From an optimization exercise on the open Yosys and OpenROAD flow, aimed at small area, a short achievable clock period and few clock cycles per item; shortcuts taken in it are not production practice. Only simulation tests tie the RTL to the original design; equivalence was not proved. Some runs may be left out. An edit can pass the tests and still lose a function that they never use.

`design/flow/config.mk`:
```
export PLATFORM = sky130hd
export DESIGN_NAME = lstm
export DESIGN_NICKNAME = lstm
export VERILOG_FILES = /design/flow/design.v
export SDC_FILE = /design/flow/constraint.sdc
export NUM_CORES = 4
export LEC_CHECK = 0
export CAP_MARGIN = 20
export CORE_MARGIN = 2
export CORE_UTILIZATION = 45
export PLACE_DENSITY = 0.6
export SLEW_MARGIN = 20
```
`design/flow/constraint.sdc`:
```
create_clock -name core_clock -period 12.0 [get_ports {clock}]
set_input_delay 2.4000 -clock core_clock [delete_from_list [all_inputs] [get_ports {clock}]]
set_output_delay 2.4000 -clock core_clock [all_outputs]
set_load 0.01 [all_outputs]
```
`design/flow/design.v`:
```
module lstm #(parameter INPUT_SZ   =  2,
                  parameter HIDDEN_SZ  =  4,
                  parameter OUTPUT_SZ  =  1, 
                  parameter QN        =  6,
                  parameter QM        = 11,
                  parameter DSP48_PER_ROW_G = 4,
                  parameter DSP48_PER_ROW_M = 2)
                 (inputVec,
                  trainingFlag,
                  clock,
                  reset,
                  newSample,
                  dataoutReady,
                  outputVec);
    parameter BITWIDTH           = QN + QM + 1;
    parameter INPUT_BITWIDTH     = BITWIDTH*INPUT_SZ;
    parameter LAYER_BITWIDTH     = BITWIDTH*HIDDEN_SZ;
    parameter MULT_BITWIDTH      = (2*BITWIDTH+2);
    parameter ELEMWISE_BITWIDTH  = MULT_BITWIDTH*HIDDEN_SZ;
    parameter OUTPUT_BITWIDTH    = OUTPUT_SZ * BITWIDTH;  
	parameter ADDR_BITWIDTH      = log2(HIDDEN_SZ);
	parameter ADDR_BITWIDTH_X    = log2(INPUT_SZ);
	parameter MUX_BITWIDTH		  = log2(DSP48_PER_ROW_M);
	parameter N_DSP48            = HIDDEN_SZ/DSP48_PER_ROW_M;
    input [INPUT_BITWIDTH-1:0]       inputVec;
    input                            trainingFlag;
    input                            clock;
    input                            reset;
    input                            newSample;
    output reg                       dataoutReady;
    output reg [LAYER_BITWIDTH-1:0] outputVec;
    wire   [ADDR_BITWIDTH_X-1:0] colAddressRead_wZX;
    wire   [ADDR_BITWIDTH-1:0]   colAddressRead_wZY;
    wire   [ADDR_BITWIDTH_X-1:0] colAddressRead_wIX;
    wire   [ADDR_BITWIDTH-1:0]   colAddressRead_wIY;
    wire   [ADDR_BITWIDTH_X-1:0] colAddressRead_wFX;
    wire   [ADDR_BITWIDTH-1:0]   colAddressRead_wFY;
    wire   [ADDR_BITWIDTH_X-1:0] colAddressRead_wOX;
    wire   [ADDR_BITWIDTH-1:0]   colAddressRead_wOY;
    wire   [LAYER_BITWIDTH-1:0]  wZX_out;
    wire   [LAYER_BITWIDTH-1:0]  wZY_out;
    wire   [LAYER_BITWIDTH-1:0]  wIX_out;
    wire   [LAYER_BITWIDTH-1:0]  wIY_out;
    wire   [LAYER_BITWIDTH-1:0]  wFX_out;
    wire   [LAYER_BITWIDTH-1:0]  wFY_out;
    wire   [LAYER_BITWIDTH-1:0]  wOX_out;
    wire   [LAYER_BITWIDTH-1:0]  wOY_out;
    wire   [LAYER_BITWIDTH-1:0]  gate_Z;
    wire   [LAYER_BITWIDTH-1:0]  gate_I;
    wire   [LAYER_BITWIDTH-1:0]  gate_F;
    wire   [LAYER_BITWIDTH-1:0]  gate_O;
    wire                         gateReady_Z;
    wire                         gateReady_I;
    wire                         gateReady_F;
    wire                         gateReady_O;
    reg                          beginCalc;
    reg                          z_ready;
    reg                          f_ready;
    reg                          y_ready;
    reg signed [LAYER_BITWIDTH-1:0]    prevLayerOut;
    reg signed [BITWIDTH-1:0]    inputVecSample;
    reg signed [BITWIDTH-1:0]    prevOutVecSample;
    wire signed [LAYER_BITWIDTH-1:0] bZ;
    wire signed [LAYER_BITWIDTH-1:0] bI;
    wire signed [LAYER_BITWIDTH-1:0] bF;
    wire signed [LAYER_BITWIDTH-1:0] bO;
    reg                          endState;
    reg [LAYER_BITWIDTH-1:0] biasROM [0:31];
    initial begin
        $readmemh("weights.hex", biasROM);
    end
    assign bZ = biasROM[6];
    assign bI = biasROM[14];
    assign bF = biasROM[22];
    assign bO = biasROM[30];
    reg signed [ELEMWISE_BITWIDTH-1:0] elemWiseMult_out;
    reg [1:0] muxStageSelector;
    reg signed  [LAYER_BITWIDTH-1:0] ZI_prod;
    reg signed  [LAYER_BITWIDTH-1:0] CF_prod;
    reg signed [LAYER_BITWIDTH-1:0] layer_C;
    reg signed  [LAYER_BITWIDTH-1:0] prev_C;
    reg signed  [MUX_BITWIDTH-1:0] rowMux;
    reg signed  [MUX_BITWIDTH-1:0] NEXTrowMux;
    reg signed  [LAYER_BITWIDTH-1:0] elemWise_op1;
    reg signed  [LAYER_BITWIDTH-1:0] elemWise_op2;
    reg signed  [LAYER_BITWIDTH-1:0] elemWise_mult1;
    wire signed  [LAYER_BITWIDTH-1:0] elemWise_mult2;
    reg  signed  [LAYER_BITWIDTH-1:0] elemWise_mult1_FF;
    reg  signed  [LAYER_BITWIDTH-1:0] elemWise_mult2_FF;
    wire signed  [LAYER_BITWIDTH-1:0] tanh_result;
    wire reset_sigm;
    wire reset_tanh;
    reg  sigmoidEnable;
    reg  tanhEnable;
	  assign reset_sigm = reset || !sigmoidEnable;
	  assign reset_tanh = reset || !tanhEnable;
    integer j;
    gate #(INPUT_SZ, HIDDEN_SZ, QN, QM, DSP48_PER_ROW_G) GATE_Z (inputVecSample, prevOutVecSample, wZX_out, wZY_out, bZ, beginCalc,
                                                             clock, reset, colAddressRead_wZX, colAddressRead_wZY, gateReady_Z, gate_Z);
    weightRAM  #(HIDDEN_SZ,  INPUT_SZ, BITWIDTH, 0)  WRAM_Z_X (colAddressRead_wZX, clock, wZX_out);
    weightRAM  #(HIDDEN_SZ, HIDDEN_SZ, BITWIDTH, 2)  WRAM_Z_Y (colAddressRead_wZY, clock, wZY_out);
    gate #(INPUT_SZ, HIDDEN_SZ, QN, QM, DSP48_PER_ROW_G) GATE_I (inputVecSample, prevOutVecSample, wIX_out, wIY_out, bI, beginCalc,
                                                             clock, reset, colAddressRead_wIX, colAddressRead_wIY, gateReady_I, gate_I);
    weightRAM  #(HIDDEN_SZ,  INPUT_SZ, BITWIDTH, 8)  WRAM_I_X (colAddressRead_wIX, clock, wIX_out);
    weightRAM  #(HIDDEN_SZ, HIDDEN_SZ, BITWIDTH, 10)  WRAM_I_Y (colAddressRead_wIY, clock, wIY_out);
    gate #(INPUT_SZ, HIDDEN_SZ, QN, QM, DSP48_PER_ROW_G) GATE_F (inputVecSample, prevOutVecSample, wFX_out, wFY_out, bF, beginCalc,
                                                             clock, reset, colAddressRead_wFX, colAddressRead_wFY, gateReady_F, gate_F);
    weightRAM  #(HIDDEN_SZ,  INPUT_SZ, BITWIDTH, 16)  WRAM_F_X (colAddressRead_wFX, clock, wFX_out);
    weightRAM  #(HIDDEN_SZ, HIDDEN_SZ, BITWIDTH, 18)  WRAM_F_Y (colAddressRead_wFY, clock, wFY_out);
    gate #(INPUT_SZ, HIDDEN_SZ, QN, QM, DSP48_PER_ROW_G) GATE_O (inputVecSample, prevOutVecSample, wOX_out, wOY_out, bO, beginCalc,
                                                             clock, reset, colAddressRead_wOX, colAddressRead_wOY, gateReady_O, gate_O);
    weightRAM  #(HIDDEN_SZ,  INPUT_SZ, BITWIDTH, 24)  WRAM_O_X (colAddressRead_wOX, clock, wOX_out);
    weightRAM  #(HIDDEN_SZ, HIDDEN_SZ, BITWIDTH, 26)  WRAM_O_Y (colAddressRead_wOY, clock, wOY_out);
    genvar i;
    generate
        for (i = 0; i < HIDDEN_SZ; i = i + 1) begin
            sigmoid #(QN,QM) sigmoid_i (elemWise_op2[i*BITWIDTH +: BITWIDTH], clock, reset_sigm, elemWise_mult2[i*BITWIDTH +: BITWIDTH]);
        end
    endgenerate
    generate
        for (i = 0; i < HIDDEN_SZ; i = i + 1) begin
            tanh #(QN,QM) tanh_i (elemWise_op1[i*BITWIDTH +: BITWIDTH], clock, reset_tanh, tanh_result[i*BITWIDTH +: BITWIDTH]);
        end
    endgenerate
	always @(posedge clock) begin
        if( reset == 1'b1) begin
            inputVecSample   <= {BITWIDTH{1'b0}};
            prevOutVecSample <= {BITWIDTH{1'b0}};
        end
        else begin
            inputVecSample   <= inputVec[colAddressRead_wZX*BITWIDTH +: BITWIDTH];
            prevOutVecSample <= prevLayerOut[colAddressRead_wZY*BITWIDTH +: BITWIDTH]; 
        end
    end
    always @(posedge clock) begin
        case (muxStageSelector)
            2'd0 : begin
                elemWise_op1 <= gate_Z;
                elemWise_op2 <= gate_I;
            end
            2'd1 : begin
                elemWise_op1 <= 18'b0;
                elemWise_op2 <= gate_F;
            end
            2'd2 : begin
                elemWise_op1 <= layer_C;
                elemWise_op2 <= gate_O;
            end
            default : begin
				elemWise_op1 <= gate_Z;
                elemWise_op2 <= gate_I;
            end
        endcase
    end
    always @(posedge clock) begin
        if(muxStageSelector == 2'd1)
            elemWise_mult1 <= prev_C;
        else
            elemWise_mult1 <= tanh_result;
    end
    always @(posedge clock) begin
		if(reset) begin
			ZI_prod <= {LAYER_BITWIDTH{1'b0}};
		end
        else if (z_ready) begin
            for(j=0; j < HIDDEN_SZ; j = j + 1) begin
                ZI_prod[j*BITWIDTH +: BITWIDTH] <= elemWiseMult_out[j*MULT_BITWIDTH +: MULT_BITWIDTH] >>> QM;
            end
        end
	end
    always @(posedge clock) begin
		if(reset) begin
			CF_prod <= {LAYER_BITWIDTH{1'b0}};
		end
        else if (f_ready) begin
            for(j=0; j < HIDDEN_SZ; j = j + 1) begin
                CF_prod[j*BITWIDTH +: BITWIDTH] <= elemWiseMult_out[j*MULT_BITWIDTH +: MULT_BITWIDTH] >>> QM;
            end
        end
	end
    always @(posedge clock) begin
		if(reset) begin
			prevLayerOut <= {LAYER_BITWIDTH{1'b0}};
		end
        else if (y_ready) begin
            for(j=0; j < HIDDEN_SZ; j = j + 1) begin
                prevLayerOut[j*BITWIDTH +: BITWIDTH] <= elemWiseMult_out[j*MULT_BITWIDTH +: MULT_BITWIDTH] >>> QM;
            end
        end
	end
    always @(*) begin
        for(j=0; j < HIDDEN_SZ; j = j + 1) begin
            layer_C[j*BITWIDTH +: BITWIDTH] = ZI_prod[j*BITWIDTH +: BITWIDTH] +  CF_prod[j*BITWIDTH +: BITWIDTH];
        end
    end
    always @(posedge clock) begin
        if (reset)
    		prev_C <= {LAYER_BITWIDTH{1'b0}};
        else if(y_ready)
            prev_C <= layer_C;
	end
    always @(posedge clock) begin
		elemWise_mult2_FF <= elemWise_mult2;
	end
    always @(posedge clock) begin
        for(j=0; j < HIDDEN_SZ; j = j + 1) begin
            elemWiseMult_out[j*MULT_BITWIDTH +: MULT_BITWIDTH] <= ($signed(elemWise_mult2_FF[j*BITWIDTH +: BITWIDTH]) *
																							 $signed(elemWise_mult1[j*BITWIDTH +: BITWIDTH]));
        end
    end
	always @(*) begin
		outputVec = prevLayerOut;
	end
    always @(posedge clock) begin
        if (reset)
            dataoutReady <= 1'b0;
        else
            dataoutReady <= endState;
    end
    parameter IDLE             = 5'd0;
    parameter GATE_CALC_INIT   = 5'd1;
    parameter GATE_CALC        = 5'd2;
    parameter NON_LIN_1A_PIPE  = 5'd3;
    parameter NON_LIN_1A       = 5'd4;
    parameter NON_LIN_2A       = 5'd5;
    parameter NON_LIN_3A       = 5'd6;
    parameter NON_LIN_4A       = 5'd7;
    parameter NON_LIN_5A       = 5'd8;
    parameter ELEM_PROD_A_PIPE = 5'd9;
    parameter ELEM_PROD_A      = 5'd10;
    parameter NON_LIN_1B_PIPE  = 5'd11;
    parameter NON_LIN_1B       = 5'd12;
    parameter NON_LIN_2B       = 5'd13;
    parameter NON_LIN_3B       = 5'd14;
    parameter NON_LIN_4B       = 5'd15;
    parameter NON_LIN_5B       = 5'd16;
    parameter ELEM_PROD_B_PIPE = 5'd17;
    parameter ELEM_PROD_B      = 5'd18;
    parameter NON_LIN_1C_PIPE  = 5'd19;
    parameter NON_LIN_1C_PIPE2 = 5'd20;
    parameter NON_LIN_1C       = 5'd21;
    parameter NON_LIN_2C       = 5'd22;
    parameter NON_LIN_3C       = 5'd23;
    parameter NON_LIN_4C       = 5'd24;
    parameter NON_LIN_5C       = 5'd25;
    parameter ELEM_PROD_C_PIPE = 5'd26;
    parameter ELEM_PROD_C      = 5'd27;
    parameter END              = 5'd28;
    reg [4:0] state;
    reg [4:0] NEXTstate;
    always @(posedge clock) begin
		if (reset == 1'b1) begin
			state  <= IDLE;
		end
		else begin
			state  <= NEXTstate;
		end
	end
	always @(*) begin
		case(state)
			IDLE :
			begin
				if ( newSample == 1'b1) begin
					NEXTstate = GATE_CALC_INIT;
				end
				else begin
					NEXTstate = IDLE;
				end
			end
			GATE_CALC_INIT:
			begin
				NEXTstate = GATE_CALC;
			end
			GATE_CALC:
			begin
				if (gateReady_Z == 1'b1 || gateReady_I == 1'b1 || gateReady_F == 1'b1 || gateReady_O == 1'b1) begin
					NEXTstate = NON_LIN_1A_PIPE;
				end
				else begin
					NEXTstate = GATE_CALC;
				end
			end
			NON_LIN_1A_PIPE:
			begin
				NEXTstate = NON_LIN_1A;
			end
			NON_LIN_1A:
			begin
				NEXTstate = NON_LIN_2A;
			end
			NON_LIN_2A:
			begin
				NEXTstate = NON_LIN_3A;
			end
			NON_LIN_3A:
			begin
				NEXTstate = NON_LIN_4A;
			end
			NON_LIN_4A:
			begin
				NEXTstate = NON_LIN_5A;
			end
			NON_LIN_5A:
			begin
				NEXTstate = ELEM_PROD_A_PIPE;
			end
			ELEM_PROD_A_PIPE:
			begin
					NEXTstate  = ELEM_PROD_A;
			end
			ELEM_PROD_A:
			begin
					NEXTstate  = NON_LIN_1B_PIPE;
			end
			NON_LIN_1B_PIPE:
			begin
				NEXTstate = NON_LIN_1B;
			end
			NON_LIN_1B:
			begin
				NEXTstate = NON_LIN_2B;
			end
			NON_LIN_2B:
			begin
				NEXTstate = NON_LIN_3B;
			end
			NON_LIN_3B:
			begin
				NEXTstate = NON_LIN_4B;
			end
			NON_LIN_4B:
			begin
				NEXTstate = NON_LIN_5B;
			end
			NON_LIN_5B:
			begin
				NEXTstate = ELEM_PROD_B_PIPE;
			end
			ELEM_PROD_B_PIPE:
			begin
					NEXTstate  = ELEM_PROD_B;
			end
			ELEM_PROD_B:
			begin
					NEXTstate  = NON_LIN_1C_PIPE;
			end
			NON_LIN_1C_PIPE:
			begin
				NEXTstate = NON_LIN_1C_PIPE2;
			end
			NON_LIN_1C_PIPE2:
			begin
				NEXTstate = NON_LIN_1C;
			end
			NON_LIN_1C:
			begin
				NEXTstate = NON_LIN_2C;
			end
			NON_LIN_2C:
			begin
				NEXTstate = NON_LIN_3C;
			end
			NON_LIN_3C:
			begin
				NEXTstate = NON_LIN_4C;
			end
			NON_LIN_4C:
			begin
				NEXTstate = NON_LIN_5C;
			end
			NON_LIN_5C:
			begin
				NEXTstate = ELEM_PROD_C_PIPE;
			end
			ELEM_PROD_C_PIPE:
			begin
					NEXTstate  = ELEM_PROD_C;
			end
			ELEM_PROD_C:
			begin
					NEXTstate  = END;
			end
			END :
			begin
				NEXTstate = IDLE;
			end
			default:
			begin
				NEXTstate = IDLE;
			end
		endcase
	end
	always @(*) begin
		case(state)
			IDLE :
			begin
				beginCalc        = 1'b0;
				muxStageSelector = 2'b0;
				sigmoidEnable    = 1'b0;
				tanhEnable       = 1'b0;
				z_ready          = 1'b0;
				f_ready          = 1'b0;
				y_ready          = 1'b0;
				endState         = 1'b0;
			end
			GATE_CALC_INIT:
			begin
				beginCalc        = 1'b1;
				muxStageSelector = 2'b0;
				sigmoidEnable    = 1'b0;
				tanhEnable       = 1'b0;
				z_ready          = 1'b0;
				f_ready          = 1'b0;
				y_ready          = 1'b0;
				endState         = 1'b0;
			end
			GATE_CALC:
			begin
				beginCalc        = 1'b0;
				muxStageSelector = 2'b0;
				sigmoidEnable    = 1'b0;
				tanhEnable       = 1'b0;
				z_ready          = 1'b0;
				f_ready          = 1'b0;
				y_ready          = 1'b0;
				endState         = 1'b0;
			end
			NON_LIN_1A_PIPE:
			begin
				beginCalc        = 1'b0;
				muxStageSelector = 2'b0;
				sigmoidEnable    = 1'b0;
				tanhEnable       = 1'b0;
				z_ready          = 1'b0;
				f_ready          = 1'b0;
				y_ready          = 1'b0;
				endState         = 1'b0;
			end
			NON_LIN_1A:
			begin
				beginCalc        = 1'b0;
				muxStageSelector = 2'b0;
				sigmoidEnable    = 1'b1;
				tanhEnable       = 1'b1;
				z_ready          = 1'b0;
				f_ready          = 1'b0;
				y_ready          = 1'b0;
				endState         = 1'b0;
			end
			NON_LIN_2A:
			begin
				beginCalc        = 1'b0;
				muxStageSelector = 2'b0;
				sigmoidEnable    = 1'b1;
				tanhEnable       = 1'b1;
				z_ready          = 1'b0;
				f_ready          = 1'b0;
				y_ready          = 1'b0;
				endState         = 1'b0;
			end
			NON_LIN_3A:
			begin
				beginCalc        = 1'b0;
				muxStageSelector = 2'b0;
				sigmoidEnable    = 1'b1;
				tanhEnable       = 1'b1;
				z_ready          = 1'b0;
				f_ready          = 1'b0;
				y_ready          = 1'b0;
				endState         = 1'b0;
			end
			NON_LIN_4A:
			begin
				beginCalc        = 1'b0;
				muxStageSelector = 2'b0;
				sigmoidEnable    = 1'b1;
				tanhEnable       = 1'b1;
				z_ready          = 1'b0;
				f_ready          = 1'b0;
				y_ready          = 1'b0;
				endState         = 1'b0;
			end
			NON_LIN_5A:
			begin
				beginCalc        = 1'b0;
				muxStageSelector = 2'b0;
				sigmoidEnable    = 1'b1;
				tanhEnable       = 1'b1;
				z_ready          = 1'b0;
				f_ready          = 1'b0;
				y_ready          = 1'b0;
				endState         = 1'b0;
			end
			ELEM_PROD_A_PIPE:
			begin
				beginCalc        = 1'b0;
				muxStageSelector = 2'b0;
				sigmoidEnable    = 1'b0;
				tanhEnable       = 1'b0;
				z_ready          = 1'b0;
				f_ready          = 1'b0;
				y_ready          = 1'b0;
				endState         = 1'b0;
			end
			ELEM_PROD_A:
			begin
				beginCalc        = 1'b0;
				muxStageSelector = 2'b1;
				sigmoidEnable    = 1'b0;
				tanhEnable       = 1'b0;
				z_ready          = 1'b0;
				f_ready          = 1'b0;
				y_ready          = 1'b0;
				endState         = 1'b0;
			end
			NON_LIN_1B_PIPE:
			begin
				beginCalc        = 1'b0;
				muxStageSelector = 2'b1;
				sigmoidEnable    = 1'b0;
				tanhEnable       = 1'b0;
				z_ready          = 1'b1;
				f_ready          = 1'b0;
				y_ready          = 1'b0;
				endState         = 1'b0;
			end
			NON_LIN_1B:
			begin
				beginCalc        = 1'b0;
				muxStageSelector = 2'b1;
				sigmoidEnable    = 1'b1;
				tanhEnable       = 1'b0;
				z_ready          = 1'b0;
				f_ready          = 1'b0;
				y_ready          = 1'b0;
				endState         = 1'b0;
			end
			NON_LIN_2B:
			begin
				beginCalc        = 1'b0;
				muxStageSelector = 2'b1;
				sigmoidEnable    = 1'b1;
				tanhEnable       = 1'b0;
				z_ready          = 1'b0;
				f_ready          = 1'b0;
				y_ready          = 1'b0;
				endState         = 1'b0;
			end
			NON_LIN_3B:
			begin
				beginCalc        = 1'b0;
				muxStageSelector = 2'b1;
				sigmoidEnable    = 1'b1;
				tanhEnable       = 1'b0;
				z_ready          = 1'b0;
				f_ready          = 1'b0;
				y_ready          = 1'b0;
				endState         = 1'b0;
			end
			NON_LIN_4B:
			begin
				beginCalc        = 1'b0;
				muxStageSelector = 2'b1;
				sigmoidEnable    = 1'b1;
				tanhEnable       = 1'b0;
				z_ready          = 1'b0;
				f_ready          = 1'b0;
				y_ready          = 1'b0;
				endState         = 1'b0;
			end
			NON_LIN_5B:
			begin
				beginCalc        = 1'b0;
				muxStageSelector = 2'b1;
				sigmoidEnable    = 1'b1;
				tanhEnable       = 1'b0;
				z_ready          = 1'b0;
				f_ready          = 1'b0;
				y_ready          = 1'b0;
				endState         = 1'b0;
			end
			ELEM_PROD_B_PIPE:
			begin
				beginCalc        = 1'b0;
				muxStageSelector = 2'b1;
				sigmoidEnable    = 1'b0;
				tanhEnable       = 1'b0;
				z_ready          = 1'b0;
				f_ready          = 1'b0;
				y_ready          = 1'b0;
				endState         = 1'b0;
			end
			ELEM_PROD_B:
			begin
				beginCalc        = 1'b0;
				muxStageSelector = 2'd2;
				sigmoidEnable    = 1'b0;
				tanhEnable       = 1'b0;
				z_ready          = 1'b0;
				f_ready          = 1'b0;
				y_ready          = 1'b0;
				endState         = 1'b0;
			end
			NON_LIN_1C_PIPE:
			begin
				beginCalc        = 1'b0;
				muxStageSelector = 2'd2;
				sigmoidEnable    = 1'b0;
				tanhEnable       = 1'b0;
				z_ready          = 1'b0;
				f_ready          = 1'b1;
				y_ready          = 1'b0;
				endState         = 1'b0;
			end
			NON_LIN_1C_PIPE2:
			begin
				beginCalc        = 1'b0;
				muxStageSelector = 2'd2;
				sigmoidEnable    = 1'b0;
				tanhEnable       = 1'b0;
				z_ready          = 1'b0;
				f_ready          = 1'b0;
				y_ready          = 1'b0;
				endState         = 1'b0;
			end
			NON_LIN_1C:
			begin
				beginCalc        = 1'b0;
				muxStageSelector = 2'd2;
				sigmoidEnable    = 1'b1;
				tanhEnable       = 1'b1;
				z_ready          = 1'b0;
				f_ready          = 1'b0;
				y_ready          = 1'b0;
				endState         = 1'b0;
			end
			NON_LIN_2C:
			begin
				beginCalc        = 1'b0;
				muxStageSelector = 2'd2;
				sigmoidEnable    = 1'b1;
				tanhEnable       = 1'b1;
				z_ready          = 1'b0;
				f_ready          = 1'b0;
				y_ready          = 1'b0;
				endState         = 1'b0;
			end
			NON_LIN_3C:
			begin
				beginCalc        = 1'b0;
				muxStageSelector = 2'd2;
				sigmoidEnable    = 1'b1;
				tanhEnable       = 1'b1;
				z_ready          = 1'b0;
				f_ready          = 1'b0;
				y_ready          = 1'b0;
				endState         = 1'b0;
			end
			NON_LIN_4C:
			begin
				beginCalc        = 1'b0;
				muxStageSelector = 2'd2;
				sigmoidEnable    = 1'b1;
				tanhEnable       = 1'b1;
				z_ready          = 1'b0;
				f_ready          = 1'b0;
				y_ready          = 1'b0;
				endState         = 1'b0;
			end
			NON_LIN_5C:
			begin
				beginCalc        = 1'b0;
				muxStageSelector = 2'd2;
				sigmoidEnable    = 1'b1;
				tanhEnable       = 1'b1;
				z_ready          = 1'b0;
				f_ready          = 1'b0;
				y_ready          = 1'b0;
				endState         = 1'b0;
			end
			ELEM_PROD_C_PIPE:
			begin
				beginCalc        = 1'b0;
				muxStageSelector = 2'd2;
				sigmoidEnable    = 1'b0;
				tanhEnable       = 1'b0;
				z_ready          = 1'b0;
				f_ready          = 1'b0;
				y_ready          = 1'b0;
				endState         = 1'b0;
			end
			ELEM_PROD_C:
			begin
				beginCalc        = 1'b0;
				muxStageSelector = 2'd2;
				sigmoidEnable    = 1'b0;
				tanhEnable       = 1'b0;
				z_ready          = 1'b0;
				f_ready          = 1'b0;
				y_ready          = 1'b0;
				endState         = 1'b0;
			end
			END :
			begin
				beginCalc        = 1'b0;
				muxStageSelector = 2'd2;
				sigmoidEnable    = 1'b0;
				tanhEnable       = 1'b0;
				z_ready          = 1'b0;
				f_ready          = 1'b0;
				y_ready          = 1'b1;
				endState         = 1'b1;
			end
			default:
			begin
				beginCalc        = 1'b0;
				muxStageSelector = 2'b0;
				sigmoidEnable    = 1'b0;
				tanhEnable       = 1'b0;
				z_ready          = 1'b0;
				f_ready          = 1'b0;
				y_ready          = 1'b0;
				endState         = 1'b0;
			end
		endcase
	end
	function integer log2;
		input [31:0] argument;
		integer k;
		begin
			 log2 = -1;
			 k = argument;
			 while( k > 0 ) begin
				log2 = log2 + 1;
				k = k >> 1;
			 end
		end
	endfunction
endmodule
module gate     #(parameter INPUT_SZ  = 2, 
				  parameter HIDDEN_SZ = 16, 
				  parameter QN = 6,
                  parameter QM = 11,
				  parameter DSP48_PER_ROW = 4)
                 (inputVec,
                  prevLayerOut,
                  weightMem_X,
                  weightMem_Y,
                  biasVec,
                  beginCalc,
                  clock,
                  reset,
                  colAddress_X,
                  colAddress_Y,
                  dataReady_gate,
                  gateOutput);
    parameter BITWIDTH         = QN + QM + 1;
    parameter LAYER_BITWIDTH   = BITWIDTH*HIDDEN_SZ;
	parameter ADDR_BITWIDTH_X  = log2(INPUT_SZ);
	parameter ADDR_BITWIDTH    = log2(HIDDEN_SZ);
	parameter IDLE       = 3'd0;
	parameter CALC_XandY = 3'd1;
	parameter SUM_X      = 3'd2;
	parameter CALC_Y     = 3'd3;
	parameter SUM_Y      = 3'd4;
	input signed        [BITWIDTH-1:0]  inputVec;
	input signed        [BITWIDTH-1:0]  prevLayerOut;
	input signed  [LAYER_BITWIDTH-1:0]  weightMem_X;
	input signed  [LAYER_BITWIDTH-1:0]  weightMem_Y;
	input signed  [LAYER_BITWIDTH-1:0]  biasVec;
	input signed                        beginCalc;
	input                               clock;
	input                               reset;
	output wire        [ADDR_BITWIDTH_X-1:0] 	colAddress_X;
	output wire        [ADDR_BITWIDTH-1:0]  colAddress_Y;
	output reg	    					    dataReady_gate;
	output reg signed [LAYER_BITWIDTH-1:0]  gateOutput;
	wire signed [LAYER_BITWIDTH-1:0] outputVec_X;
	wire signed [LAYER_BITWIDTH-1:0] outputVec_Y;
	reg signed  [LAYER_BITWIDTH-1:0] adder_X;
	wire dataReady_X;
	wire dataReady_Y;
	wire reset_dotProd_X;
	wire reset_dotProd_Y;
	reg [2:0] state;
	reg [2:0] NEXTstate;
	integer i;
    reg enable_dotprodX;
		reg enable_dotprodY;
	assign reset_dotProd_X = reset || !enable_dotprodX;
	assign reset_dotProd_Y = reset || !enable_dotprodY;
    dot_prod  #(HIDDEN_SZ,INPUT_SZ,QN,QM,DSP48_PER_ROW)  DOTPROD_X (weightMem_X, inputVec, clock, reset_dotProd_X, dataReady_X, colAddress_X, outputVec_X);
    dot_prod  #(HIDDEN_SZ,HIDDEN_SZ,QN,QM,DSP48_PER_ROW) DOTPROD_Y (weightMem_Y, prevLayerOut, clock, reset_dotProd_Y, dataReady_Y, colAddress_Y, outputVec_Y);
    always @(posedge clock) begin
        if (reset == 1'b1) begin
            adder_X    <= {LAYER_BITWIDTH{1'b0}};
        end
        else if(dataReady_X) begin
            for (i = 0; i < HIDDEN_SZ; i = i + 1) begin
                adder_X[i*BITWIDTH +: BITWIDTH] <= outputVec_X[i*BITWIDTH +: BITWIDTH] + biasVec[i*BITWIDTH +: BITWIDTH];
            end
        end
	end
    always @(posedge clock) begin
        if (reset == 1'b1) begin
            gateOutput <= {LAYER_BITWIDTH{1'b0}};
        end
        else if(dataReady_Y) begin
            for (i = 0; i < HIDDEN_SZ; i = i + 1) begin
                gateOutput[i*BITWIDTH +: BITWIDTH] <= adder_X[i*BITWIDTH +: BITWIDTH] + outputVec_Y[i*BITWIDTH +: BITWIDTH];
            end
        end
	end
    always @(posedge clock) begin
		if (reset == 1'b1) begin
			state <= 3'd0;
		end
		else begin
			state <= NEXTstate;
		end
	end
	always @(*) begin
		case(state)
			IDLE :
			begin
				if ( beginCalc == 1'b1)
					NEXTstate = CALC_XandY;
				else
					NEXTstate = IDLE;
			end
			CALC_XandY :
			begin
				if (dataReady_X == 1'b1)
					NEXTstate = SUM_X;
				else
					NEXTstate = CALC_XandY;
			end
			SUM_X :
				NEXTstate = CALC_Y;
			CALC_Y :
			begin
				if (dataReady_Y == 1'b1)
					NEXTstate = SUM_Y;
				else
					NEXTstate = CALC_Y;
			end
			SUM_Y :
				NEXTstate = IDLE;
			default:
				NEXTstate = IDLE;
		endcase
	end
	always @(*) begin
		case (state)
			IDLE :
			begin
				enable_dotprodX = 1'b0;
				enable_dotprodY = 1'b0;
				dataReady_gate  = 1'b0;
			end
			CALC_XandY:
			begin
				enable_dotprodX = 1'b1;
				enable_dotprodY = 1'b1;
				dataReady_gate  = 1'b0;
			end
			SUM_X :
			begin
				enable_dotprodX = 1'b1;
				enable_dotprodY = 1'b1;
				dataReady_gate  = 1'b0;
			end
			CALC_Y :
			begin
				enable_dotprodX = 1'b0;
				enable_dotprodY = 1'b1;
				dataReady_gate  = 1'b0;
			end
			SUM_Y :
			begin
				enable_dotprodX = 1'b0;
				enable_dotprodY = 1'b1;
				dataReady_gate  = 1'b1;
			end
            default :
			begin
				enable_dotprodX = 1'b0;
				enable_dotprodY = 1'b1;
				dataReady_gate  = 1'b1;
			end
		endcase
	end
function integer log2;
    input [31:0] argument;
    integer i;
    begin
         log2 = -1;
         i = argument;
         while( i > 0 ) begin
            log2 = log2 + 1;
            i = i >> 1;
         end
    end
endfunction
endmodule
(* use_dsp48 = "yes" *) 
module dot_prod #(parameter NROW = 16,
                  parameter NCOL = 16,
                  parameter QN   = 6,
                  parameter QM   = 11,
                  parameter DSP48_PER_ROW    = 4)
                 (weightRow,
                  inputVector,
                  clk,
                  reset,
                  dataReadyF,
                  colAddress,
                  outputVector);
  parameter BITWIDTH              = QN + QM + 1;
	parameter ADDR_BITWIDTH         = log2(NCOL);
  parameter LAYER_BITWIDTH        = BITWIDTH*NROW;
  parameter N_DSP48               = NROW/DSP48_PER_ROW;
  parameter DSP48_INPUT_BITWIDTH  = BITWIDTH*N_DSP48;
  parameter DSP48_OUTPUT_BITWIDTH = (2*BITWIDTH+1)*NROW;
  parameter MAC_BITWIDTH          = (2*BITWIDTH+1);
	parameter MUX_BITWIDTH          = log2(DSP48_PER_ROW);
	input signed      [LAYER_BITWIDTH-1:0] weightRow;
	input signed      [BITWIDTH-1:0]       inputVector;
	input         clk;
	input         reset;
	output reg    dataReadyF;
	output reg          [ADDR_BITWIDTH-1:0]  colAddress;
	output reg signed  [LAYER_BITWIDTH-1:0] outputVector;
    reg dataReady;
    reg [MUX_BITWIDTH-1:0] rowMux;
    reg signed [BITWIDTH-1:0] inputVectorPipe;
    reg signed [BITWIDTH-1:0] inputVectorPipe2;
    reg signed [DSP48_INPUT_BITWIDTH -1:0]  weightMAC;
    reg signed [DSP48_OUTPUT_BITWIDTH -1:0] outputMAC;
    integer i;
    reg [2:0] state;
    reg [2:0] NEXTstate;
    reg [ADDR_BITWIDTH-1:0] NEXTcolAddress;
    reg [MUX_BITWIDTH-1:0] NEXTrowMux;
    reg [MUX_BITWIDTH-1:0] rowMuxP;
    reg [MUX_BITWIDTH-1:0] rowMuxP2;
    reg outputEn;
    reg outputEnP;
    reg outputEnP2;
    reg clearMAC;
    parameter IDLE = 3'd0;
    parameter IDLE_RDY = 3'd1;
    parameter CALC = 3'd2;
    parameter END_PIPE  = 3'd3;
    parameter END_PIPE2  = 3'd4;
    parameter END_PIPE3  = 3'd5;
    parameter END  = 3'd6;
    always @(posedge clk) begin
      outputEnP <= outputEn;
      outputEnP2 <= outputEnP;
    end
    always @(posedge clk) begin
      if (reset == 1'b1) begin
          weightMAC       <= {DSP48_INPUT_BITWIDTH{1'b0}};
          inputVectorPipe <= {BITWIDTH{1'b0}};
      end
      else begin
          for(i = 0; i < N_DSP48; i = i + 1) begin
              weightMAC[i*BITWIDTH +: BITWIDTH] <= weightRow[(i*DSP48_PER_ROW+rowMuxP)*BITWIDTH +: BITWIDTH];
          end
          inputVectorPipe  <= inputVector;
          inputVectorPipe2  <= inputVectorPipe;
      end
    end
	always @(posedge clk) begin
		if (reset == 1'b1)
            outputMAC <= {DSP48_OUTPUT_BITWIDTH{1'b0}};
        else
        if(outputEnP) begin
				for (i=0; i < N_DSP48; i = i + 1) begin
					outputMAC[(i*DSP48_PER_ROW+rowMuxP2)*MAC_BITWIDTH +: MAC_BITWIDTH] <= $signed(outputMAC[(i*DSP48_PER_ROW+rowMuxP2)*MAC_BITWIDTH +: MAC_BITWIDTH])
                                                                           + ($signed(weightMAC[i*BITWIDTH +: BITWIDTH]) * $signed(inputVectorPipe));
			  end
        end
  end
  always @(posedge clk) begin
	if (reset == 1'b1) begin
		outputVector <= {LAYER_BITWIDTH{1'b0}};
	end
	else if (dataReady) begin
		for(i = 0; i < NROW; i = i + 1) begin
			outputVector[i*BITWIDTH +: BITWIDTH] <= ($signed(outputMAC[i*MAC_BITWIDTH +: MAC_BITWIDTH]) >>> QM);
		end
	end
  end
	always @(posedge clk) begin
		dataReadyF <= dataReady;
    rowMuxP   <= rowMux;
    rowMuxP2  <= rowMuxP;
	end
  always @(posedge clk) begin
      if( reset == 1'b1) begin
          state <= 3'd0;
          colAddress <= {ADDR_BITWIDTH{1'b0}};
          rowMux     <= {MUX_BITWIDTH{1'b0}};
      end
      else begin
          state      <= NEXTstate;
          colAddress <= NEXTcolAddress;
          rowMux     <= NEXTrowMux;
      end
  end
  always @(*) begin
      case(state)
          IDLE :
              NEXTstate = CALC;
          CALC :
              if (colAddress == NCOL-1 && rowMux == DSP48_PER_ROW-1)
                  NEXTstate = END_PIPE;
              else
                  NEXTstate = CALC;
          END_PIPE :
              NEXTstate = END_PIPE2;
          END_PIPE2:
              NEXTstate = END_PIPE3;
          END_PIPE3:
              NEXTstate = END;
          END :
              NEXTstate = END;
          default:
              NEXTstate = IDLE;
      endcase
  end
  always @(*) begin
      case(state)
          IDLE :
          begin
              dataReady      = 1'b0;
              NEXTcolAddress = 1;
              NEXTrowMux     = {MUX_BITWIDTH{1'b0}};
              outputEn       = 1'b0;
              clearMAC       = 1'b1;
          end
          CALC :
          begin
              dataReady      = 1'b0;
              NEXTcolAddress = colAddress + 1;
              if( (colAddress == NCOL - 1) && (rowMux != DSP48_PER_ROW-1)) begin
                  NEXTrowMux = rowMux + 1;
              end
              else begin
                  NEXTrowMux = rowMux;
              end
              outputEn       = 1'b1;
              clearMAC       = 1'b0;
          end
          END_PIPE :
          begin
              dataReady      = 1'b0;
              NEXTcolAddress = {ADDR_BITWIDTH{1'b0}};
              NEXTrowMux     = DSP48_PER_ROW-1;
              outputEn       = 1'b1;
              clearMAC       = 1'b0;
          end
          END_PIPE2 :
          begin
              dataReady      = 1'b0;
              NEXTcolAddress = {ADDR_BITWIDTH{1'b0}};
              NEXTrowMux     = DSP48_PER_ROW-1;
              outputEn       = 1'b1;
              clearMAC       = 1'b0;
          end
          END_PIPE3 :
          begin
              dataReady      = 1'b1;
              NEXTcolAddress = {ADDR_BITWIDTH{1'b0}};
              NEXTrowMux     = DSP48_PER_ROW-1;
              outputEn       = 1'b0;
              clearMAC       = 1'b0;
          end
          END :
          begin
              dataReady      = 1'b0;
              NEXTcolAddress = {ADDR_BITWIDTH{1'b0}};
              NEXTrowMux     = DSP48_PER_ROW-1;
              outputEn       = 1'b0;
              clearMAC       = 1'b0;
          end
          default:
          begin
              dataReady      = 1'b0;
              NEXTcolAddress = {ADDR_BITWIDTH{1'b0}};
              NEXTrowMux     = {MUX_BITWIDTH{1'b0}};
              outputEn       = 1'b0;
              clearMAC       = 1'b1;
          end
      endcase
  end
function integer log2;
	input [31:0] argument;
	integer k;
	begin
		 log2 = -1;
		 k = argument;
		 while( k > 0 ) begin
			log2 = log2 + 1;
			k = k >> 1;
		 end
	end
endfunction
endmodule
module weightRAM #(parameter NROW = 16,
                   parameter NCOL = 16,
                   parameter BITWIDTH = 18,
                   parameter BASE = 0)
                  (addressOut,
                   clock,
                   rowOut);
    parameter OUTPUT_PORT_SIZE = BITWIDTH*NROW;
    parameter ADDR_BITWIDTH    = log2(NCOL);
    input       [ADDR_BITWIDTH-1:0]     addressOut;
    input                               clock;
    output reg  [OUTPUT_PORT_SIZE-1:0]  rowOut;
    reg [OUTPUT_PORT_SIZE-1:0] ROM_matrix [0:31];
    initial begin
        $readmemh("weights.hex", ROM_matrix);
    end
    always @(posedge clock) begin
        rowOut <= ROM_matrix[BASE + addressOut];
    end
function integer log2;
    input [31:0] argument;
    integer i;
    begin
         log2 = -1;
         i = argument;
         while( i > 0 ) begin
            log2 = log2 + 1;
            i = i >> 1;
         end
    end
endfunction
endmodule
module sigmoid  #(parameter QN = 6,
                  parameter QM = 11) 
                 (input signed  [QN+QM:0] operand,
                  input                 clock,
                  input                 reset,
                  output reg signed [QN+QM:0] result);
    parameter BITWIDTH = QN + QM + 1;
    localparam signed [QN+QM:0] p0_i1 = 18'b000000000110100000;
    localparam signed [QN+QM:0] p1_i1 = 18'b000000000010010011;
    localparam signed [QN+QM:0] p2_i1 = 18'b000000000000001101;
    localparam signed [QN+QM:0] p0_i2 = 18'b000000010000000100;    
    localparam signed [QN+QM:0] p1_i2 = 18'b000000001000101110;
    localparam signed [QN+QM:0] p2_i2 = 18'b000000000001010011;
    localparam signed [QN+QM:0] p0_i3 = 18'b000000001111111100;
    localparam signed [QN+QM:0] p1_i3 = 18'b000000001000101110;
    localparam signed [QN+QM:0] p2_i3 = 18'b111111111110101101;
    localparam signed [QN+QM:0] p0_i4 = 18'b000000011001100000;
    localparam signed [QN+QM:0] p1_i4 = 18'b000000000010010011;
    localparam signed [QN+QM:0] p2_i4 = 18'b111111111111110011;
    reg signed [QN+QM:0] p2;
    reg signed [QN+QM:0] p1;
    reg signed [QN+QM:0] p0;
    reg state;
    reg signed [2*BITWIDTH:0] outputMAC;
    reg signed [BITWIDTH-1:0] multiplierMux;
    reg signed [BITWIDTH-1:0] adderMux;
    reg interval_mux_active;
	reg [2:0] STATE;
	reg [2:0] NEXT_STATE;
	parameter IDLE            = 3'd0;
	parameter INTERVAL_CHOICE = 3'd1;
	parameter COEF_CHOICE     = 3'd2;
	parameter MAC1 = 3'd3;
	parameter MAC2 = 3'd4;
	parameter END  = 3'd5;
    always @(*) begin
		if(reset) begin
			p2 <= 18'd0;
			p1 <= 18'd0;
			p0 <= 18'd0;
		end
		else begin
			if (operand < $signed(18'b111101000000000000)) begin
				p2 <= 18'd0;  
				p1 <= 18'd0;   
				p0 <= 18'd0;   
			end
			else if (operand < $signed(18'b111110100000000000)) begin
				p2 <= p2_i1;
				p1 <= p1_i1;
				p0 <= p0_i1;
			end
			else if (operand < $signed(18'd0)) begin
				p2 <= p2_i2;
				p1 <= p1_i2;
				p0 <= p0_i2;
			end
			else if (operand < $signed(18'b000001100000000000)) begin
				p2 <= p2_i3;
				p1 <= p1_i3;
				p0 <= p0_i3;
			end
			else if (operand < $signed(18'b000011000000000000)) begin
				p2 <= p2_i4;
				p1 <= p1_i4;
				p0 <= p0_i4;
			end
			else begin
				p2 <= 18'd0;
				p1 <= 18'd0;
				p0 <= 18'b000000100000000000;
			end
		end
    end
    always @(posedge clock) begin
        if(reset) begin
            multiplierMux <= 18'd0;
            adderMux      <= 18'd0;
        end
        else begin
            if (state == 1'b0) begin
                multiplierMux <= p2;
                adderMux <= p1;
            end
            else begin
                multiplierMux <= result;
                adderMux <= p0;
            end
        end
    end
    always @(posedge clock) begin
		if(reset) begin
			outputMAC <= 37'b0;
		end 
		else begin
			outputMAC <= operand*multiplierMux;
		end
	end
	always @(*) begin
		result = (outputMAC >>> QM) + adderMux;
	end
    always @(posedge clock) begin
		if(reset) begin
			STATE <= IDLE;
		end
		else begin
			STATE <= NEXT_STATE;
		end
	end
	always @(*) begin
		case(STATE)
		IDLE:
		begin
			interval_mux_active = 1;
			state =0;
		end
		INTERVAL_CHOICE:
		begin
			interval_mux_active = 1;
			state =0;
		end
		COEF_CHOICE:
		begin
			interval_mux_active = 0;
			state =0;
		end
		MAC1:
		begin
			interval_mux_active = 0;
			state = 1;
		end
		MAC2:
		begin
			interval_mux_active = 0;
			state = 1;
		end	
		END:
		begin
			interval_mux_active = 0;
			state = 1;
		end
		default:
		begin
			interval_mux_active = 0;
			state = 0;
		end
		endcase
	end
	always @(*) begin
		case(STATE)
		IDLE:
		begin
			NEXT_STATE = INTERVAL_CHOICE;
		end
		INTERVAL_CHOICE:
		begin
			NEXT_STATE = COEF_CHOICE;
		end
		COEF_CHOICE:
		begin
			NEXT_STATE = MAC1;
		end
		MAC1:
		begin
			NEXT_STATE = MAC2;
		end
		MAC2:
		begin
			NEXT_STATE = END;
		end	
		END:
		begin
			NEXT_STATE = IDLE;
		end
		default:
		begin
			NEXT_STATE = IDLE;
		end
		endcase
	end		
endmodule
module tanh     #(parameter QN = 6,
                  parameter QM = 11) 
                 (input signed  [QN+QM:0] operand,
                  input                 clock,
                  input                 reset,
                  output reg  [QN+QM:0] result);
    parameter BITWIDTH = QN + QM + 1;
    localparam signed [QN+QM:0] p0_i1 = 18'b111111110011010001;
    localparam signed [QN+QM:0] p1_i1 = 18'b000000001110111001;
    localparam signed [QN+QM:0] p2_i1 = 18'b000000000010111000;
    localparam signed [QN+QM:0] p0_i2 = 18'b000000000000000110;    
    localparam signed [QN+QM:0] p1_i2 = 18'b000000100010101100;
    localparam signed [QN+QM:0] p2_i2 = 18'b000000001010000111;
    localparam signed [QN+QM:0] p0_i3 = 18'b111111111111111001;
    localparam signed [QN+QM:0] p1_i3 = 18'b000000100010101111;
    localparam signed [QN+QM:0] p2_i3 = 18'b111111110101110111;
    localparam signed [QN+QM:0] p0_i4 = 18'b000000001100110001;
    localparam signed [QN+QM:0] p1_i4 = 18'b000000001110111001;
    localparam signed [QN+QM:0] p2_i4 = 18'b111111111101000111;
    reg signed [QN+QM:0] p2;
    reg signed [QN+QM:0] p1;
    reg signed [QN+QM:0] p0;
    reg state;
    reg signed [2*BITWIDTH:0] outputMAC;
    reg signed [BITWIDTH-1:0] multiplierMux;
    reg signed [BITWIDTH-1:0] adderMux;
    reg interval_mux_active;
	reg [2:0] STATE;
	reg [2:0] NEXT_STATE;
	parameter IDLE            = 3'd0;
	parameter INTERVAL_CHOICE = 3'd1;
	parameter COEF_CHOICE     = 3'd2;
	parameter MAC1 = 3'd3;
	parameter MAC2 = 3'd4;
	parameter END  = 3'd5;
    always @(*) begin
		if(reset) begin
			p2 <= 18'd0;
			p1 <= 18'd0;
			p0 <= 18'd0; 
		end
		else begin
			if (operand < $signed(18'b111110100000000000)) begin
				p2 <= 18'd0;  
				p1 <= 18'd0;   
				p0 <= 18'b111111100000000000;   
			end
			else if (operand < $signed(18'b111111100000000000)) begin
				p2 <= p2_i1;
				p1 <= p1_i1;
				p0 <= p0_i1;
			end
			else if (operand < $signed(18'd0)) begin
				p2 <= p2_i2;
				p1 <= p1_i2;
				p0 <= p0_i2;
			end
			else if (operand < $signed(18'b000000100000000000)) begin
				p2 <= p2_i3;
				p1 <= p1_i3;
				p0 <= p0_i3;
			end
			else if (operand < $signed(18'b000001100000000000)) begin
				p2 <= p2_i4;
				p1 <= p1_i4;
				p0 <= p0_i4;
			end
			else begin
				p2 <= 18'd0;
				p1 <= 18'd0;
				p0 <= 18'b000000100000000000;
			end
		end
    end
    always @(posedge clock) begin
        if(reset) begin
            multiplierMux <= 18'd0;
            adderMux      <= 18'd0;
        end
        else begin
            if (state == 1'b0) begin
                multiplierMux <= p2;
                adderMux <= p1;
            end
            else begin
                multiplierMux <= result;
                adderMux <= p0;
            end
        end
    end
    always @(posedge clock) begin
		if(reset) begin
			outputMAC <= 37'b0;
		end 
		else begin
			outputMAC <= operand*multiplierMux;
		end
	end
	always @(*) begin
		result = (outputMAC >>> QM) + adderMux;
	end
    always @(posedge clock) begin
		if(reset) begin
			STATE <= IDLE;
		end
		else begin
			STATE <= NEXT_STATE;
		end
	end
	always @(*) begin
		case(STATE)
		IDLE:
		begin
			interval_mux_active = 1;
			state =0;
		end
		INTERVAL_CHOICE:
		begin
			interval_mux_active = 1;
			state =0;
		end
		COEF_CHOICE:
		begin
			interval_mux_active = 0;
			state =0;
		end
		MAC1:
		begin
			interval_mux_active = 0;
			state = 1;
		end
		MAC2:
		begin
			interval_mux_active = 0;
			state = 1;
		end	
		END:
		begin
			interval_mux_active = 0;
			state = 1;
		end
		default:
		begin
			interval_mux_active = 0;
			state = 0;
		end
		endcase
	end
	always @(*) begin
		case(STATE)
		IDLE:
		begin
			NEXT_STATE = INTERVAL_CHOICE;
		end
		INTERVAL_CHOICE:
		begin
			NEXT_STATE = COEF_CHOICE;
		end
		COEF_CHOICE:
		begin
			NEXT_STATE = MAC1;
		end
		MAC1:
		begin
			NEXT_STATE = MAC2;
		end
		MAC2:
		begin
			NEXT_STATE = END;
		end	
		END:
		begin
			NEXT_STATE = IDLE;
		end
		default:
		begin
			NEXT_STATE = IDLE;
		end
		endcase
	end		
endmodule
```
`design/flow/weights.hex`:
```
001b7ff4ffeac40132
006080396ffb6bfda1
005d7fc8400203fd1e
ff548049100e1bfeb5
000d7fd8500d840451
00f90012000c1ffbfd
ffb7bfea3ffad80010
000000000000000000
ffebfffffff64bfbc6
febdbfff60077ffae8
fea8ffa96004b402b3
ff59003d0ff4980527
004a404f8ff07fff1d
ff5c003c7015bffc39
0078ffefaffe3000fe
000000000000000000
fecb3ffcf0104402e8
ff7f80284ff1cbfe3f
ffa9ffd81014fc0369
ff26c02d2005e003f2
feabbff5aff4a3fb32
00ca00020ff8cbfcef
0207c085f01dd00832
000000000000000000
0069ffb81fed4bfabc
feadffd67002f7fbc9
00aec0563ff7e8006a
fee10047b008e7fc79
ffef8026601233fac0
ff70403540050c044a
0035c00b20047fff81
000000000000000000
```
`design/flow/run.sh`:
```
#!/bin/bash
# synth_recipe.tcl (not shown) runs the flow's synth.tcl, then flattens the netlist and writes it again
# the make line also repeats each setting of config.mk as NAME=value (left out here)
make -C /OpenROAD-flow-scripts/flow DESIGN_CONFIG=/design/flow/config.mk WORK_HOME=/design/flow/orfs CLKGATE_MAP_FILE= SYNTH_SCRIPT=/design/flow/synth_recipe.tcl finish
```
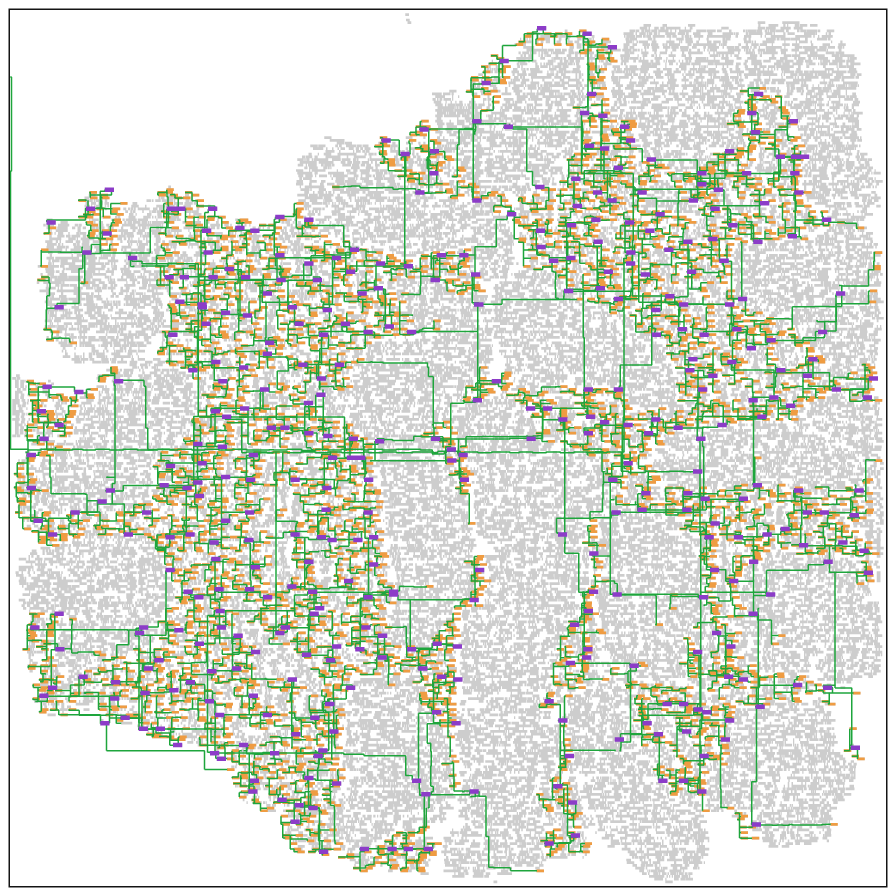
Figure 1: run 1, clock distribution.
[purple] cells driving clock nets | count: 412
[orange] flip-flops | count: 3649
[green] clock wires | length: 52.1 mm
routed clock nets: 413

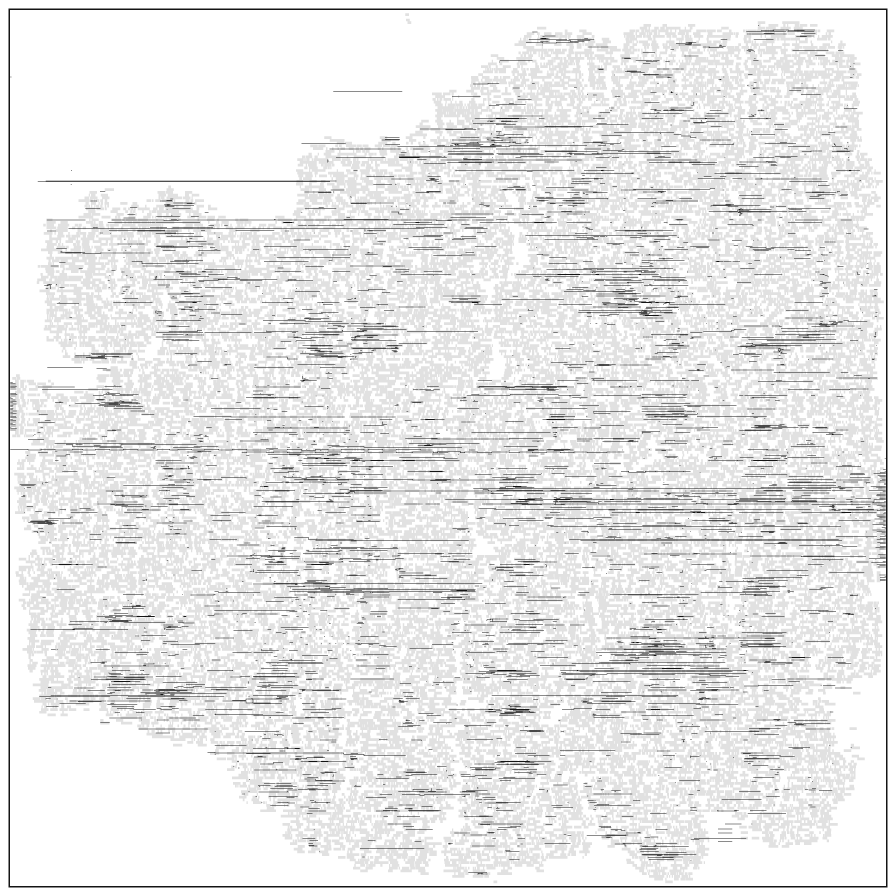
Figure 2: run 1, the metal 3 layer.
Cells faint in the background.
share of all routed wire: 5.9%
nets with wire on the layer: 2086
wire length on this layer: 56.0 mm
main direction: horizontal
longest straight run: 353 um

==> results.txt, run 1 <==
Status
The flow ran to the end and the layout has no timing, DRC or antenna violations.

Clocking
CTS placed an instance of sky130_fd_sc_hd__clkbuf_16 at the clock tree root. In this run the deepest clock path goes through 4 buffers. Gates resized during post-CTS repair numbered 0. The number of clock buffers added by TritonCTS is between 400 and 500. The clock insertion delay at the later pin of the skew report is ~1.1 ns. The CTS clock-pin slew for the worst setup and hold paths is 0.06 ns. After clock tree synthesis, the flow added hold-fix buffers numbering 0. The total number of H-tree levels is 5. The clock drives 3649 sinks. After clock tree synthesis, the setup repair step added 0 buffers.

The TritonCTS clock tree is done.

Layout
For this run, the number of standard cells in the final layout without fillers is 45708. The dominant kind of cell by area is multi-input combinational cells. The area taken by flip-flops and latches is between 70000 and 80000 sq um. Multi-input logic gates represent a cell area share of 0.653. The library cells used most frequently in the layout, excluding fill and tap cells, are sky130_fd_sc_hd__inv_1, sky130_fd_sc_hd__fa_1, sky130_fd_sc_hd__nand2_1, sky130_fd_sc_hd__dfxtp_1, sky130_fd_sc_hd__nor2_1. Measured on the final layout, the clock distribution area share stands at 0.0398. The number of nets at the end of the flow is about 43000. The final layout contains a sequential cell count of ~3600. The layout contains a multi-input combinational cell count of 25079. The most common cell after layout, fill and taps aside is sky130_fd_sc_hd__inv_1. The multi-input combinational cells in the finished layout cover a total of 237000 sq um. The number of clock-tree buffers in the layout is approximately 580. The fraction of area in registers is 0.202. The non-clock buffer area fraction after layout is 0.0102.

The layout-stage area growth over the synthesis result is 7.18%. After layout, the inverter instance count without clock inverters stands at between 5000 and 6000. The number of signal-net buffers in the layout is about 440. The post-route standard cell area excluding fillers is 362000 sq um. After filler insertion, the fill cell instance count of the layout stands at between 70000 and 80000.

The share of final-layout standard cells stronger than drive strength 1 is 0.0429. The number of antenna diodes in the final layout is 60.

Routing
Using the TritonRoute via totals, the vias-per-cell ratio works out to roughly 5.3. Wire segments on met3 add up to between 50 and 60 mm in the final route. The number of nets with antenna violations after routing is 0. In the final routed layout, each cell accounts on average for roughly 21 um. For this run, the detailed router's first-pass iteration total came to 8. The wire length after detailed routing is between 900 and 1000 mm. In the routed design, unresolved DRC markers number 0. The length of routed met2 wiring is 436 mm. The detailed router put a total of around 400 mm of wire on met1.

For this block, the via count after detailed routing is 243608. The top metal layer carrying routed signals is met5. The first routing iteration left 17323 violations.

Critical path
The critical path runs through a total of 24 cells. The critical path's most frequent cell is sky130_fd_sc_hd__fa_1. The critical path starts at GATE_F.DOTPROD_X.weightMAC[9]$_SDFF_PP0_. Traced cell by cell, the critical path runs through and2_1 -> fa_1 -> fa_1 -> inv_1 -> fa_1 -> inv_1 -> fa_1 -> inv_1 -> fa_1 -> inv_1 -> fa_1 -> ha_1 -> ha_1 -> o21a_1 -> o21a_1 -> o21ai_0 -> o21ai_0 -> a21oi_1 -> and3_1 -> o41ai_1 -> a21o_1 -> a21oi_1 -> xnor2_1 -> a32o_1. The number of cells on the worst reg-to-reg path is 24. In this run the worst path has a maximum fanout of 18. On the critical path the largest part of the delay comes from adder cells.

For this run, the slowest stage of the critical path takes ~0.91 ns. Data on the critical path arrives at its endpoint at about 8.8 ns. The worst setup path is of the reg -> reg kind. The required time of the critical path is around 13 ns. The endpoint of the worst setup timing path is GATE_F.DOTPROD_X.outputMAC[65]$_SDFFE_PP0P_. The count of buffering cells on the critical path with inverters included is 4.

The cell with the largest stage delay on the worst path is sky130_fd_sc_hd__dfxtp_1. The critical path capture point type is a flop. The startpoint of the worst-slack reg-to-reg timing path is GATE_F.DOTPROD_X.weightMAC[9]$_SDFF_PP0_. The worst register-to-register path ends at GATE_F.DOTPROD_X.outputMAC[65]$_SDFFE_PP0P_. The kind of start point of the critical path is a flop.

The worst reg-to-reg setup slack is around 4.1 ns.

Synthesis
In this run, distinct cell masters in the synthesized netlist total between 90 and 100. After synthesis, the share of flip-flops with an asynchronous set or reset is 0. The dominant cell by count in the synthesized netlist is sky130_fd_sc_hd__inv_1. The cell taking the most area after synthesis is sky130_fd_sc_hd__fa_1. The average instance area after synthesis is just over 9 sq um. The share of the synthesized area in compound gates (AO/OA/AOI/OAI) is 0.0789. Sorting the synthesized cells by area gives the leading types as sky130_fd_sc_hd__fa_1, sky130_fd_sc_hd__dfxtp_1, sky130_fd_sc_hd__ha_1.

For this run, the leading register cell type out of synthesis is sky130_fd_sc_hd__dfxtp_1. The warning count from the yosys run is 14. The adder-cell share of the synthesized area is 0.395. The synthesized design contains 3649 register bits.

Of the total synthesized cell area, the portion taken by XOR and XNOR cells is 0.0360. Of the post-synthesis cell area, the part taken by muxes is 0.0382. The simple-gate share of the synthesized area is 0.151.

The portion of the post-synthesis area used by sequential elements is 0.216. The number of cells produced by synthesis is around 36000. The area fraction of the dominant cell type after synthesis is 0.310. The post-synth design cell area is 338000 sq um. The main combinational cell family by area after synthesis is adder cells. The number of nets in the synthesized netlist is around 44000. The number of flops mapped to enable cells by yosys is 0. Sorting the synthesized cells by how often they occur yields sky130_fd_sc_hd__inv_1, sky130_fd_sc_hd__fa_1, sky130_fd_sc_hd__nand2_1.

Place
The count of port buffers added during placement is between 100 and 150. The half-perimeter wire length after detailed placement is between 700 and 800 mm. At the placement stage, the worst setup path has a slack of 4.27 ns. The routability congestion estimate from global placement is around 0.9.

The placed instance count is between 40000 and 50000. The cell area after placement is about 350000 sq um.

Die
In this run the standard cell core region covers 749000 sq um. The die height is 871 um. The die is between 800 and 900 um wide. The number of primary I/O pins is 113. The die outline area is 758000 sq um. The initial core utilization is 0.451.

The flow inserted between 9000 and 10000 tap cells.

Global routing
The pin count of the biggest net entering global routing is about 170. The layer flagged by global routing as most heavily used is met2. The first global-routing pass estimated 1480 mm of wire. The via count of the first global-routing pass is between 200k and 300k.

The routing usage on met2 is 0.406. The overflow left after global routing is 0. The initial antenna violation count is 65.

For this run, the total global-route usage over all layers was measured as 0.248. For met1 alone, demand over resource in global routing was 0.335. The met3 demand-to-capacity share in global routing is 0.0310.

Timing
The final worst clock skew is roughly 0.09 ns. The total negative setup slack is 0 ns. The final hold violation count came to 0.

The number of max-slew violations in the final report was 0. The remaining max-slew budget at the tightest pin is 0.116. Setup repair after global routing left no endpoint under its margin. In the post-route analysis, the smallest setup slack over all paths is 4.13 ns.

In the finished design, the share of the clock period the worst path needs comes to 0.656. The worst path needs between 7 and 8 ns of the cycle, external delays included. For the pin with the worst max-slew slack, the measured transition is 1.31 ns.

The minimum hold slack is approximately 0.37 ns. Derived from the worst setup path, the maximum achievable clock frequency is 127 MHz. The setup-violating endpoint count in the final report is 0.

Min path
Counting instances, the worst hold path has a depth of 0. The worst min-delay path startpoint is GATE_Z.DOTPROD_X.rowMux[1]$_SDFFE_PP0P_. The class of the worst hold path is reg -> reg.

The worst hold path terminates at GATE_Z.DOTPROD_X.rowMuxP[1]$_DFF_P_.

Job
Max-cap violations in this run came to 0.
Testbench counts for the RTL of run 1, summed over its fixed seeds: cycles 15,688, items 320.
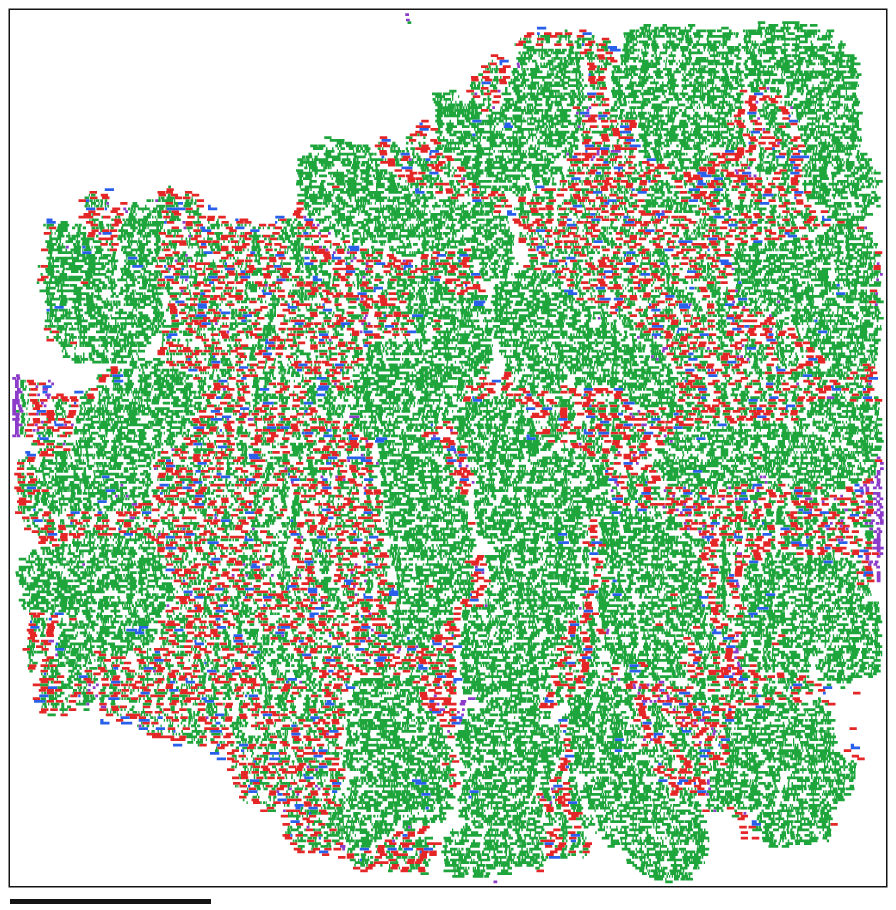
Figure 3: run 1, cells coloured by class.
Scale bar: 200 um.
[green] all other logic | cells: 30882 | share of their area: 74%
[purple] other buffers and delay cells | cells: 439 | share of their area: 1.1%
[blue] clock drivers and dummy loads | cells: 758 | share of their area: 4.1%
[red] flops | cells: 3649 | share of their area: 21%
number of rows in the core area: 318
post-route core utilization: 0.484

==> run 2: a larger rewrite; changed files in full <==
==> design/flow/design.v <==
module lstm (inputVec, trainingFlag, clock, reset, newSample, dataoutReady, outputVec);
    input  [35:0] inputVec;
    input         trainingFlag;
    input         clock;
    input         reset;
    input         newSample;
    output reg    dataoutReady;
    output [71:0] outputVec;
    localparam LAST = 6'd37;
    localparam A_X0 = 3'd0, A_X1 = 3'd1, A_HB = 3'd2, A_RHI = 3'd3, A_GV = 3'd4, A_C = 3'd5, A_O = 3'd6;
    localparam B_W = 2'd0, B_P2 = 2'd1, B_RLO = 2'd2, B_ZR = 2'd3;
    localparam K_ZERO = 3'd0, K_BIAS = 3'd1, K_ACC = 3'd2, K_MASK = 3'd3, K_P1 = 3'd4, K_P0 = 3'd5, K_ZR = 3'd6;
    localparam I_RHI = 2'd0, I_GV = 2'd1, I_C = 2'd2;
    reg        busy;
    reg [5:0]  cnt;
    reg [17:0] x0, x1;
    reg [2:0] asel;
    reg [1:0] bsel;
    reg [2:0] ksel;
    reg [1:0] isel;
    reg       ntanh;
    reg [4:0] waddr;
    reg [1:0] hidx;
    reg       gv_load, zr_load, c_load, o_load, h_load;
    wire [12:0] h_q [0:3];
    wire [12:0] hb = h_q[hidx];
    wire [71:0] wrow, brow;
    weightRAM ROM (.addr(waddr), .baddr({waddr[4:3], 3'd6}), .word(wrow), .bias(brow));
    always @(*) begin
        asel = 3'd0; bsel = 2'd0; ksel = 3'd0; isel = 2'd0; ntanh = 1'b0;
        waddr = 5'd0; hidx = 2'd0;
        gv_load = 1'b0; zr_load = 1'b0; c_load = 1'b0; o_load = 1'b0; h_load = 1'b0;
        case (cnt)
            6'd1:  begin asel = A_X0; bsel = B_W; ksel = K_BIAS; waddr = 5'd0; end
            6'd2:  begin asel = A_X1; bsel = B_W; ksel = K_ACC;  waddr = 5'd1; end
            6'd3:  begin asel = A_HB; bsel = B_W; ksel = K_MASK; waddr = 5'd2; hidx = 2'd0; end
            6'd4:  begin asel = A_HB; bsel = B_W; ksel = K_ACC;  waddr = 5'd3; hidx = 2'd1; end
            6'd5:  begin asel = A_HB; bsel = B_W; ksel = K_ACC;  waddr = 5'd4; hidx = 2'd2; end
            6'd6:  begin asel = A_HB; bsel = B_W; ksel = K_ACC;  waddr = 5'd5; hidx = 2'd3; end
            6'd7:  begin asel = A_RHI; bsel = B_P2; ksel = K_P1; isel = I_RHI; ntanh = 1'b1; gv_load = 1'b1; end
            6'd8:  begin asel = A_GV;  bsel = B_RLO; ksel = K_P0; isel = I_GV; ntanh = 1'b1; end
            6'd9:  begin asel = A_X0; bsel = B_W; ksel = K_BIAS; waddr = 5'd8; zr_load = 1'b1; end
            6'd10: begin asel = A_X1; bsel = B_W; ksel = K_ACC;  waddr = 5'd9; end
            6'd11: begin asel = A_HB; bsel = B_W; ksel = K_MASK; waddr = 5'd10; hidx = 2'd0; end
            6'd12: begin asel = A_HB; bsel = B_W; ksel = K_ACC;  waddr = 5'd11; hidx = 2'd1; end
            6'd13: begin asel = A_HB; bsel = B_W; ksel = K_ACC;  waddr = 5'd12; hidx = 2'd2; end
            6'd14: begin asel = A_HB; bsel = B_W; ksel = K_ACC;  waddr = 5'd13; hidx = 2'd3; end
            6'd15: begin asel = A_RHI; bsel = B_P2; ksel = K_P1; isel = I_RHI; gv_load = 1'b1; end
            6'd16: begin asel = A_GV;  bsel = B_RLO; ksel = K_P0; isel = I_GV; end
            6'd17: begin asel = A_RHI; bsel = B_ZR; ksel = K_ZERO; end
            6'd18: begin asel = A_X0; bsel = B_W; ksel = K_BIAS; waddr = 5'd16; zr_load = 1'b1; end
            6'd19: begin asel = A_X1; bsel = B_W; ksel = K_ACC;  waddr = 5'd17; end
            6'd20: begin asel = A_HB; bsel = B_W; ksel = K_MASK; waddr = 5'd18; hidx = 2'd0; end
            6'd21: begin asel = A_HB; bsel = B_W; ksel = K_ACC;  waddr = 5'd19; hidx = 2'd1; end
            6'd22: begin asel = A_HB; bsel = B_W; ksel = K_ACC;  waddr = 5'd20; hidx = 2'd2; end
            6'd23: begin asel = A_HB; bsel = B_W; ksel = K_ACC;  waddr = 5'd21; hidx = 2'd3; end
            6'd24: begin asel = A_RHI; bsel = B_P2; ksel = K_P1; isel = I_RHI; gv_load = 1'b1; end
            6'd25: begin asel = A_GV;  bsel = B_RLO; ksel = K_P0; isel = I_GV; end
            6'd26: begin asel = A_C; bsel = B_RLO; ksel = K_ZR; end
            6'd27: begin asel = A_X0; bsel = B_W; ksel = K_BIAS; waddr = 5'd24; c_load = 1'b1; end
            6'd28: begin asel = A_X1; bsel = B_W; ksel = K_ACC;  waddr = 5'd25; end
            6'd29: begin asel = A_HB; bsel = B_W; ksel = K_MASK; waddr = 5'd26; hidx = 2'd0; end
            6'd30: begin asel = A_HB; bsel = B_W; ksel = K_ACC;  waddr = 5'd27; hidx = 2'd1; end
            6'd31: begin asel = A_HB; bsel = B_W; ksel = K_ACC;  waddr = 5'd28; hidx = 2'd2; end
            6'd32: begin asel = A_HB; bsel = B_W; ksel = K_ACC;  waddr = 5'd29; hidx = 2'd3; end
            6'd33: begin asel = A_RHI; bsel = B_P2; ksel = K_P1; isel = I_RHI; gv_load = 1'b1; end
            6'd34: begin asel = A_GV;  bsel = B_RLO; ksel = K_P0; isel = I_GV; end
            6'd35: begin asel = A_C; bsel = B_P2; ksel = K_P1; isel = I_C; ntanh = 1'b1; o_load = 1'b1; end
            6'd36: begin asel = A_C; bsel = B_RLO; ksel = K_P0; isel = I_C; ntanh = 1'b1; end
            6'd37: begin asel = A_O; bsel = B_RLO; ksel = K_ZERO; h_load = 1'b1; end
            default: ;
        endcase
    end
    always @(posedge clock) begin
        x0 <= inputVec[17:0];
        x1 <= inputVec[35:18];
        if (reset) begin
            busy <= 1'b0;
            cnt <= 6'd0;
            dataoutReady <= 1'b0;
        end else begin
            dataoutReady <= busy && cnt == LAST;
            if (busy) begin
                if (cnt == LAST) begin
                    busy <= 1'b0;
                    cnt <= 6'd0;
                end else
                    cnt <= cnt + 6'd1;
            end else if (newSample) begin
                busy <= 1'b1;
                cnt <= 6'd1;
            end
        end
    end
    genvar r;
    generate
        for (r = 0; r < 4; r = r + 1) begin : U
            gate LANE (.clock(clock), .reset(reset),
                       .x0(x0), .x1(x1), .hb(hb),
                       .w(wrow[18*r +: 18]), .bias(brow[18*r +: 18]),
                       .asel(asel), .bsel(bsel), .ksel(ksel), .isel(isel), .ntanh(ntanh),
                       .gv_load(gv_load), .zr_load(zr_load), .c_load(c_load),
                       .o_load(o_load), .h_load(h_load),
                       .h(h_q[r]));
            assign outputVec[18*r +: 18] = {{5{h_q[r][12]}}, h_q[r]};
        end
    endgenerate
endmodule
module gate (clock, reset, x0, x1, hb, w, bias,
             asel, bsel, ksel, isel, ntanh,
             gv_load, zr_load, c_load, o_load, h_load, h);
    input             clock, reset;
    input      [17:0] x0, x1;
    input      [12:0] hb;
    input      [17:0] w, bias;
    input      [2:0]  asel;
    input      [1:0]  bsel;
    input      [2:0]  ksel;
    input      [1:0]  isel;
    input             ntanh;
    input             gv_load, zr_load, c_load, o_load, h_load;
    output reg [12:0] h;
    localparam A_X0 = 3'd0, A_X1 = 3'd1, A_HB = 3'd2, A_RHI = 3'd3, A_GV = 3'd4, A_C = 3'd5, A_O = 3'd6;
    localparam B_W = 2'd0, B_P2 = 2'd1, B_RLO = 2'd2, B_ZR = 2'd3;
    localparam K_ZERO = 3'd0, K_BIAS = 3'd1, K_ACC = 3'd2, K_MASK = 3'd3, K_P1 = 3'd4, K_P0 = 3'd5, K_ZR = 3'd6;
    localparam I_RHI = 2'd0, I_GV = 2'd1, I_C = 2'd2;
    reg  [28:0] R;
    reg  [17:0] gv, c;
    reg  [12:0] zr, o;
    wire [17:0] rhi = R[28:11];
    wire [12:0] rlo = R[23:11];
    reg  [17:0] nv;
    always @(*) begin
        case (isel)
            I_RHI:   nv = rhi;
            I_GV:    nv = gv;
            default: nv = c;
        endcase
    end
    wire [17:0] sp2, sp1, sp0, tp2, tp1, tp0;
    sigmoid SG (.operand(nv), .p2(sp2), .p1(sp1), .p0(sp0));
    tanh    TH (.operand(nv), .p2(tp2), .p1(tp1), .p0(tp0));
    wire [17:0] p2 = ntanh ? tp2 : sp2;
    wire [17:0] p1 = ntanh ? tp1 : sp1;
    wire [17:0] p0 = ntanh ? tp0 : sp0;
    reg [17:0] A;
    reg [12:0] B;
    reg [28:0] K;
    always @(*) begin
        case (asel)
            A_X0:    A = x0;
            A_X1:    A = x1;
            A_HB:    A = {{5{hb[12]}}, hb};
            A_RHI:   A = rhi;
            A_GV:    A = gv;
            A_C:     A = c;
            default: A = {{5{o[12]}}, o};
        endcase
        case (bsel)
            B_W:     B = w[12:0];
            B_P2:    B = p2[12:0];
            B_RLO:   B = rlo;
            default: B = zr;
        endcase
        case (ksel)
            K_BIAS:  K = {bias, 11'd0};
            K_ACC:   K = R;
            K_MASK:  K = {R[28:11], 11'd0};
            K_P1:    K = {p1, 11'd0};
            K_P0:    K = {p0, 11'd0};
            K_ZR:    K = {{5{zr[12]}}, zr, 11'd0};
            default: K = 29'd0;
        endcase
    end
    wire [28:0] Rn;
    dot_prod MAC (.a(A), .b(B), .k(K), .y(Rn));
    always @(posedge clock) begin
        R <= Rn;
        if (gv_load) gv <= rhi;
        if (zr_load) zr <= rlo;
        if (o_load)  o  <= rlo;
        if (reset) begin
            c <= 18'd0;
            h <= 13'd0;
        end else begin
            if (c_load) c <= rhi;
            if (h_load) h <= Rn[23:11];
        end
    end
endmodule
module dot_prod (a, b, k, y);
    input  signed [17:0] a;
    input  signed [12:0] b;
    input  signed [28:0] k;
    output signed [28:0] y;
    assign y = a * b + k;
endmodule
module weightRAM (addr, baddr, word, bias);
    input  [4:0]  addr, baddr;
    output [71:0] word, bias;
    reg [71:0] ROM_matrix [0:31];
    initial begin
        $readmemh("weights.hex", ROM_matrix);
    end
    assign word = ROM_matrix[addr];
    assign bias = ROM_matrix[baddr];
endmodule
module sigmoid (operand, p2, p1, p0);
    input  signed [17:0] operand;
    output reg signed [17:0] p2, p1, p0;
    always @(*) begin
        if (operand < -18'sd12288) begin p2 = 18'sd0; p1 = 18'sd0; p0 = 18'sd0; end
        else if (operand < -18'sd6144) begin p2 = 18'sd13; p1 = 18'sd147; p0 = 18'sd416; end
        else if (operand < 18'sd0) begin p2 = 18'sd83; p1 = 18'sd558; p0 = 18'sd1028; end
        else if (operand < 18'sd6144) begin p2 = -18'sd83; p1 = 18'sd558; p0 = 18'sd1020; end
        else if (operand < 18'sd12288) begin p2 = -18'sd13; p1 = 18'sd147; p0 = 18'sd1632; end
        else begin p2 = 18'sd0; p1 = 18'sd0; p0 = 18'sd2048; end
    end
endmodule
module tanh (operand, p2, p1, p0);
    input  signed [17:0] operand;
    output reg signed [17:0] p2, p1, p0;
    always @(*) begin
        if (operand < -18'sd6144) begin p2 = 18'sd0; p1 = 18'sd0; p0 = -18'sd2048; end
        else if (operand < -18'sd2048) begin p2 = 18'sd184; p1 = 18'sd953; p0 = -18'sd815; end
        else if (operand < 18'sd0) begin p2 = 18'sd647; p1 = 18'sd2220; p0 = 18'sd6; end
        else if (operand < 18'sd2048) begin p2 = -18'sd649; p1 = 18'sd2223; p0 = -18'sd7; end
        else if (operand < 18'sd6144) begin p2 = -18'sd185; p1 = 18'sd953; p0 = 18'sd817; end
        else begin p2 = 18'sd0; p1 = 18'sd0; p0 = 18'sd2048; end
    end
endmodule
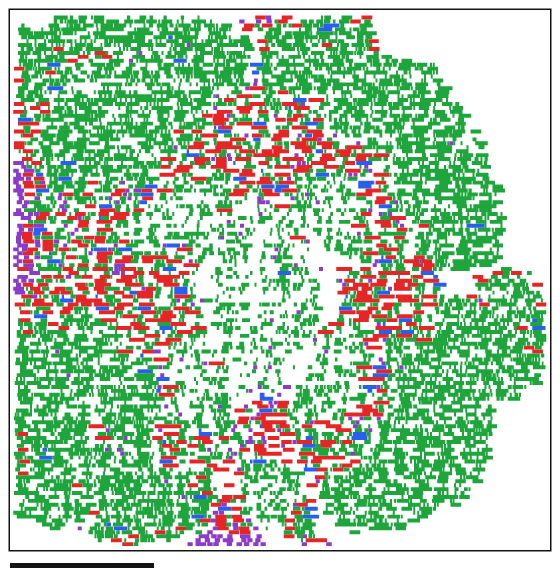
Figure 4: run 2, cells coloured by class.
Scale bar: 100 um.
[blue] clock drivers and dummy loads | cells: 113 | share of their area: 3.3%
[red] flops | cells: 482 | share of their area: 18%
[purple] other buffers and delay cells | cells: 278 | share of their area: 3.7%
[green] all other logic | cells: 6124 | share of their area: 75%
post-route core utilization: 0.495
floorplan core area: 136000 sq um
sequential portion of the cell area: 0.171
post-route cell area: 67100 sq um

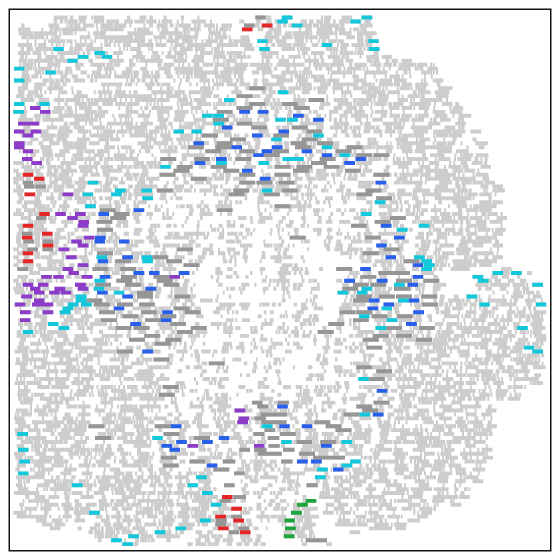
Figure 5: run 2, sequential cells coloured by netlist name.
Other sequential cells in the stronger grey, the rest of the logic in the fainter grey.
[red] `x1` | sequential cells: 18
[cyan] `U.LANE.R` | sequential cells: 116 | where: widely spread
[green] `cnt` | sequential cells: 6 | where: south
[blue] `U.LANE.c` | sequential cells: 72
[purple] `U.LANE.h` | sequential cells: 52 | where: west
not coloured: 218
Storage cell area: 11400 sq um

==> run 2 against run 1 <==
Effect of this change:
- cell count down 81%
- die area down 82%
- area after synthesis down 82%
- first-iteration DRC count down 73%
- still clean
- critical path type unchanged
==> results.txt, run 2 <==
Global routing
The pin count of the biggest net entering global routing is 74 (-57%). The initial antenna violation count came to 13 (-80%). The met3 demand-to-capacity share in global routing is 0.0435 (+0.0126). The routing usage on met2 is 0.478 (+0.0723). The via count of the first global-routing pass is 50844 (-80%). The met1 usage is 0.415 (+0.0798).

Synthesis
The number of flops mapped to enable cells by yosys is 176 (+176). The async set-or-reset flop fraction in the synthesized netlist is 0 (unchanged). The number of library cell types mapped by synthesis is 98 (+7.7%). sky130_fd_sc_hd__fa_1 takes more of the synthesized area than any other cell.

The mux cell area share after synthesis came to 0.0546 (+0.0163). The number of flip-flops and latches in the synthesized netlist is 482 (-87%). The post-synth design cell area is 61500 sq um (-82%). The warning count from the yosys run is 5 (-9).

Ranked by total cell area, the synthesized netlist is headed by sky130_fd_sc_hd__fa_1, sky130_fd_sc_hd__dfxtp_1, sky130_fd_sc_hd__edfxtp_1. The adder-cell share of the synthesized area is 0.386 (-0.00890). The dominant cell by count in the synthesized netlist is sky130_fd_sc_hd__inv_1. The average instance area after synthesis was 8.90 sq um (-4.4%). The simple-gate share of the synthesized area is 0.133 (-0.0189).

Status
The flow ran to the end and the layout has no timing, DRC or antenna violations.

Layout
The number of nets at the end of the flow is 8316 (-81%). The area growth from synthesis to layout is 9.01%. The final instance count without filler cells is 8784 (-81%). The number of sequential cells in the layout was 482 (-87%). The number of clock-tree buffers in the layout is 86 (-85%). In the layout the commonest cells are sky130_fd_sc_hd__inv_1, sky130_fd_sc_hd__fa_1, sky130_fd_sc_hd__nor2_1, sky130_fd_sc_hd__nand2_1, sky130_fd_sc_hd__ha_1. The area of combinational cells with multiple inputs is 43900 sq um (-81%).

The number of diodes is 6 (-90%). The share of final-layout standard cells stronger than drive strength 1 was 0.0583 (+0.0154).

Place
The cell area after placement is 64900 sq um (-81%). The half-perimeter wire length after detailed placement is 163 mm (-78%). The routability congestion estimate from global placement is 1.03 (+13%).

Clocking
The total clock buffers created by CTS is 60 (-85%). The cts-stage hold buffer count is 0 (unchanged). The largest buffer count on any clock path is 3 (-1). The clock insertion delay at the later pin of the skew report came to 0.72 ns (-0.38 ns).

Min path
The worst hold path belongs to the class reg -> reg.

Timing
Setup repair after global routing left no endpoint under its margin. The final setup slack of the worst path was 1.20 ns (-2.93 ns). The clock period minus final worst setup slack came to 10.80 ns (+2.93 ns).

The slew at the pin closest to its max-slew limit is 1.21 ns (-0.104 ns). The final hold violation count is 0 (unchanged). The minimum hold slack is 0.495 ns (+0.121 ns). The number of max-slew violations in the final report was 0 (unchanged). The highest achievable clock rate is 92.6 MHz (-27%). The setup-violating endpoint count in the final report was 0 (unchanged).

Die
The die outline area is 140000 sq um (-82%). The x dimension of the die is 374 um (-57%). The die height is 374 um (-57%). The number of primary I/O pins is 113 (unchanged). The site row count was 135 (-58%).

Routing
The routed length per instance was 23.7 um (+15%). The number of search-and-repair iterations in the first detailed-routing pass came to 7 (-1). The violation count after the first detailed-route iteration came to 4607 (-73%). The average vias per placed instance came to 5.65 (+6.1%). The DRC violations left came to 0 (unchanged). The routed length on met1 is 89.3 mm (-78%).

Critical path
The critical path ends at U[0].LANE.R[26]$_DFF_P_. The required time of the critical path is 12.56 ns (-0.40 ns). The family with the most delay on the worst path is adder cells. The largest individual stage delay along the critical path comes from the cell sky130_fd_sc_hd__o31ai_1. The logic depth of the worst path, buffers included is 37 (+54%). The kind of start point of the critical path is a flop. STA classifies the critical path endpoint as a flop.
Testbench counts for the RTL of run 2, summed over its fixed seeds: cycles 12,168, items 320.
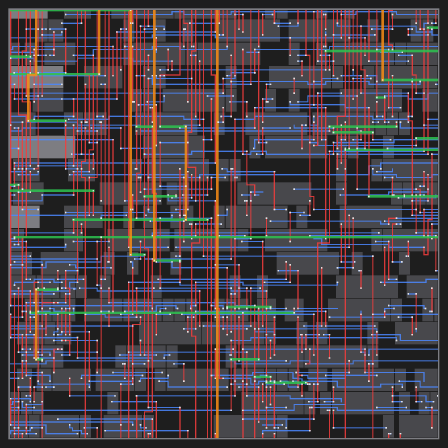
Figure 6: run 2, zoomed window.
Window x 255 to 305, y 68 to 118 um. Cells in grey, sequential cells in the stronger grey; small squares are vias.
[red] met2
[green] met3
[blue] met1
[orange] met4
netlist names of flops here include: `U.LANE.c` (1), `U.LANE.o` (1)
most frequent: inv_1 (64), fa_1 (40), nand2_1 (19)
sequential cells in the window: 2
cells with their middle in the window: 180

## Run 3: files that changed since run 2, shown whole
==> design/flow/design.v <==
module lstm (inputVec, trainingFlag, clock, reset, newSample, dataoutReady, outputVec);
    input  [35:0] inputVec;
    input         trainingFlag;
    input         clock;
    input         reset;
    input         newSample;
    output reg    dataoutReady;
    output [71:0] outputVec;
    localparam LAST = 6'd40;
    reg        busy;
    reg [5:0]  cnt;
    reg [17:0] x0, x1;
    wire       start = !busy && newSample;
    wire [5:0] cnt_n = reset ? 6'd0 : busy ? (cnt == LAST ? 6'd0 : cnt + 6'd1) : (newSample ? 6'd1 : 6'd0);
    wire [5:0] cnt_p = busy ? cnt + 6'd1 : 6'd1;
    reg [2:0] asel_n, bsel_n, esel_n;
    reg       psrc_n, ntanh_n;
    reg [4:0] waddr_n;
    reg [1:0] hidx_n;
    reg [1:0] kk_n;
    reg [7:0] en_n;    
    always @(*) begin
        asel_n = 3'd0; bsel_n = 3'd0; esel_n = 3'd0; psrc_n = 1'b0; ntanh_n = 1'b0;
        waddr_n = 5'd0; hidx_n = 2'd0;
        case (cnt_p)
            6'd1: begin asel_n = 3'd0; bsel_n = 3'd0; esel_n = 3'd1; psrc_n = 1'b0; ntanh_n = 1'b0; waddr_n = 5'd0; hidx_n = 2'd0; end   
            6'd2: begin asel_n = 3'd1; bsel_n = 3'd0; esel_n = 3'd0; psrc_n = 1'b0; ntanh_n = 1'b0; waddr_n = 5'd1; hidx_n = 2'd0; end   
            6'd3: begin asel_n = 3'd2; bsel_n = 3'd0; esel_n = 3'd0; psrc_n = 1'b0; ntanh_n = 1'b0; waddr_n = 5'd2; hidx_n = 2'd0; end   
            6'd4: begin asel_n = 3'd2; bsel_n = 3'd0; esel_n = 3'd0; psrc_n = 1'b0; ntanh_n = 1'b0; waddr_n = 5'd3; hidx_n = 2'd1; end   
            6'd5: begin asel_n = 3'd2; bsel_n = 3'd0; esel_n = 3'd0; psrc_n = 1'b0; ntanh_n = 1'b0; waddr_n = 5'd4; hidx_n = 2'd2; end   
            6'd6: begin asel_n = 3'd2; bsel_n = 3'd0; esel_n = 3'd0; psrc_n = 1'b0; ntanh_n = 1'b0; waddr_n = 5'd5; hidx_n = 2'd3; end   
            6'd7: begin asel_n = 3'd0; bsel_n = 3'd0; esel_n = 3'd1; psrc_n = 1'b0; ntanh_n = 1'b0; waddr_n = 5'd8; hidx_n = 2'd0; end   
            6'd8: begin asel_n = 3'd1; bsel_n = 3'd0; esel_n = 3'd0; psrc_n = 1'b0; ntanh_n = 1'b0; waddr_n = 5'd9; hidx_n = 2'd0; end   
            6'd9: begin asel_n = 3'd3; bsel_n = 3'd1; esel_n = 3'd2; psrc_n = 1'b0; ntanh_n = 1'b1; waddr_n = 5'd0; hidx_n = 2'd0; end   
            6'd10: begin asel_n = 3'd2; bsel_n = 3'd0; esel_n = 3'd0; psrc_n = 1'b0; ntanh_n = 1'b0; waddr_n = 5'd10; hidx_n = 2'd0; end   
            6'd11: begin asel_n = 3'd3; bsel_n = 3'd2; esel_n = 3'd3; psrc_n = 1'b0; ntanh_n = 1'b1; waddr_n = 5'd0; hidx_n = 2'd0; end   
            6'd12: begin asel_n = 3'd2; bsel_n = 3'd0; esel_n = 3'd0; psrc_n = 1'b0; ntanh_n = 1'b0; waddr_n = 5'd11; hidx_n = 2'd1; end   
            6'd13: begin asel_n = 3'd2; bsel_n = 3'd0; esel_n = 3'd0; psrc_n = 1'b0; ntanh_n = 1'b0; waddr_n = 5'd12; hidx_n = 2'd2; end   
            6'd14: begin asel_n = 3'd2; bsel_n = 3'd0; esel_n = 3'd0; psrc_n = 1'b0; ntanh_n = 1'b0; waddr_n = 5'd13; hidx_n = 2'd3; end   
            6'd15: begin asel_n = 3'd0; bsel_n = 3'd0; esel_n = 3'd1; psrc_n = 1'b0; ntanh_n = 1'b0; waddr_n = 5'd16; hidx_n = 2'd0; end   
            6'd16: begin asel_n = 3'd1; bsel_n = 3'd0; esel_n = 3'd0; psrc_n = 1'b0; ntanh_n = 1'b0; waddr_n = 5'd17; hidx_n = 2'd0; end   
            6'd17: begin asel_n = 3'd3; bsel_n = 3'd1; esel_n = 3'd2; psrc_n = 1'b0; ntanh_n = 1'b0; waddr_n = 5'd0; hidx_n = 2'd0; end   
            6'd18: begin asel_n = 3'd2; bsel_n = 3'd0; esel_n = 3'd0; psrc_n = 1'b0; ntanh_n = 1'b0; waddr_n = 5'd18; hidx_n = 2'd0; end   
            6'd19: begin asel_n = 3'd3; bsel_n = 3'd2; esel_n = 3'd3; psrc_n = 1'b0; ntanh_n = 1'b0; waddr_n = 5'd0; hidx_n = 2'd0; end   
            6'd20: begin asel_n = 3'd2; bsel_n = 3'd0; esel_n = 3'd0; psrc_n = 1'b0; ntanh_n = 1'b0; waddr_n = 5'd19; hidx_n = 2'd1; end   
            6'd21: begin asel_n = 3'd5; bsel_n = 3'd3; esel_n = 3'd0; psrc_n = 1'b0; ntanh_n = 1'b0; waddr_n = 5'd0; hidx_n = 2'd0; end   
            6'd22: begin asel_n = 3'd2; bsel_n = 3'd0; esel_n = 3'd0; psrc_n = 1'b0; ntanh_n = 1'b0; waddr_n = 5'd20; hidx_n = 2'd2; end   
            6'd23: begin asel_n = 3'd2; bsel_n = 3'd0; esel_n = 3'd0; psrc_n = 1'b0; ntanh_n = 1'b0; waddr_n = 5'd21; hidx_n = 2'd3; end   
            6'd24: begin asel_n = 3'd0; bsel_n = 3'd0; esel_n = 3'd1; psrc_n = 1'b0; ntanh_n = 1'b0; waddr_n = 5'd24; hidx_n = 2'd0; end   
            6'd25: begin asel_n = 3'd1; bsel_n = 3'd0; esel_n = 3'd0; psrc_n = 1'b0; ntanh_n = 1'b0; waddr_n = 5'd25; hidx_n = 2'd0; end   
            6'd26: begin asel_n = 3'd3; bsel_n = 3'd1; esel_n = 3'd2; psrc_n = 1'b0; ntanh_n = 1'b0; waddr_n = 5'd0; hidx_n = 2'd0; end   
            6'd27: begin asel_n = 3'd2; bsel_n = 3'd0; esel_n = 3'd0; psrc_n = 1'b0; ntanh_n = 1'b0; waddr_n = 5'd26; hidx_n = 2'd0; end   
            6'd28: begin asel_n = 3'd3; bsel_n = 3'd2; esel_n = 3'd3; psrc_n = 1'b0; ntanh_n = 1'b0; waddr_n = 5'd0; hidx_n = 2'd0; end   
            6'd29: begin asel_n = 3'd2; bsel_n = 3'd0; esel_n = 3'd0; psrc_n = 1'b0; ntanh_n = 1'b0; waddr_n = 5'd27; hidx_n = 2'd1; end   
            6'd30: begin asel_n = 3'd4; bsel_n = 3'd4; esel_n = 3'd4; psrc_n = 1'b0; ntanh_n = 1'b0; waddr_n = 5'd0; hidx_n = 2'd0; end   
            6'd31: begin asel_n = 3'd2; bsel_n = 3'd0; esel_n = 3'd0; psrc_n = 1'b0; ntanh_n = 1'b0; waddr_n = 5'd28; hidx_n = 2'd2; end   
            6'd32: begin asel_n = 3'd2; bsel_n = 3'd0; esel_n = 3'd0; psrc_n = 1'b0; ntanh_n = 1'b0; waddr_n = 5'd29; hidx_n = 2'd3; end   
            6'd33: begin asel_n = 3'd4; bsel_n = 3'd1; esel_n = 3'd2; psrc_n = 1'b1; ntanh_n = 1'b1; waddr_n = 5'd0; hidx_n = 2'd0; end   
            6'd35: begin asel_n = 3'd3; bsel_n = 3'd1; esel_n = 3'd2; psrc_n = 1'b0; ntanh_n = 1'b0; waddr_n = 5'd0; hidx_n = 2'd0; end   
            6'd36: begin asel_n = 3'd4; bsel_n = 3'd2; esel_n = 3'd3; psrc_n = 1'b1; ntanh_n = 1'b1; waddr_n = 5'd0; hidx_n = 2'd0; end   
            6'd37: begin asel_n = 3'd3; bsel_n = 3'd2; esel_n = 3'd3; psrc_n = 1'b0; ntanh_n = 1'b0; waddr_n = 5'd0; hidx_n = 2'd0; end   
            6'd39: begin asel_n = 3'd6; bsel_n = 3'd4; esel_n = 3'd0; psrc_n = 1'b0; ntanh_n = 1'b0; waddr_n = 5'd0; hidx_n = 2'd0; end   
            default: ;
        endcase
    end
    always @(*) begin
        kk_n = 2'd0; en_n = 8'd0;
        case (cnt_p)
            6'd2: begin kk_n = 2'd0; en_n = 8'b00000001; end   
            6'd3: begin kk_n = 2'd1; en_n = 8'b00000001; end   
            6'd4: begin kk_n = 2'd2; en_n = 8'b00000001; end   
            6'd5: begin kk_n = 2'd1; en_n = 8'b00000001; end   
            6'd6: begin kk_n = 2'd1; en_n = 8'b00000001; end   
            6'd7: begin kk_n = 2'd1; en_n = 8'b00000011; end   
            6'd8: begin kk_n = 2'd0; en_n = 8'b00000001; end   
            6'd9: begin kk_n = 2'd1; en_n = 8'b00000001; end   
            6'd10: begin kk_n = 2'd0; en_n = 8'b00000100; end   
            6'd11: begin kk_n = 2'd2; en_n = 8'b00000001; end   
            6'd12: begin kk_n = 2'd0; en_n = 8'b00001000; end   
            6'd13: begin kk_n = 2'd1; en_n = 8'b00000001; end   
            6'd14: begin kk_n = 2'd1; en_n = 8'b00000001; end   
            6'd15: begin kk_n = 2'd1; en_n = 8'b00000011; end   
            6'd16: begin kk_n = 2'd0; en_n = 8'b00000001; end   
            6'd17: begin kk_n = 2'd1; en_n = 8'b00000001; end   
            6'd18: begin kk_n = 2'd0; en_n = 8'b00000100; end   
            6'd19: begin kk_n = 2'd2; en_n = 8'b00000001; end   
            6'd20: begin kk_n = 2'd0; en_n = 8'b00010000; end   
            6'd21: begin kk_n = 2'd1; en_n = 8'b00000001; end   
            6'd22: begin kk_n = 2'd0; en_n = 8'b00001000; end   
            6'd23: begin kk_n = 2'd1; en_n = 8'b00000001; end   
            6'd24: begin kk_n = 2'd1; en_n = 8'b00000011; end   
            6'd25: begin kk_n = 2'd0; en_n = 8'b00000001; end   
            6'd26: begin kk_n = 2'd1; en_n = 8'b00000001; end   
            6'd27: begin kk_n = 2'd0; en_n = 8'b00000100; end   
            6'd28: begin kk_n = 2'd2; en_n = 8'b00000001; end   
            6'd29: begin kk_n = 2'd0; en_n = 8'b00010000; end   
            6'd30: begin kk_n = 2'd1; en_n = 8'b00000001; end   
            6'd31: begin kk_n = 2'd0; en_n = 8'b01000000; end   
            6'd32: begin kk_n = 2'd1; en_n = 8'b00000001; end   
            6'd33: begin kk_n = 2'd1; en_n = 8'b00000011; end   
            6'd34: begin kk_n = 2'd0; en_n = 8'b00000100; end   
            6'd36: begin kk_n = 2'd0; en_n = 8'b00000100; end   
            6'd37: begin kk_n = 2'd0; en_n = 8'b00010000; end   
            6'd38: begin kk_n = 2'd0; en_n = 8'b00100000; end   
            6'd40: begin kk_n = 2'd0; en_n = 8'b10000000; end   
            default: ;
        endcase
    end
    reg [2:0] asel, bsel, esel;
    reg       psrc, ntanh;
    reg [4:0] waddr;
    reg [1:0] hidx;
    reg [1:0] kk;
    reg [7:0] en;
    always @(posedge clock) begin
        x0 <= inputVec[17:0];
        x1 <= inputVec[35:18];
        asel <= asel_n; bsel <= bsel_n; esel <= esel_n; psrc <= psrc_n; ntanh <= ntanh_n;
        waddr <= waddr_n; hidx <= hidx_n; kk <= kk_n;
        en <= reset ? 8'd0 : en_n;
        cnt <= cnt_n;
        if (reset) begin
            busy <= 1'b0;
            dataoutReady <= 1'b0;
        end else begin
            dataoutReady <= busy && cnt == LAST;
            if (busy) busy <= cnt != LAST;
            else busy <= newSample;
        end
    end
    wire [12:0] h_q [0:3];
    wire [12:0] hb = h_q[hidx];
    wire [71:0] wrow_n, brow;
    reg  [51:0] wq;
    weightRAM ROM (.addr(waddr_n), .baddr({waddr[4:3], 3'd6}), .word(wrow_n), .bias(brow));
    always @(posedge clock)
        wq <= {wrow_n[66:54], wrow_n[48:36], wrow_n[30:18], wrow_n[12:0]};
    genvar r;
    generate
        for (r = 0; r < 4; r = r + 1) begin : U
            gate LANE (.clock(clock), .reset(reset),
                       .x0(x0), .x1(x1), .hb(hb),
                       .w(wq[13*r +: 13]), .bias(brow[18*r +: 18]),
                       .asel(asel), .bsel(bsel), .esel(esel), .psrc(psrc), .ntanh(ntanh),
                       .kk(kk), .en(en), .h(h_q[r]));
            assign outputVec[18*r +: 18] = {{5{h_q[r][12]}}, h_q[r]};
        end
    endgenerate
endmodule
module gate (clock, reset, x0, x1, hb, w, bias,
             asel, bsel, esel, psrc, ntanh, kk, en, h);
    input             clock, reset;
    input      [17:0] x0, x1;
    input      [12:0] hb;
    input      [12:0] w;
    input      [17:0] bias;
    input      [2:0]  asel, bsel, esel;
    input             psrc, ntanh;
    input      [1:0]  kk;
    input      [7:0]  en;
    output reg [12:0] h;
    localparam A_X0 = 3'd0, A_X1 = 3'd1, A_HB = 3'd2, A_GV = 3'd3, A_C = 3'd4, A_Q = 3'd5, A_O = 3'd6;
    localparam B_W = 3'd0, B_P2 = 3'd1, B_T = 3'd2, B_ZR = 3'd3, B_Q = 3'd4;
    localparam E_ZERO = 3'd0, E_BIAS = 3'd1, E_P1 = 3'd2, E_P0 = 3'd3, E_ZR = 3'd4;
    reg  [28:0] R;
    reg  [17:0] gv, c;
    reg  [12:0] T, zr, q, o;
    wire [2:0] gsi_n, gti_n, cti_n;
    reg  [2:0] gsi, gti, cti;
    wire [17:0] sp2, sp1, sp0, tp2, tp1, tp0, cp2, cp1, cp0;
    sigmoid SG (.operand(gv), .idx(gsi_n), .sel(gsi), .p2(sp2), .p1(sp1), .p0(sp0));
    tanh    TG (.operand(gv), .idx(gti_n), .sel(gti), .p2(tp2), .p1(tp1), .p0(tp0));
    tanh    TC (.operand(c),  .idx(cti_n), .sel(cti), .p2(cp2), .p1(cp1), .p0(cp0));
    always @(posedge clock) begin
        gsi <= gsi_n;
        gti <= gti_n;
        cti <= cti_n;
    end
    wire [17:0] p2 = psrc ? cp2 : ntanh ? tp2 : sp2;
    wire [17:0] p1 = psrc ? cp1 : ntanh ? tp1 : sp1;
    wire [17:0] p0 = psrc ? cp0 : ntanh ? tp0 : sp0;
    reg [17:0] A;
    reg [12:0] B;
    reg [17:0] E;
    always @(*) begin
        case (asel)
            A_X0:    A = x0;
            A_X1:    A = x1;
            A_HB:    A = {{5{hb[12]}}, hb};
            A_GV:    A = gv;
            A_C:     A = c;
            A_Q:     A = {{5{q[12]}}, q};
            default: A = {{5{o[12]}}, o};
        endcase
        case (bsel)
            B_W:     B = w;
            B_P2:    B = p2[12:0];
            B_T:     B = T;
            B_ZR:    B = zr;
            default: B = q;
        endcase
        case (esel)
            E_BIAS:  E = bias;
            E_P1:    E = p1;
            E_P0:    E = p0;
            E_ZR:    E = {{5{zr[12]}}, zr};
            default: E = 18'd0;
        endcase
    end
    wire [28:0] s_n, c_n;
    dot_prod CSA (.a(A), .b(B), .e(E), .s(s_n), .c(c_n));
    reg  [28:0] S, C;
    always @(posedge clock) begin
        S <= s_n;
        C <= c_n;
    end
    wire [28:0] K = kk == 2'd1 ? R : kk == 2'd2 ? {R[28:11], 11'd0} : 29'd0;
    wire [28:0] Y = S + C + K;
    always @(posedge clock) begin
        if (en[0]) R  <= Y;
        if (en[1]) gv <= Y[28:11];
        if (en[2]) T  <= Y[23:11];
        if (en[3]) zr <= Y[23:11];
        if (en[4]) q  <= Y[23:11];
        if (en[5]) o  <= Y[23:11];
        if (reset) begin
            c <= 18'd0;
            h <= 13'd0;
        end else begin
            if (en[6]) c <= Y[28:11];
            if (en[7]) h <= Y[23:11];
        end
    end
endmodule
module dot_prod (a, b, e, s, c);
    input  [17:0] a;
    input  [12:0] b;
    input  [17:0] e;
    output [28:0] s, c;
    wire neg0 = b[1];
    wire one0 = b[0] ^ 1'b0;
    wire two0 = (b[1] & ~b[0] & ~1'b0) | (~b[1] & b[0] & 1'b0);
    wire pp0_0 = ((one0 & a[0])) ^ neg0;
    wire pp0_1 = ((one0 & a[1]) | (two0 & a[0])) ^ neg0;
    wire pp0_2 = ((one0 & a[2]) | (two0 & a[1])) ^ neg0;
    wire pp0_3 = ((one0 & a[3]) | (two0 & a[2])) ^ neg0;
    wire pp0_4 = ((one0 & a[4]) | (two0 & a[3])) ^ neg0;
    wire pp0_5 = ((one0 & a[5]) | (two0 & a[4])) ^ neg0;
    wire pp0_6 = ((one0 & a[6]) | (two0 & a[5])) ^ neg0;
    wire pp0_7 = ((one0 & a[7]) | (two0 & a[6])) ^ neg0;
    wire pp0_8 = ((one0 & a[8]) | (two0 & a[7])) ^ neg0;
    wire pp0_9 = ((one0 & a[9]) | (two0 & a[8])) ^ neg0;
    wire pp0_10 = ((one0 & a[10]) | (two0 & a[9])) ^ neg0;
    wire pp0_11 = ((one0 & a[11]) | (two0 & a[10])) ^ neg0;
    wire pp0_12 = ((one0 & a[12]) | (two0 & a[11])) ^ neg0;
    wire pp0_13 = ((one0 & a[13]) | (two0 & a[12])) ^ neg0;
    wire pp0_14 = ((one0 & a[14]) | (two0 & a[13])) ^ neg0;
    wire pp0_15 = ((one0 & a[15]) | (two0 & a[14])) ^ neg0;
    wire pp0_16 = ((one0 & a[16]) | (two0 & a[15])) ^ neg0;
    wire pp0_17 = ((one0 & a[17]) | (two0 & a[16])) ^ neg0;
    wire pp0_18 = ~(((one0 & a[17]) | (two0 & a[17])) ^ neg0);
    wire neg1 = b[3];
    wire one1 = b[2] ^ b[1];
    wire two1 = (b[3] & ~b[2] & ~b[1]) | (~b[3] & b[2] & b[1]);
    wire pp1_0 = ((one1 & a[0])) ^ neg1;
    wire pp1_1 = ((one1 & a[1]) | (two1 & a[0])) ^ neg1;
    wire pp1_2 = ((one1 & a[2]) | (two1 & a[1])) ^ neg1;
    wire pp1_3 = ((one1 & a[3]) | (two1 & a[2])) ^ neg1;
    wire pp1_4 = ((one1 & a[4]) | (two1 & a[3])) ^ neg1;
    wire pp1_5 = ((one1 & a[5]) | (two1 & a[4])) ^ neg1;
    wire pp1_6 = ((one1 & a[6]) | (two1 & a[5])) ^ neg1;
    wire pp1_7 = ((one1 & a[7]) | (two1 & a[6])) ^ neg1;
    wire pp1_8 = ((one1 & a[8]) | (two1 & a[7])) ^ neg1;
    wire pp1_9 = ((one1 & a[9]) | (two1 & a[8])) ^ neg1;
    wire pp1_10 = ((one1 & a[10]) | (two1 & a[9])) ^ neg1;
    wire pp1_11 = ((one1 & a[11]) | (two1 & a[10])) ^ neg1;
    wire pp1_12 = ((one1 & a[12]) | (two1 & a[11])) ^ neg1;
    wire pp1_13 = ((one1 & a[13]) | (two1 & a[12])) ^ neg1;
    wire pp1_14 = ((one1 & a[14]) | (two1 & a[13])) ^ neg1;
    wire pp1_15 = ((one1 & a[15]) | (two1 & a[14])) ^ neg1;
    wire pp1_16 = ((one1 & a[16]) | (two1 & a[15])) ^ neg1;
    wire pp1_17 = ((one1 & a[17]) | (two1 & a[16])) ^ neg1;
    wire pp1_18 = ~(((one1 & a[17]) | (two1 & a[17])) ^ neg1);
    wire neg2 = b[5];
    wire one2 = b[4] ^ b[3];
    wire two2 = (b[5] & ~b[4] & ~b[3]) | (~b[5] & b[4] & b[3]);
    wire pp2_0 = ((one2 & a[0])) ^ neg2;
    wire pp2_1 = ((one2 & a[1]) | (two2 & a[0])) ^ neg2;
    wire pp2_2 = ((one2 & a[2]) | (two2 & a[1])) ^ neg2;
    wire pp2_3 = ((one2 & a[3]) | (two2 & a[2])) ^ neg2;
    wire pp2_4 = ((one2 & a[4]) | (two2 & a[3])) ^ neg2;
    wire pp2_5 = ((one2 & a[5]) | (two2 & a[4])) ^ neg2;
    wire pp2_6 = ((one2 & a[6]) | (two2 & a[5])) ^ neg2;
    wire pp2_7 = ((one2 & a[7]) | (two2 & a[6])) ^ neg2;
    wire pp2_8 = ((one2 & a[8]) | (two2 & a[7])) ^ neg2;
    wire pp2_9 = ((one2 & a[9]) | (two2 & a[8])) ^ neg2;
    wire pp2_10 = ((one2 & a[10]) | (two2 & a[9])) ^ neg2;
    wire pp2_11 = ((one2 & a[11]) | (two2 & a[10])) ^ neg2;
    wire pp2_12 = ((one2 & a[12]) | (two2 & a[11])) ^ neg2;
    wire pp2_13 = ((one2 & a[13]) | (two2 & a[12])) ^ neg2;
    wire pp2_14 = ((one2 & a[14]) | (two2 & a[13])) ^ neg2;
    wire pp2_15 = ((one2 & a[15]) | (two2 & a[14])) ^ neg2;
    wire pp2_16 = ((one2 & a[16]) | (two2 & a[15])) ^ neg2;
    wire pp2_17 = ((one2 & a[17]) | (two2 & a[16])) ^ neg2;
    wire pp2_18 = ~(((one2 & a[17]) | (two2 & a[17])) ^ neg2);
    wire neg3 = b[7];
    wire one3 = b[6] ^ b[5];
    wire two3 = (b[7] & ~b[6] & ~b[5]) | (~b[7] & b[6] & b[5]);
    wire pp3_0 = ((one3 & a[0])) ^ neg3;
    wire pp3_1 = ((one3 & a[1]) | (two3 & a[0])) ^ neg3;
    wire pp3_2 = ((one3 & a[2]) | (two3 & a[1])) ^ neg3;
    wire pp3_3 = ((one3 & a[3]) | (two3 & a[2])) ^ neg3;
    wire pp3_4 = ((one3 & a[4]) | (two3 & a[3])) ^ neg3;
    wire pp3_5 = ((one3 & a[5]) | (two3 & a[4])) ^ neg3;
    wire pp3_6 = ((one3 & a[6]) | (two3 & a[5])) ^ neg3;
    wire pp3_7 = ((one3 & a[7]) | (two3 & a[6])) ^ neg3;
    wire pp3_8 = ((one3 & a[8]) | (two3 & a[7])) ^ neg3;
    wire pp3_9 = ((one3 & a[9]) | (two3 & a[8])) ^ neg3;
    wire pp3_10 = ((one3 & a[10]) | (two3 & a[9])) ^ neg3;
    wire pp3_11 = ((one3 & a[11]) | (two3 & a[10])) ^ neg3;
    wire pp3_12 = ((one3 & a[12]) | (two3 & a[11])) ^ neg3;
    wire pp3_13 = ((one3 & a[13]) | (two3 & a[12])) ^ neg3;
    wire pp3_14 = ((one3 & a[14]) | (two3 & a[13])) ^ neg3;
    wire pp3_15 = ((one3 & a[15]) | (two3 & a[14])) ^ neg3;
    wire pp3_16 = ((one3 & a[16]) | (two3 & a[15])) ^ neg3;
    wire pp3_17 = ((one3 & a[17]) | (two3 & a[16])) ^ neg3;
    wire pp3_18 = ~(((one3 & a[17]) | (two3 & a[17])) ^ neg3);
    wire neg4 = b[9];
    wire one4 = b[8] ^ b[7];
    wire two4 = (b[9] & ~b[8] & ~b[7]) | (~b[9] & b[8] & b[7]);
    wire pp4_0 = ((one4 & a[0])) ^ neg4;
    wire pp4_1 = ((one4 & a[1]) | (two4 & a[0])) ^ neg4;
    wire pp4_2 = ((one4 & a[2]) | (two4 & a[1])) ^ neg4;
    wire pp4_3 = ((one4 & a[3]) | (two4 & a[2])) ^ neg4;
    wire pp4_4 = ((one4 & a[4]) | (two4 & a[3])) ^ neg4;
    wire pp4_5 = ((one4 & a[5]) | (two4 & a[4])) ^ neg4;
    wire pp4_6 = ((one4 & a[6]) | (two4 & a[5])) ^ neg4;
    wire pp4_7 = ((one4 & a[7]) | (two4 & a[6])) ^ neg4;
    wire pp4_8 = ((one4 & a[8]) | (two4 & a[7])) ^ neg4;
    wire pp4_9 = ((one4 & a[9]) | (two4 & a[8])) ^ neg4;
    wire pp4_10 = ((one4 & a[10]) | (two4 & a[9])) ^ neg4;
    wire pp4_11 = ((one4 & a[11]) | (two4 & a[10])) ^ neg4;
    wire pp4_12 = ((one4 & a[12]) | (two4 & a[11])) ^ neg4;
    wire pp4_13 = ((one4 & a[13]) | (two4 & a[12])) ^ neg4;
    wire pp4_14 = ((one4 & a[14]) | (two4 & a[13])) ^ neg4;
    wire pp4_15 = ((one4 & a[15]) | (two4 & a[14])) ^ neg4;
    wire pp4_16 = ((one4 & a[16]) | (two4 & a[15])) ^ neg4;
    wire pp4_17 = ((one4 & a[17]) | (two4 & a[16])) ^ neg4;
    wire pp4_18 = ~(((one4 & a[17]) | (two4 & a[17])) ^ neg4);
    wire neg5 = b[11];
    wire one5 = b[10] ^ b[9];
    wire two5 = (b[11] & ~b[10] & ~b[9]) | (~b[11] & b[10] & b[9]);
    wire pp5_0 = ((one5 & a[0])) ^ neg5;
    wire pp5_1 = ((one5 & a[1]) | (two5 & a[0])) ^ neg5;
    wire pp5_2 = ((one5 & a[2]) | (two5 & a[1])) ^ neg5;
    wire pp5_3 = ((one5 & a[3]) | (two5 & a[2])) ^ neg5;
    wire pp5_4 = ((one5 & a[4]) | (two5 & a[3])) ^ neg5;
    wire pp5_5 = ((one5 & a[5]) | (two5 & a[4])) ^ neg5;
    wire pp5_6 = ((one5 & a[6]) | (two5 & a[5])) ^ neg5;
    wire pp5_7 = ((one5 & a[7]) | (two5 & a[6])) ^ neg5;
    wire pp5_8 = ((one5 & a[8]) | (two5 & a[7])) ^ neg5;
    wire pp5_9 = ((one5 & a[9]) | (two5 & a[8])) ^ neg5;
    wire pp5_10 = ((one5 & a[10]) | (two5 & a[9])) ^ neg5;
    wire pp5_11 = ((one5 & a[11]) | (two5 & a[10])) ^ neg5;
    wire pp5_12 = ((one5 & a[12]) | (two5 & a[11])) ^ neg5;
    wire pp5_13 = ((one5 & a[13]) | (two5 & a[12])) ^ neg5;
    wire pp5_14 = ((one5 & a[14]) | (two5 & a[13])) ^ neg5;
    wire pp5_15 = ((one5 & a[15]) | (two5 & a[14])) ^ neg5;
    wire pp5_16 = ((one5 & a[16]) | (two5 & a[15])) ^ neg5;
    wire pp5_17 = ((one5 & a[17]) | (two5 & a[16])) ^ neg5;
    wire pp5_18 = ~(((one5 & a[17]) | (two5 & a[17])) ^ neg5);
    wire neg6 = b[12];
    wire one6 = b[12] ^ b[11];
    wire two6 = (b[12] & ~b[12] & ~b[11]) | (~b[12] & b[12] & b[11]);
    wire pp6_0 = ((one6 & a[0])) ^ neg6;
    wire pp6_1 = ((one6 & a[1]) | (two6 & a[0])) ^ neg6;
    wire pp6_2 = ((one6 & a[2]) | (two6 & a[1])) ^ neg6;
    wire pp6_3 = ((one6 & a[3]) | (two6 & a[2])) ^ neg6;
    wire pp6_4 = ((one6 & a[4]) | (two6 & a[3])) ^ neg6;
    wire pp6_5 = ((one6 & a[5]) | (two6 & a[4])) ^ neg6;
    wire pp6_6 = ((one6 & a[6]) | (two6 & a[5])) ^ neg6;
    wire pp6_7 = ((one6 & a[7]) | (two6 & a[6])) ^ neg6;
    wire pp6_8 = ((one6 & a[8]) | (two6 & a[7])) ^ neg6;
    wire pp6_9 = ((one6 & a[9]) | (two6 & a[8])) ^ neg6;
    wire pp6_10 = ((one6 & a[10]) | (two6 & a[9])) ^ neg6;
    wire pp6_11 = ((one6 & a[11]) | (two6 & a[10])) ^ neg6;
    wire pp6_12 = ((one6 & a[12]) | (two6 & a[11])) ^ neg6;
    wire pp6_13 = ((one6 & a[13]) | (two6 & a[12])) ^ neg6;
    wire pp6_14 = ((one6 & a[14]) | (two6 & a[13])) ^ neg6;
    wire pp6_15 = ((one6 & a[15]) | (two6 & a[14])) ^ neg6;
    wire pp6_16 = ((one6 & a[16]) | (two6 & a[15])) ^ neg6;
    wire fs0 = pp0_10 ^ pp1_8;
    wire fc0 = pp0_10 & pp1_8;
    wire fs1 = pp0_11 ^ pp1_9 ^ pp2_7;
    wire fc1 = (pp0_11 & pp1_9) | (pp2_7 & (pp0_11 ^ pp1_9));
    wire fs2 = pp0_12 ^ pp1_10 ^ pp2_8;
    wire fc2 = (pp0_12 & pp1_10) | (pp2_8 & (pp0_12 ^ pp1_10));
    wire fs3 = pp3_6 ^ pp4_4 ^ pp5_2;
    wire fc3 = (pp3_6 & pp4_4) | (pp5_2 & (pp3_6 ^ pp4_4));
    wire fs4 = pp0_13 ^ pp1_11 ^ pp2_9;
    wire fc4 = (pp0_13 & pp1_11) | (pp2_9 & (pp0_13 ^ pp1_11));
    wire fs5 = pp3_7 ^ pp4_5 ^ pp5_3;
    wire fc5 = (pp3_7 & pp4_5) | (pp5_3 & (pp3_7 ^ pp4_5));
    wire fs6 = pp0_14 ^ pp1_12 ^ pp2_10;
    wire fc6 = (pp0_14 & pp1_12) | (pp2_10 & (pp0_14 ^ pp1_12));
    wire fs7 = pp3_8 ^ pp4_6 ^ pp5_4;
    wire fc7 = (pp3_8 & pp4_6) | (pp5_4 & (pp3_8 ^ pp4_6));
    wire fs8 = pp0_15 ^ pp1_13 ^ pp2_11;
    wire fc8 = (pp0_15 & pp1_13) | (pp2_11 & (pp0_15 ^ pp1_13));
    wire fs9 = pp3_9 ^ pp4_7 ^ pp5_5;
    wire fc9 = (pp3_9 & pp4_7) | (pp5_5 & (pp3_9 ^ pp4_7));
    wire fs10 = pp0_16 ^ pp1_14 ^ pp2_12;
    wire fc10 = (pp0_16 & pp1_14) | (pp2_12 & (pp0_16 ^ pp1_14));
    wire fs11 = pp3_10 ^ pp4_8 ^ pp5_6;
    wire fc11 = (pp3_10 & pp4_8) | (pp5_6 & (pp3_10 ^ pp4_8));
    wire fs12 = pp0_17 ^ pp1_15 ^ pp2_13;
    wire fc12 = (pp0_17 & pp1_15) | (pp2_13 & (pp0_17 ^ pp1_15));
    wire fs13 = pp3_11 ^ pp4_9 ^ pp5_7;
    wire fc13 = (pp3_11 & pp4_9) | (pp5_7 & (pp3_11 ^ pp4_9));
    wire fs14 = pp0_18 ^ pp1_16 ^ pp2_14;
    wire fc14 = (pp0_18 & pp1_16) | (pp2_14 & (pp0_18 ^ pp1_16));
    wire fs15 = pp3_12 ^ pp4_10 ^ pp5_8;
    wire fc15 = (pp3_12 & pp4_10) | (pp5_8 & (pp3_12 ^ pp4_10));
    wire fs16 = pp6_6 ^ e[7];
    wire fc16 = pp6_6 & e[7];
    wire fs17 = pp1_17 ^ pp2_15 ^ pp3_13;
    wire fc17 = (pp1_17 & pp2_15) | (pp3_13 & (pp1_17 ^ pp2_15));
    wire fs18 = pp4_11 ^ pp5_9 ^ pp6_7;
    wire fc18 = (pp4_11 & pp5_9) | (pp6_7 & (pp4_11 ^ pp5_9));
    wire fs19 = e[8] ^ 1'b1;
    wire fc19 = e[8] & 1'b1;
    wire fs20 = pp1_18 ^ pp2_16 ^ pp3_14;
    wire fc20 = (pp1_18 & pp2_16) | (pp3_14 & (pp1_18 ^ pp2_16));
    wire fs21 = pp4_12 ^ pp5_10 ^ pp6_8;
    wire fc21 = (pp4_12 & pp5_10) | (pp6_8 & (pp4_12 ^ pp5_10));
    wire fs22 = pp2_17 ^ pp3_15 ^ pp4_13;
    wire fc22 = (pp2_17 & pp3_15) | (pp4_13 & (pp2_17 ^ pp3_15));
    wire fs23 = pp5_11 ^ pp6_9;
    wire fc23 = pp5_11 & pp6_9;
    wire fs24 = pp2_18 ^ pp3_16 ^ pp4_14;
    wire fc24 = (pp2_18 & pp3_16) | (pp4_14 & (pp2_18 ^ pp3_16));
    wire fs25 = pp3_17 ^ pp4_15;
    wire fc25 = pp3_17 & pp4_15;
    wire fs26 = pp0_6 ^ pp1_4;
    wire fc26 = pp0_6 & pp1_4;
    wire fs27 = pp0_7 ^ pp1_5;
    wire fc27 = pp0_7 & pp1_5;
    wire fs28 = pp0_8 ^ pp1_6 ^ pp2_4;
    wire fc28 = (pp0_8 & pp1_6) | (pp2_4 & (pp0_8 ^ pp1_6));
    wire fs29 = pp3_2 ^ pp4_0;
    wire fc29 = pp3_2 & pp4_0;
    wire fs30 = pp0_9 ^ pp1_7 ^ pp2_5;
    wire fc30 = (pp0_9 & pp1_7) | (pp2_5 & (pp0_9 ^ pp1_7));
    wire fs31 = pp3_3 ^ pp4_1;
    wire fc31 = pp3_3 & pp4_1;
    wire fs32 = pp2_6 ^ pp3_4 ^ pp4_2;
    wire fc32 = (pp2_6 & pp3_4) | (pp4_2 & (pp2_6 ^ pp3_4));
    wire fs33 = pp5_0 ^ neg5 ^ fs0;
    wire fc33 = (pp5_0 & neg5) | (fs0 & (pp5_0 ^ neg5));
    wire fs34 = pp3_5 ^ pp4_3 ^ pp5_1;
    wire fc34 = (pp3_5 & pp4_3) | (pp5_1 & (pp3_5 ^ pp4_3));
    wire fs35 = e[0] ^ fs1 ^ fc0;
    wire fc35 = (e[0] & fs1) | (fc0 & (e[0] ^ fs1));
    wire fs36 = pp6_0 ^ neg6 ^ e[1];
    wire fc36 = (pp6_0 & neg6) | (e[1] & (pp6_0 ^ neg6));
    wire fs37 = fs2 ^ fs3 ^ fc1;
    wire fc37 = (fs2 & fs3) | (fc1 & (fs2 ^ fs3));
    wire fs38 = pp6_1 ^ e[2] ^ fs4;
    wire fc38 = (pp6_1 & e[2]) | (fs4 & (pp6_1 ^ e[2]));
    wire fs39 = fs5 ^ fc2 ^ fc3;
    wire fc39 = (fs5 & fc2) | (fc3 & (fs5 ^ fc2));
    wire fs40 = pp6_2 ^ e[3] ^ fs6;
    wire fc40 = (pp6_2 & e[3]) | (fs6 & (pp6_2 ^ e[3]));
    wire fs41 = fs7 ^ fc4 ^ fc5;
    wire fc41 = (fs7 & fc4) | (fc5 & (fs7 ^ fc4));
    wire fs42 = pp6_3 ^ e[4] ^ fs8;
    wire fc42 = (pp6_3 & e[4]) | (fs8 & (pp6_3 ^ e[4]));
    wire fs43 = fs9 ^ fc6 ^ fc7;
    wire fc43 = (fs9 & fc6) | (fc7 & (fs9 ^ fc6));
    wire fs44 = pp6_4 ^ e[5] ^ fs10;
    wire fc44 = (pp6_4 & e[5]) | (fs10 & (pp6_4 ^ e[5]));
    wire fs45 = fs11 ^ fc8 ^ fc9;
    wire fc45 = (fs11 & fc8) | (fc9 & (fs11 ^ fc8));
    wire fs46 = pp6_5 ^ e[6] ^ fs12;
    wire fc46 = (pp6_5 & e[6]) | (fs12 & (pp6_5 ^ e[6]));
    wire fs47 = fs13 ^ fc10 ^ fc11;
    wire fc47 = (fs13 & fc10) | (fc11 & (fs13 ^ fc10));
    wire fs48 = 1'b1 ^ fs14 ^ fs15;
    wire fc48 = (1'b1 & fs14) | (fs15 & (1'b1 ^ fs14));
    wire fs49 = fs16 ^ fc12 ^ fc13;
    wire fc49 = (fs16 & fc12) | (fc13 & (fs16 ^ fc12));
    wire fs50 = fs17 ^ fs18 ^ fs19;
    wire fc50 = (fs17 & fs18) | (fs19 & (fs17 ^ fs18));
    wire fs51 = fc14 ^ fc15 ^ fc16;
    wire fc51 = (fc14 & fc15) | (fc16 & (fc14 ^ fc15));
    wire fs52 = e[9] ^ fs20 ^ fs21;
    wire fc52 = (e[9] & fs20) | (fs21 & (e[9] ^ fs20));
    wire fs53 = fc17 ^ fc18 ^ fc19;
    wire fc53 = (fc17 & fc18) | (fc19 & (fc17 ^ fc18));
    wire fs54 = e[10] ^ 1'b1 ^ fs22;
    wire fc54 = (e[10] & 1'b1) | (fs22 & (e[10] ^ 1'b1));
    wire fs55 = fs23 ^ fc20 ^ fc21;
    wire fc55 = (fs23 & fc20) | (fc21 & (fs23 ^ fc20));
    wire fs56 = pp5_12 ^ pp6_10 ^ e[11];
    wire fc56 = (pp5_12 & pp6_10) | (e[11] & (pp5_12 ^ pp6_10));
    wire fs57 = fs24 ^ fc22 ^ fc23;
    wire fc57 = (fs24 & fc22) | (fc23 & (fs24 ^ fc22));
    wire fs58 = pp5_13 ^ pp6_11 ^ e[12];
    wire fc58 = (pp5_13 & pp6_11) | (e[12] & (pp5_13 ^ pp6_11));
    wire fs59 = 1'b1 ^ fs25 ^ fc24;
    wire fc59 = (1'b1 & fs25) | (fc24 & (1'b1 ^ fs25));
    wire fs60 = pp3_18 ^ pp4_16 ^ pp5_14;
    wire fc60 = (pp3_18 & pp4_16) | (pp5_14 & (pp3_18 ^ pp4_16));
    wire fs61 = pp6_12 ^ e[13] ^ fc25;
    wire fc61 = (pp6_12 & e[13]) | (fc25 & (pp6_12 ^ e[13]));
    wire fs62 = pp4_17 ^ pp5_15 ^ pp6_13;
    wire fc62 = (pp4_17 & pp5_15) | (pp6_13 & (pp4_17 ^ pp5_15));
    wire fs63 = e[14] ^ 1'b1;
    wire fc63 = e[14] & 1'b1;
    wire fs64 = pp4_18 ^ pp5_16 ^ pp6_14;
    wire fc64 = (pp4_18 & pp5_16) | (pp6_14 & (pp4_18 ^ pp5_16));
    wire fs65 = pp5_17 ^ pp6_15;
    wire fc65 = pp5_17 & pp6_15;
    wire fs66 = pp0_4 ^ pp1_2;
    wire fc66 = pp0_4 & pp1_2;
    wire fs67 = pp0_5 ^ pp1_3;
    wire fc67 = pp0_5 & pp1_3;
    wire fs68 = pp2_2 ^ pp3_0 ^ neg3;
    wire fc68 = (pp2_2 & pp3_0) | (neg3 & (pp2_2 ^ pp3_0));
    wire fs69 = pp2_3 ^ pp3_1 ^ fs27;
    wire fc69 = (pp2_3 & pp3_1) | (fs27 & (pp2_3 ^ pp3_1));
    wire fs70 = neg4 ^ fs28 ^ fs29;
    wire fc70 = (neg4 & fs28) | (fs29 & (neg4 ^ fs28));
    wire fs71 = fs30 ^ fs31 ^ fc28;
    wire fc71 = (fs30 & fs31) | (fc28 & (fs30 ^ fs31));
    wire fs72 = fs32 ^ fs33 ^ fc30;
    wire fc72 = (fs32 & fs33) | (fc30 & (fs32 ^ fs33));
    wire fs73 = fs34 ^ fs35 ^ fc32;
    wire fc73 = (fs34 & fs35) | (fc32 & (fs34 ^ fs35));
    wire fs74 = fs36 ^ fs37 ^ fc34;
    wire fc74 = (fs36 & fs37) | (fc34 & (fs36 ^ fs37));
    wire fs75 = fs38 ^ fs39 ^ fc36;
    wire fc75 = (fs38 & fs39) | (fc36 & (fs38 ^ fs39));
    wire fs76 = fs40 ^ fs41 ^ fc38;
    wire fc76 = (fs40 & fs41) | (fc38 & (fs40 ^ fs41));
    wire fs77 = fs42 ^ fs43 ^ fc40;
    wire fc77 = (fs42 & fs43) | (fc40 & (fs42 ^ fs43));
    wire fs78 = fs44 ^ fs45 ^ fc42;
    wire fc78 = (fs44 & fs45) | (fc42 & (fs44 ^ fs45));
    wire fs79 = fs46 ^ fs47 ^ fc44;
    wire fc79 = (fs46 & fs47) | (fc44 & (fs46 ^ fs47));
    wire fs80 = fs48 ^ fs49 ^ fc46;
    wire fc80 = (fs48 & fs49) | (fc46 & (fs48 ^ fs49));
    wire fs81 = fs50 ^ fs51 ^ fc48;
    wire fc81 = (fs50 & fs51) | (fc48 & (fs50 ^ fs51));
    wire fs82 = fs52 ^ fs53 ^ fc50;
    wire fc82 = (fs52 & fs53) | (fc50 & (fs52 ^ fs53));
    wire fs83 = fs54 ^ fs55 ^ fc52;
    wire fc83 = (fs54 & fs55) | (fc52 & (fs54 ^ fs55));
    wire fs84 = fs56 ^ fs57 ^ fc54;
    wire fc84 = (fs56 & fs57) | (fc54 & (fs56 ^ fs57));
    wire fs85 = fs58 ^ fs59 ^ fc56;
    wire fc85 = (fs58 & fs59) | (fc56 & (fs58 ^ fs59));
    wire fs86 = fs60 ^ fs61 ^ fc58;
    wire fc86 = (fs60 & fs61) | (fc58 & (fs60 ^ fs61));
    wire fs87 = fs62 ^ fs63 ^ fc60;
    wire fc87 = (fs62 & fs63) | (fc60 & (fs62 ^ fs63));
    wire fs88 = e[15] ^ fs64 ^ fc62;
    wire fc88 = (e[15] & fs64) | (fc62 & (e[15] ^ fs64));
    wire fs89 = e[16] ^ 1'b1 ^ fs65;
    wire fc89 = (e[16] & 1'b1) | (fs65 & (e[16] ^ 1'b1));
    wire fs90 = pp5_18 ^ pp6_16 ^ e[17];
    wire fc90 = (pp5_18 & pp6_16) | (e[17] & (pp5_18 ^ pp6_16));
    wire fs91 = pp0_2 ^ pp1_0;
    wire fc91 = pp0_2 & pp1_0;
    wire fs92 = pp0_3 ^ pp1_1;
    wire fc92 = pp0_3 & pp1_1;
    wire fs93 = pp2_0 ^ neg2 ^ fs66;
    wire fc93 = (pp2_0 & neg2) | (fs66 & (pp2_0 ^ neg2));
    wire fs94 = pp2_1 ^ fs67 ^ fc66;
    wire fc94 = (pp2_1 & fs67) | (fc66 & (pp2_1 ^ fs67));
    wire fs95 = fs26 ^ fs68 ^ fc67;
    wire fc95 = (fs26 & fs68) | (fc67 & (fs26 ^ fs68));
    wire fs96 = fc26 ^ fs69 ^ fc68;
    wire fc96 = (fc26 & fs69) | (fc68 & (fc26 ^ fs69));
    wire fs97 = fc27 ^ fs70 ^ fc69;
    wire fc97 = (fc27 & fs70) | (fc69 & (fc27 ^ fs70));
    wire fs98 = fc29 ^ fs71 ^ fc70;
    wire fc98 = (fc29 & fs71) | (fc70 & (fc29 ^ fs71));
    wire fs99 = fc31 ^ fs72 ^ fc71;
    wire fc99 = (fc31 & fs72) | (fc71 & (fc31 ^ fs72));
    wire fs100 = fc33 ^ fs73 ^ fc72;
    wire fc100 = (fc33 & fs73) | (fc72 & (fc33 ^ fs73));
    wire fs101 = fc35 ^ fs74 ^ fc73;
    wire fc101 = (fc35 & fs74) | (fc73 & (fc35 ^ fs74));
    wire fs102 = fc37 ^ fs75 ^ fc74;
    wire fc102 = (fc37 & fs75) | (fc74 & (fc37 ^ fs75));
    wire fs103 = fc39 ^ fs76 ^ fc75;
    wire fc103 = (fc39 & fs76) | (fc75 & (fc39 ^ fs76));
    wire fs104 = fc41 ^ fs77 ^ fc76;
    wire fc104 = (fc41 & fs77) | (fc76 & (fc41 ^ fs77));
    wire fs105 = fc43 ^ fs78 ^ fc77;
    wire fc105 = (fc43 & fs78) | (fc77 & (fc43 ^ fs78));
    wire fs106 = fc45 ^ fs79 ^ fc78;
    wire fc106 = (fc45 & fs79) | (fc78 & (fc45 ^ fs79));
    wire fs107 = fc47 ^ fs80 ^ fc79;
    wire fc107 = (fc47 & fs80) | (fc79 & (fc47 ^ fs80));
    wire fs108 = fc49 ^ fs81 ^ fc80;
    wire fc108 = (fc49 & fs81) | (fc80 & (fc49 ^ fs81));
    wire fs109 = fc51 ^ fs82 ^ fc81;
    wire fc109 = (fc51 & fs82) | (fc81 & (fc51 ^ fs82));
    wire fs110 = fc53 ^ fs83 ^ fc82;
    wire fc110 = (fc53 & fs83) | (fc82 & (fc53 ^ fs83));
    wire fs111 = fc55 ^ fs84 ^ fc83;
    wire fc111 = (fc55 & fs84) | (fc83 & (fc55 ^ fs84));
    wire fs112 = fc57 ^ fs85 ^ fc84;
    wire fc112 = (fc57 & fs85) | (fc84 & (fc57 ^ fs85));
    wire fs113 = fc59 ^ fs86 ^ fc85;
    wire fc113 = (fc59 & fs86) | (fc85 & (fc59 ^ fs86));
    wire fs114 = fc61 ^ fs87 ^ fc86;
    wire fc114 = (fc61 & fs87) | (fc86 & (fc61 ^ fs87));
    wire fs115 = fc63 ^ fs88 ^ fc87;
    wire fc115 = (fc63 & fs88) | (fc87 & (fc63 ^ fs88));
    wire fs116 = fc64 ^ fs89 ^ fc88;
    wire fc116 = (fc64 & fs89) | (fc88 & (fc64 ^ fs89));
    wire fs117 = fc65 ^ fs90 ^ fc89;
    wire fc117 = (fc65 & fs90) | (fc89 & (fc65 ^ fs90));
    assign s[0] = pp0_0;
    assign c[0] = neg0;
    assign s[1] = pp0_1;
    assign c[1] = 1'b0;
    assign s[2] = neg1;
    assign c[2] = fs91;
    assign s[3] = fs92;
    assign c[3] = fc91;
    assign s[4] = fs93;
    assign c[4] = fc92;
    assign s[5] = fs94;
    assign c[5] = fc93;
    assign s[6] = fs95;
    assign c[6] = fc94;
    assign s[7] = fs96;
    assign c[7] = fc95;
    assign s[8] = fs97;
    assign c[8] = fc96;
    assign s[9] = fs98;
    assign c[9] = fc97;
    assign s[10] = fs99;
    assign c[10] = fc98;
    assign s[11] = fs100;
    assign c[11] = fc99;
    assign s[12] = fs101;
    assign c[12] = fc100;
    assign s[13] = fs102;
    assign c[13] = fc101;
    assign s[14] = fs103;
    assign c[14] = fc102;
    assign s[15] = fs104;
    assign c[15] = fc103;
    assign s[16] = fs105;
    assign c[16] = fc104;
    assign s[17] = fs106;
    assign c[17] = fc105;
    assign s[18] = fs107;
    assign c[18] = fc106;
    assign s[19] = fs108;
    assign c[19] = fc107;
    assign s[20] = fs109;
    assign c[20] = fc108;
    assign s[21] = fs110;
    assign c[21] = fc109;
    assign s[22] = fs111;
    assign c[22] = fc110;
    assign s[23] = fs112;
    assign c[23] = fc111;
    assign s[24] = fs113;
    assign c[24] = fc112;
    assign s[25] = fs114;
    assign c[25] = fc113;
    assign s[26] = fs115;
    assign c[26] = fc114;
    assign s[27] = fs116;
    assign c[27] = fc115;
    assign s[28] = fs117;
    assign c[28] = fc116;
endmodule
module weightRAM (addr, baddr, word, bias);
    input  [4:0]  addr, baddr;
    output [71:0] word, bias;
    reg [71:0] ROM_matrix [0:31];
    initial begin
        $readmemh("weights.hex", ROM_matrix);
    end
    assign word = ROM_matrix[addr];
    assign bias = ROM_matrix[baddr];
endmodule
module sigmoid (operand, idx, sel, p2, p1, p0);
    input  signed [17:0] operand;
    output [2:0] idx;
    input  [2:0] sel;
    output reg signed [17:0] p2, p1, p0;
    assign idx = operand < -18'sd12288 ? 3'd0 :
                 operand < -18'sd6144 ? 3'd1 :
                 operand < 18'sd0 ? 3'd2 :
                 operand < 18'sd6144 ? 3'd3 :
                 operand < 18'sd12288 ? 3'd4 :
                 3'd5;
    always @(*) begin
        case (sel)
            3'd0: begin p2 = 18'sd0; p1 = 18'sd0; p0 = 18'sd0; end
            3'd1: begin p2 = 18'sd13; p1 = 18'sd147; p0 = 18'sd416; end
            3'd2: begin p2 = 18'sd83; p1 = 18'sd558; p0 = 18'sd1028; end
            3'd3: begin p2 = -18'sd83; p1 = 18'sd558; p0 = 18'sd1020; end
            3'd4: begin p2 = -18'sd13; p1 = 18'sd147; p0 = 18'sd1632; end
            default: begin p2 = 18'sd0; p1 = 18'sd0; p0 = 18'sd2048; end
        endcase
    end
endmodule
module tanh (operand, idx, sel, p2, p1, p0);
    input  signed [17:0] operand;
    output [2:0] idx;
    input  [2:0] sel;
    output reg signed [17:0] p2, p1, p0;
    assign idx = operand < -18'sd6144 ? 3'd0 :
                 operand < -18'sd2048 ? 3'd1 :
                 operand < 18'sd0 ? 3'd2 :
                 operand < 18'sd2048 ? 3'd3 :
                 operand < 18'sd6144 ? 3'd4 :
                 3'd5;
    always @(*) begin
        case (sel)
            3'd0: begin p2 = 18'sd0; p1 = 18'sd0; p0 = -18'sd2048; end
            3'd1: begin p2 = 18'sd184; p1 = 18'sd953; p0 = -18'sd815; end
            3'd2: begin p2 = 18'sd647; p1 = 18'sd2220; p0 = 18'sd6; end
            3'd3: begin p2 = -18'sd649; p1 = 18'sd2223; p0 = -18'sd7; end
            3'd4: begin p2 = -18'sd185; p1 = 18'sd953; p0 = 18'sd817; end
            default: begin p2 = 18'sd0; p1 = 18'sd0; p0 = 18'sd2048; end
        endcase
    end
endmodule
==> design/flow/config.mk <==
export PLATFORM = sky130hd
export DESIGN_NAME = lstm
export DESIGN_NICKNAME = lstm
export VERILOG_FILES = /design/flow/design.v
export SDC_FILE = /design/flow/constraint.sdc
export NUM_CORES = 4
export LEC_CHECK = 0
export ABC_CLOCK_PERIOD_IN_PS = 5000
export CAP_MARGIN = 20
export CORE_MARGIN = 2
export CORE_UTILIZATION = 45
export PLACE_DENSITY = 0.6
export SETUP_SLACK_MARGIN = 5
export SLEW_MARGIN = 20
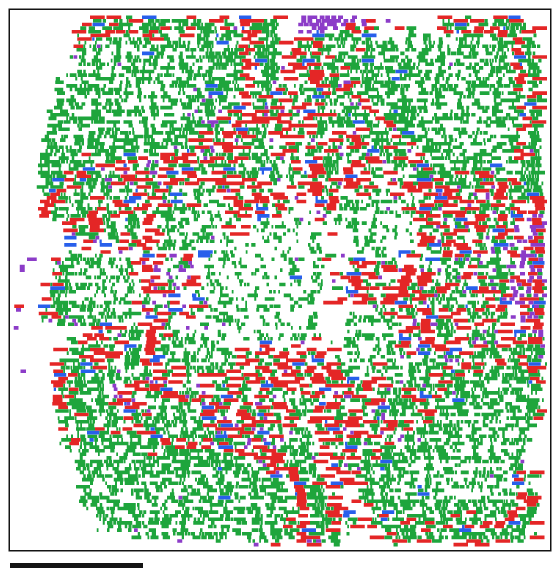
Figure 7: run 3, cells coloured by class.
Scale bar: 100 um.
[purple] other buffers and delay cells | cells: 340 | share of their area: 3.7%
[green] all other logic | cells: 6685 | share of their area: 62%
[blue] clock drivers and dummy loads | cells: 204 | share of their area: 4.8%
[red] flops | cells: 916 | share of their area: 29%

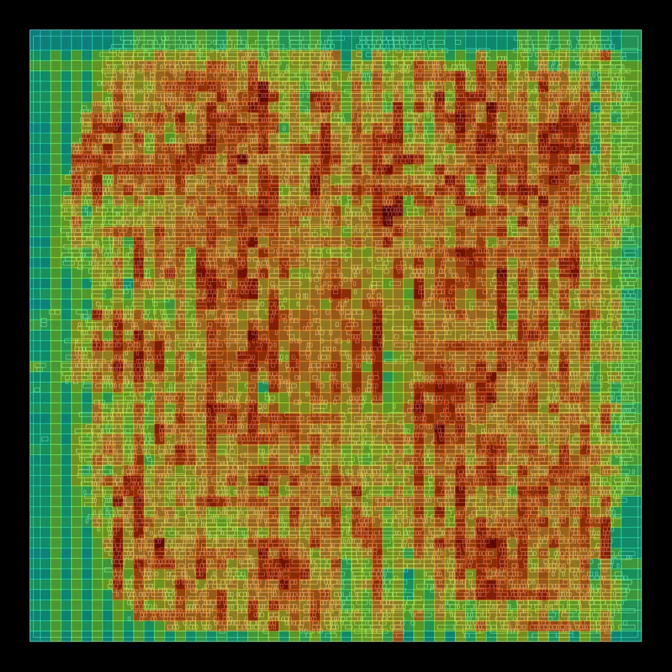
Figure 8: run 3, routing congestion.
met2 track utilization from global routing: 0.493
post-route core utilization: 0.495
GR Util All Layers: 0.334

==> run 3 against run 2 <==
Effect of this change:
- cell area up 19%
- synthesized cell count grew 20%
- register-to-register slack improved by 3.9 ns
- clock skew down 0.036 ns
- critical path type unchanged
==> results.txt, run 3 <==
Status
The flow ran to the end and the layout has no timing, DRC or antenna violations.

Synthesis
When the netlist entered floorplanning its net count stood at 9080. The number of flops mapped to enable cells by yosys is 396 (+130%). In the post-synthesis netlist, the cell with the most instances is sky130_fd_sc_hd__inv_1. The most used flip-flop cell after synthesis is sky130_fd_sc_hd__dfxtp_1. The number of cells produced by synthesis is approximately 8300. The number of flip-flops and latches in the synthesized netlist is 916 (+90%). The portion of the post-synthesis area used by sequential elements is 0.306.

The average instance area after synthesis was 8.76 sq um (-1.5%). The XOR/XNOR share of the synthesized area is 0.0273. The number of library cell types mapped by synthesis is 117 (+19%). The mux cell area share after synthesis came to 0.0366 (-0.0180). The async set-or-reset flop fraction in the synthesized netlist came to 0 (unchanged).

sky130_fd_sc_hd__edfxtp_1 takes more of the synthesized area than any other cell. The warning count from the yosys run is 5 (unchanged). Counting instances in the post-synthesis netlist gives the leading cell types as sky130_fd_sc_hd__inv_1, sky130_fd_sc_hd__a21oi_1, sky130_fd_sc_hd__nand2_1. The post-synth design cell area was 73000 sq um (+19%). In the post-synthesis netlist, the biggest area contributors are sky130_fd_sc_hd__edfxtp_1, sky130_fd_sc_hd__dfxtp_1, sky130_fd_sc_hd__fa_1.

The adder-cell share of the synthesized area is 0.179 (-0.207). The simple-gate share of the synthesized area is 0.112 (-0.0203).

Layout
The final instance count without filler cells is 10319 (+17%). The area of combinational cells with multiple inputs was 44800 sq um (+2.0%). The number of clock-tree buffers in the layout is 150 (+74%). The clock tree cell share of total cell area is 0.0463.

The area taken by flip-flops and latches is 22300 sq um (+95%). The fraction of area in registers was 0.281 (+0.110). The number of multi-input combinational cells in the layout is between 5000 and 6000. The library cell used most frequently in the layout, excluding fill and tap cells, is sky130_fd_sc_hd__inv_1. The share of final-layout standard cells stronger than drive strength 1 is 0.0803 (+0.0220). The number of fill cells is 15229. The number of sequential cells in the layout is 916 (+90%). The number of nets at the end of the flow came to 8804 (+5.9%). The number of diodes is 14 (+8). The dominant kind of cell by area is multi-input combinational cells. The post-route standard cell area excluding fillers is 79600 sq um (+19%). The layout-stage area growth over the synthesis result was 9.05% (about the same). The library cells used most frequently in the layout, excluding fill and tap cells, are sky130_fd_sc_hd__inv_1, sky130_fd_sc_hd__a21oi_1, sky130_fd_sc_hd__nand2_1, sky130_fd_sc_hd__o21ai_0, sky130_fd_sc_hd__dfxtp_1.

Global routing
The via count of the first global-routing pass is 62355 (+23%). The pin count of the biggest net entering global routing was 75 (+1.4%). The met3 demand-to-capacity share in global routing is 0.0683 (+0.0247).

The met1 usage is 0.475 (+0.0596). The initial antenna violation count is 20 (+7). The overflow left after global routing is 0. met2 is the most crowded layer. The global-route wire length before repair is between 400 and 500 mm.

Critical path
Together, buffers and inverters on the worst path number 6. The largest single stage delay on the critical path is about 0.67 ns. The worst setup path is captured at a flop. In this run the critical register-to-register path is launched from ntanh$_DFF_P_. The setup check on the worst reg-to-reg path leaves a slack of ~5 ns.

The critical path in this run is classified as reg -> reg. The cell count of the worst reg-to-reg path is 17. Data on the critical path arrives at its endpoint at ~7.5 ns. In this run the worst setup path begins at ntanh$_DFF_P_. STA classifies the critical path startpoint as a flop.

The endpoint of the most critical register-to-register path is U[3].LANE.S[19]$_DFF_P_. The required time of the critical path is 12.63 ns (+0.07 ns). Along the worst path, the maximum fanout reaches between 50 and 60. The kind of cell with the highest combined delay along the critical path is adder cells. On the critical path, the stage with the largest delay is an instance of sky130_fd_sc_hd__nand2_1. The signal on the critical path passes through buf_4 -> inv_1 -> buf_4 -> a311oi_1 -> o311a_1 -> o31ai_4 -> buf_4 -> inv_2 -> nand2_1 -> o22ai_1 -> o21ai_0 -> o21ai_1 -> fa_1 -> fa_1 -> fa_1 -> inv_1 -> fa_1. The logic depth of the worst path, buffers included is 17 (-54%). The most critical setup path has its endpoint at U[3].LANE.S[19]$_DFF_P_.

Timing
The setup-violating endpoint count in the final report is 0 (unchanged). The slew at the pin closest to its max-slew limit is 1.36 ns (+0.146 ns). The highest achievable clock rate is 145 MHz (+56%). The final hold violation count is 0 (unchanged). The final setup slack of the worst path is 5.09 ns (+3.90 ns). Adding up every negative setup slack in the final design gives 0 ns. The clock period minus final worst setup slack is 6.91 ns (-3.90 ns). The number of max-slew violations in the final report is 0 (unchanged). The minimum hold slack was 0.477 ns (-0.0182 ns). Setup repair after global routing could not meet its margin everywhere.

Die
The number of primary I/O pins is 113 (unchanged). The site row count is 147 (+8.9%). The initial core utilization is 0.454. The number of tapcells is 2160.

The die height is 407 um (+8.8%). The core outline area is 161000 sq um (+19%). The x dimension of the die is 407 um (+8.8%). The die outline area came to 165000 sq um (+18%).

Routing
In this run the remaining antenna-violating nets after routing total 0. The routed length on met1 came to 118 mm (+32%). The number of search-and-repair iterations in the first detailed-routing pass is 9 (+2). The DRC violations left is 0 (unchanged). After detailed routing, no signal wire sits above met5. The routed length per instance is 27.2 um (+15%). The via total after detailed routing is roughly 67000. The average vias per placed instance is 6.45 (+14%). The violation count after the first detailed-route iteration is 9027 (+96%).

Clocking
The total clock buffers created by CTS was 107 (+78%). The master cell of the clock root buffer is sky130_fd_sc_hd__clkbuf_16. The cts-stage hold buffer count is 0 (unchanged). The largest buffer count on any clock path is 3 (unchanged).

The clock sink count is 916. Clock-pin slew was measured on the worst setup and hold paths at around 0.060 ns. The post-cts resize count is 1.

Min path
The worst min-delay path startpoint is U[3].LANE.c[7]$_SDFFE_PP0P_. The class of the worst hold path is reg -> reg.

Place
The half-perimeter wire length after detailed placement was 199 mm (+23%). The cell area after placement is 75800 sq um (+17%). After detailed placement, the design holds a cell count of 10098.

The routability congestion estimate from global placement is 0.992 (-3.4%). The minimum setup slack after placement is roughly 4.9 ns.

Testbench counts for the RTL of run 3, summed over its fixed seeds: cycles 13,128, items 320.
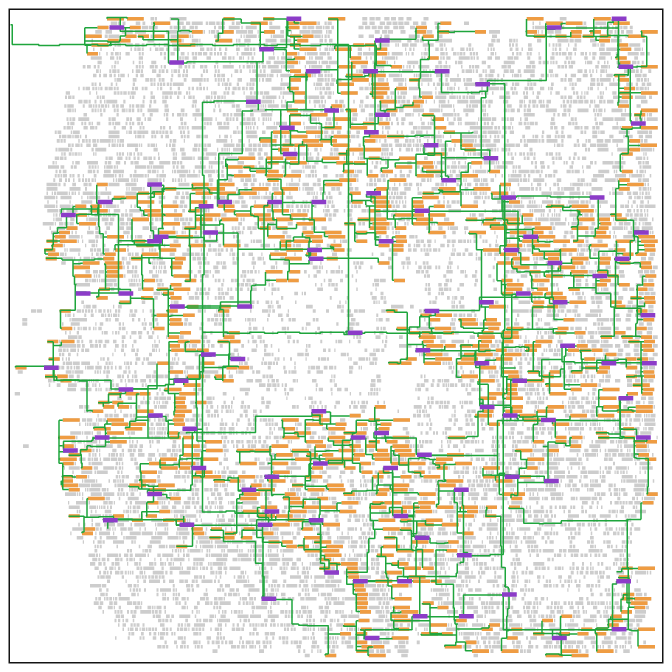
Figure 9: run 3, clock distribution.
[purple] cells driving clock nets | count: 107
[orange] flip-flops | count: 916
[green] clock wires | length: 14100 um
routed clock nets: 108
flops lie: widely spread
clock latency at the later pin of the worst-skew pair: 0.79 ns
Fin Clk Skew: 0.0508 ns

--- run 4 (changed files replaced; the others as in run 3) ---
removed: design/flow/run.sh
==> design/flow/design.v <==
module lstm (inputVec, trainingFlag, clock, reset, newSample, dataoutReady, outputVec);
    input  [35:0] inputVec;
    input         trainingFlag;
    input         clock;
    input         reset;
    input         newSample;
    output reg    dataoutReady;
    output [71:0] outputVec;
    localparam LAST = 6'd40;
    reg        busy;
    reg [5:0]  cnt;
    wire [5:0] cnt_n = reset ? 6'd0 : busy ? (cnt == LAST ? 6'd0 : cnt + 6'd1) : (newSample ? 6'd1 : 6'd0);
    wire [5:0] cnt_p = busy ? cnt + 6'd1 : 6'd1;
    wire [5:0] cnt_pp = (busy && !reset && cnt != LAST) ? cnt + 6'd2 : 6'd1;
    reg  [2:0] xsrc_n, bsrc_n, esrc_n;
    reg        psrc_n, ntanh_n;
    reg  [4:0] waddr_n;
    reg  [2:0] xsrc, bsrc, esrc;
    reg        psrc, ntanh;
    reg  [4:0] waddr;
    always @(*) begin
        xsrc_n = 3'd0; bsrc_n = 3'd0; esrc_n = 3'd0; psrc_n = 1'b0; ntanh_n = 1'b0; waddr_n = 5'd0;
        case (cnt_pp)
            6'd1: begin xsrc_n = 3'd0; bsrc_n = 3'd0; esrc_n = 3'd1; psrc_n = 1'b0; ntanh_n = 1'b0; waddr_n = 5'd0; end   
            6'd2: begin xsrc_n = 3'd1; bsrc_n = 3'd0; esrc_n = 3'd0; psrc_n = 1'b0; ntanh_n = 1'b0; waddr_n = 5'd1; end   
            6'd3: begin xsrc_n = 3'd2; bsrc_n = 3'd0; esrc_n = 3'd0; psrc_n = 1'b0; ntanh_n = 1'b0; waddr_n = 5'd2; end   
            6'd4: begin xsrc_n = 3'd3; bsrc_n = 3'd0; esrc_n = 3'd0; psrc_n = 1'b0; ntanh_n = 1'b0; waddr_n = 5'd3; end   
            6'd5: begin xsrc_n = 3'd4; bsrc_n = 3'd0; esrc_n = 3'd0; psrc_n = 1'b0; ntanh_n = 1'b0; waddr_n = 5'd4; end   
            6'd6: begin xsrc_n = 3'd5; bsrc_n = 3'd0; esrc_n = 3'd0; psrc_n = 1'b0; ntanh_n = 1'b0; waddr_n = 5'd5; end   
            6'd7: begin xsrc_n = 3'd0; bsrc_n = 3'd0; esrc_n = 3'd1; psrc_n = 1'b0; ntanh_n = 1'b0; waddr_n = 5'd8; end   
            6'd8: begin xsrc_n = 3'd1; bsrc_n = 3'd0; esrc_n = 3'd0; psrc_n = 1'b0; ntanh_n = 1'b0; waddr_n = 5'd9; end   
            6'd9: begin xsrc_n = 3'd0; bsrc_n = 3'd1; esrc_n = 3'd2; psrc_n = 1'b0; ntanh_n = 1'b1; waddr_n = 5'd0; end   
            6'd10: begin xsrc_n = 3'd2; bsrc_n = 3'd0; esrc_n = 3'd0; psrc_n = 1'b0; ntanh_n = 1'b0; waddr_n = 5'd10; end   
            6'd11: begin xsrc_n = 3'd0; bsrc_n = 3'd2; esrc_n = 3'd3; psrc_n = 1'b0; ntanh_n = 1'b1; waddr_n = 5'd0; end   
            6'd12: begin xsrc_n = 3'd3; bsrc_n = 3'd0; esrc_n = 3'd0; psrc_n = 1'b0; ntanh_n = 1'b0; waddr_n = 5'd11; end   
            6'd13: begin xsrc_n = 3'd4; bsrc_n = 3'd0; esrc_n = 3'd0; psrc_n = 1'b0; ntanh_n = 1'b0; waddr_n = 5'd12; end   
            6'd14: begin xsrc_n = 3'd5; bsrc_n = 3'd0; esrc_n = 3'd0; psrc_n = 1'b0; ntanh_n = 1'b0; waddr_n = 5'd13; end   
            6'd15: begin xsrc_n = 3'd0; bsrc_n = 3'd0; esrc_n = 3'd1; psrc_n = 1'b0; ntanh_n = 1'b0; waddr_n = 5'd16; end   
            6'd16: begin xsrc_n = 3'd1; bsrc_n = 3'd0; esrc_n = 3'd0; psrc_n = 1'b0; ntanh_n = 1'b0; waddr_n = 5'd17; end   
            6'd17: begin xsrc_n = 3'd0; bsrc_n = 3'd1; esrc_n = 3'd2; psrc_n = 1'b0; ntanh_n = 1'b0; waddr_n = 5'd0; end   
            6'd18: begin xsrc_n = 3'd2; bsrc_n = 3'd0; esrc_n = 3'd0; psrc_n = 1'b0; ntanh_n = 1'b0; waddr_n = 5'd18; end   
            6'd19: begin xsrc_n = 3'd0; bsrc_n = 3'd2; esrc_n = 3'd3; psrc_n = 1'b0; ntanh_n = 1'b0; waddr_n = 5'd0; end   
            6'd20: begin xsrc_n = 3'd3; bsrc_n = 3'd0; esrc_n = 3'd0; psrc_n = 1'b0; ntanh_n = 1'b0; waddr_n = 5'd19; end   
            6'd21: begin xsrc_n = 3'd0; bsrc_n = 3'd2; esrc_n = 3'd0; psrc_n = 1'b0; ntanh_n = 1'b0; waddr_n = 5'd0; end   
            6'd22: begin xsrc_n = 3'd4; bsrc_n = 3'd0; esrc_n = 3'd0; psrc_n = 1'b0; ntanh_n = 1'b0; waddr_n = 5'd20; end   
            6'd23: begin xsrc_n = 3'd5; bsrc_n = 3'd0; esrc_n = 3'd0; psrc_n = 1'b0; ntanh_n = 1'b0; waddr_n = 5'd21; end   
            6'd24: begin xsrc_n = 3'd0; bsrc_n = 3'd0; esrc_n = 3'd1; psrc_n = 1'b0; ntanh_n = 1'b0; waddr_n = 5'd24; end   
            6'd25: begin xsrc_n = 3'd1; bsrc_n = 3'd0; esrc_n = 3'd0; psrc_n = 1'b0; ntanh_n = 1'b0; waddr_n = 5'd25; end   
            6'd26: begin xsrc_n = 3'd0; bsrc_n = 3'd1; esrc_n = 3'd2; psrc_n = 1'b0; ntanh_n = 1'b0; waddr_n = 5'd0; end   
            6'd27: begin xsrc_n = 3'd2; bsrc_n = 3'd0; esrc_n = 3'd0; psrc_n = 1'b0; ntanh_n = 1'b0; waddr_n = 5'd26; end   
            6'd28: begin xsrc_n = 3'd0; bsrc_n = 3'd2; esrc_n = 3'd3; psrc_n = 1'b0; ntanh_n = 1'b0; waddr_n = 5'd0; end   
            6'd29: begin xsrc_n = 3'd3; bsrc_n = 3'd0; esrc_n = 3'd0; psrc_n = 1'b0; ntanh_n = 1'b0; waddr_n = 5'd27; end   
            6'd30: begin xsrc_n = 3'd0; bsrc_n = 3'd2; esrc_n = 3'd4; psrc_n = 1'b0; ntanh_n = 1'b0; waddr_n = 5'd0; end   
            6'd31: begin xsrc_n = 3'd4; bsrc_n = 3'd0; esrc_n = 3'd0; psrc_n = 1'b0; ntanh_n = 1'b0; waddr_n = 5'd28; end   
            6'd32: begin xsrc_n = 3'd5; bsrc_n = 3'd0; esrc_n = 3'd0; psrc_n = 1'b0; ntanh_n = 1'b0; waddr_n = 5'd29; end   
            6'd34: begin xsrc_n = 3'd0; bsrc_n = 3'd1; esrc_n = 3'd2; psrc_n = 1'b1; ntanh_n = 1'b1; waddr_n = 5'd0; end   
            6'd35: begin xsrc_n = 3'd0; bsrc_n = 3'd1; esrc_n = 3'd2; psrc_n = 1'b0; ntanh_n = 1'b0; waddr_n = 5'd0; end   
            6'd36: begin xsrc_n = 3'd0; bsrc_n = 3'd2; esrc_n = 3'd3; psrc_n = 1'b1; ntanh_n = 1'b1; waddr_n = 5'd0; end   
            6'd37: begin xsrc_n = 3'd0; bsrc_n = 3'd2; esrc_n = 3'd3; psrc_n = 1'b0; ntanh_n = 1'b0; waddr_n = 5'd0; end   
            6'd39: begin xsrc_n = 3'd0; bsrc_n = 3'd2; esrc_n = 3'd0; psrc_n = 1'b0; ntanh_n = 1'b0; waddr_n = 5'd0; end   
            default: ;
        endcase
    end
    always @(posedge clock) begin
        if (!busy && newSample && !reset) begin
            xsrc <= 3'd1; bsrc <= 3'd0; esrc <= 3'd0; psrc <= 1'b0; ntanh <= 1'b0; waddr <= 5'd1;
        end else begin
            xsrc <= xsrc_n; bsrc <= bsrc_n; esrc <= esrc_n; psrc <= psrc_n; ntanh <= ntanh_n; waddr <= waddr_n;
        end
    end
    reg [1:0] asel_n;
    reg [1:0] kk_n;
    reg [4:0] en_n;    
    always @(*) begin
        asel_n = 2'd0;
        case (cnt_p)
            6'd1: asel_n = 2'd0;   
            6'd2: asel_n = 2'd0;   
            6'd3: asel_n = 2'd0;   
            6'd4: asel_n = 2'd0;   
            6'd5: asel_n = 2'd0;   
            6'd6: asel_n = 2'd0;   
            6'd7: asel_n = 2'd0;   
            6'd8: asel_n = 2'd0;   
            6'd9: asel_n = 2'd1;   
            6'd10: asel_n = 2'd0;   
            6'd11: asel_n = 2'd1;   
            6'd12: asel_n = 2'd0;   
            6'd13: asel_n = 2'd0;   
            6'd14: asel_n = 2'd0;   
            6'd15: asel_n = 2'd0;   
            6'd16: asel_n = 2'd0;   
            6'd17: asel_n = 2'd1;   
            6'd18: asel_n = 2'd0;   
            6'd19: asel_n = 2'd1;   
            6'd20: asel_n = 2'd0;   
            6'd21: asel_n = 2'd3;   
            6'd22: asel_n = 2'd0;   
            6'd23: asel_n = 2'd0;   
            6'd24: asel_n = 2'd0;   
            6'd25: asel_n = 2'd0;   
            6'd26: asel_n = 2'd1;   
            6'd27: asel_n = 2'd0;   
            6'd28: asel_n = 2'd1;   
            6'd29: asel_n = 2'd0;   
            6'd30: asel_n = 2'd2;   
            6'd31: asel_n = 2'd0;   
            6'd32: asel_n = 2'd0;   
            6'd34: asel_n = 2'd2;   
            6'd35: asel_n = 2'd1;   
            6'd36: asel_n = 2'd2;   
            6'd37: asel_n = 2'd1;   
            6'd39: asel_n = 2'd3;   
            default: ;
        endcase
    end
    always @(*) begin
        kk_n = 2'd0; en_n = 5'd0;
        case (cnt_p)
            6'd2: begin kk_n = 2'd0; en_n = 5'b00001; end   
            6'd3: begin kk_n = 2'd1; en_n = 5'b00001; end   
            6'd4: begin kk_n = 2'd2; en_n = 5'b00001; end   
            6'd5: begin kk_n = 2'd1; en_n = 5'b00001; end   
            6'd6: begin kk_n = 2'd1; en_n = 5'b00001; end   
            6'd7: begin kk_n = 2'd1; en_n = 5'b00011; end   
            6'd8: begin kk_n = 2'd0; en_n = 5'b00001; end   
            6'd9: begin kk_n = 2'd1; en_n = 5'b00001; end   
            6'd10: begin kk_n = 2'd0; en_n = 5'b00000; end   
            6'd11: begin kk_n = 2'd2; en_n = 5'b00001; end   
            6'd12: begin kk_n = 2'd0; en_n = 5'b00100; end   
            6'd13: begin kk_n = 2'd1; en_n = 5'b00001; end   
            6'd14: begin kk_n = 2'd1; en_n = 5'b00001; end   
            6'd15: begin kk_n = 2'd1; en_n = 5'b00011; end   
            6'd16: begin kk_n = 2'd0; en_n = 5'b00001; end   
            6'd17: begin kk_n = 2'd1; en_n = 5'b00001; end   
            6'd18: begin kk_n = 2'd0; en_n = 5'b00000; end   
            6'd19: begin kk_n = 2'd2; en_n = 5'b00001; end   
            6'd20: begin kk_n = 2'd0; en_n = 5'b00000; end   
            6'd21: begin kk_n = 2'd1; en_n = 5'b00001; end   
            6'd22: begin kk_n = 2'd0; en_n = 5'b00100; end   
            6'd23: begin kk_n = 2'd1; en_n = 5'b00001; end   
            6'd24: begin kk_n = 2'd1; en_n = 5'b00011; end   
            6'd25: begin kk_n = 2'd0; en_n = 5'b00001; end   
            6'd26: begin kk_n = 2'd1; en_n = 5'b00001; end   
            6'd27: begin kk_n = 2'd0; en_n = 5'b00000; end   
            6'd28: begin kk_n = 2'd2; en_n = 5'b00001; end   
            6'd29: begin kk_n = 2'd0; en_n = 5'b00000; end   
            6'd30: begin kk_n = 2'd1; en_n = 5'b00001; end   
            6'd31: begin kk_n = 2'd0; en_n = 5'b01000; end   
            6'd32: begin kk_n = 2'd1; en_n = 5'b00001; end   
            6'd33: begin kk_n = 2'd1; en_n = 5'b00011; end   
            6'd35: begin kk_n = 2'd0; en_n = 5'b00000; end   
            6'd36: begin kk_n = 2'd0; en_n = 5'b00000; end   
            6'd37: begin kk_n = 2'd0; en_n = 5'b00100; end   
            6'd38: begin kk_n = 2'd0; en_n = 5'b00000; end   
            6'd40: begin kk_n = 2'd0; en_n = 5'b10000; end   
            default: ;
        endcase
    end
    reg [1:0] asel, kk;
    reg [4:0] en;
    always @(posedge clock) begin
        asel <= asel_n;
        kk <= kk_n;
        en <= reset ? 5'd0 : en_n;
        cnt <= cnt_n;
        if (reset) begin
            busy <= 1'b0;
            dataoutReady <= 1'b0;
        end else begin
            dataoutReady <= busy && cnt == LAST;
            if (busy) busy <= cnt != LAST;
            else busy <= newSample;
        end
    end
    wire [12:0] h_q [0:3];
    reg  [17:0] xb;
    always @(posedge clock) begin
        case (xsrc)
            3'd0:    xb <= inputVec[17:0];
            3'd1:    xb <= inputVec[35:18];
            3'd2:    xb <= {{5{h_q[0][12]}}, h_q[0]};
            3'd3:    xb <= {{5{h_q[1][12]}}, h_q[1]};
            3'd4:    xb <= {{5{h_q[2][12]}}, h_q[2]};
            default: xb <= {{5{h_q[3][12]}}, h_q[3]};
        endcase
    end
    wire [71:0] wrow, brow;
    weightRAM ROM (.addr(waddr), .baddr({waddr[4:3], 3'd6}), .word(wrow), .bias(brow));
    genvar r;
    generate
        for (r = 0; r < 4; r = r + 1) begin : U
            gate LANE (.clock(clock), .reset(reset), .xb(xb),
                       .w_n(wrow[18*r +: 13]), .bias_n(brow[18*r +: 18]),
                       .bsrc(bsrc), .esrc(esrc), .psrc(psrc), .ntanh(ntanh),
                       .asel(asel), .kk(kk), .en(en), .h(h_q[r]));
            assign outputVec[18*r +: 18] = {{5{h_q[r][12]}}, h_q[r]};
        end
    endgenerate
endmodule
module gate (clock, reset, xb, w_n, bias_n, bsrc, esrc, psrc, ntanh,
             asel, kk, en, h);
    input             clock, reset;
    input      [17:0] xb;
    input      [12:0] w_n;
    input      [17:0] bias_n;
    input      [2:0]  bsrc, esrc;
    input             psrc, ntanh;
    input      [1:0]  asel;
    input      [1:0]  kk;
    input      [4:0]  en;
    output reg [12:0] h;
    localparam A_XB = 2'd0, A_GV = 2'd1, A_C = 2'd2, A_ZR = 2'd3;
    localparam B_W = 3'd0, B_P2 = 3'd1, B_Y = 3'd2, B_ZR = 3'd3;
    localparam E_ZERO = 3'd0, E_BIAS = 3'd1, E_P1 = 3'd2, E_P0 = 3'd3, E_ZR = 3'd4;
    reg  [28:0] R;
    reg  [17:0] gv, c;
    reg  [12:0] zr;
    wire [28:0] Y;
    wire [17:0] pv = psrc ? c : gv;
    wire [2:0]  si, ti;
    wire [17:0] sp2, sp1, sp0, tp2, tp1, tp0;
    sigmoid SG (.operand(pv), .idx(si), .sel(si), .p2(sp2), .p1(sp1), .p0(sp0));
    tanh    TG (.operand(pv), .idx(ti), .sel(ti), .p2(tp2), .p1(tp1), .p0(tp0));
    wire [17:0] p2 = ntanh ? tp2 : sp2;
    wire [17:0] p1 = ntanh ? tp1 : sp1;
    wire [17:0] p0 = ntanh ? tp0 : sp0;
    reg [12:0] bq;
    reg [17:0] eq;
    always @(posedge clock) begin
        case (bsrc)
            B_W:     bq <= w_n;
            B_P2:    bq <= p2[12:0];
            B_Y:     bq <= Y[23:11];
            default: bq <= zr;
        endcase
        case (esrc)
            E_BIAS:  eq <= bias_n;
            E_P1:    eq <= p1;
            E_P0:    eq <= p0;
            E_ZR:    eq <= {{5{zr[12]}}, zr};
            default: eq <= 18'd0;
        endcase
    end
    reg [17:0] A;
    always @(*) begin
        case (asel)
            A_XB:    A = xb;
            A_GV:    A = gv;
            A_C:     A = c;
            default: A = {{5{zr[12]}}, zr};
        endcase
    end
    wire [28:0] s_n, c_n;
    dot_prod CSA (.a(A), .b(bq), .e(eq), .s(s_n), .c(c_n));
    reg  [28:0] S, C;
    always @(posedge clock) begin
        S <= s_n;
        C <= c_n;
    end
    wire [28:0] K = kk == 2'd1 ? R : kk == 2'd2 ? {R[28:11], 11'd0} : 29'd0;
    assign Y = S + C + K;
    always @(posedge clock) begin
        if (en[0]) R  <= Y;
        if (en[1]) gv <= Y[28:11];
        if (en[2]) zr <= Y[23:11];
        if (reset) begin
            c <= 18'd0;
            h <= 13'd0;
        end else begin
            if (en[3]) c <= Y[28:11];
            if (en[4]) h <= Y[23:11];
        end
    end
endmodule
module dot_prod (a, b, e, s, c);
    input  [17:0] a;
    input  [12:0] b;
    input  [17:0] e;
    output [28:0] s, c;
    wire neg0 = b[1];
    wire one0 = b[0] ^ 1'b0;
    wire two0 = (b[1] & ~b[0] & ~1'b0) | (~b[1] & b[0] & 1'b0);
    wire pp0_0 = ((one0 & a[0])) ^ neg0;
    wire pp0_1 = ((one0 & a[1]) | (two0 & a[0])) ^ neg0;
    wire pp0_2 = ((one0 & a[2]) | (two0 & a[1])) ^ neg0;
    wire pp0_3 = ((one0 & a[3]) | (two0 & a[2])) ^ neg0;
    wire pp0_4 = ((one0 & a[4]) | (two0 & a[3])) ^ neg0;
    wire pp0_5 = ((one0 & a[5]) | (two0 & a[4])) ^ neg0;
    wire pp0_6 = ((one0 & a[6]) | (two0 & a[5])) ^ neg0;
    wire pp0_7 = ((one0 & a[7]) | (two0 & a[6])) ^ neg0;
    wire pp0_8 = ((one0 & a[8]) | (two0 & a[7])) ^ neg0;
    wire pp0_9 = ((one0 & a[9]) | (two0 & a[8])) ^ neg0;
    wire pp0_10 = ((one0 & a[10]) | (two0 & a[9])) ^ neg0;
    wire pp0_11 = ((one0 & a[11]) | (two0 & a[10])) ^ neg0;
    wire pp0_12 = ((one0 & a[12]) | (two0 & a[11])) ^ neg0;
    wire pp0_13 = ((one0 & a[13]) | (two0 & a[12])) ^ neg0;
    wire pp0_14 = ((one0 & a[14]) | (two0 & a[13])) ^ neg0;
    wire pp0_15 = ((one0 & a[15]) | (two0 & a[14])) ^ neg0;
    wire pp0_16 = ((one0 & a[16]) | (two0 & a[15])) ^ neg0;
    wire pp0_17 = ((one0 & a[17]) | (two0 & a[16])) ^ neg0;
    wire pp0_18 = ~(((one0 & a[17]) | (two0 & a[17])) ^ neg0);
    wire neg1 = b[3];
    wire one1 = b[2] ^ b[1];
    wire two1 = (b[3] & ~b[2] & ~b[1]) | (~b[3] & b[2] & b[1]);
    wire pp1_0 = ((one1 & a[0])) ^ neg1;
    wire pp1_1 = ((one1 & a[1]) | (two1 & a[0])) ^ neg1;
    wire pp1_2 = ((one1 & a[2]) | (two1 & a[1])) ^ neg1;
    wire pp1_3 = ((one1 & a[3]) | (two1 & a[2])) ^ neg1;
    wire pp1_4 = ((one1 & a[4]) | (two1 & a[3])) ^ neg1;
    wire pp1_5 = ((one1 & a[5]) | (two1 & a[4])) ^ neg1;
    wire pp1_6 = ((one1 & a[6]) | (two1 & a[5])) ^ neg1;
    wire pp1_7 = ((one1 & a[7]) | (two1 & a[6])) ^ neg1;
    wire pp1_8 = ((one1 & a[8]) | (two1 & a[7])) ^ neg1;
    wire pp1_9 = ((one1 & a[9]) | (two1 & a[8])) ^ neg1;
    wire pp1_10 = ((one1 & a[10]) | (two1 & a[9])) ^ neg1;
    wire pp1_11 = ((one1 & a[11]) | (two1 & a[10])) ^ neg1;
    wire pp1_12 = ((one1 & a[12]) | (two1 & a[11])) ^ neg1;
    wire pp1_13 = ((one1 & a[13]) | (two1 & a[12])) ^ neg1;
    wire pp1_14 = ((one1 & a[14]) | (two1 & a[13])) ^ neg1;
    wire pp1_15 = ((one1 & a[15]) | (two1 & a[14])) ^ neg1;
    wire pp1_16 = ((one1 & a[16]) | (two1 & a[15])) ^ neg1;
    wire pp1_17 = ((one1 & a[17]) | (two1 & a[16])) ^ neg1;
    wire pp1_18 = ~(((one1 & a[17]) | (two1 & a[17])) ^ neg1);
    wire neg2 = b[5];
    wire one2 = b[4] ^ b[3];
    wire two2 = (b[5] & ~b[4] & ~b[3]) | (~b[5] & b[4] & b[3]);
    wire pp2_0 = ((one2 & a[0])) ^ neg2;
    wire pp2_1 = ((one2 & a[1]) | (two2 & a[0])) ^ neg2;
    wire pp2_2 = ((one2 & a[2]) | (two2 & a[1])) ^ neg2;
    wire pp2_3 = ((one2 & a[3]) | (two2 & a[2])) ^ neg2;
    wire pp2_4 = ((one2 & a[4]) | (two2 & a[3])) ^ neg2;
    wire pp2_5 = ((one2 & a[5]) | (two2 & a[4])) ^ neg2;
    wire pp2_6 = ((one2 & a[6]) | (two2 & a[5])) ^ neg2;
    wire pp2_7 = ((one2 & a[7]) | (two2 & a[6])) ^ neg2;
    wire pp2_8 = ((one2 & a[8]) | (two2 & a[7])) ^ neg2;
    wire pp2_9 = ((one2 & a[9]) | (two2 & a[8])) ^ neg2;
    wire pp2_10 = ((one2 & a[10]) | (two2 & a[9])) ^ neg2;
    wire pp2_11 = ((one2 & a[11]) | (two2 & a[10])) ^ neg2;
    wire pp2_12 = ((one2 & a[12]) | (two2 & a[11])) ^ neg2;
    wire pp2_13 = ((one2 & a[13]) | (two2 & a[12])) ^ neg2;
    wire pp2_14 = ((one2 & a[14]) | (two2 & a[13])) ^ neg2;
    wire pp2_15 = ((one2 & a[15]) | (two2 & a[14])) ^ neg2;
    wire pp2_16 = ((one2 & a[16]) | (two2 & a[15])) ^ neg2;
    wire pp2_17 = ((one2 & a[17]) | (two2 & a[16])) ^ neg2;
    wire pp2_18 = ~(((one2 & a[17]) | (two2 & a[17])) ^ neg2);
    wire neg3 = b[7];
    wire one3 = b[6] ^ b[5];
    wire two3 = (b[7] & ~b[6] & ~b[5]) | (~b[7] & b[6] & b[5]);
    wire pp3_0 = ((one3 & a[0])) ^ neg3;
    wire pp3_1 = ((one3 & a[1]) | (two3 & a[0])) ^ neg3;
    wire pp3_2 = ((one3 & a[2]) | (two3 & a[1])) ^ neg3;
    wire pp3_3 = ((one3 & a[3]) | (two3 & a[2])) ^ neg3;
    wire pp3_4 = ((one3 & a[4]) | (two3 & a[3])) ^ neg3;
    wire pp3_5 = ((one3 & a[5]) | (two3 & a[4])) ^ neg3;
    wire pp3_6 = ((one3 & a[6]) | (two3 & a[5])) ^ neg3;
    wire pp3_7 = ((one3 & a[7]) | (two3 & a[6])) ^ neg3;
    wire pp3_8 = ((one3 & a[8]) | (two3 & a[7])) ^ neg3;
    wire pp3_9 = ((one3 & a[9]) | (two3 & a[8])) ^ neg3;
    wire pp3_10 = ((one3 & a[10]) | (two3 & a[9])) ^ neg3;
    wire pp3_11 = ((one3 & a[11]) | (two3 & a[10])) ^ neg3;
    wire pp3_12 = ((one3 & a[12]) | (two3 & a[11])) ^ neg3;
    wire pp3_13 = ((one3 & a[13]) | (two3 & a[12])) ^ neg3;
    wire pp3_14 = ((one3 & a[14]) | (two3 & a[13])) ^ neg3;
    wire pp3_15 = ((one3 & a[15]) | (two3 & a[14])) ^ neg3;
    wire pp3_16 = ((one3 & a[16]) | (two3 & a[15])) ^ neg3;
    wire pp3_17 = ((one3 & a[17]) | (two3 & a[16])) ^ neg3;
    wire pp3_18 = ~(((one3 & a[17]) | (two3 & a[17])) ^ neg3);
    wire neg4 = b[9];
    wire one4 = b[8] ^ b[7];
    wire two4 = (b[9] & ~b[8] & ~b[7]) | (~b[9] & b[8] & b[7]);
    wire pp4_0 = ((one4 & a[0])) ^ neg4;
    wire pp4_1 = ((one4 & a[1]) | (two4 & a[0])) ^ neg4;
    wire pp4_2 = ((one4 & a[2]) | (two4 & a[1])) ^ neg4;
    wire pp4_3 = ((one4 & a[3]) | (two4 & a[2])) ^ neg4;
    wire pp4_4 = ((one4 & a[4]) | (two4 & a[3])) ^ neg4;
    wire pp4_5 = ((one4 & a[5]) | (two4 & a[4])) ^ neg4;
    wire pp4_6 = ((one4 & a[6]) | (two4 & a[5])) ^ neg4;
    wire pp4_7 = ((one4 & a[7]) | (two4 & a[6])) ^ neg4;
    wire pp4_8 = ((one4 & a[8]) | (two4 & a[7])) ^ neg4;
    wire pp4_9 = ((one4 & a[9]) | (two4 & a[8])) ^ neg4;
    wire pp4_10 = ((one4 & a[10]) | (two4 & a[9])) ^ neg4;
    wire pp4_11 = ((one4 & a[11]) | (two4 & a[10])) ^ neg4;
    wire pp4_12 = ((one4 & a[12]) | (two4 & a[11])) ^ neg4;
    wire pp4_13 = ((one4 & a[13]) | (two4 & a[12])) ^ neg4;
    wire pp4_14 = ((one4 & a[14]) | (two4 & a[13])) ^ neg4;
    wire pp4_15 = ((one4 & a[15]) | (two4 & a[14])) ^ neg4;
    wire pp4_16 = ((one4 & a[16]) | (two4 & a[15])) ^ neg4;
    wire pp4_17 = ((one4 & a[17]) | (two4 & a[16])) ^ neg4;
    wire pp4_18 = ~(((one4 & a[17]) | (two4 & a[17])) ^ neg4);
    wire neg5 = b[11];
    wire one5 = b[10] ^ b[9];
    wire two5 = (b[11] & ~b[10] & ~b[9]) | (~b[11] & b[10] & b[9]);
    wire pp5_0 = ((one5 & a[0])) ^ neg5;
    wire pp5_1 = ((one5 & a[1]) | (two5 & a[0])) ^ neg5;
    wire pp5_2 = ((one5 & a[2]) | (two5 & a[1])) ^ neg5;
    wire pp5_3 = ((one5 & a[3]) | (two5 & a[2])) ^ neg5;
    wire pp5_4 = ((one5 & a[4]) | (two5 & a[3])) ^ neg5;
    wire pp5_5 = ((one5 & a[5]) | (two5 & a[4])) ^ neg5;
    wire pp5_6 = ((one5 & a[6]) | (two5 & a[5])) ^ neg5;
    wire pp5_7 = ((one5 & a[7]) | (two5 & a[6])) ^ neg5;
    wire pp5_8 = ((one5 & a[8]) | (two5 & a[7])) ^ neg5;
    wire pp5_9 = ((one5 & a[9]) | (two5 & a[8])) ^ neg5;
    wire pp5_10 = ((one5 & a[10]) | (two5 & a[9])) ^ neg5;
    wire pp5_11 = ((one5 & a[11]) | (two5 & a[10])) ^ neg5;
    wire pp5_12 = ((one5 & a[12]) | (two5 & a[11])) ^ neg5;
    wire pp5_13 = ((one5 & a[13]) | (two5 & a[12])) ^ neg5;
    wire pp5_14 = ((one5 & a[14]) | (two5 & a[13])) ^ neg5;
    wire pp5_15 = ((one5 & a[15]) | (two5 & a[14])) ^ neg5;
    wire pp5_16 = ((one5 & a[16]) | (two5 & a[15])) ^ neg5;
    wire pp5_17 = ((one5 & a[17]) | (two5 & a[16])) ^ neg5;
    wire pp5_18 = ~(((one5 & a[17]) | (two5 & a[17])) ^ neg5);
    wire neg6 = b[12];
    wire one6 = b[12] ^ b[11];
    wire two6 = (b[12] & ~b[12] & ~b[11]) | (~b[12] & b[12] & b[11]);
    wire pp6_0 = ((one6 & a[0])) ^ neg6;
    wire pp6_1 = ((one6 & a[1]) | (two6 & a[0])) ^ neg6;
    wire pp6_2 = ((one6 & a[2]) | (two6 & a[1])) ^ neg6;
    wire pp6_3 = ((one6 & a[3]) | (two6 & a[2])) ^ neg6;
    wire pp6_4 = ((one6 & a[4]) | (two6 & a[3])) ^ neg6;
    wire pp6_5 = ((one6 & a[5]) | (two6 & a[4])) ^ neg6;
    wire pp6_6 = ((one6 & a[6]) | (two6 & a[5])) ^ neg6;
    wire pp6_7 = ((one6 & a[7]) | (two6 & a[6])) ^ neg6;
    wire pp6_8 = ((one6 & a[8]) | (two6 & a[7])) ^ neg6;
    wire pp6_9 = ((one6 & a[9]) | (two6 & a[8])) ^ neg6;
    wire pp6_10 = ((one6 & a[10]) | (two6 & a[9])) ^ neg6;
    wire pp6_11 = ((one6 & a[11]) | (two6 & a[10])) ^ neg6;
    wire pp6_12 = ((one6 & a[12]) | (two6 & a[11])) ^ neg6;
    wire pp6_13 = ((one6 & a[13]) | (two6 & a[12])) ^ neg6;
    wire pp6_14 = ((one6 & a[14]) | (two6 & a[13])) ^ neg6;
    wire pp6_15 = ((one6 & a[15]) | (two6 & a[14])) ^ neg6;
    wire pp6_16 = ((one6 & a[16]) | (two6 & a[15])) ^ neg6;
    wire fs0 = pp0_10 ^ pp1_8;
    wire fc0 = pp0_10 & pp1_8;
    wire fs1 = pp0_11 ^ pp1_9 ^ pp2_7;
    wire fc1 = (pp0_11 & pp1_9) | (pp2_7 & (pp0_11 ^ pp1_9));
    wire fs2 = pp0_12 ^ pp1_10 ^ pp2_8;
    wire fc2 = (pp0_12 & pp1_10) | (pp2_8 & (pp0_12 ^ pp1_10));
    wire fs3 = pp3_6 ^ pp4_4 ^ pp5_2;
    wire fc3 = (pp3_6 & pp4_4) | (pp5_2 & (pp3_6 ^ pp4_4));
    wire fs4 = pp0_13 ^ pp1_11 ^ pp2_9;
    wire fc4 = (pp0_13 & pp1_11) | (pp2_9 & (pp0_13 ^ pp1_11));
    wire fs5 = pp3_7 ^ pp4_5 ^ pp5_3;
    wire fc5 = (pp3_7 & pp4_5) | (pp5_3 & (pp3_7 ^ pp4_5));
    wire fs6 = pp0_14 ^ pp1_12 ^ pp2_10;
    wire fc6 = (pp0_14 & pp1_12) | (pp2_10 & (pp0_14 ^ pp1_12));
    wire fs7 = pp3_8 ^ pp4_6 ^ pp5_4;
    wire fc7 = (pp3_8 & pp4_6) | (pp5_4 & (pp3_8 ^ pp4_6));
    wire fs8 = pp0_15 ^ pp1_13 ^ pp2_11;
    wire fc8 = (pp0_15 & pp1_13) | (pp2_11 & (pp0_15 ^ pp1_13));
    wire fs9 = pp3_9 ^ pp4_7 ^ pp5_5;
    wire fc9 = (pp3_9 & pp4_7) | (pp5_5 & (pp3_9 ^ pp4_7));
    wire fs10 = pp0_16 ^ pp1_14 ^ pp2_12;
    wire fc10 = (pp0_16 & pp1_14) | (pp2_12 & (pp0_16 ^ pp1_14));
    wire fs11 = pp3_10 ^ pp4_8 ^ pp5_6;
    wire fc11 = (pp3_10 & pp4_8) | (pp5_6 & (pp3_10 ^ pp4_8));
    wire fs12 = pp0_17 ^ pp1_15 ^ pp2_13;
    wire fc12 = (pp0_17 & pp1_15) | (pp2_13 & (pp0_17 ^ pp1_15));
    wire fs13 = pp3_11 ^ pp4_9 ^ pp5_7;
    wire fc13 = (pp3_11 & pp4_9) | (pp5_7 & (pp3_11 ^ pp4_9));
    wire fs14 = pp0_18 ^ pp1_16 ^ pp2_14;
    wire fc14 = (pp0_18 & pp1_16) | (pp2_14 & (pp0_18 ^ pp1_16));
    wire fs15 = pp3_12 ^ pp4_10 ^ pp5_8;
    wire fc15 = (pp3_12 & pp4_10) | (pp5_8 & (pp3_12 ^ pp4_10));
    wire fs16 = pp6_6 ^ e[7];
    wire fc16 = pp6_6 & e[7];
    wire fs17 = pp1_17 ^ pp2_15 ^ pp3_13;
    wire fc17 = (pp1_17 & pp2_15) | (pp3_13 & (pp1_17 ^ pp2_15));
    wire fs18 = pp4_11 ^ pp5_9 ^ pp6_7;
    wire fc18 = (pp4_11 & pp5_9) | (pp6_7 & (pp4_11 ^ pp5_9));
    wire fs19 = e[8] ^ 1'b1;
    wire fc19 = e[8] & 1'b1;
    wire fs20 = pp1_18 ^ pp2_16 ^ pp3_14;
    wire fc20 = (pp1_18 & pp2_16) | (pp3_14 & (pp1_18 ^ pp2_16));
    wire fs21 = pp4_12 ^ pp5_10 ^ pp6_8;
    wire fc21 = (pp4_12 & pp5_10) | (pp6_8 & (pp4_12 ^ pp5_10));
    wire fs22 = pp2_17 ^ pp3_15 ^ pp4_13;
    wire fc22 = (pp2_17 & pp3_15) | (pp4_13 & (pp2_17 ^ pp3_15));
    wire fs23 = pp5_11 ^ pp6_9;
    wire fc23 = pp5_11 & pp6_9;
    wire fs24 = pp2_18 ^ pp3_16 ^ pp4_14;
    wire fc24 = (pp2_18 & pp3_16) | (pp4_14 & (pp2_18 ^ pp3_16));
    wire fs25 = pp3_17 ^ pp4_15;
    wire fc25 = pp3_17 & pp4_15;
    wire fs26 = pp0_6 ^ pp1_4;
    wire fc26 = pp0_6 & pp1_4;
    wire fs27 = pp0_7 ^ pp1_5;
    wire fc27 = pp0_7 & pp1_5;
    wire fs28 = pp0_8 ^ pp1_6 ^ pp2_4;
    wire fc28 = (pp0_8 & pp1_6) | (pp2_4 & (pp0_8 ^ pp1_6));
    wire fs29 = pp3_2 ^ pp4_0;
    wire fc29 = pp3_2 & pp4_0;
    wire fs30 = pp0_9 ^ pp1_7 ^ pp2_5;
    wire fc30 = (pp0_9 & pp1_7) | (pp2_5 & (pp0_9 ^ pp1_7));
    wire fs31 = pp3_3 ^ pp4_1;
    wire fc31 = pp3_3 & pp4_1;
    wire fs32 = pp2_6 ^ pp3_4 ^ pp4_2;
    wire fc32 = (pp2_6 & pp3_4) | (pp4_2 & (pp2_6 ^ pp3_4));
    wire fs33 = pp5_0 ^ neg5 ^ fs0;
    wire fc33 = (pp5_0 & neg5) | (fs0 & (pp5_0 ^ neg5));
    wire fs34 = pp3_5 ^ pp4_3 ^ pp5_1;
    wire fc34 = (pp3_5 & pp4_3) | (pp5_1 & (pp3_5 ^ pp4_3));
    wire fs35 = e[0] ^ fs1 ^ fc0;
    wire fc35 = (e[0] & fs1) | (fc0 & (e[0] ^ fs1));
    wire fs36 = pp6_0 ^ neg6 ^ e[1];
    wire fc36 = (pp6_0 & neg6) | (e[1] & (pp6_0 ^ neg6));
    wire fs37 = fs2 ^ fs3 ^ fc1;
    wire fc37 = (fs2 & fs3) | (fc1 & (fs2 ^ fs3));
    wire fs38 = pp6_1 ^ e[2] ^ fs4;
    wire fc38 = (pp6_1 & e[2]) | (fs4 & (pp6_1 ^ e[2]));
    wire fs39 = fs5 ^ fc2 ^ fc3;
    wire fc39 = (fs5 & fc2) | (fc3 & (fs5 ^ fc2));
    wire fs40 = pp6_2 ^ e[3] ^ fs6;
    wire fc40 = (pp6_2 & e[3]) | (fs6 & (pp6_2 ^ e[3]));
    wire fs41 = fs7 ^ fc4 ^ fc5;
    wire fc41 = (fs7 & fc4) | (fc5 & (fs7 ^ fc4));
    wire fs42 = pp6_3 ^ e[4] ^ fs8;
    wire fc42 = (pp6_3 & e[4]) | (fs8 & (pp6_3 ^ e[4]));
    wire fs43 = fs9 ^ fc6 ^ fc7;
    wire fc43 = (fs9 & fc6) | (fc7 & (fs9 ^ fc6));
    wire fs44 = pp6_4 ^ e[5] ^ fs10;
    wire fc44 = (pp6_4 & e[5]) | (fs10 & (pp6_4 ^ e[5]));
    wire fs45 = fs11 ^ fc8 ^ fc9;
    wire fc45 = (fs11 & fc8) | (fc9 & (fs11 ^ fc8));
    wire fs46 = pp6_5 ^ e[6] ^ fs12;
    wire fc46 = (pp6_5 & e[6]) | (fs12 & (pp6_5 ^ e[6]));
    wire fs47 = fs13 ^ fc10 ^ fc11;
    wire fc47 = (fs13 & fc10) | (fc11 & (fs13 ^ fc10));
    wire fs48 = 1'b1 ^ fs14 ^ fs15;
    wire fc48 = (1'b1 & fs14) | (fs15 & (1'b1 ^ fs14));
    wire fs49 = fs16 ^ fc12 ^ fc13;
    wire fc49 = (fs16 & fc12) | (fc13 & (fs16 ^ fc12));
    wire fs50 = fs17 ^ fs18 ^ fs19;
    wire fc50 = (fs17 & fs18) | (fs19 & (fs17 ^ fs18));
    wire fs51 = fc14 ^ fc15 ^ fc16;
    wire fc51 = (fc14 & fc15) | (fc16 & (fc14 ^ fc15));
    wire fs52 = e[9] ^ fs20 ^ fs21;
    wire fc52 = (e[9] & fs20) | (fs21 & (e[9] ^ fs20));
    wire fs53 = fc17 ^ fc18 ^ fc19;
    wire fc53 = (fc17 & fc18) | (fc19 & (fc17 ^ fc18));
    wire fs54 = e[10] ^ 1'b1 ^ fs22;
    wire fc54 = (e[10] & 1'b1) | (fs22 & (e[10] ^ 1'b1));
    wire fs55 = fs23 ^ fc20 ^ fc21;
    wire fc55 = (fs23 & fc20) | (fc21 & (fs23 ^ fc20));
    wire fs56 = pp5_12 ^ pp6_10 ^ e[11];
    wire fc56 = (pp5_12 & pp6_10) | (e[11] & (pp5_12 ^ pp6_10));
    wire fs57 = fs24 ^ fc22 ^ fc23;
    wire fc57 = (fs24 & fc22) | (fc23 & (fs24 ^ fc22));
    wire fs58 = pp5_13 ^ pp6_11 ^ e[12];
    wire fc58 = (pp5_13 & pp6_11) | (e[12] & (pp5_13 ^ pp6_11));
    wire fs59 = 1'b1 ^ fs25 ^ fc24;
    wire fc59 = (1'b1 & fs25) | (fc24 & (1'b1 ^ fs25));
    wire fs60 = pp3_18 ^ pp4_16 ^ pp5_14;
    wire fc60 = (pp3_18 & pp4_16) | (pp5_14 & (pp3_18 ^ pp4_16));
    wire fs61 = pp6_12 ^ e[13] ^ fc25;
    wire fc61 = (pp6_12 & e[13]) | (fc25 & (pp6_12 ^ e[13]));
    wire fs62 = pp4_17 ^ pp5_15 ^ pp6_13;
    wire fc62 = (pp4_17 & pp5_15) | (pp6_13 & (pp4_17 ^ pp5_15));
    wire fs63 = e[14] ^ 1'b1;
    wire fc63 = e[14] & 1'b1;
    wire fs64 = pp4_18 ^ pp5_16 ^ pp6_14;
    wire fc64 = (pp4_18 & pp5_16) | (pp6_14 & (pp4_18 ^ pp5_16));
    wire fs65 = pp5_17 ^ pp6_15;
    wire fc65 = pp5_17 & pp6_15;
    wire fs66 = pp0_4 ^ pp1_2;
    wire fc66 = pp0_4 & pp1_2;
    wire fs67 = pp0_5 ^ pp1_3;
    wire fc67 = pp0_5 & pp1_3;
    wire fs68 = pp2_2 ^ pp3_0 ^ neg3;
    wire fc68 = (pp2_2 & pp3_0) | (neg3 & (pp2_2 ^ pp3_0));
    wire fs69 = pp2_3 ^ pp3_1 ^ fs27;
    wire fc69 = (pp2_3 & pp3_1) | (fs27 & (pp2_3 ^ pp3_1));
    wire fs70 = neg4 ^ fs28 ^ fs29;
    wire fc70 = (neg4 & fs28) | (fs29 & (neg4 ^ fs28));
    wire fs71 = fs30 ^ fs31 ^ fc28;
    wire fc71 = (fs30 & fs31) | (fc28 & (fs30 ^ fs31));
    wire fs72 = fs32 ^ fs33 ^ fc30;
    wire fc72 = (fs32 & fs33) | (fc30 & (fs32 ^ fs33));
    wire fs73 = fs34 ^ fs35 ^ fc32;
    wire fc73 = (fs34 & fs35) | (fc32 & (fs34 ^ fs35));
    wire fs74 = fs36 ^ fs37 ^ fc34;
    wire fc74 = (fs36 & fs37) | (fc34 & (fs36 ^ fs37));
    wire fs75 = fs38 ^ fs39 ^ fc36;
    wire fc75 = (fs38 & fs39) | (fc36 & (fs38 ^ fs39));
    wire fs76 = fs40 ^ fs41 ^ fc38;
    wire fc76 = (fs40 & fs41) | (fc38 & (fs40 ^ fs41));
    wire fs77 = fs42 ^ fs43 ^ fc40;
    wire fc77 = (fs42 & fs43) | (fc40 & (fs42 ^ fs43));
    wire fs78 = fs44 ^ fs45 ^ fc42;
    wire fc78 = (fs44 & fs45) | (fc42 & (fs44 ^ fs45));
    wire fs79 = fs46 ^ fs47 ^ fc44;
    wire fc79 = (fs46 & fs47) | (fc44 & (fs46 ^ fs47));
    wire fs80 = fs48 ^ fs49 ^ fc46;
    wire fc80 = (fs48 & fs49) | (fc46 & (fs48 ^ fs49));
    wire fs81 = fs50 ^ fs51 ^ fc48;
    wire fc81 = (fs50 & fs51) | (fc48 & (fs50 ^ fs51));
    wire fs82 = fs52 ^ fs53 ^ fc50;
    wire fc82 = (fs52 & fs53) | (fc50 & (fs52 ^ fs53));
    wire fs83 = fs54 ^ fs55 ^ fc52;
    wire fc83 = (fs54 & fs55) | (fc52 & (fs54 ^ fs55));
    wire fs84 = fs56 ^ fs57 ^ fc54;
    wire fc84 = (fs56 & fs57) | (fc54 & (fs56 ^ fs57));
    wire fs85 = fs58 ^ fs59 ^ fc56;
    wire fc85 = (fs58 & fs59) | (fc56 & (fs58 ^ fs59));
    wire fs86 = fs60 ^ fs61 ^ fc58;
    wire fc86 = (fs60 & fs61) | (fc58 & (fs60 ^ fs61));
    wire fs87 = fs62 ^ fs63 ^ fc60;
    wire fc87 = (fs62 & fs63) | (fc60 & (fs62 ^ fs63));
    wire fs88 = e[15] ^ fs64 ^ fc62;
    wire fc88 = (e[15] & fs64) | (fc62 & (e[15] ^ fs64));
    wire fs89 = e[16] ^ 1'b1 ^ fs65;
    wire fc89 = (e[16] & 1'b1) | (fs65 & (e[16] ^ 1'b1));
    wire fs90 = pp5_18 ^ pp6_16 ^ e[17];
    wire fc90 = (pp5_18 & pp6_16) | (e[17] & (pp5_18 ^ pp6_16));
    wire fs91 = pp0_2 ^ pp1_0;
    wire fc91 = pp0_2 & pp1_0;
    wire fs92 = pp0_3 ^ pp1_1;
    wire fc92 = pp0_3 & pp1_1;
    wire fs93 = pp2_0 ^ neg2 ^ fs66;
    wire fc93 = (pp2_0 & neg2) | (fs66 & (pp2_0 ^ neg2));
    wire fs94 = pp2_1 ^ fs67 ^ fc66;
    wire fc94 = (pp2_1 & fs67) | (fc66 & (pp2_1 ^ fs67));
    wire fs95 = fs26 ^ fs68 ^ fc67;
    wire fc95 = (fs26 & fs68) | (fc67 & (fs26 ^ fs68));
    wire fs96 = fc26 ^ fs69 ^ fc68;
    wire fc96 = (fc26 & fs69) | (fc68 & (fc26 ^ fs69));
    wire fs97 = fc27 ^ fs70 ^ fc69;
    wire fc97 = (fc27 & fs70) | (fc69 & (fc27 ^ fs70));
    wire fs98 = fc29 ^ fs71 ^ fc70;
    wire fc98 = (fc29 & fs71) | (fc70 & (fc29 ^ fs71));
    wire fs99 = fc31 ^ fs72 ^ fc71;
    wire fc99 = (fc31 & fs72) | (fc71 & (fc31 ^ fs72));
    wire fs100 = fc33 ^ fs73 ^ fc72;
    wire fc100 = (fc33 & fs73) | (fc72 & (fc33 ^ fs73));
    wire fs101 = fc35 ^ fs74 ^ fc73;
    wire fc101 = (fc35 & fs74) | (fc73 & (fc35 ^ fs74));
    wire fs102 = fc37 ^ fs75 ^ fc74;
    wire fc102 = (fc37 & fs75) | (fc74 & (fc37 ^ fs75));
    wire fs103 = fc39 ^ fs76 ^ fc75;
    wire fc103 = (fc39 & fs76) | (fc75 & (fc39 ^ fs76));
    wire fs104 = fc41 ^ fs77 ^ fc76;
    wire fc104 = (fc41 & fs77) | (fc76 & (fc41 ^ fs77));
    wire fs105 = fc43 ^ fs78 ^ fc77;
    wire fc105 = (fc43 & fs78) | (fc77 & (fc43 ^ fs78));
    wire fs106 = fc45 ^ fs79 ^ fc78;
    wire fc106 = (fc45 & fs79) | (fc78 & (fc45 ^ fs79));
    wire fs107 = fc47 ^ fs80 ^ fc79;
    wire fc107 = (fc47 & fs80) | (fc79 & (fc47 ^ fs80));
    wire fs108 = fc49 ^ fs81 ^ fc80;
    wire fc108 = (fc49 & fs81) | (fc80 & (fc49 ^ fs81));
    wire fs109 = fc51 ^ fs82 ^ fc81;
    wire fc109 = (fc51 & fs82) | (fc81 & (fc51 ^ fs82));
    wire fs110 = fc53 ^ fs83 ^ fc82;
    wire fc110 = (fc53 & fs83) | (fc82 & (fc53 ^ fs83));
    wire fs111 = fc55 ^ fs84 ^ fc83;
    wire fc111 = (fc55 & fs84) | (fc83 & (fc55 ^ fs84));
    wire fs112 = fc57 ^ fs85 ^ fc84;
    wire fc112 = (fc57 & fs85) | (fc84 & (fc57 ^ fs85));
    wire fs113 = fc59 ^ fs86 ^ fc85;
    wire fc113 = (fc59 & fs86) | (fc85 & (fc59 ^ fs86));
    wire fs114 = fc61 ^ fs87 ^ fc86;
    wire fc114 = (fc61 & fs87) | (fc86 & (fc61 ^ fs87));
    wire fs115 = fc63 ^ fs88 ^ fc87;
    wire fc115 = (fc63 & fs88) | (fc87 & (fc63 ^ fs88));
    wire fs116 = fc64 ^ fs89 ^ fc88;
    wire fc116 = (fc64 & fs89) | (fc88 & (fc64 ^ fs89));
    wire fs117 = fc65 ^ fs90 ^ fc89;
    wire fc117 = (fc65 & fs90) | (fc89 & (fc65 ^ fs90));
    assign s[0] = pp0_0;
    assign c[0] = neg0;
    assign s[1] = pp0_1;
    assign c[1] = 1'b0;
    assign s[2] = neg1;
    assign c[2] = fs91;
    assign s[3] = fs92;
    assign c[3] = fc91;
    assign s[4] = fs93;
    assign c[4] = fc92;
    assign s[5] = fs94;
    assign c[5] = fc93;
    assign s[6] = fs95;
    assign c[6] = fc94;
    assign s[7] = fs96;
    assign c[7] = fc95;
    assign s[8] = fs97;
    assign c[8] = fc96;
    assign s[9] = fs98;
    assign c[9] = fc97;
    assign s[10] = fs99;
    assign c[10] = fc98;
    assign s[11] = fs100;
    assign c[11] = fc99;
    assign s[12] = fs101;
    assign c[12] = fc100;
    assign s[13] = fs102;
    assign c[13] = fc101;
    assign s[14] = fs103;
    assign c[14] = fc102;
    assign s[15] = fs104;
    assign c[15] = fc103;
    assign s[16] = fs105;
    assign c[16] = fc104;
    assign s[17] = fs106;
    assign c[17] = fc105;
    assign s[18] = fs107;
    assign c[18] = fc106;
    assign s[19] = fs108;
    assign c[19] = fc107;
    assign s[20] = fs109;
    assign c[20] = fc108;
    assign s[21] = fs110;
    assign c[21] = fc109;
    assign s[22] = fs111;
    assign c[22] = fc110;
    assign s[23] = fs112;
    assign c[23] = fc111;
    assign s[24] = fs113;
    assign c[24] = fc112;
    assign s[25] = fs114;
    assign c[25] = fc113;
    assign s[26] = fs115;
    assign c[26] = fc114;
    assign s[27] = fs116;
    assign c[27] = fc115;
    assign s[28] = fs117;
    assign c[28] = fc116;
endmodule
module weightRAM (addr, baddr, word, bias);
    input  [4:0]  addr, baddr;
    output [71:0] word, bias;
    reg [71:0] ROM_matrix [0:31];
    initial begin
        $readmemh("weights.hex", ROM_matrix);
    end
    assign word = ROM_matrix[addr];
    assign bias = ROM_matrix[baddr];
endmodule
module sigmoid (operand, idx, sel, p2, p1, p0);
    input  signed [17:0] operand;
    output [2:0] idx;
    input  [2:0] sel;
    output reg signed [17:0] p2, p1, p0;
    assign idx = operand < -18'sd12288 ? 3'd0 :
                 operand < -18'sd6144 ? 3'd1 :
                 operand < 18'sd0 ? 3'd2 :
                 operand < 18'sd6144 ? 3'd3 :
                 operand < 18'sd12288 ? 3'd4 :
                 3'd5;
    always @(*) begin
        case (sel)
            3'd0: begin p2 = 18'sd0; p1 = 18'sd0; p0 = 18'sd0; end
            3'd1: begin p2 = 18'sd13; p1 = 18'sd147; p0 = 18'sd416; end
            3'd2: begin p2 = 18'sd83; p1 = 18'sd558; p0 = 18'sd1028; end
            3'd3: begin p2 = -18'sd83; p1 = 18'sd558; p0 = 18'sd1020; end
            3'd4: begin p2 = -18'sd13; p1 = 18'sd147; p0 = 18'sd1632; end
            default: begin p2 = 18'sd0; p1 = 18'sd0; p0 = 18'sd2048; end
        endcase
    end
endmodule
module tanh (operand, idx, sel, p2, p1, p0);
    input  signed [17:0] operand;
    output [2:0] idx;
    input  [2:0] sel;
    output reg signed [17:0] p2, p1, p0;
    assign idx = operand < -18'sd6144 ? 3'd0 :
                 operand < -18'sd2048 ? 3'd1 :
                 operand < 18'sd0 ? 3'd2 :
                 operand < 18'sd2048 ? 3'd3 :
                 operand < 18'sd6144 ? 3'd4 :
                 3'd5;
    always @(*) begin
        case (sel)
            3'd0: begin p2 = 18'sd0; p1 = 18'sd0; p0 = -18'sd2048; end
            3'd1: begin p2 = 18'sd184; p1 = 18'sd953; p0 = -18'sd815; end
            3'd2: begin p2 = 18'sd647; p1 = 18'sd2220; p0 = 18'sd6; end
            3'd3: begin p2 = -18'sd649; p1 = 18'sd2223; p0 = -18'sd7; end
            3'd4: begin p2 = -18'sd185; p1 = 18'sd953; p0 = 18'sd817; end
            default: begin p2 = 18'sd0; p1 = 18'sd0; p0 = 18'sd2048; end
        endcase
    end
endmodule
==> design/flow/flow/run.sh <==
#!/bin/bash
# The standard layout (standard.sh: the standard synthesis and ORFS
# flow, unchanged), with a larger setup-repair margin so that repair_timing
# keeps improving paths past what the 12 ns period alone asks for.
# ORFS writes each step's full log under orfs/logs; make's output goes to
# standard.log here.
bash standard.sh SETUP_SLACK_MARGIN=${FLOW_SETUP_MARGIN:-7.3} finish > standard.log 2>&1
==> design/flow/standard.sh <==
#!/bin/bash
# synth_recipe.tcl (not shown) runs the flow's synth.tcl, then flattens the netlist and writes it again
# the make line also repeats each setting of config.mk as NAME=value (left out here)
make -C /OpenROAD-flow-scripts/flow DESIGN_CONFIG=/design/flow/config.mk WORK_HOME=/design/flow/orfs CLKGATE_MAP_FILE= SYNTH_SCRIPT=/design/flow/synth_recipe.tcl "${@:-finish}"
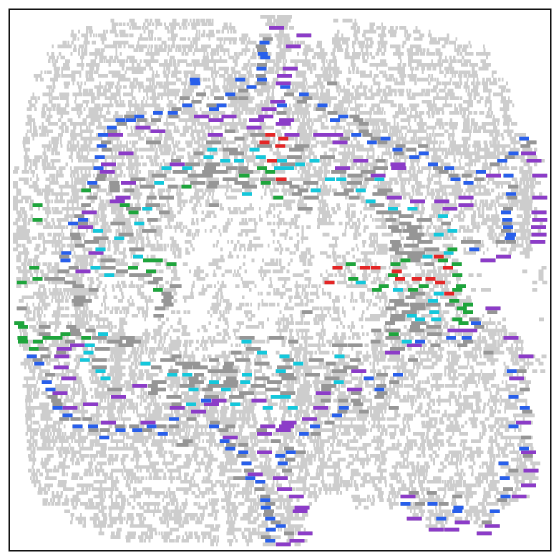
Figure 10: run 4, sequential cells coloured by netlist name.
Other sequential cells in the stronger grey, the rest of the logic in the fainter grey.
[cyan] `U.LANE.c` | sequential cells: 72
[red] `xb` | sequential cells: 18
[blue] `U.LANE.C` | sequential cells: 112 | where: widely spread
[green] `U.LANE.h` | sequential cells: 52
[purple] `U.LANE.R` | sequential cells: 116 | where: widely spread
not coloured: 373

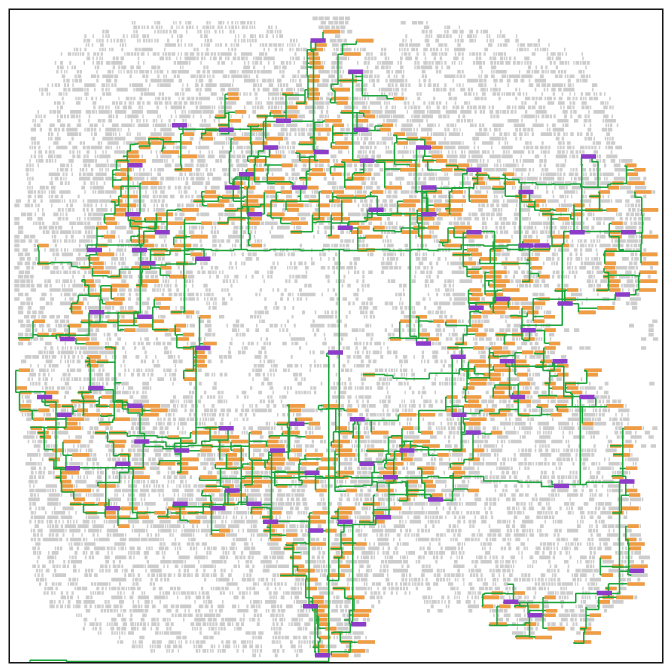
Figure 11: run 4, clock distribution.
[purple] cells driving clock nets | count: 86
[green] clock wires | length: 10600 um
[orange] flip-flops | count: 743
routed clock nets: 87
Fin Clk Skew: 0.0271 ns
clock latency at the later pin of the worst-skew pair: 0.71 ns

==> run 4 against run 3 <==
Effect of this change:
- sequential share of layout area decreased by 5.5 points
- area after synthesis is 4.2% lower
- via count shrank 1.4%
- wire length decreased by 11%
- synthesized cell count increased by 6.3%
- maximum frequency grew 49%
- count of clock-buffer cells in the layout decreased by 28
- first-iteration DRC count down 19%
- die area fell by 4.2%
- highest routed layer unchanged
==> results.txt, run 4 <==
Layout
Of the total standard cell area in the layout, the multi-input combinational portion is 0.613. The number of multi-input combinational cells in the layout is 6361 (+9.0%). Relative to the synthesized area, the layout overhead comes to 9.95%. The library cell used most frequently in the layout, excluding fill and tap cells, is sky130_fd_sc_hd__a21oi_1.

The area taken by flip-flops and latches is 17400 sq um (-22%). The number of nets at the end of the flow is 9227 (+4.8%). The number of diodes is 6 (-8).

The number of signal-net buffers in the layout is 351. The number of ordinary inverters in the final layout is between 900 and 1000. The share of final-layout standard cells stronger than drive strength 1 is 0.0894 (+0.00906). The final instance count without filler cells was 10589 (+2.6%). The final core utilization was 0.498 (+0.00326). The non-clock buffer area fraction after layout is 0.0441. The area of combinational cells with multiple inputs is 47100 sq um (+5.2%).

The top cell types in the final layout, fill and taps aside, are sky130_fd_sc_hd__a21oi_1, sky130_fd_sc_hd__inv_1, sky130_fd_sc_hd__nor2_1, sky130_fd_sc_hd__nand2_1, sky130_fd_sc_hd__fa_1. The number of fill cells is 14871 (-2.4%). In the final layout, the registers with the most flip-flops are U.LANE.R: 116 flops, U.LANE.S: 116 flops, U.LANE.C: 112 flops.

The number of clock-tree buffers in the layout is 122 (-19%). The number of sequential cells in the layout came to 743 (-19%). The clock tree cell share of total cell area came to 0.0378 (-0.00855). The dominant kind of cell by area is multi-input combinational cells. The fraction of area in registers is 0.226 (-0.0546).

Synthesis
The XOR/XNOR share of the synthesized area came to 0.0317 (+0.00440). The post-synth design cell area is 69900 sq um (-4.2%). The warning count from the yosys run is 5 (unchanged). The number of flops mapped to enable cells by yosys was 240 (-39%). The mux cell area share after synthesis is 0.0334 (-0.00312).

The async set-or-reset flop fraction in the synthesized netlist is 0 (unchanged). The most common flop cell mapped by yosys is sky130_fd_sc_hd__dfxtp_1. The share of the synthesized area in compound gates (AO/OA/AOI/OAI) is 0.260. The share of synthesized area in the top cell type comes to 0.144. By area the synthesized netlist is led by sky130_fd_sc_hd__dfxtp_1, sky130_fd_sc_hd__fa_1, sky130_fd_sc_hd__edfxtp_1.

The simple-gate share of the synthesized area is 0.138 (+0.0256). The number of library cell types mapped by synthesis is 101 (-14%). The dominant cell by count in the synthesized netlist is sky130_fd_sc_hd__a21oi_1.

The average instance area after synthesis was 7.90 sq um (-9.9%). The portion of the post-synthesis area used by sequential elements came to 0.247 (-0.0584). Counting instances in the post-synthesis netlist gives the leading cell types as sky130_fd_sc_hd__a21oi_1, sky130_fd_sc_hd__inv_1, sky130_fd_sc_hd__nor2_1. The post-synthesis net count is 9609 (+5.8%). The main combinational cell family by area after synthesis is compound AO/OA/AOI/OAI gates. The number of flip-flops and latches in the synthesized netlist is 743 (-19%). The adder-cell share of the synthesized area is 0.193 (+0.0139). The number of cells produced by synthesis is 8847 (+6.3%). sky130_fd_sc_hd__dfxtp_1 takes more of the synthesized area than any other cell.

Place
The count of port buffers added during placement is about 110. The routability congestion estimate from global placement is 1.02 (+2.4%). The half-perimeter wire length after detailed placement is 174 mm (-13%).

The cell area after placement is 71900 sq um (-5.2%). The minimum setup slack after placement is 6.19 ns (+1.25 ns). The placed instance count is 10344 (+2.4%).

Global routing
The overflow left after global routing came to 0 (unchanged). The via count of the first global-routing pass was 59975 (-3.8%). The routing usage on met2 is 0.475 (-0.0178). The global-route wire length before repair came to 374 mm (-10%). The total routing usage reported by global routing is 0.304 (-0.0300). The initial antenna violation count is 14 (-30%). The pin count of the biggest net entering global routing was 108 (+44%). The met3 demand-to-capacity share in global routing is 0.0522 (-0.0160). The met1 usage was 0.424 (-0.0509). The global routing stage identified its most utilized layer as met2.

Timing
The number of max-slew violations in the final report is 0 (unchanged). Dividing the final minimum period by the clock period gives 0.387. The clock period minus final worst setup slack is 4.65 ns (-2.26 ns). The remaining max-slew budget at the tightest pin is 0.110. The slew at the pin closest to its max-slew limit was 1.33 ns (-0.0211 ns). The final setup slack of the worst path is 7.35 ns (+2.26 ns). The final hold violation count is 0 (unchanged). The total negative setup slack came to 0 ns (unchanged). Setup repair after global routing could not meet its margin everywhere. The minimum hold slack is 0.486 ns (+0.00929 ns). The setup-violating endpoint count in the final report came to 0 (unchanged). The highest achievable clock rate is 215 MHz (+49%).

Die
The x dimension of the die is 398 um (-2.1%). The initial core utilization is 0.453 (-0.000731). The die height came to 398 um (-2.1%). The number of tapcells is 2044 (-5.4%). The number of primary I/O pins is 113 (unchanged). The die outline area is 159000 sq um (-4.2%). The core outline area is 154000 sq um (-4.1%).

Job
The number of violations of the max-capacitance limit is 0.

Routing
The average vias per placed instance is 6.19 (-3.9%). The number of search-and-repair iterations in the first detailed-routing pass is 9 (unchanged). The number of nets with antenna violations after routing was 0 (unchanged).

The routed length on met1 is 107 mm (-9.7%). The length of routed met2 wiring is around 110 mm. The routed length per instance was 23.7 um (-13%). The met3 layer wire length in the routed design is roughly 22 mm. The wire length after detailed routing is between 200 and 300 mm. The via total after detailed routing was 65577 (-1.4%). The top metal layer carrying routed signals is met5.

The violation count after the first detailed-route iteration is 7287 (-19%). The DRC violations left was 0 (unchanged).

Critical path
The largest driver fanout on the critical path is 7 (-87%). The slowest stage of the critical path is the sky130_fd_sc_hd__fa_1 cell. By instance count, the cell type seen most on the critical path is sky130_fd_sc_hd__fa_1. The delay contributed by the slowest stage of the critical path is 0.57 ns (-0.10 ns). STA classifies the critical path startpoint as a flop.

The critical path capture point type is a flop. In this run the worst setup path begins at asel[0]$_DFF_P_. The kind of cell with the highest combined delay along the critical path is adder cells.

The signal arrival time at the worst endpoint was 5.23 ns (-2.31 ns). The critical setup path kind is reg -> reg. Traced cell by cell, the critical path runs through buf_4 -> buf_12 -> nor2_2 -> buf_4 -> nor3_1 -> a21oi_1 -> buf_4 -> nor2_1 -> a211oi_1 -> o22ai_1 -> fa_1 -> inv_1 -> fa_1 -> fa_1 -> inv_1 -> fa_1 -> inv_1. The most critical setup path has its endpoint at U[0].LANE.S[12]$_DFF_P_.

The count of buffering cells on the critical path with inverters included was 7 (+1). The cell count of the worst reg-to-reg path was 17 (unchanged). The logic depth of the worst path, buffers included is 17 (unchanged). The endpoint of the most critical register-to-register path is U[0].LANE.S[12]$_DFF_P_. The worst register-to-register path begins at asel[0]$_DFF_P_. The worst reg-to-reg setup slack was 7.35 ns (+2.26 ns). The required time of the critical path is 12.59 ns (-0.04 ns).

Clocking
The master cell of the clock root buffer is sky130_fd_sc_hd__clkbuf_16. The largest buffer count on any clock path is 3 (unchanged). The post-cts resize count is 113 (+112). The CTS clock-pin slew for the worst setup and hold paths is 0.06 ns (about the same).

TritonCTS built the clock tree. The clock sink count is 743 (-19%). CTS built an H-tree with a depth of 3. The total clock buffers created by CTS is 86 (-20%). The cts-stage hold buffer count is 0 (unchanged).

Once the clock tree was built, the setup fixing pass inserted 14 buffers.

Min path
The instance count along the most critical hold path is 2. For hold timing, the worst endpoint is U[2].LANE.c[9]$_SDFFE_PP0P_. The startpoint identified for the worst hold timing path is U[2].LANE.c[9]$_SDFFE_PP0P_. The min-delay analysis places its worst path in the category reg -> reg.

Status
The run finished with no timing, DRC or antenna violations.
Testbench counts for the RTL of run 4, summed over its fixed seeds: cycles 13,128, items 320.
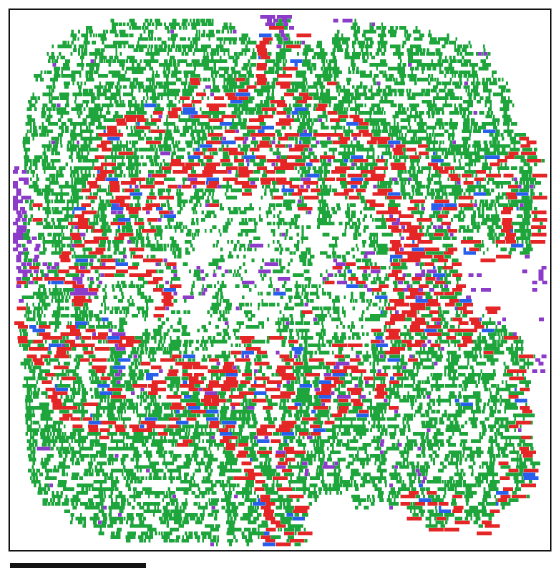
Figure 12: run 4, cells coloured by class.
Scale bar: 100 um.
[purple] other buffers and delay cells | cells: 351 | share of their area: 4.6%
[green] all other logic | cells: 7283 | share of their area: 68%
[red] flops | cells: 743 | share of their area: 23%
[blue] clock drivers and dummy loads | cells: 162 | share of their area: 3.9%
number of rows in the core area: 144
post-route cell area: 76900 sq um

==> run 5, diff against run 4 <==
==> design/flow/run.sh (new file) <==
#!/bin/bash
# synth_recipe.tcl (not shown) runs the flow's synth.tcl, then flattens the netlist and writes it again
# the make line also repeats each setting of config.mk as NAME=value (left out here)
make -C /OpenROAD-flow-scripts/flow DESIGN_CONFIG=/design/flow/config.mk WORK_HOME=/design/flow/orfs CLKGATE_MAP_FILE= SYNTH_SCRIPT=/design/flow/synth_recipe.tcl finish
removed: design/flow/flow/run.sh
removed: design/flow/standard.sh
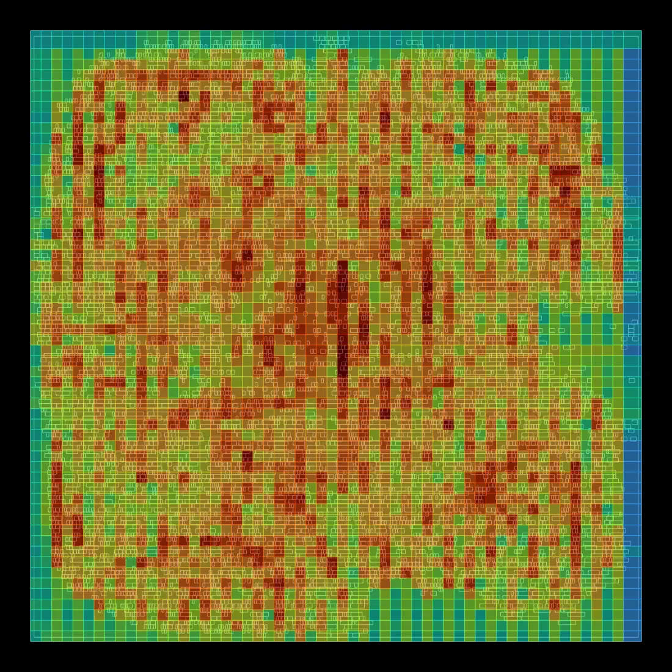
Figure 13: run 5, routing congestion.
post-route core utilization: 0.486
met2 track utilization from global routing: 0.469
global-route track usage on met3: 0.0497
detail-routed net length per standard cell: 22.9 um

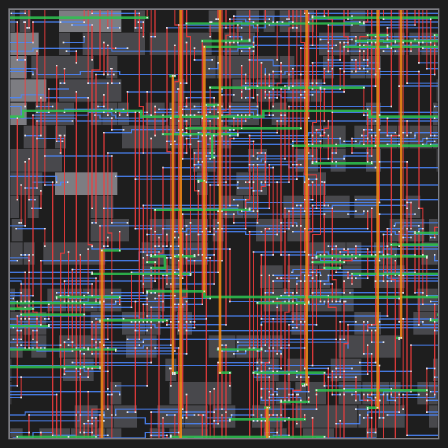
Figure 14: run 5, zoomed window.
Window x 274 to 324, y 75 to 125 um. Cells in grey, sequential cells in the stronger grey; small squares are vias.
[orange] met4
[red] met2
[green] met3
[blue] met1
most frequent: a21oi_1 (31), a211oi_1 (24), nor2_1 (17)
sequential cells in the window: 3
cells with their middle in the window: 167
netlist names of flops here include: `U.LANE.bq` (2), `U.LANE.S` (1)

==> run 5 against run 4 <==
Effect of this change:
- still clean
- via count fell by 1.2%
- clock skew fell by 0.0025 ns
- count of clock-buffer cells in the layout did not move
- first-iteration DRC count fell by 6.0%
- critical endpoint is now U[3].LANE.S[15]$_DFF_P_
- largest cell class unchanged
==> results.txt, run 5 <==
Timing
The number of max-slew violations in the final report is 0 (unchanged). The minimum hold slack is 0.473 ns (-0.0128 ns). The setup-violating endpoint count in the final report is 0 (unchanged). The final hold violation count came to 0 (unchanged). The final worst clock skew is 0.0246 ns (-0.00251 ns). Setup repair after global routing left no endpoint under its margin.

The total negative setup slack is 0 ns (unchanged). The remaining max-slew budget at the tightest pin is 0.141 (+0.0309). The final worst-path cycle share is 0.470 (+0.0832). The slew at the pin closest to its max-slew limit is 1.29 ns (-0.0490 ns).

The final setup slack of the worst path is 6.35 ns (-0.998 ns). The clock period minus final worst setup slack is 5.65 ns (+0.998 ns). The highest achievable clock rate came to 177 MHz (-18%).

Routing
The via total after detailed routing is 64786 (-1.2%). The number of nets with antenna violations after routing was 0 (unchanged). The wire length after detailed routing was 241 mm (-3.9%). The number of search-and-repair iterations in the first detailed-routing pass was 8 (-1). The violation count after the first detailed-route iteration is 6852 (-6.0%). The DRC violations left came to 0 (unchanged).

The top metal layer carrying routed signals is met5. The average vias per placed instance is 6.16 (-0.50%). The length of routed met2 wiring is 109 mm (-3.5%).

The met3 layer wire length in the routed design was 19.5 mm (-11%). The routed length on met1 was 105 mm (-1.6%).

Die
The die height is 398 um (unchanged). The site row count came to 144 (unchanged). The x dimension of the die is 398 um (unchanged). The number of tapcells is 2044 (unchanged). The number of primary I/O pins is 113 (unchanged).

The die outline area was 159000 sq um (unchanged). The initial core utilization came to 0.453 (unchanged). The core outline area was 154000 sq um (unchanged).

Synthesis
The number of library cell types mapped by synthesis is 101 (unchanged). The average instance area after synthesis is 7.90 sq um (unchanged). By area the synthesized netlist is led by sky130_fd_sc_hd__dfxtp_1, sky130_fd_sc_hd__fa_1, sky130_fd_sc_hd__edfxtp_1. The XOR/XNOR share of the synthesized area is 0.0317 (unchanged). The number of flip-flops and latches in the synthesized netlist is 743 (unchanged). After synthesis, the largest family of logic cells by area is compound AO/OA/AOI/OAI gates. The area fraction of the dominant cell type after synthesis is 0.144 (unchanged).

The post-synthesis net count is 9609 (unchanged). The portion of the post-synthesis area used by sequential elements was 0.247 (unchanged). The share of the synthesized area in compound gates (AO/OA/AOI/OAI) is 0.260 (unchanged). The async set-or-reset flop fraction in the synthesized netlist is 0 (unchanged). Among all flip-flop cells after synthesis, the most frequent one is sky130_fd_sc_hd__dfxtp_1.

The number of cells produced by synthesis came to 8847 (unchanged). The dominant cell by count in the synthesized netlist is sky130_fd_sc_hd__a21oi_1. The adder-cell share of the synthesized area is 0.193 (unchanged). The warning count from the yosys run is 5 (unchanged). The post-synth design cell area is 69900 sq um (unchanged).

The simple-gate share of the synthesized area is 0.138 (unchanged). The mux cell area share after synthesis is 0.0334 (unchanged). The number of flops mapped to enable cells by yosys is 240 (unchanged). sky130_fd_sc_hd__dfxtp_1 takes more of the synthesized area than any other cell. Sorting the synthesized cells by how often they occur yields sky130_fd_sc_hd__a21oi_1, sky130_fd_sc_hd__inv_1, sky130_fd_sc_hd__nor2_1.

Layout
The number of diodes came to 1 (-5). The final instance count without filler cells came to 10514 (-0.71%). The number of nets at the end of the flow is 9157 (-0.76%). The non-clock buffer area fraction after layout came to 0.0340 (-0.0100).

The area taken by flip-flops and latches is 17400 sq um (about the same). The most common cell after layout, fill and taps aside is sky130_fd_sc_hd__a21oi_1. The number of sequential cells in the layout is 743 (unchanged). The area of combinational cells with multiple inputs is 46100 sq um (-2.2%). The number of clock-tree buffers in the layout came to 122 (unchanged).

The largest registers in the layout are U.LANE.R: 116 flops, U.LANE.S: 116 flops, U.LANE.C: 112 flops. The fraction of area in multi-input gates is 0.615 (+0.00192). The number of ordinary inverters in the final layout is 921 (-0.11%). The number of multi-input combinational cells in the layout came to 6353 (-0.13%). The top cell types in the final layout, fill and taps aside, are sky130_fd_sc_hd__a21oi_1, sky130_fd_sc_hd__inv_1, sky130_fd_sc_hd__nor2_1, sky130_fd_sc_hd__nand2_1, sky130_fd_sc_hd__fa_1. Relative to the synthesized area, the layout overhead comes to 7.23%.

The fraction of area in registers is 0.232 (+0.00564). The clock tree cell share of total cell area was 0.0387 (+0.000957). The number of fill cells came to 15034 (+1.1%).

The dominant kind of cell by area is multi-input combinational cells. The number of signal-net buffers in the layout came to 290 (-17%). The share of final-layout standard cells stronger than drive strength 1 came to 0.0657 (-0.0237). The post-route standard cell area excluding fillers was 75000 sq um (-2.5%).

Place
The minimum setup slack after placement is 6.19 ns (unchanged). The cell area after placement came to 71900 sq um (unchanged). The routability congestion estimate from global placement was 1.02 (unchanged). The placed instance count was 10344 (unchanged). The half-perimeter wire length after detailed placement is 174 mm (unchanged).

The count of port buffers added during placement is 111 (unchanged).

Clocking
The clock sink count is 743 (unchanged). The total clock buffers created by CTS was 86 (unchanged). The total number of H-tree levels came to 3 (unchanged). The root buffer cell chosen for the clock tree is sky130_fd_sc_hd__clkbuf_16. The CTS clock-pin slew for the worst setup and hold paths is 0.06 ns (about the same). The cts-stage hold buffer count is 0 (unchanged). The largest buffer count on any clock path is 3 (unchanged).

The post-cts resize count came to 0 (-100%). The TritonCTS clock tree is done. The post-CTS repair timing setup buffer count is 0 (-14). The clock insertion delay at the later pin of the skew report was 0.70 ns (about the same).

Global routing
The global-route wire length before repair is 367 mm (-1.7%). The layer flagged by global routing as most heavily used is met2. The total routing usage reported by global routing is 0.298 (-0.00609).

The met1 usage was 0.417 (-0.00724). The via count of the first global-routing pass is 59537 (-0.73%). The pin count of the biggest net entering global routing is 128 (+19%). The initial antenna violation count is 13 (-1). The overflow left after global routing is 0 (unchanged).

Critical path
The signal arrival time at the worst endpoint is 6.22 ns (+0.99 ns). Following the worst setup path forward leads to its endpoint at U[3].LANE.S[15]$_DFF_P_. The required time of the critical path is 12.57 ns (-0.02 ns).

The kind of start point of the critical path is a flop. Walking the worst path, the cells encountered are buf_12 -> mux2_2 -> a21oi_1 -> nor2_1 -> a211oi_1 -> o22ai_1 -> fa_1 -> inv_1 -> fa_1 -> inv_1 -> fa_1 -> inv_1 -> fa_1. The critical path is of the reg -> reg type. The critical path capture point type is a flop. The endpoint of the most critical register-to-register path is U[3].LANE.S[15]$_DFF_P_. On the critical path the largest part of the delay comes from adder cells. The first element of the critical path is asel[0]$_DFF_P_. The count of buffering cells on the critical path with inverters included is 4 (-3). The cell count of the worst reg-to-reg path was 13 (-4). The logic depth of the worst path, buffers included is 13 (-4). The critical path's most frequent cell is sky130_fd_sc_hd__fa_1. The worst reg-to-reg setup slack is 6.35 ns (-1.00 ns). The worst register-to-register path begins at asel[0]$_DFF_P_. The delay contributed by the slowest stage of the critical path is 0.85 ns (+0.28 ns). The largest driver fanout on the critical path is 127 (+120).

On the critical path, the stage with the largest delay is an instance of sky130_fd_sc_hd__a21oi_1.

Status
The run finished with no timing, DRC or antenna violations.

Min path
The instance count along the most critical hold path is 2 (unchanged). The class of the worst hold path is reg -> reg. The worst hold path begins at U[1].LANE.c[9]$_SDFFE_PP0P_. For hold timing, the worst endpoint is U[1].LANE.c[9]$_SDFFE_PP0P_.

Job
The number of violations of the max-capacitance limit is 0 (unchanged).
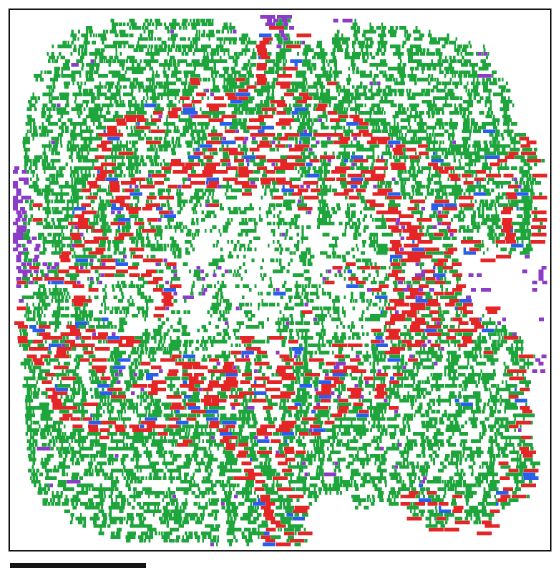
Figure 15: run 5, cells coloured by class.
Scale bar: 100 um.
[purple] other buffers and delay cells | cells: 290 | share of their area: 3.5%
[red] flops | cells: 743 | share of their area: 24%
[green] all other logic | cells: 7274 | share of their area: 68%
[blue] clock drivers and dummy loads | cells: 162 | share of their area: 4.0%

==> run 6, diff against run 5 <==
--- a/design/flow/design.v
+++ b/design/flow/design.v
@@ -13,3 +13,3 @@
     wire [5:0] cnt_p = busy ? cnt + 6'd1 : 6'd1;
-    wire [5:0] cnt_pp = (busy && !reset && cnt != LAST) ? cnt + 6'd2 : 6'd1;
+    wire [5:0] cnt_pp = (busy && cnt != LAST) ? cnt + 6'd2 : 6'd1;
     reg  [2:0] xsrc_n, bsrc_n, esrc_n;
@@ -17,4 +17,5 @@
     reg  [4:0] waddr_n;
-    reg  [2:0] xsrc, bsrc, esrc;
-    reg        psrc, ntanh;
+    reg  [2:0] xsrc;
+    reg  [2:0] bsrc_r, esrc_r;
+    reg        psrc_r, ntanh_r;
     reg  [4:0] waddr;
@@ -63,7 +64,19 @@
     end
+    wire start = !busy && newSample && !reset;
+    always @(*) begin
+        if (reset) begin
+            bsrc_r = 3'd0; esrc_r = 3'd1; psrc_r = 1'b0; ntanh_r = 1'b0;
+        end else if (start) begin
+            bsrc_r = 3'd0; esrc_r = 3'd0; psrc_r = 1'b0; ntanh_r = 1'b0;
+        end else begin
+            bsrc_r = bsrc_n; esrc_r = esrc_n; psrc_r = psrc_n; ntanh_r = ntanh_n;
+        end
+    end
     always @(posedge clock) begin
-        if (!busy && newSample && !reset) begin
-            xsrc <= 3'd1; bsrc <= 3'd0; esrc <= 3'd0; psrc <= 1'b0; ntanh <= 1'b0; waddr <= 5'd1;
+        if (reset) begin
+            xsrc <= 3'd0; waddr <= 5'd0;
+        end else if (start) begin
+            xsrc <= 3'd1; waddr <= 5'd1;
         end else begin
-            xsrc <= xsrc_n; bsrc <= bsrc_n; esrc <= esrc_n; psrc <= psrc_n; ntanh <= ntanh_n; waddr <= waddr_n;
+            xsrc <= xsrc_n; waddr <= waddr_n;
         end
@@ -159,8 +172,4 @@
     end
-    reg [1:0] asel, kk;
-    reg [4:0] en;
+    wire [4:0] en_r = reset ? 5'd0 : en_n;
     always @(posedge clock) begin
-        asel <= asel_n;
-        kk <= kk_n;
-        en <= reset ? 5'd0 : en_n;
         cnt <= cnt_n;
@@ -177,10 +186,10 @@
     reg  [17:0] xb;
-    always @(posedge clock) begin
+    always @(*) begin
         case (xsrc)
-            3'd0:    xb <= inputVec[17:0];
-            3'd1:    xb <= inputVec[35:18];
-            3'd2:    xb <= {{5{h_q[0][12]}}, h_q[0]};
-            3'd3:    xb <= {{5{h_q[1][12]}}, h_q[1]};
-            3'd4:    xb <= {{5{h_q[2][12]}}, h_q[2]};
-            default: xb <= {{5{h_q[3][12]}}, h_q[3]};
+            3'd0:    xb = inputVec[17:0];
+            3'd1:    xb = inputVec[35:18];
+            3'd2:    xb = {{5{h_q[0][12]}}, h_q[0]};
+            3'd3:    xb = {{5{h_q[1][12]}}, h_q[1]};
+            3'd4:    xb = {{5{h_q[2][12]}}, h_q[2]};
+            default: xb = {{5{h_q[3][12]}}, h_q[3]};
         endcase
@@ -194,4 +203,4 @@
                        .w_n(wrow[18*r +: 13]), .bias_n(brow[18*r +: 18]),
-                       .bsrc(bsrc), .esrc(esrc), .psrc(psrc), .ntanh(ntanh),
-                       .asel(asel), .kk(kk), .en(en), .h(h_q[r]));
+                       .bsrc_n(bsrc_r), .esrc_n(esrc_r), .psrc_n(psrc_r), .ntanh_n(ntanh_r),
+                       .asel_n(asel_n), .kk_n(kk_n), .en_n(en_r), .h(h_q[r]));
             assign outputVec[18*r +: 18] = {{5{h_q[r][12]}}, h_q[r]};
@@ -200,4 +209,4 @@
 endmodule
-module gate (clock, reset, xb, w_n, bias_n, bsrc, esrc, psrc, ntanh,
-             asel, kk, en, h);
+module gate (clock, reset, xb, w_n, bias_n, bsrc_n, esrc_n, psrc_n, ntanh_n,
+             asel_n, kk_n, en_n, h);
     input             clock, reset;
@@ -206,7 +215,7 @@
     input      [17:0] bias_n;
-    input      [2:0]  bsrc, esrc;
-    input             psrc, ntanh;
-    input      [1:0]  asel;
-    input      [1:0]  kk;
-    input      [4:0]  en;
+    input      [2:0]  bsrc_n, esrc_n;
+    input             psrc_n, ntanh_n;
+    input      [1:0]  asel_n;
+    input      [1:0]  kk_n;
+    input      [4:0]  en_n;
     output reg [12:0] h;
@@ -215,2 +224,10 @@
     localparam E_ZERO = 3'd0, E_BIAS = 3'd1, E_P1 = 3'd2, E_P0 = 3'd3, E_ZR = 3'd4;
+    reg  [2:0]  bsrc, esrc;
+    reg         psrc, ntanh;
+    reg  [1:0]  kk;
+    reg  [4:0]  en;
+    always @(posedge clock) begin
+        bsrc <= bsrc_n; esrc <= esrc_n; psrc <= psrc_n; ntanh <= ntanh_n;
+        kk <= kk_n; en <= en_n;
+    end
     reg  [28:0] R;
@@ -227,11 +244,19 @@
     wire [17:0] p0 = ntanh ? tp0 : sp0;
-    reg [12:0] bq;
-    reg [17:0] eq;
-    always @(posedge clock) begin
+    reg  [12:0] b_n;
+    always @(*) begin
         case (bsrc)
-            B_W:     bq <= w_n;
-            B_P2:    bq <= p2[12:0];
-            B_Y:     bq <= Y[23:11];
-            default: bq <= zr;
+            B_W:     b_n = w_n;
+            B_P2:    b_n = p2[12:0];
+            B_Y:     b_n = Y[23:11];
+            default: b_n = zr;
         endcase
+    end
+    wire [6:0] bone_n, btwo_n, bneg_n;
+    booth_enc ENC (.b(b_n), .bone(bone_n), .btwo(btwo_n), .bneg(bneg_n));
+    reg  [6:0] bone, btwo, bneg;
+    reg [17:0] eq;
+    always @(posedge clock) begin
+        bone <= bone_n;
+        btwo <= btwo_n;
+        bneg <= bneg_n;
         case (esrc)
@@ -245,8 +270,8 @@
     reg [17:0] A;
-    always @(*) begin
-        case (asel)
-            A_XB:    A = xb;
-            A_GV:    A = gv;
-            A_C:     A = c;
-            default: A = {{5{zr[12]}}, zr};
+    always @(posedge clock) begin
+        case (asel_n)
+            A_XB:    A <= xb;
+            A_GV:    A <= gv;
+            A_C:     A <= c;
+            default: A <= {{5{zr[12]}}, zr};
         endcase
@@ -254,3 +279,3 @@
     wire [28:0] s_n, c_n;
-    dot_prod CSA (.a(A), .b(bq), .e(eq), .s(s_n), .c(c_n));
+    dot_prod CSA (.a(A), .bone(bone), .btwo(btwo), .bneg(bneg), .e(eq), .s(s_n), .c(c_n));
     reg  [28:0] S, C;
@@ -275,10 +300,10 @@
 endmodule
-module dot_prod (a, b, e, s, c);
+module dot_prod (a, bone, btwo, bneg, e, s, c);
     input  [17:0] a;
-    input  [12:0] b;
+    input  [6:0] bone, btwo, bneg;
     input  [17:0] e;
     output [28:0] s, c;
-    wire neg0 = b[1];
-    wire one0 = b[0] ^ 1'b0;
-    wire two0 = (b[1] & ~b[0] & ~1'b0) | (~b[1] & b[0] & 1'b0);
+    wire neg0 = bneg[0];
+    wire one0 = bone[0];
+    wire two0 = btwo[0];
     wire pp0_0 = ((one0 & a[0])) ^ neg0;
@@ -302,5 +327,5 @@
     wire pp0_18 = ~(((one0 & a[17]) | (two0 & a[17])) ^ neg0);
-    wire neg1 = b[3];
-    wire one1 = b[2] ^ b[1];
-    wire two1 = (b[3] & ~b[2] & ~b[1]) | (~b[3] & b[2] & b[1]);
+    wire neg1 = bneg[1];
+    wire one1 = bone[1];
+    wire two1 = btwo[1];
     wire pp1_0 = ((one1 & a[0])) ^ neg1;
@@ -324,5 +349,5 @@
     wire pp1_18 = ~(((one1 & a[17]) | (two1 & a[17])) ^ neg1);
-    wire neg2 = b[5];
-    wire one2 = b[4] ^ b[3];
-    wire two2 = (b[5] & ~b[4] & ~b[3]) | (~b[5] & b[4] & b[3]);
+    wire neg2 = bneg[2];
+    wire one2 = bone[2];
+    wire two2 = btwo[2];
     wire pp2_0 = ((one2 & a[0])) ^ neg2;
@@ -346,5 +371,5 @@
     wire pp2_18 = ~(((one2 & a[17]) | (two2 & a[17])) ^ neg2);
-    wire neg3 = b[7];
-    wire one3 = b[6] ^ b[5];
-    wire two3 = (b[7] & ~b[6] & ~b[5]) | (~b[7] & b[6] & b[5]);
+    wire neg3 = bneg[3];
+    wire one3 = bone[3];
+    wire two3 = btwo[3];
     wire pp3_0 = ((one3 & a[0])) ^ neg3;
@@ -368,5 +393,5 @@
     wire pp3_18 = ~(((one3 & a[17]) | (two3 & a[17])) ^ neg3);
-    wire neg4 = b[9];
-    wire one4 = b[8] ^ b[7];
-    wire two4 = (b[9] & ~b[8] & ~b[7]) | (~b[9] & b[8] & b[7]);
+    wire neg4 = bneg[4];
+    wire one4 = bone[4];
+    wire two4 = btwo[4];
     wire pp4_0 = ((one4 & a[0])) ^ neg4;
@@ -390,5 +415,5 @@
     wire pp4_18 = ~(((one4 & a[17]) | (two4 & a[17])) ^ neg4);
-    wire neg5 = b[11];
-    wire one5 = b[10] ^ b[9];
-    wire two5 = (b[11] & ~b[10] & ~b[9]) | (~b[11] & b[10] & b[9]);
+    wire neg5 = bneg[5];
+    wire one5 = bone[5];
+    wire two5 = btwo[5];
     wire pp5_0 = ((one5 & a[0])) ^ neg5;
@@ -412,5 +437,5 @@
     wire pp5_18 = ~(((one5 & a[17]) | (two5 & a[17])) ^ neg5);
-    wire neg6 = b[12];
-    wire one6 = b[12] ^ b[11];
-    wire two6 = (b[12] & ~b[12] & ~b[11]) | (~b[12] & b[12] & b[11]);
+    wire neg6 = bneg[6];
+    wire one6 = bone[6];
+    wire two6 = btwo[6];
     wire pp6_0 = ((one6 & a[0])) ^ neg6;
@@ -727,2 +752,27 @@
 endmodule
+module booth_enc (b, bone, btwo, bneg);
+    input  [12:0] b;
+    output [6:0] bone, btwo, bneg;
+    assign bneg[0] = b[1];
+    assign bone[0] = b[0] ^ 1'b0;
+    assign btwo[0] = (b[1] & ~b[0] & ~1'b0) | (~b[1] & b[0] & 1'b0);
+    assign bneg[1] = b[3];
+    assign bone[1] = b[2] ^ b[1];
+    assign btwo[1] = (b[3] & ~b[2] & ~b[1]) | (~b[3] & b[2] & b[1]);
+    assign bneg[2] = b[5];
+    assign bone[2] = b[4] ^ b[3];
+    assign btwo[2] = (b[5] & ~b[4] & ~b[3]) | (~b[5] & b[4] & b[3]);
+    assign bneg[3] = b[7];
+    assign bone[3] = b[6] ^ b[5];
+    assign btwo[3] = (b[7] & ~b[6] & ~b[5]) | (~b[7] & b[6] & b[5]);
+    assign bneg[4] = b[9];
+    assign bone[4] = b[8] ^ b[7];
+    assign btwo[4] = (b[9] & ~b[8] & ~b[7]) | (~b[9] & b[8] & b[7]);
+    assign bneg[5] = b[11];
+    assign bone[5] = b[10] ^ b[9];
+    assign btwo[5] = (b[11] & ~b[10] & ~b[9]) | (~b[11] & b[10] & b[9]);
+    assign bneg[6] = b[12];
+    assign bone[6] = b[12] ^ b[11];
+    assign btwo[6] = (b[12] & ~b[12] & ~b[11]) | (~b[12] & b[12] & b[11]);
+endmodule
 module weightRAM (addr, baddr, word, bias);
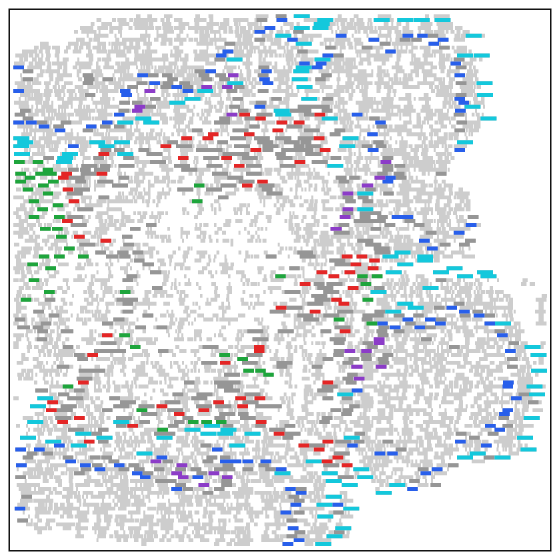
Figure 16: run 6, sequential cells coloured by netlist name.
Other sequential cells in the stronger grey, the rest of the logic in the fainter grey.
[red] `U.LANE.c` | sequential cells: 72
[purple] `U.LANE.bneg` | sequential cells: 28
[cyan] `U.LANE.R` | sequential cells: 116 | where: widely spread
[blue] `U.LANE.C` | sequential cells: 112 | where: widely spread
[green] `U.LANE.h` | sequential cells: 52
not coloured: 457
Storage cell area: 19200 sq um
post-route core utilization: 0.496

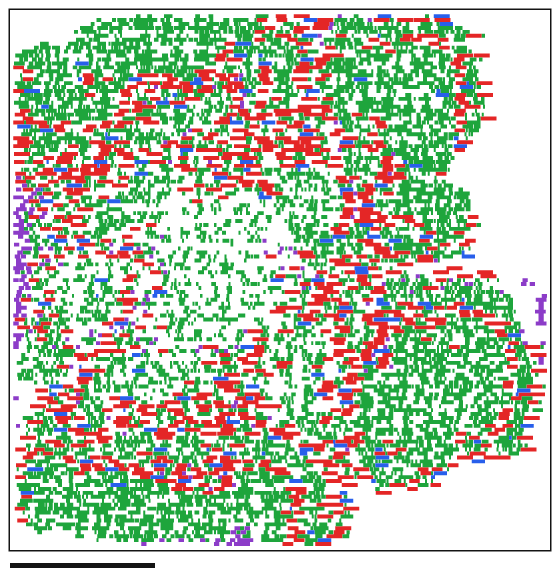
Figure 17: run 6, cells coloured by class.
Scale bar: 100 um.
[blue] clock drivers and dummy loads | cells: 180 | share of their area: 5.2%
[purple] other buffers and delay cells | cells: 218 | share of their area: 3.0%
[red] flops | cells: 837 | share of their area: 30%
[green] all other logic | cells: 5332 | share of their area: 62%

==> run 6 against run 5 <==
Effect of this change:
- highest routed layer unchanged
- critical endpoint is now U[3].LANE.bone[5]$_DFF_P_
- critical path depth increased by 2
- synthesized cell count decreased by 25%
- maximum frequency increased by 2.1%
- hold slack improved by 0.021 ns
- area after synthesis decreased by 12%
- critical path type unchanged
- count of clock-buffer cells in the layout increased by 19
==> results.txt, run 6 <==
Status
The run finished with no timing, DRC or antenna violations.

Synthesis
The mux cell area share after synthesis came to 0.0319 (-0.00151). The warning count from the yosys run came to 5 (unchanged). The synthesized design spends more area on one cell type than any other, namely sky130_fd_sc_hd__dfxtp_1. The post-synth design cell area came to 61200 sq um (-12%). Ranked by instance count, the synthesized netlist is headed by sky130_fd_sc_hd__inv_1, sky130_fd_sc_hd__dfxtp_1, sky130_fd_sc_hd__fa_1. The average instance area after synthesis is 9.23 sq um (+17%).

The async set-or-reset flop fraction in the synthesized netlist is 0 (unchanged). The number of flops mapped to enable cells by yosys is 240 (unchanged). The share of the synthesized area in compound gates (AO/OA/AOI/OAI) is 0.171 (-0.0889). The simple-gate share of the synthesized area is 0.0955 (-0.0424). The portion of the post-synthesis area used by sequential elements is 0.313 (+0.0659).

The most common flop cell mapped by yosys is sky130_fd_sc_hd__dfxtp_1. The number of library cell types mapped by synthesis is 92 (-8.9%). Among all cell types in the netlist, the one instantiated most often is sky130_fd_sc_hd__inv_1.

The number of flip-flops and latches in the synthesized netlist is 837 (+13%). After synthesis, the largest family of logic cells by area is adder cells. The area fraction of the dominant cell type after synthesis is 0.195 (+0.0512). The XOR/XNOR share of the synthesized area came to 0.0975 (+0.0658). The number of cells produced by synthesis is 6629 (-25%). The post-synthesis net count is 7377 (-23%). The adder-cell share of the synthesized area is 0.204 (+0.0110). Yosys attributes the largest share of cell area to sky130_fd_sc_hd__dfxtp_1, sky130_fd_sc_hd__fa_1, sky130_fd_sc_hd__edfxtp_1.

Critical path
The delay contributed by the slowest stage of the critical path is 0.65 ns (-0.20 ns). The endpoint of the worst setup timing path is U[3].LANE.bone[5]$_DFF_P_. Counting stages on the worst path, the most repeated cell is sky130_fd_sc_hd__and2_1. The first element of the critical path is U[3].LANE.kk[0]$_DFF_P_. The largest driver fanout on the critical path is 44 (-65%).

The family with the most delay on the worst path is simple AND/OR/NAND/NOR gates. The endpoint of the most critical register-to-register path is U[3].LANE.bone[5]$_DFF_P_. The critical path goes through nor2b_4 -> buf_4 -> and2_1 -> fa_1 -> ha_1 -> and4_1 -> nor3b_1 -> nor3_1 -> o21ai_1 -> nor4b_1 -> a211o_1 -> mux2_2 -> o21ai_0 -> nand2b_1 -> and2_1. The cell count of the worst reg-to-reg path is 15 (+2).

The startpoint of the worst-slack reg-to-reg timing path is U[3].LANE.kk[0]$_DFF_P_. The cell with the largest stage delay on the worst path is sky130_fd_sc_hd__o21ai_1. The required time of the critical path is 12.60 ns (+0.03 ns). STA classifies the critical path endpoint as a flop.

STA classifies the critical path startpoint as a flop. The worst reg-to-reg setup slack was 6.47 ns (+0.12 ns). The logic depth of the worst path, buffers included was 15 (+2).

The signal arrival time at the worst endpoint is 6.13 ns (-0.09 ns). The count of buffering cells on the critical path with inverters included was 1 (-3). The critical setup path kind is reg -> reg.

Timing
Setup repair after global routing left no endpoint under its margin. The final worst-path cycle share is 0.461 (-0.00968). The highest achievable clock rate is 181 MHz (+2.1%).

The total negative setup slack is 0 ns (unchanged). The slew at the pin closest to its max-slew limit is 1.22 ns (-0.0634 ns). The remaining max-slew budget at the tightest pin is 0.185 (+0.0440).

The final hold violation count was 0 (unchanged). The number of max-slew violations in the final report is 0 (unchanged). The clock period minus final worst setup slack is 5.53 ns (-0.116 ns).

The minimum hold slack was 0.494 ns (+0.0210 ns). The setup-violating endpoint count in the final report is 0 (unchanged). The final worst clock skew is 0.0267 ns (+0.00209 ns). The final setup slack of the worst path was 6.47 ns (+0.116 ns).

Layout
In the final layout, the registers with the most flip-flops are U.LANE.R: 116 flops, U.LANE.S: 116 flops, U.LANE.C: 112 flops. The dominant kind of cell by area is multi-input combinational cells. The non-clock buffer area fraction after layout was 0.0285 (-0.00551). Leaving out fill and tap cells, the most frequent cell in the layout is sky130_fd_sc_hd__inv_1. The number of signal-net buffers in the layout is 218 (-25%). The fraction of area in registers came to 0.286 (+0.0545). The number of sequential cells in the layout is 837 (+13%).

The number of nets at the end of the flow was 7233 (-21%). The number of multi-input combinational cells in the layout is 4409 (-31%). The fraction of area in multi-input gates was 0.550 (-0.0651).

The post-route standard cell area excluding fillers is 67000 sq um (-11%). The share of final-layout standard cells stronger than drive strength 1 is 0.0573 (-0.00840). The number of clock-tree buffers in the layout is 141 (+16%).

The number of ordinary inverters in the final layout is 923 (+0.22%). The number of fill cells is 12679 (-16%). The number of diodes is 6 (+5).

The clock tree cell share of total cell area was 0.0499 (+0.0112). The final instance count without filler cells came to 8354 (-21%). In the layout the commonest cells are sky130_fd_sc_hd__inv_1, sky130_fd_sc_hd__dfxtp_1, sky130_fd_sc_hd__fa_1, sky130_fd_sc_hd__nand2_1, sky130_fd_sc_hd__a22oi_1.

The area growth from synthesis to layout is 9.55%. The area of combinational cells with multiple inputs is 36900 sq um (-20%).

Clocking
The clock insertion delay at the later pin of the skew report is 0.72 ns (+0.02 ns). The clock sink count was 837 (+13%). The CTS clock-pin slew for the worst setup and hold paths is 0.06 ns (about the same). TritonCTS built the clock tree.

The master cell of the clock root buffer is sky130_fd_sc_hd__clkbuf_16. The cts-stage hold buffer count was 0 (unchanged). The total clock buffers created by CTS is 96 (+12%). The post-cts resize count is 0 (unchanged). The total number of H-tree levels is 3 (unchanged). The post-CTS repair timing setup buffer count is 0 (unchanged). The largest buffer count on any clock path is 3 (unchanged).

Job
The number of violations of the max-capacitance limit is 0 (unchanged).

Routing
The wire length after detailed routing is 202 mm (-16%). The routed length per instance is 24.2 um (+5.6%). The length of routed met2 wiring is 89.2 mm (-18%).

The number of nets with antenna violations after routing came to 0 (unchanged). The met3 layer wire length in the routed design came to 17.7 mm (-9.1%). The via total after detailed routing is 49034 (-24%). The number of search-and-repair iterations in the first detailed-routing pass is 11 (+3). The violation count after the first detailed-route iteration is 5355 (-22%).

The top metal layer carrying routed signals is met5. The routed length on met1 is 87.3 mm (-17%). The average vias per placed instance is 5.87 (-4.7%). The DRC violations left is 0 (unchanged).

Die
The core outline area was 135000 sq um (-12%). The x dimension of the die is 373 um (-6.4%). The number of tapcells is 1781 (-13%). The die height is 373 um (-6.4%).

The number of primary I/O pins is 113 (unchanged). The die outline area was 139000 sq um (-12%). The initial core utilization was 0.452 (-0.000854). The site row count is 135 (-6.3%).

Global routing
The initial antenna violation count was 18 (+5). The global-route wire length before repair is 305 mm (-17%). The via count of the first global-routing pass came to 48343 (-19%). The pin count of the biggest net entering global routing is 81 (-37%). The overflow left after global routing is 0 (unchanged). The total routing usage reported by global routing is 0.287 (-0.0108). The routing usage on met2 is 0.436 (-0.0330).

Place
The minimum setup slack after placement is 6.54 ns (+0.353 ns). The placed instance count came to 8168 (-21%). The cell area after placement came to 63700 sq um (-11%). The count of port buffers added during placement came to 111 (unchanged). The half-perimeter wire length after detailed placement was 146 mm (-16%). The routability congestion estimate from global placement was 1.04 (+2.6%).

Min path
The end point of the worst hold path is U[3].LANE.c[9]$_SDFFE_PP0P_. The worst min-delay path startpoint is U[3].LANE.c[9]$_SDFFE_PP0P_. The instance count along the most critical hold path is 2 (unchanged). The tightest min-delay check is of the reg -> reg type.
Testbench counts for the RTL of run 6, summed over its fixed seeds: cycles 13,128, items 320.
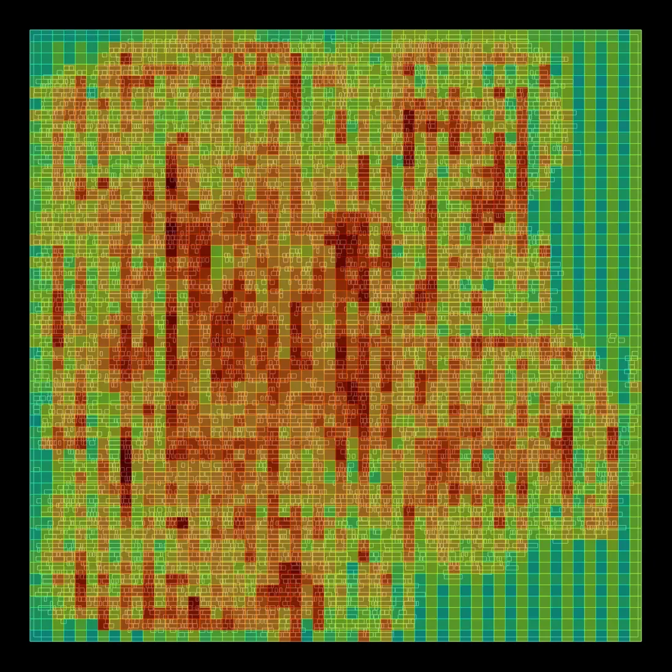
Figure 18: run 6, routing congestion.
met1 Track Usage GR: 0.402
global-route track usage on met3: 0.0531
most heavily used metal layer in global routing: met2

==> run 7, diff against run 6 <==
==> design/flow/flow/run.sh (new file) <==
#!/bin/bash
# The standard layout (standard.sh: the standard synthesis and ORFS
# flow, unchanged), with a larger setup-repair margin so that repair_timing
# keeps improving paths past what the 12 ns period alone asks for.
# ORFS writes each step's full log under orfs/logs; make's output goes to
# standard.log here.
bash standard.sh SETUP_SLACK_MARGIN=${FLOW_SETUP_MARGIN:-7.8} finish > standard.log 2>&1
==> design/flow/standard.sh (new file) <==
#!/bin/bash
# synth_recipe.tcl (not shown) runs the flow's synth.tcl, then flattens the netlist and writes it again
# the make line also repeats each setting of config.mk as NAME=value (left out here)
make -C /OpenROAD-flow-scripts/flow DESIGN_CONFIG=/design/flow/config.mk WORK_HOME=/design/flow/orfs CLKGATE_MAP_FILE= SYNTH_SCRIPT=/design/flow/synth_recipe.tcl "${@:-finish}"
removed: design/flow/run.sh
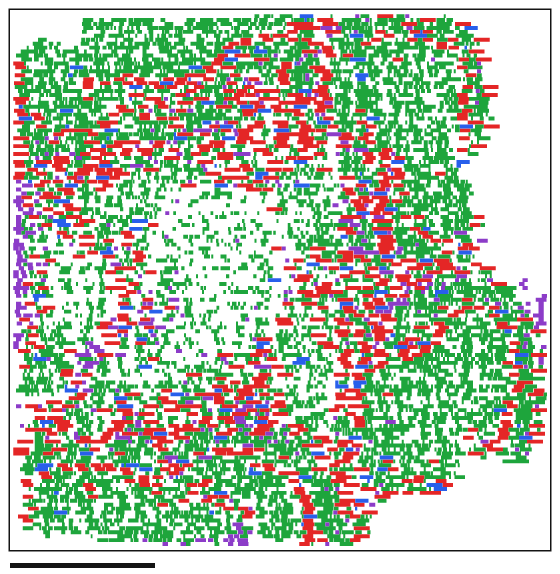
Figure 19: run 7, cells coloured by class.
Scale bar: 100 um.
[green] all other logic | cells: 5332 | share of their area: 62%
[blue] clock drivers and dummy loads | cells: 177 | share of their area: 4.6%
[red] flops | cells: 837 | share of their area: 28%
[purple] other buffers and delay cells | cells: 416 | share of their area: 6.1%

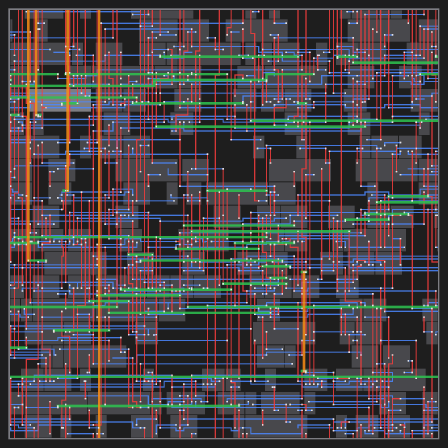
Figure 20: run 7, zoomed window.
Window x 255 to 305, y 68 to 118 um. Cells in grey, sequential cells in the stronger grey; small squares are vias.
[red] met2
[green] met3
[orange] met4
[blue] met1
most frequent: a22oi_1 (49), xor2_1 (35), inv_1 (25)
netlist names of flops here include: `U.LANE.S` (1)
cells with their middle in the window: 160
sequential cells in the window: 1

==> run 7 against run 6 <==
Effect of this change:
- still clean on timing, DRC and antenna
- synthesized cell count stayed put
- worst setup slack better by 1.1 ns
- die area did not move
- hold slack gained 0.0023 ns
- count of clock-buffer cells in the layout is 12 lower
- area after synthesis is the same
- critical endpoint is now U[0].LANE.c[16]$_SDFFE_PP0P_
- largest cell class unchanged
==> results.txt, run 7 <==
Status
The flow ran to the end and the layout has no timing, DRC or antenna violations.

Critical path
The worst setup path is captured at a flop. The first element of the critical path is U[3].LANE.kk[0]$_DFF_P_. The critical path goes through nor2b_4 -> buf_12 -> buf_12 -> buf_16 -> nand2_4 -> fa_1 -> fa_2 -> nor2b_4 -> o31a_1 -> o211ai_1 -> o221ai_4 -> a221o_2 -> a21oi_4 -> o221ai_2 -> xor2_2 -> mux2i_1 -> nor2_1. The signal arrival time at the worst endpoint came to 5.01 ns (-1.12 ns). The count of buffering cells on the critical path with inverters included is 3 (+2). The endpoint of the most critical register-to-register path is U[0].LANE.c[16]$_SDFFE_PP0P_. The largest driver fanout on the critical path is 7 (-84%). The delay contributed by the slowest stage of the critical path was 0.55 ns (-0.10 ns). In this run the critical register-to-register path is launched from U[3].LANE.kk[0]$_DFF_P_. The critical setup path kind is reg -> reg.

The worst setup path is launched from a flop. The family with the most delay on the worst path is compound AO/OA/AOI/OAI gates. The required time of the critical path is 12.58 ns (-0.02 ns).

Routing
The DRC violations left was 0 (unchanged). The via total after detailed routing is 50146 (+2.3%). The average vias per placed instance is 5.87 (about the same). The met3 layer wire length in the routed design is 18.9 mm (+6.7%). The number of nets with antenna violations after routing is 0 (unchanged). The routed length on met1 came to 91.2 mm (+4.5%). The violation count after the first detailed-route iteration is 4985 (-6.9%).

Place
The placed instance count is 8174 (+0.073%). The half-perimeter wire length after detailed placement came to 147 mm (+1.0%). The routability congestion estimate from global placement is 1.03 (-1.1%). The cell area after placement came to 63700 sq um (about the same).

The count of port buffers added during placement is 111 (unchanged).

Synthesis
The number of library cell types mapped by synthesis was 92 (unchanged). The simple-gate share of the synthesized area is 0.0955 (unchanged). The async set-or-reset flop fraction in the synthesized netlist is 0 (unchanged). For this run, the leading register cell type out of synthesis is sky130_fd_sc_hd__dfxtp_1.

The portion of the post-synthesis area used by sequential elements came to 0.313 (unchanged). In the synthesized netlist, the cells that appear most often are sky130_fd_sc_hd__inv_1, sky130_fd_sc_hd__dfxtp_1, sky130_fd_sc_hd__fa_1. The adder-cell share of the synthesized area is 0.204 (unchanged). The dominant cell by count in the synthesized netlist is sky130_fd_sc_hd__inv_1.

The number of flops mapped to enable cells by yosys is 240 (unchanged). The area fraction of the dominant cell type after synthesis came to 0.195 (unchanged). The average instance area after synthesis is 9.23 sq um (unchanged). The share of the synthesized area in compound gates (AO/OA/AOI/OAI) is 0.171 (unchanged). The post-synthesis net count was 7377 (unchanged). The number of flip-flops and latches in the synthesized netlist is 837 (unchanged). In the post-synthesis netlist, the biggest area contributors are sky130_fd_sc_hd__dfxtp_1, sky130_fd_sc_hd__fa_1, sky130_fd_sc_hd__edfxtp_1. The XOR/XNOR share of the synthesized area is 0.0975 (unchanged). After synthesis, the largest family of logic cells by area is adder cells.

Layout
The area of combinational cells with multiple inputs was 39400 sq um (+6.7%). The fraction of area in registers was 0.269 (-0.0177). The library cells used most frequently in the layout, excluding fill and tap cells, are sky130_fd_sc_hd__inv_1, sky130_fd_sc_hd__dfxtp_1, sky130_fd_sc_hd__fa_1, sky130_fd_sc_hd__nand2_1, sky130_fd_sc_hd__a22oi_1.

The fraction of area in multi-input gates is 0.549 (-0.00138). The share of final-layout standard cells stronger than drive strength 1 is 0.134 (+0.0763). The number of signal-net buffers in the layout is 416 (+91%). The number of diodes came to 4 (-2).

The number of clock-tree buffers in the layout was 129 (-8.5%). The layout-stage area growth over the synthesis result is 17.2%. The dominant kind of cell by area is multi-input combinational cells.

Die
The core outline area is 135000 sq um (unchanged). The die height came to 373 um (unchanged). The x dimension of the die is 373 um (unchanged). The site row count is 135 (unchanged).

The number of tapcells is 1781 (unchanged). The initial core utilization came to 0.452 (unchanged).

Global routing
The global routing stage identified its most utilized layer as met2. The via count of the first global-routing pass is 48930 (+1.2%).

Min path
The worst min-delay path startpoint is U[3].LANE.c[1]$_SDFFE_PP0P_. The instance count along the most critical hold path is 2 (unchanged).

Timing
The number of max-slew violations in the final report was 0 (unchanged). Setup repair after global routing could not meet its margin everywhere. The final worst clock skew came to 0.0372 ns (+0.0105 ns). The clock period minus final worst setup slack came to 4.43 ns (-1.10 ns). The final setup slack of the worst path is 7.57 ns (+1.10 ns).

Clocking
The total number of H-tree levels is 3 (unchanged). The clock insertion delay at the later pin of the skew report is 0.74 ns (+0.02 ns). The post-CTS repair timing setup buffer count was 90 (+90). The cts-stage hold buffer count is 0 (unchanged).

Job
The number of violations of the max-capacitance limit is 0 (unchanged).
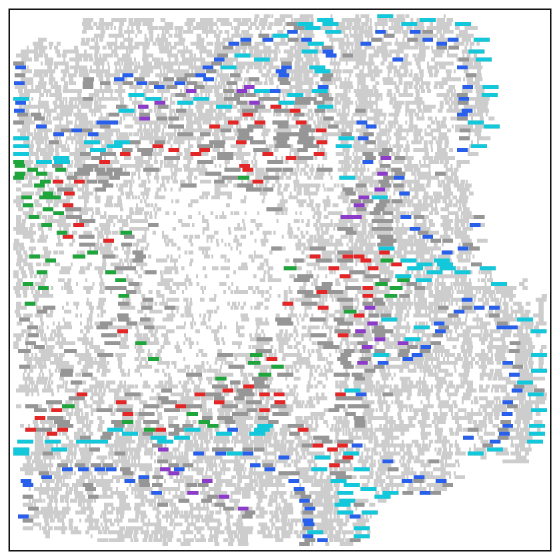
Figure 21: run 7, sequential cells coloured by netlist name.
Other sequential cells in the stronger grey, the rest of the logic in the fainter grey.
[red] `U.LANE.c` | sequential cells: 72
[cyan] `U.LANE.R` | sequential cells: 116 | where: widely spread
[purple] `U.LANE.bneg` | sequential cells: 28
[green] `U.LANE.h` | sequential cells: 52
[blue] `U.LANE.C` | sequential cells: 112 | where: widely spread
not coloured: 457

==> run 8, diff against run 7 <==
--- a/design/flow/design.v
+++ b/design/flow/design.v
@@ -133,9 +133,9 @@
             6'd2: begin kk_n = 2'd0; en_n = 5'b00001; end   
-            6'd3: begin kk_n = 2'd1; en_n = 5'b00001; end   
+            6'd3: begin kk_n = 2'd3; en_n = 5'b00001; end   
             6'd4: begin kk_n = 2'd2; en_n = 5'b00001; end   
-            6'd5: begin kk_n = 2'd1; en_n = 5'b00001; end   
-            6'd6: begin kk_n = 2'd1; en_n = 5'b00001; end   
-            6'd7: begin kk_n = 2'd1; en_n = 5'b00011; end   
+            6'd5: begin kk_n = 2'd3; en_n = 5'b00001; end   
+            6'd6: begin kk_n = 2'd3; en_n = 5'b00001; end   
+            6'd7: begin kk_n = 2'd3; en_n = 5'b00011; end   
             6'd8: begin kk_n = 2'd0; en_n = 5'b00001; end   
-            6'd9: begin kk_n = 2'd1; en_n = 5'b00001; end   
+            6'd9: begin kk_n = 2'd3; en_n = 5'b00001; end   
             6'd10: begin kk_n = 2'd0; en_n = 5'b00000; end   
@@ -143,7 +143,7 @@
             6'd12: begin kk_n = 2'd0; en_n = 5'b00100; end   
-            6'd13: begin kk_n = 2'd1; en_n = 5'b00001; end   
-            6'd14: begin kk_n = 2'd1; en_n = 5'b00001; end   
-            6'd15: begin kk_n = 2'd1; en_n = 5'b00011; end   
+            6'd13: begin kk_n = 2'd3; en_n = 5'b00001; end   
+            6'd14: begin kk_n = 2'd3; en_n = 5'b00001; end   
+            6'd15: begin kk_n = 2'd3; en_n = 5'b00011; end   
             6'd16: begin kk_n = 2'd0; en_n = 5'b00001; end   
-            6'd17: begin kk_n = 2'd1; en_n = 5'b00001; end   
+            6'd17: begin kk_n = 2'd3; en_n = 5'b00001; end   
             6'd18: begin kk_n = 2'd0; en_n = 5'b00000; end   
@@ -151,8 +151,8 @@
             6'd20: begin kk_n = 2'd0; en_n = 5'b00000; end   
-            6'd21: begin kk_n = 2'd1; en_n = 5'b00001; end   
+            6'd21: begin kk_n = 2'd3; en_n = 5'b00001; end   
             6'd22: begin kk_n = 2'd0; en_n = 5'b00100; end   
-            6'd23: begin kk_n = 2'd1; en_n = 5'b00001; end   
-            6'd24: begin kk_n = 2'd1; en_n = 5'b00011; end   
+            6'd23: begin kk_n = 2'd3; en_n = 5'b00001; end   
+            6'd24: begin kk_n = 2'd3; en_n = 5'b00011; end   
             6'd25: begin kk_n = 2'd0; en_n = 5'b00001; end   
-            6'd26: begin kk_n = 2'd1; en_n = 5'b00001; end   
+            6'd26: begin kk_n = 2'd3; en_n = 5'b00001; end   
             6'd27: begin kk_n = 2'd0; en_n = 5'b00000; end   
@@ -160,6 +160,6 @@
             6'd29: begin kk_n = 2'd0; en_n = 5'b00000; end   
-            6'd30: begin kk_n = 2'd1; en_n = 5'b00001; end   
+            6'd30: begin kk_n = 2'd3; en_n = 5'b00001; end   
             6'd31: begin kk_n = 2'd0; en_n = 5'b01000; end   
-            6'd32: begin kk_n = 2'd1; en_n = 5'b00001; end   
-            6'd33: begin kk_n = 2'd1; en_n = 5'b00011; end   
+            6'd32: begin kk_n = 2'd3; en_n = 5'b00001; end   
+            6'd33: begin kk_n = 2'd3; en_n = 5'b00011; end   
             6'd35: begin kk_n = 2'd0; en_n = 5'b00000; end   
@@ -285,7 +285,10 @@
     end
-    wire [28:0] K = kk == 2'd1 ? R : kk == 2'd2 ? {R[28:11], 11'd0} : 29'd0;
-    assign Y = S + C + K;
+    wire [28:0] K = {R[28:11] & {18{kk[1]}}, R[10:0] & {11{kk[0]}}};
+    wire [28:0] ks = S ^ C ^ K;
+    wire [28:0] kc = (S & C) | (S & K) | (C & K);
+    wire [28:0] Y3 = ks + {kc[27:0], 1'b0};
+    assign Y = S + C;              
     always @(posedge clock) begin
-        if (en[0]) R  <= Y;
-        if (en[1]) gv <= Y[28:11];
+        if (en[0]) R  <= Y3;
+        if (en[1]) gv <= Y3[28:11];
         if (en[2]) zr <= Y[23:11];
--- a/design/flow/flow/run.sh
+++ b/design/flow/flow/run.sh
@@ -6,2 +6,2 @@
 # standard.log here.
-bash standard.sh SETUP_SLACK_MARGIN=${FLOW_SETUP_MARGIN:-7.8} finish > standard.log 2>&1
+bash standard.sh SETUP_SLACK_MARGIN=${FLOW_SETUP_MARGIN:-8.0} finish > standard.log 2>&1
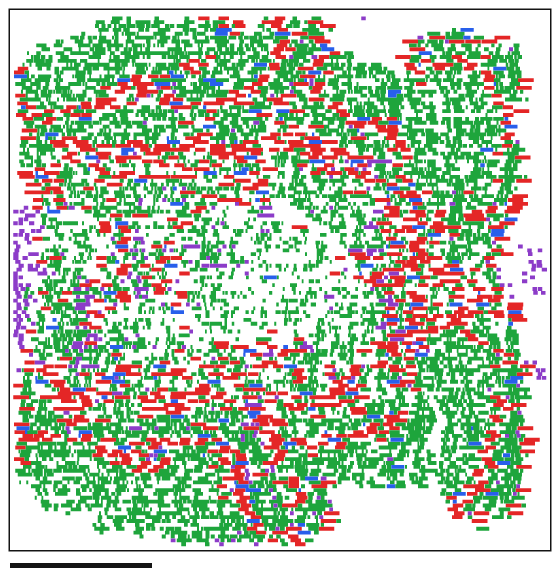
Figure 22: run 8, cells coloured by class.
Scale bar: 100 um.
[green] all other logic | cells: 5451 | share of their area: 63%
[red] flops | cells: 837 | share of their area: 27%
[blue] clock drivers and dummy loads | cells: 184 | share of their area: 4.6%
[purple] other buffers and delay cells | cells: 353 | share of their area: 4.8%
sequential portion of the cell area: 0.266
post-route core utilization: 0.520
number of rows in the core area: 137

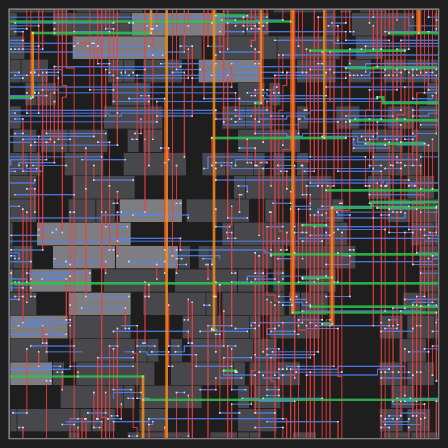
Figure 23: run 8, zoomed window.
Window x 260 to 310, y 70 to 120 um. Cells in grey, sequential cells in the stronger grey; small squares are vias.
[blue] met1
[red] met2
[green] met3
[orange] met4
most frequent: inv_1 (28), a22oi_1 (24), fa_1 (23)
cells with their middle in the window: 141
sequential cells in the window: 11
netlist names of flops here include: `U.LANE.S` (4), `U.LANE.C` (3), `U.LANE.R` (3)

==> run 8 against run 7 <==
Effect of this change:
- maximum frequency rose by 6.3%
- non-clock buffer count shrank 63
- wire length increased by 6.0%
- hold slack worse by 0.022 ns
- cell area is 1.3% higher
- count of clock-buffer cells in the layout rose by 2
- worst setup slack improved by 0.26 ns
==> results.txt, run 8 <==
Routing
The met3 layer wire length in the routed design came to 21.5 mm (+14%). The routed length on met1 is 97.1 mm (+6.4%). The DRC violations left is 0 (unchanged).

The via total after detailed routing is 52536 (+4.8%). The violation count after the first detailed-route iteration is 6413 (+29%). The average vias per placed instance came to 6.03 (+2.8%). The number of nets with antenna violations after routing is 0 (unchanged).

Layout
The number of diodes was 13 (+9). The fraction of area in multi-input gates came to 0.578 (+0.0288). Leaving out fill and tap cells, the most frequent cells in the layout are sky130_fd_sc_hd__inv_1, sky130_fd_sc_hd__dfxtp_1, sky130_fd_sc_hd__nand2_1, sky130_fd_sc_hd__fa_1, sky130_fd_sc_hd__a22oi_1. The layout-stage area growth over the synthesis result is 14.3%. The dominant kind of cell by area is multi-input combinational cells.

Synthesis
The XOR/XNOR share of the synthesized area is 0.101 (+0.00395). The number of flops mapped to enable cells by yosys was 240 (unchanged). The post-synthesis net count is 7597 (+3.0%). The async set-or-reset flop fraction in the synthesized netlist is 0 (unchanged).

The number of flip-flops and latches in the synthesized netlist came to 837 (unchanged). The simple-gate share of the synthesized area is 0.108 (+0.0125). After synthesis, the cell types taking the most area are sky130_fd_sc_hd__dfxtp_1, sky130_fd_sc_hd__fa_1, sky130_fd_sc_hd__edfxtp_1. By area, the combinational part of the netlist is dominated by adder cells.

The number of library cell types mapped by synthesis came to 100 (+8.7%). The most common flop cell mapped by yosys is sky130_fd_sc_hd__dfxtp_1. The adder-cell share of the synthesized area is 0.218 (+0.0137). The portion of the post-synthesis area used by sequential elements was 0.301 (-0.0116). The dominant cell by count in the synthesized netlist is sky130_fd_sc_hd__inv_1. The area fraction of the dominant cell type after synthesis is 0.188 (-0.00726).

Clocking
The total number of H-tree levels is 3 (unchanged). The cts-stage hold buffer count is 0 (unchanged). The post-CTS repair timing setup buffer count was 83 (-7.8%). The clock insertion delay at the later pin of the skew report is 0.75 ns (about the same).

Place
The half-perimeter wire length after detailed placement was 158 mm (+7.1%). The cell area after placement is 66000 sq um (+3.5%). The placed instance count is 8358 (+2.3%). The count of port buffers added during placement is 111 (unchanged).

Critical path
The largest driver fanout on the critical path is 8 (+1). The critical path goes through buf_12 -> buf_4 -> buf_16 -> buf_12 -> and2_4 -> fa_1 -> ha_4 -> o211ai_1 -> o211ai_1 -> a221oi_2 -> buf_4 -> o21ai_4 -> a41oi_2 -> buf_6 -> a211o_1 -> nand2_2 -> nor2_1 -> o21bai_2 -> xnor2_2. The worst setup path is captured at a flop.

The worst setup path is launched from a flop. The endpoint of the most critical register-to-register path is U[1].LANE.gv[17]$_DFFE_PP_. The family with the most delay on the worst path is compound AO/OA/AOI/OAI gates. The most critical setup path has its startpoint at U[3].LANE.kk[0]$_DFF_P_. The signal arrival time at the worst endpoint was 4.63 ns (-0.38 ns). The delay contributed by the slowest stage of the critical path is 0.50 ns (-0.05 ns). The required time of the critical path is 12.46 ns (-0.12 ns).

Min path
The worst hold path begins at U[3].LANE.c[6]$_SDFFE_PP0P_. The instance count along the most critical hold path is 2 (unchanged).

Die
The x dimension of the die is 380 um (+1.9%). The core outline area is 140000 sq um (+3.4%). The die height came to 380 um (+1.9%). The initial core utilization is 0.454 (+0.00210).

Status
The run finished with no timing, DRC or antenna violations.

Timing
The number of max-slew violations in the final report is 0 (unchanged). Setup repair after global routing could not meet its margin everywhere. The final worst clock skew is 0.0439 ns (+0.00673 ns). The clock period minus final worst setup slack was 4.17 ns (-0.263 ns).

Global routing
The most utilized layer in the global route result is met2.
Testbench counts for the RTL of run 8, summed over its fixed seeds: cycles 13,128, items 320.
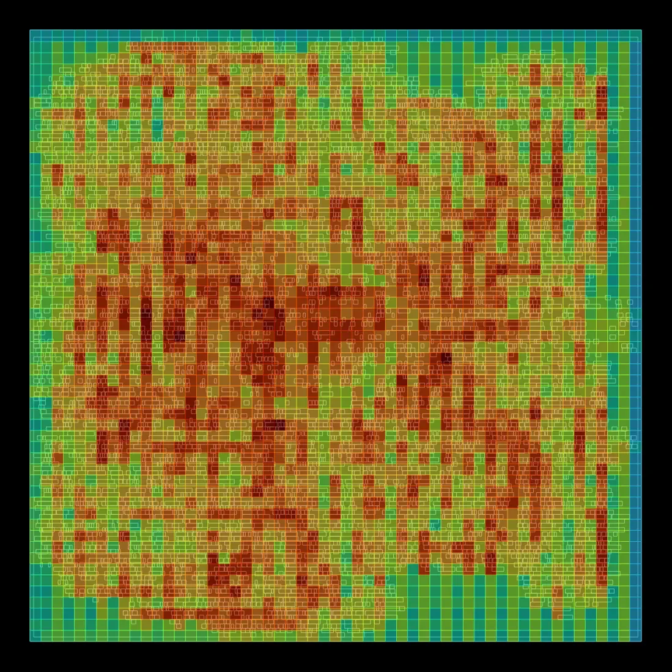
Figure 24: run 8, routing congestion.
met1 Track Usage GR: 0.428
global-route track usage on met3: 0.0656
GR Util All Layers: 0.307
detail-routed net length per standard cell: 26.1 um

[separate check: timing with driven ports]
In the flow no input, the clock included, has a driving cell. The finished layouts below were timed again as built, in two steps. Step 1, drivers: a clkbuf_16 drives clock and a buf_2 each remaining input, both assumed. Step 2 times the ports against the registers' clock, not the clock port: input delays grow and output delays shrink by t, the midpoint of the rising clock arrivals with the driver on. Slacks: ideal ports / drivers / drivers and shift; pairs: ideal ports / drivers.
| run | t, ns | setup WS [ns] | worst setup path at the end |
|---|---|---|---|
| run 1 | 1.180 | 4.133 / 4.133 / 4.133 | register to register |
| run 2 | 0.762 | 1.198 / 1.198 / 1.198 | register to register |
| run 3 | 0.853 | 5.094 / 5.094 / 5.094 | register to register |
| run 4 | 0.769 | 7.352 / 7.352 / 6.849 | input to register |
| run 5 | 0.764 | 6.354 / 6.354 / 6.255 | input to register |
| run 6 | 0.784 | 6.470 / 6.470 / 6.470 | register to register |
| run 7 | 0.801 | 7.569 / 7.569 / 7.089 | input to register |
| run 8 | 0.803 | 7.832 / 7.832 / 7.261 | input to register |
After both steps every run listed still meets setup and hold. For run 8, which loses most, drivers alone change the setup slack by 0.000 ns; drivers and shift together by -0.571 ns.
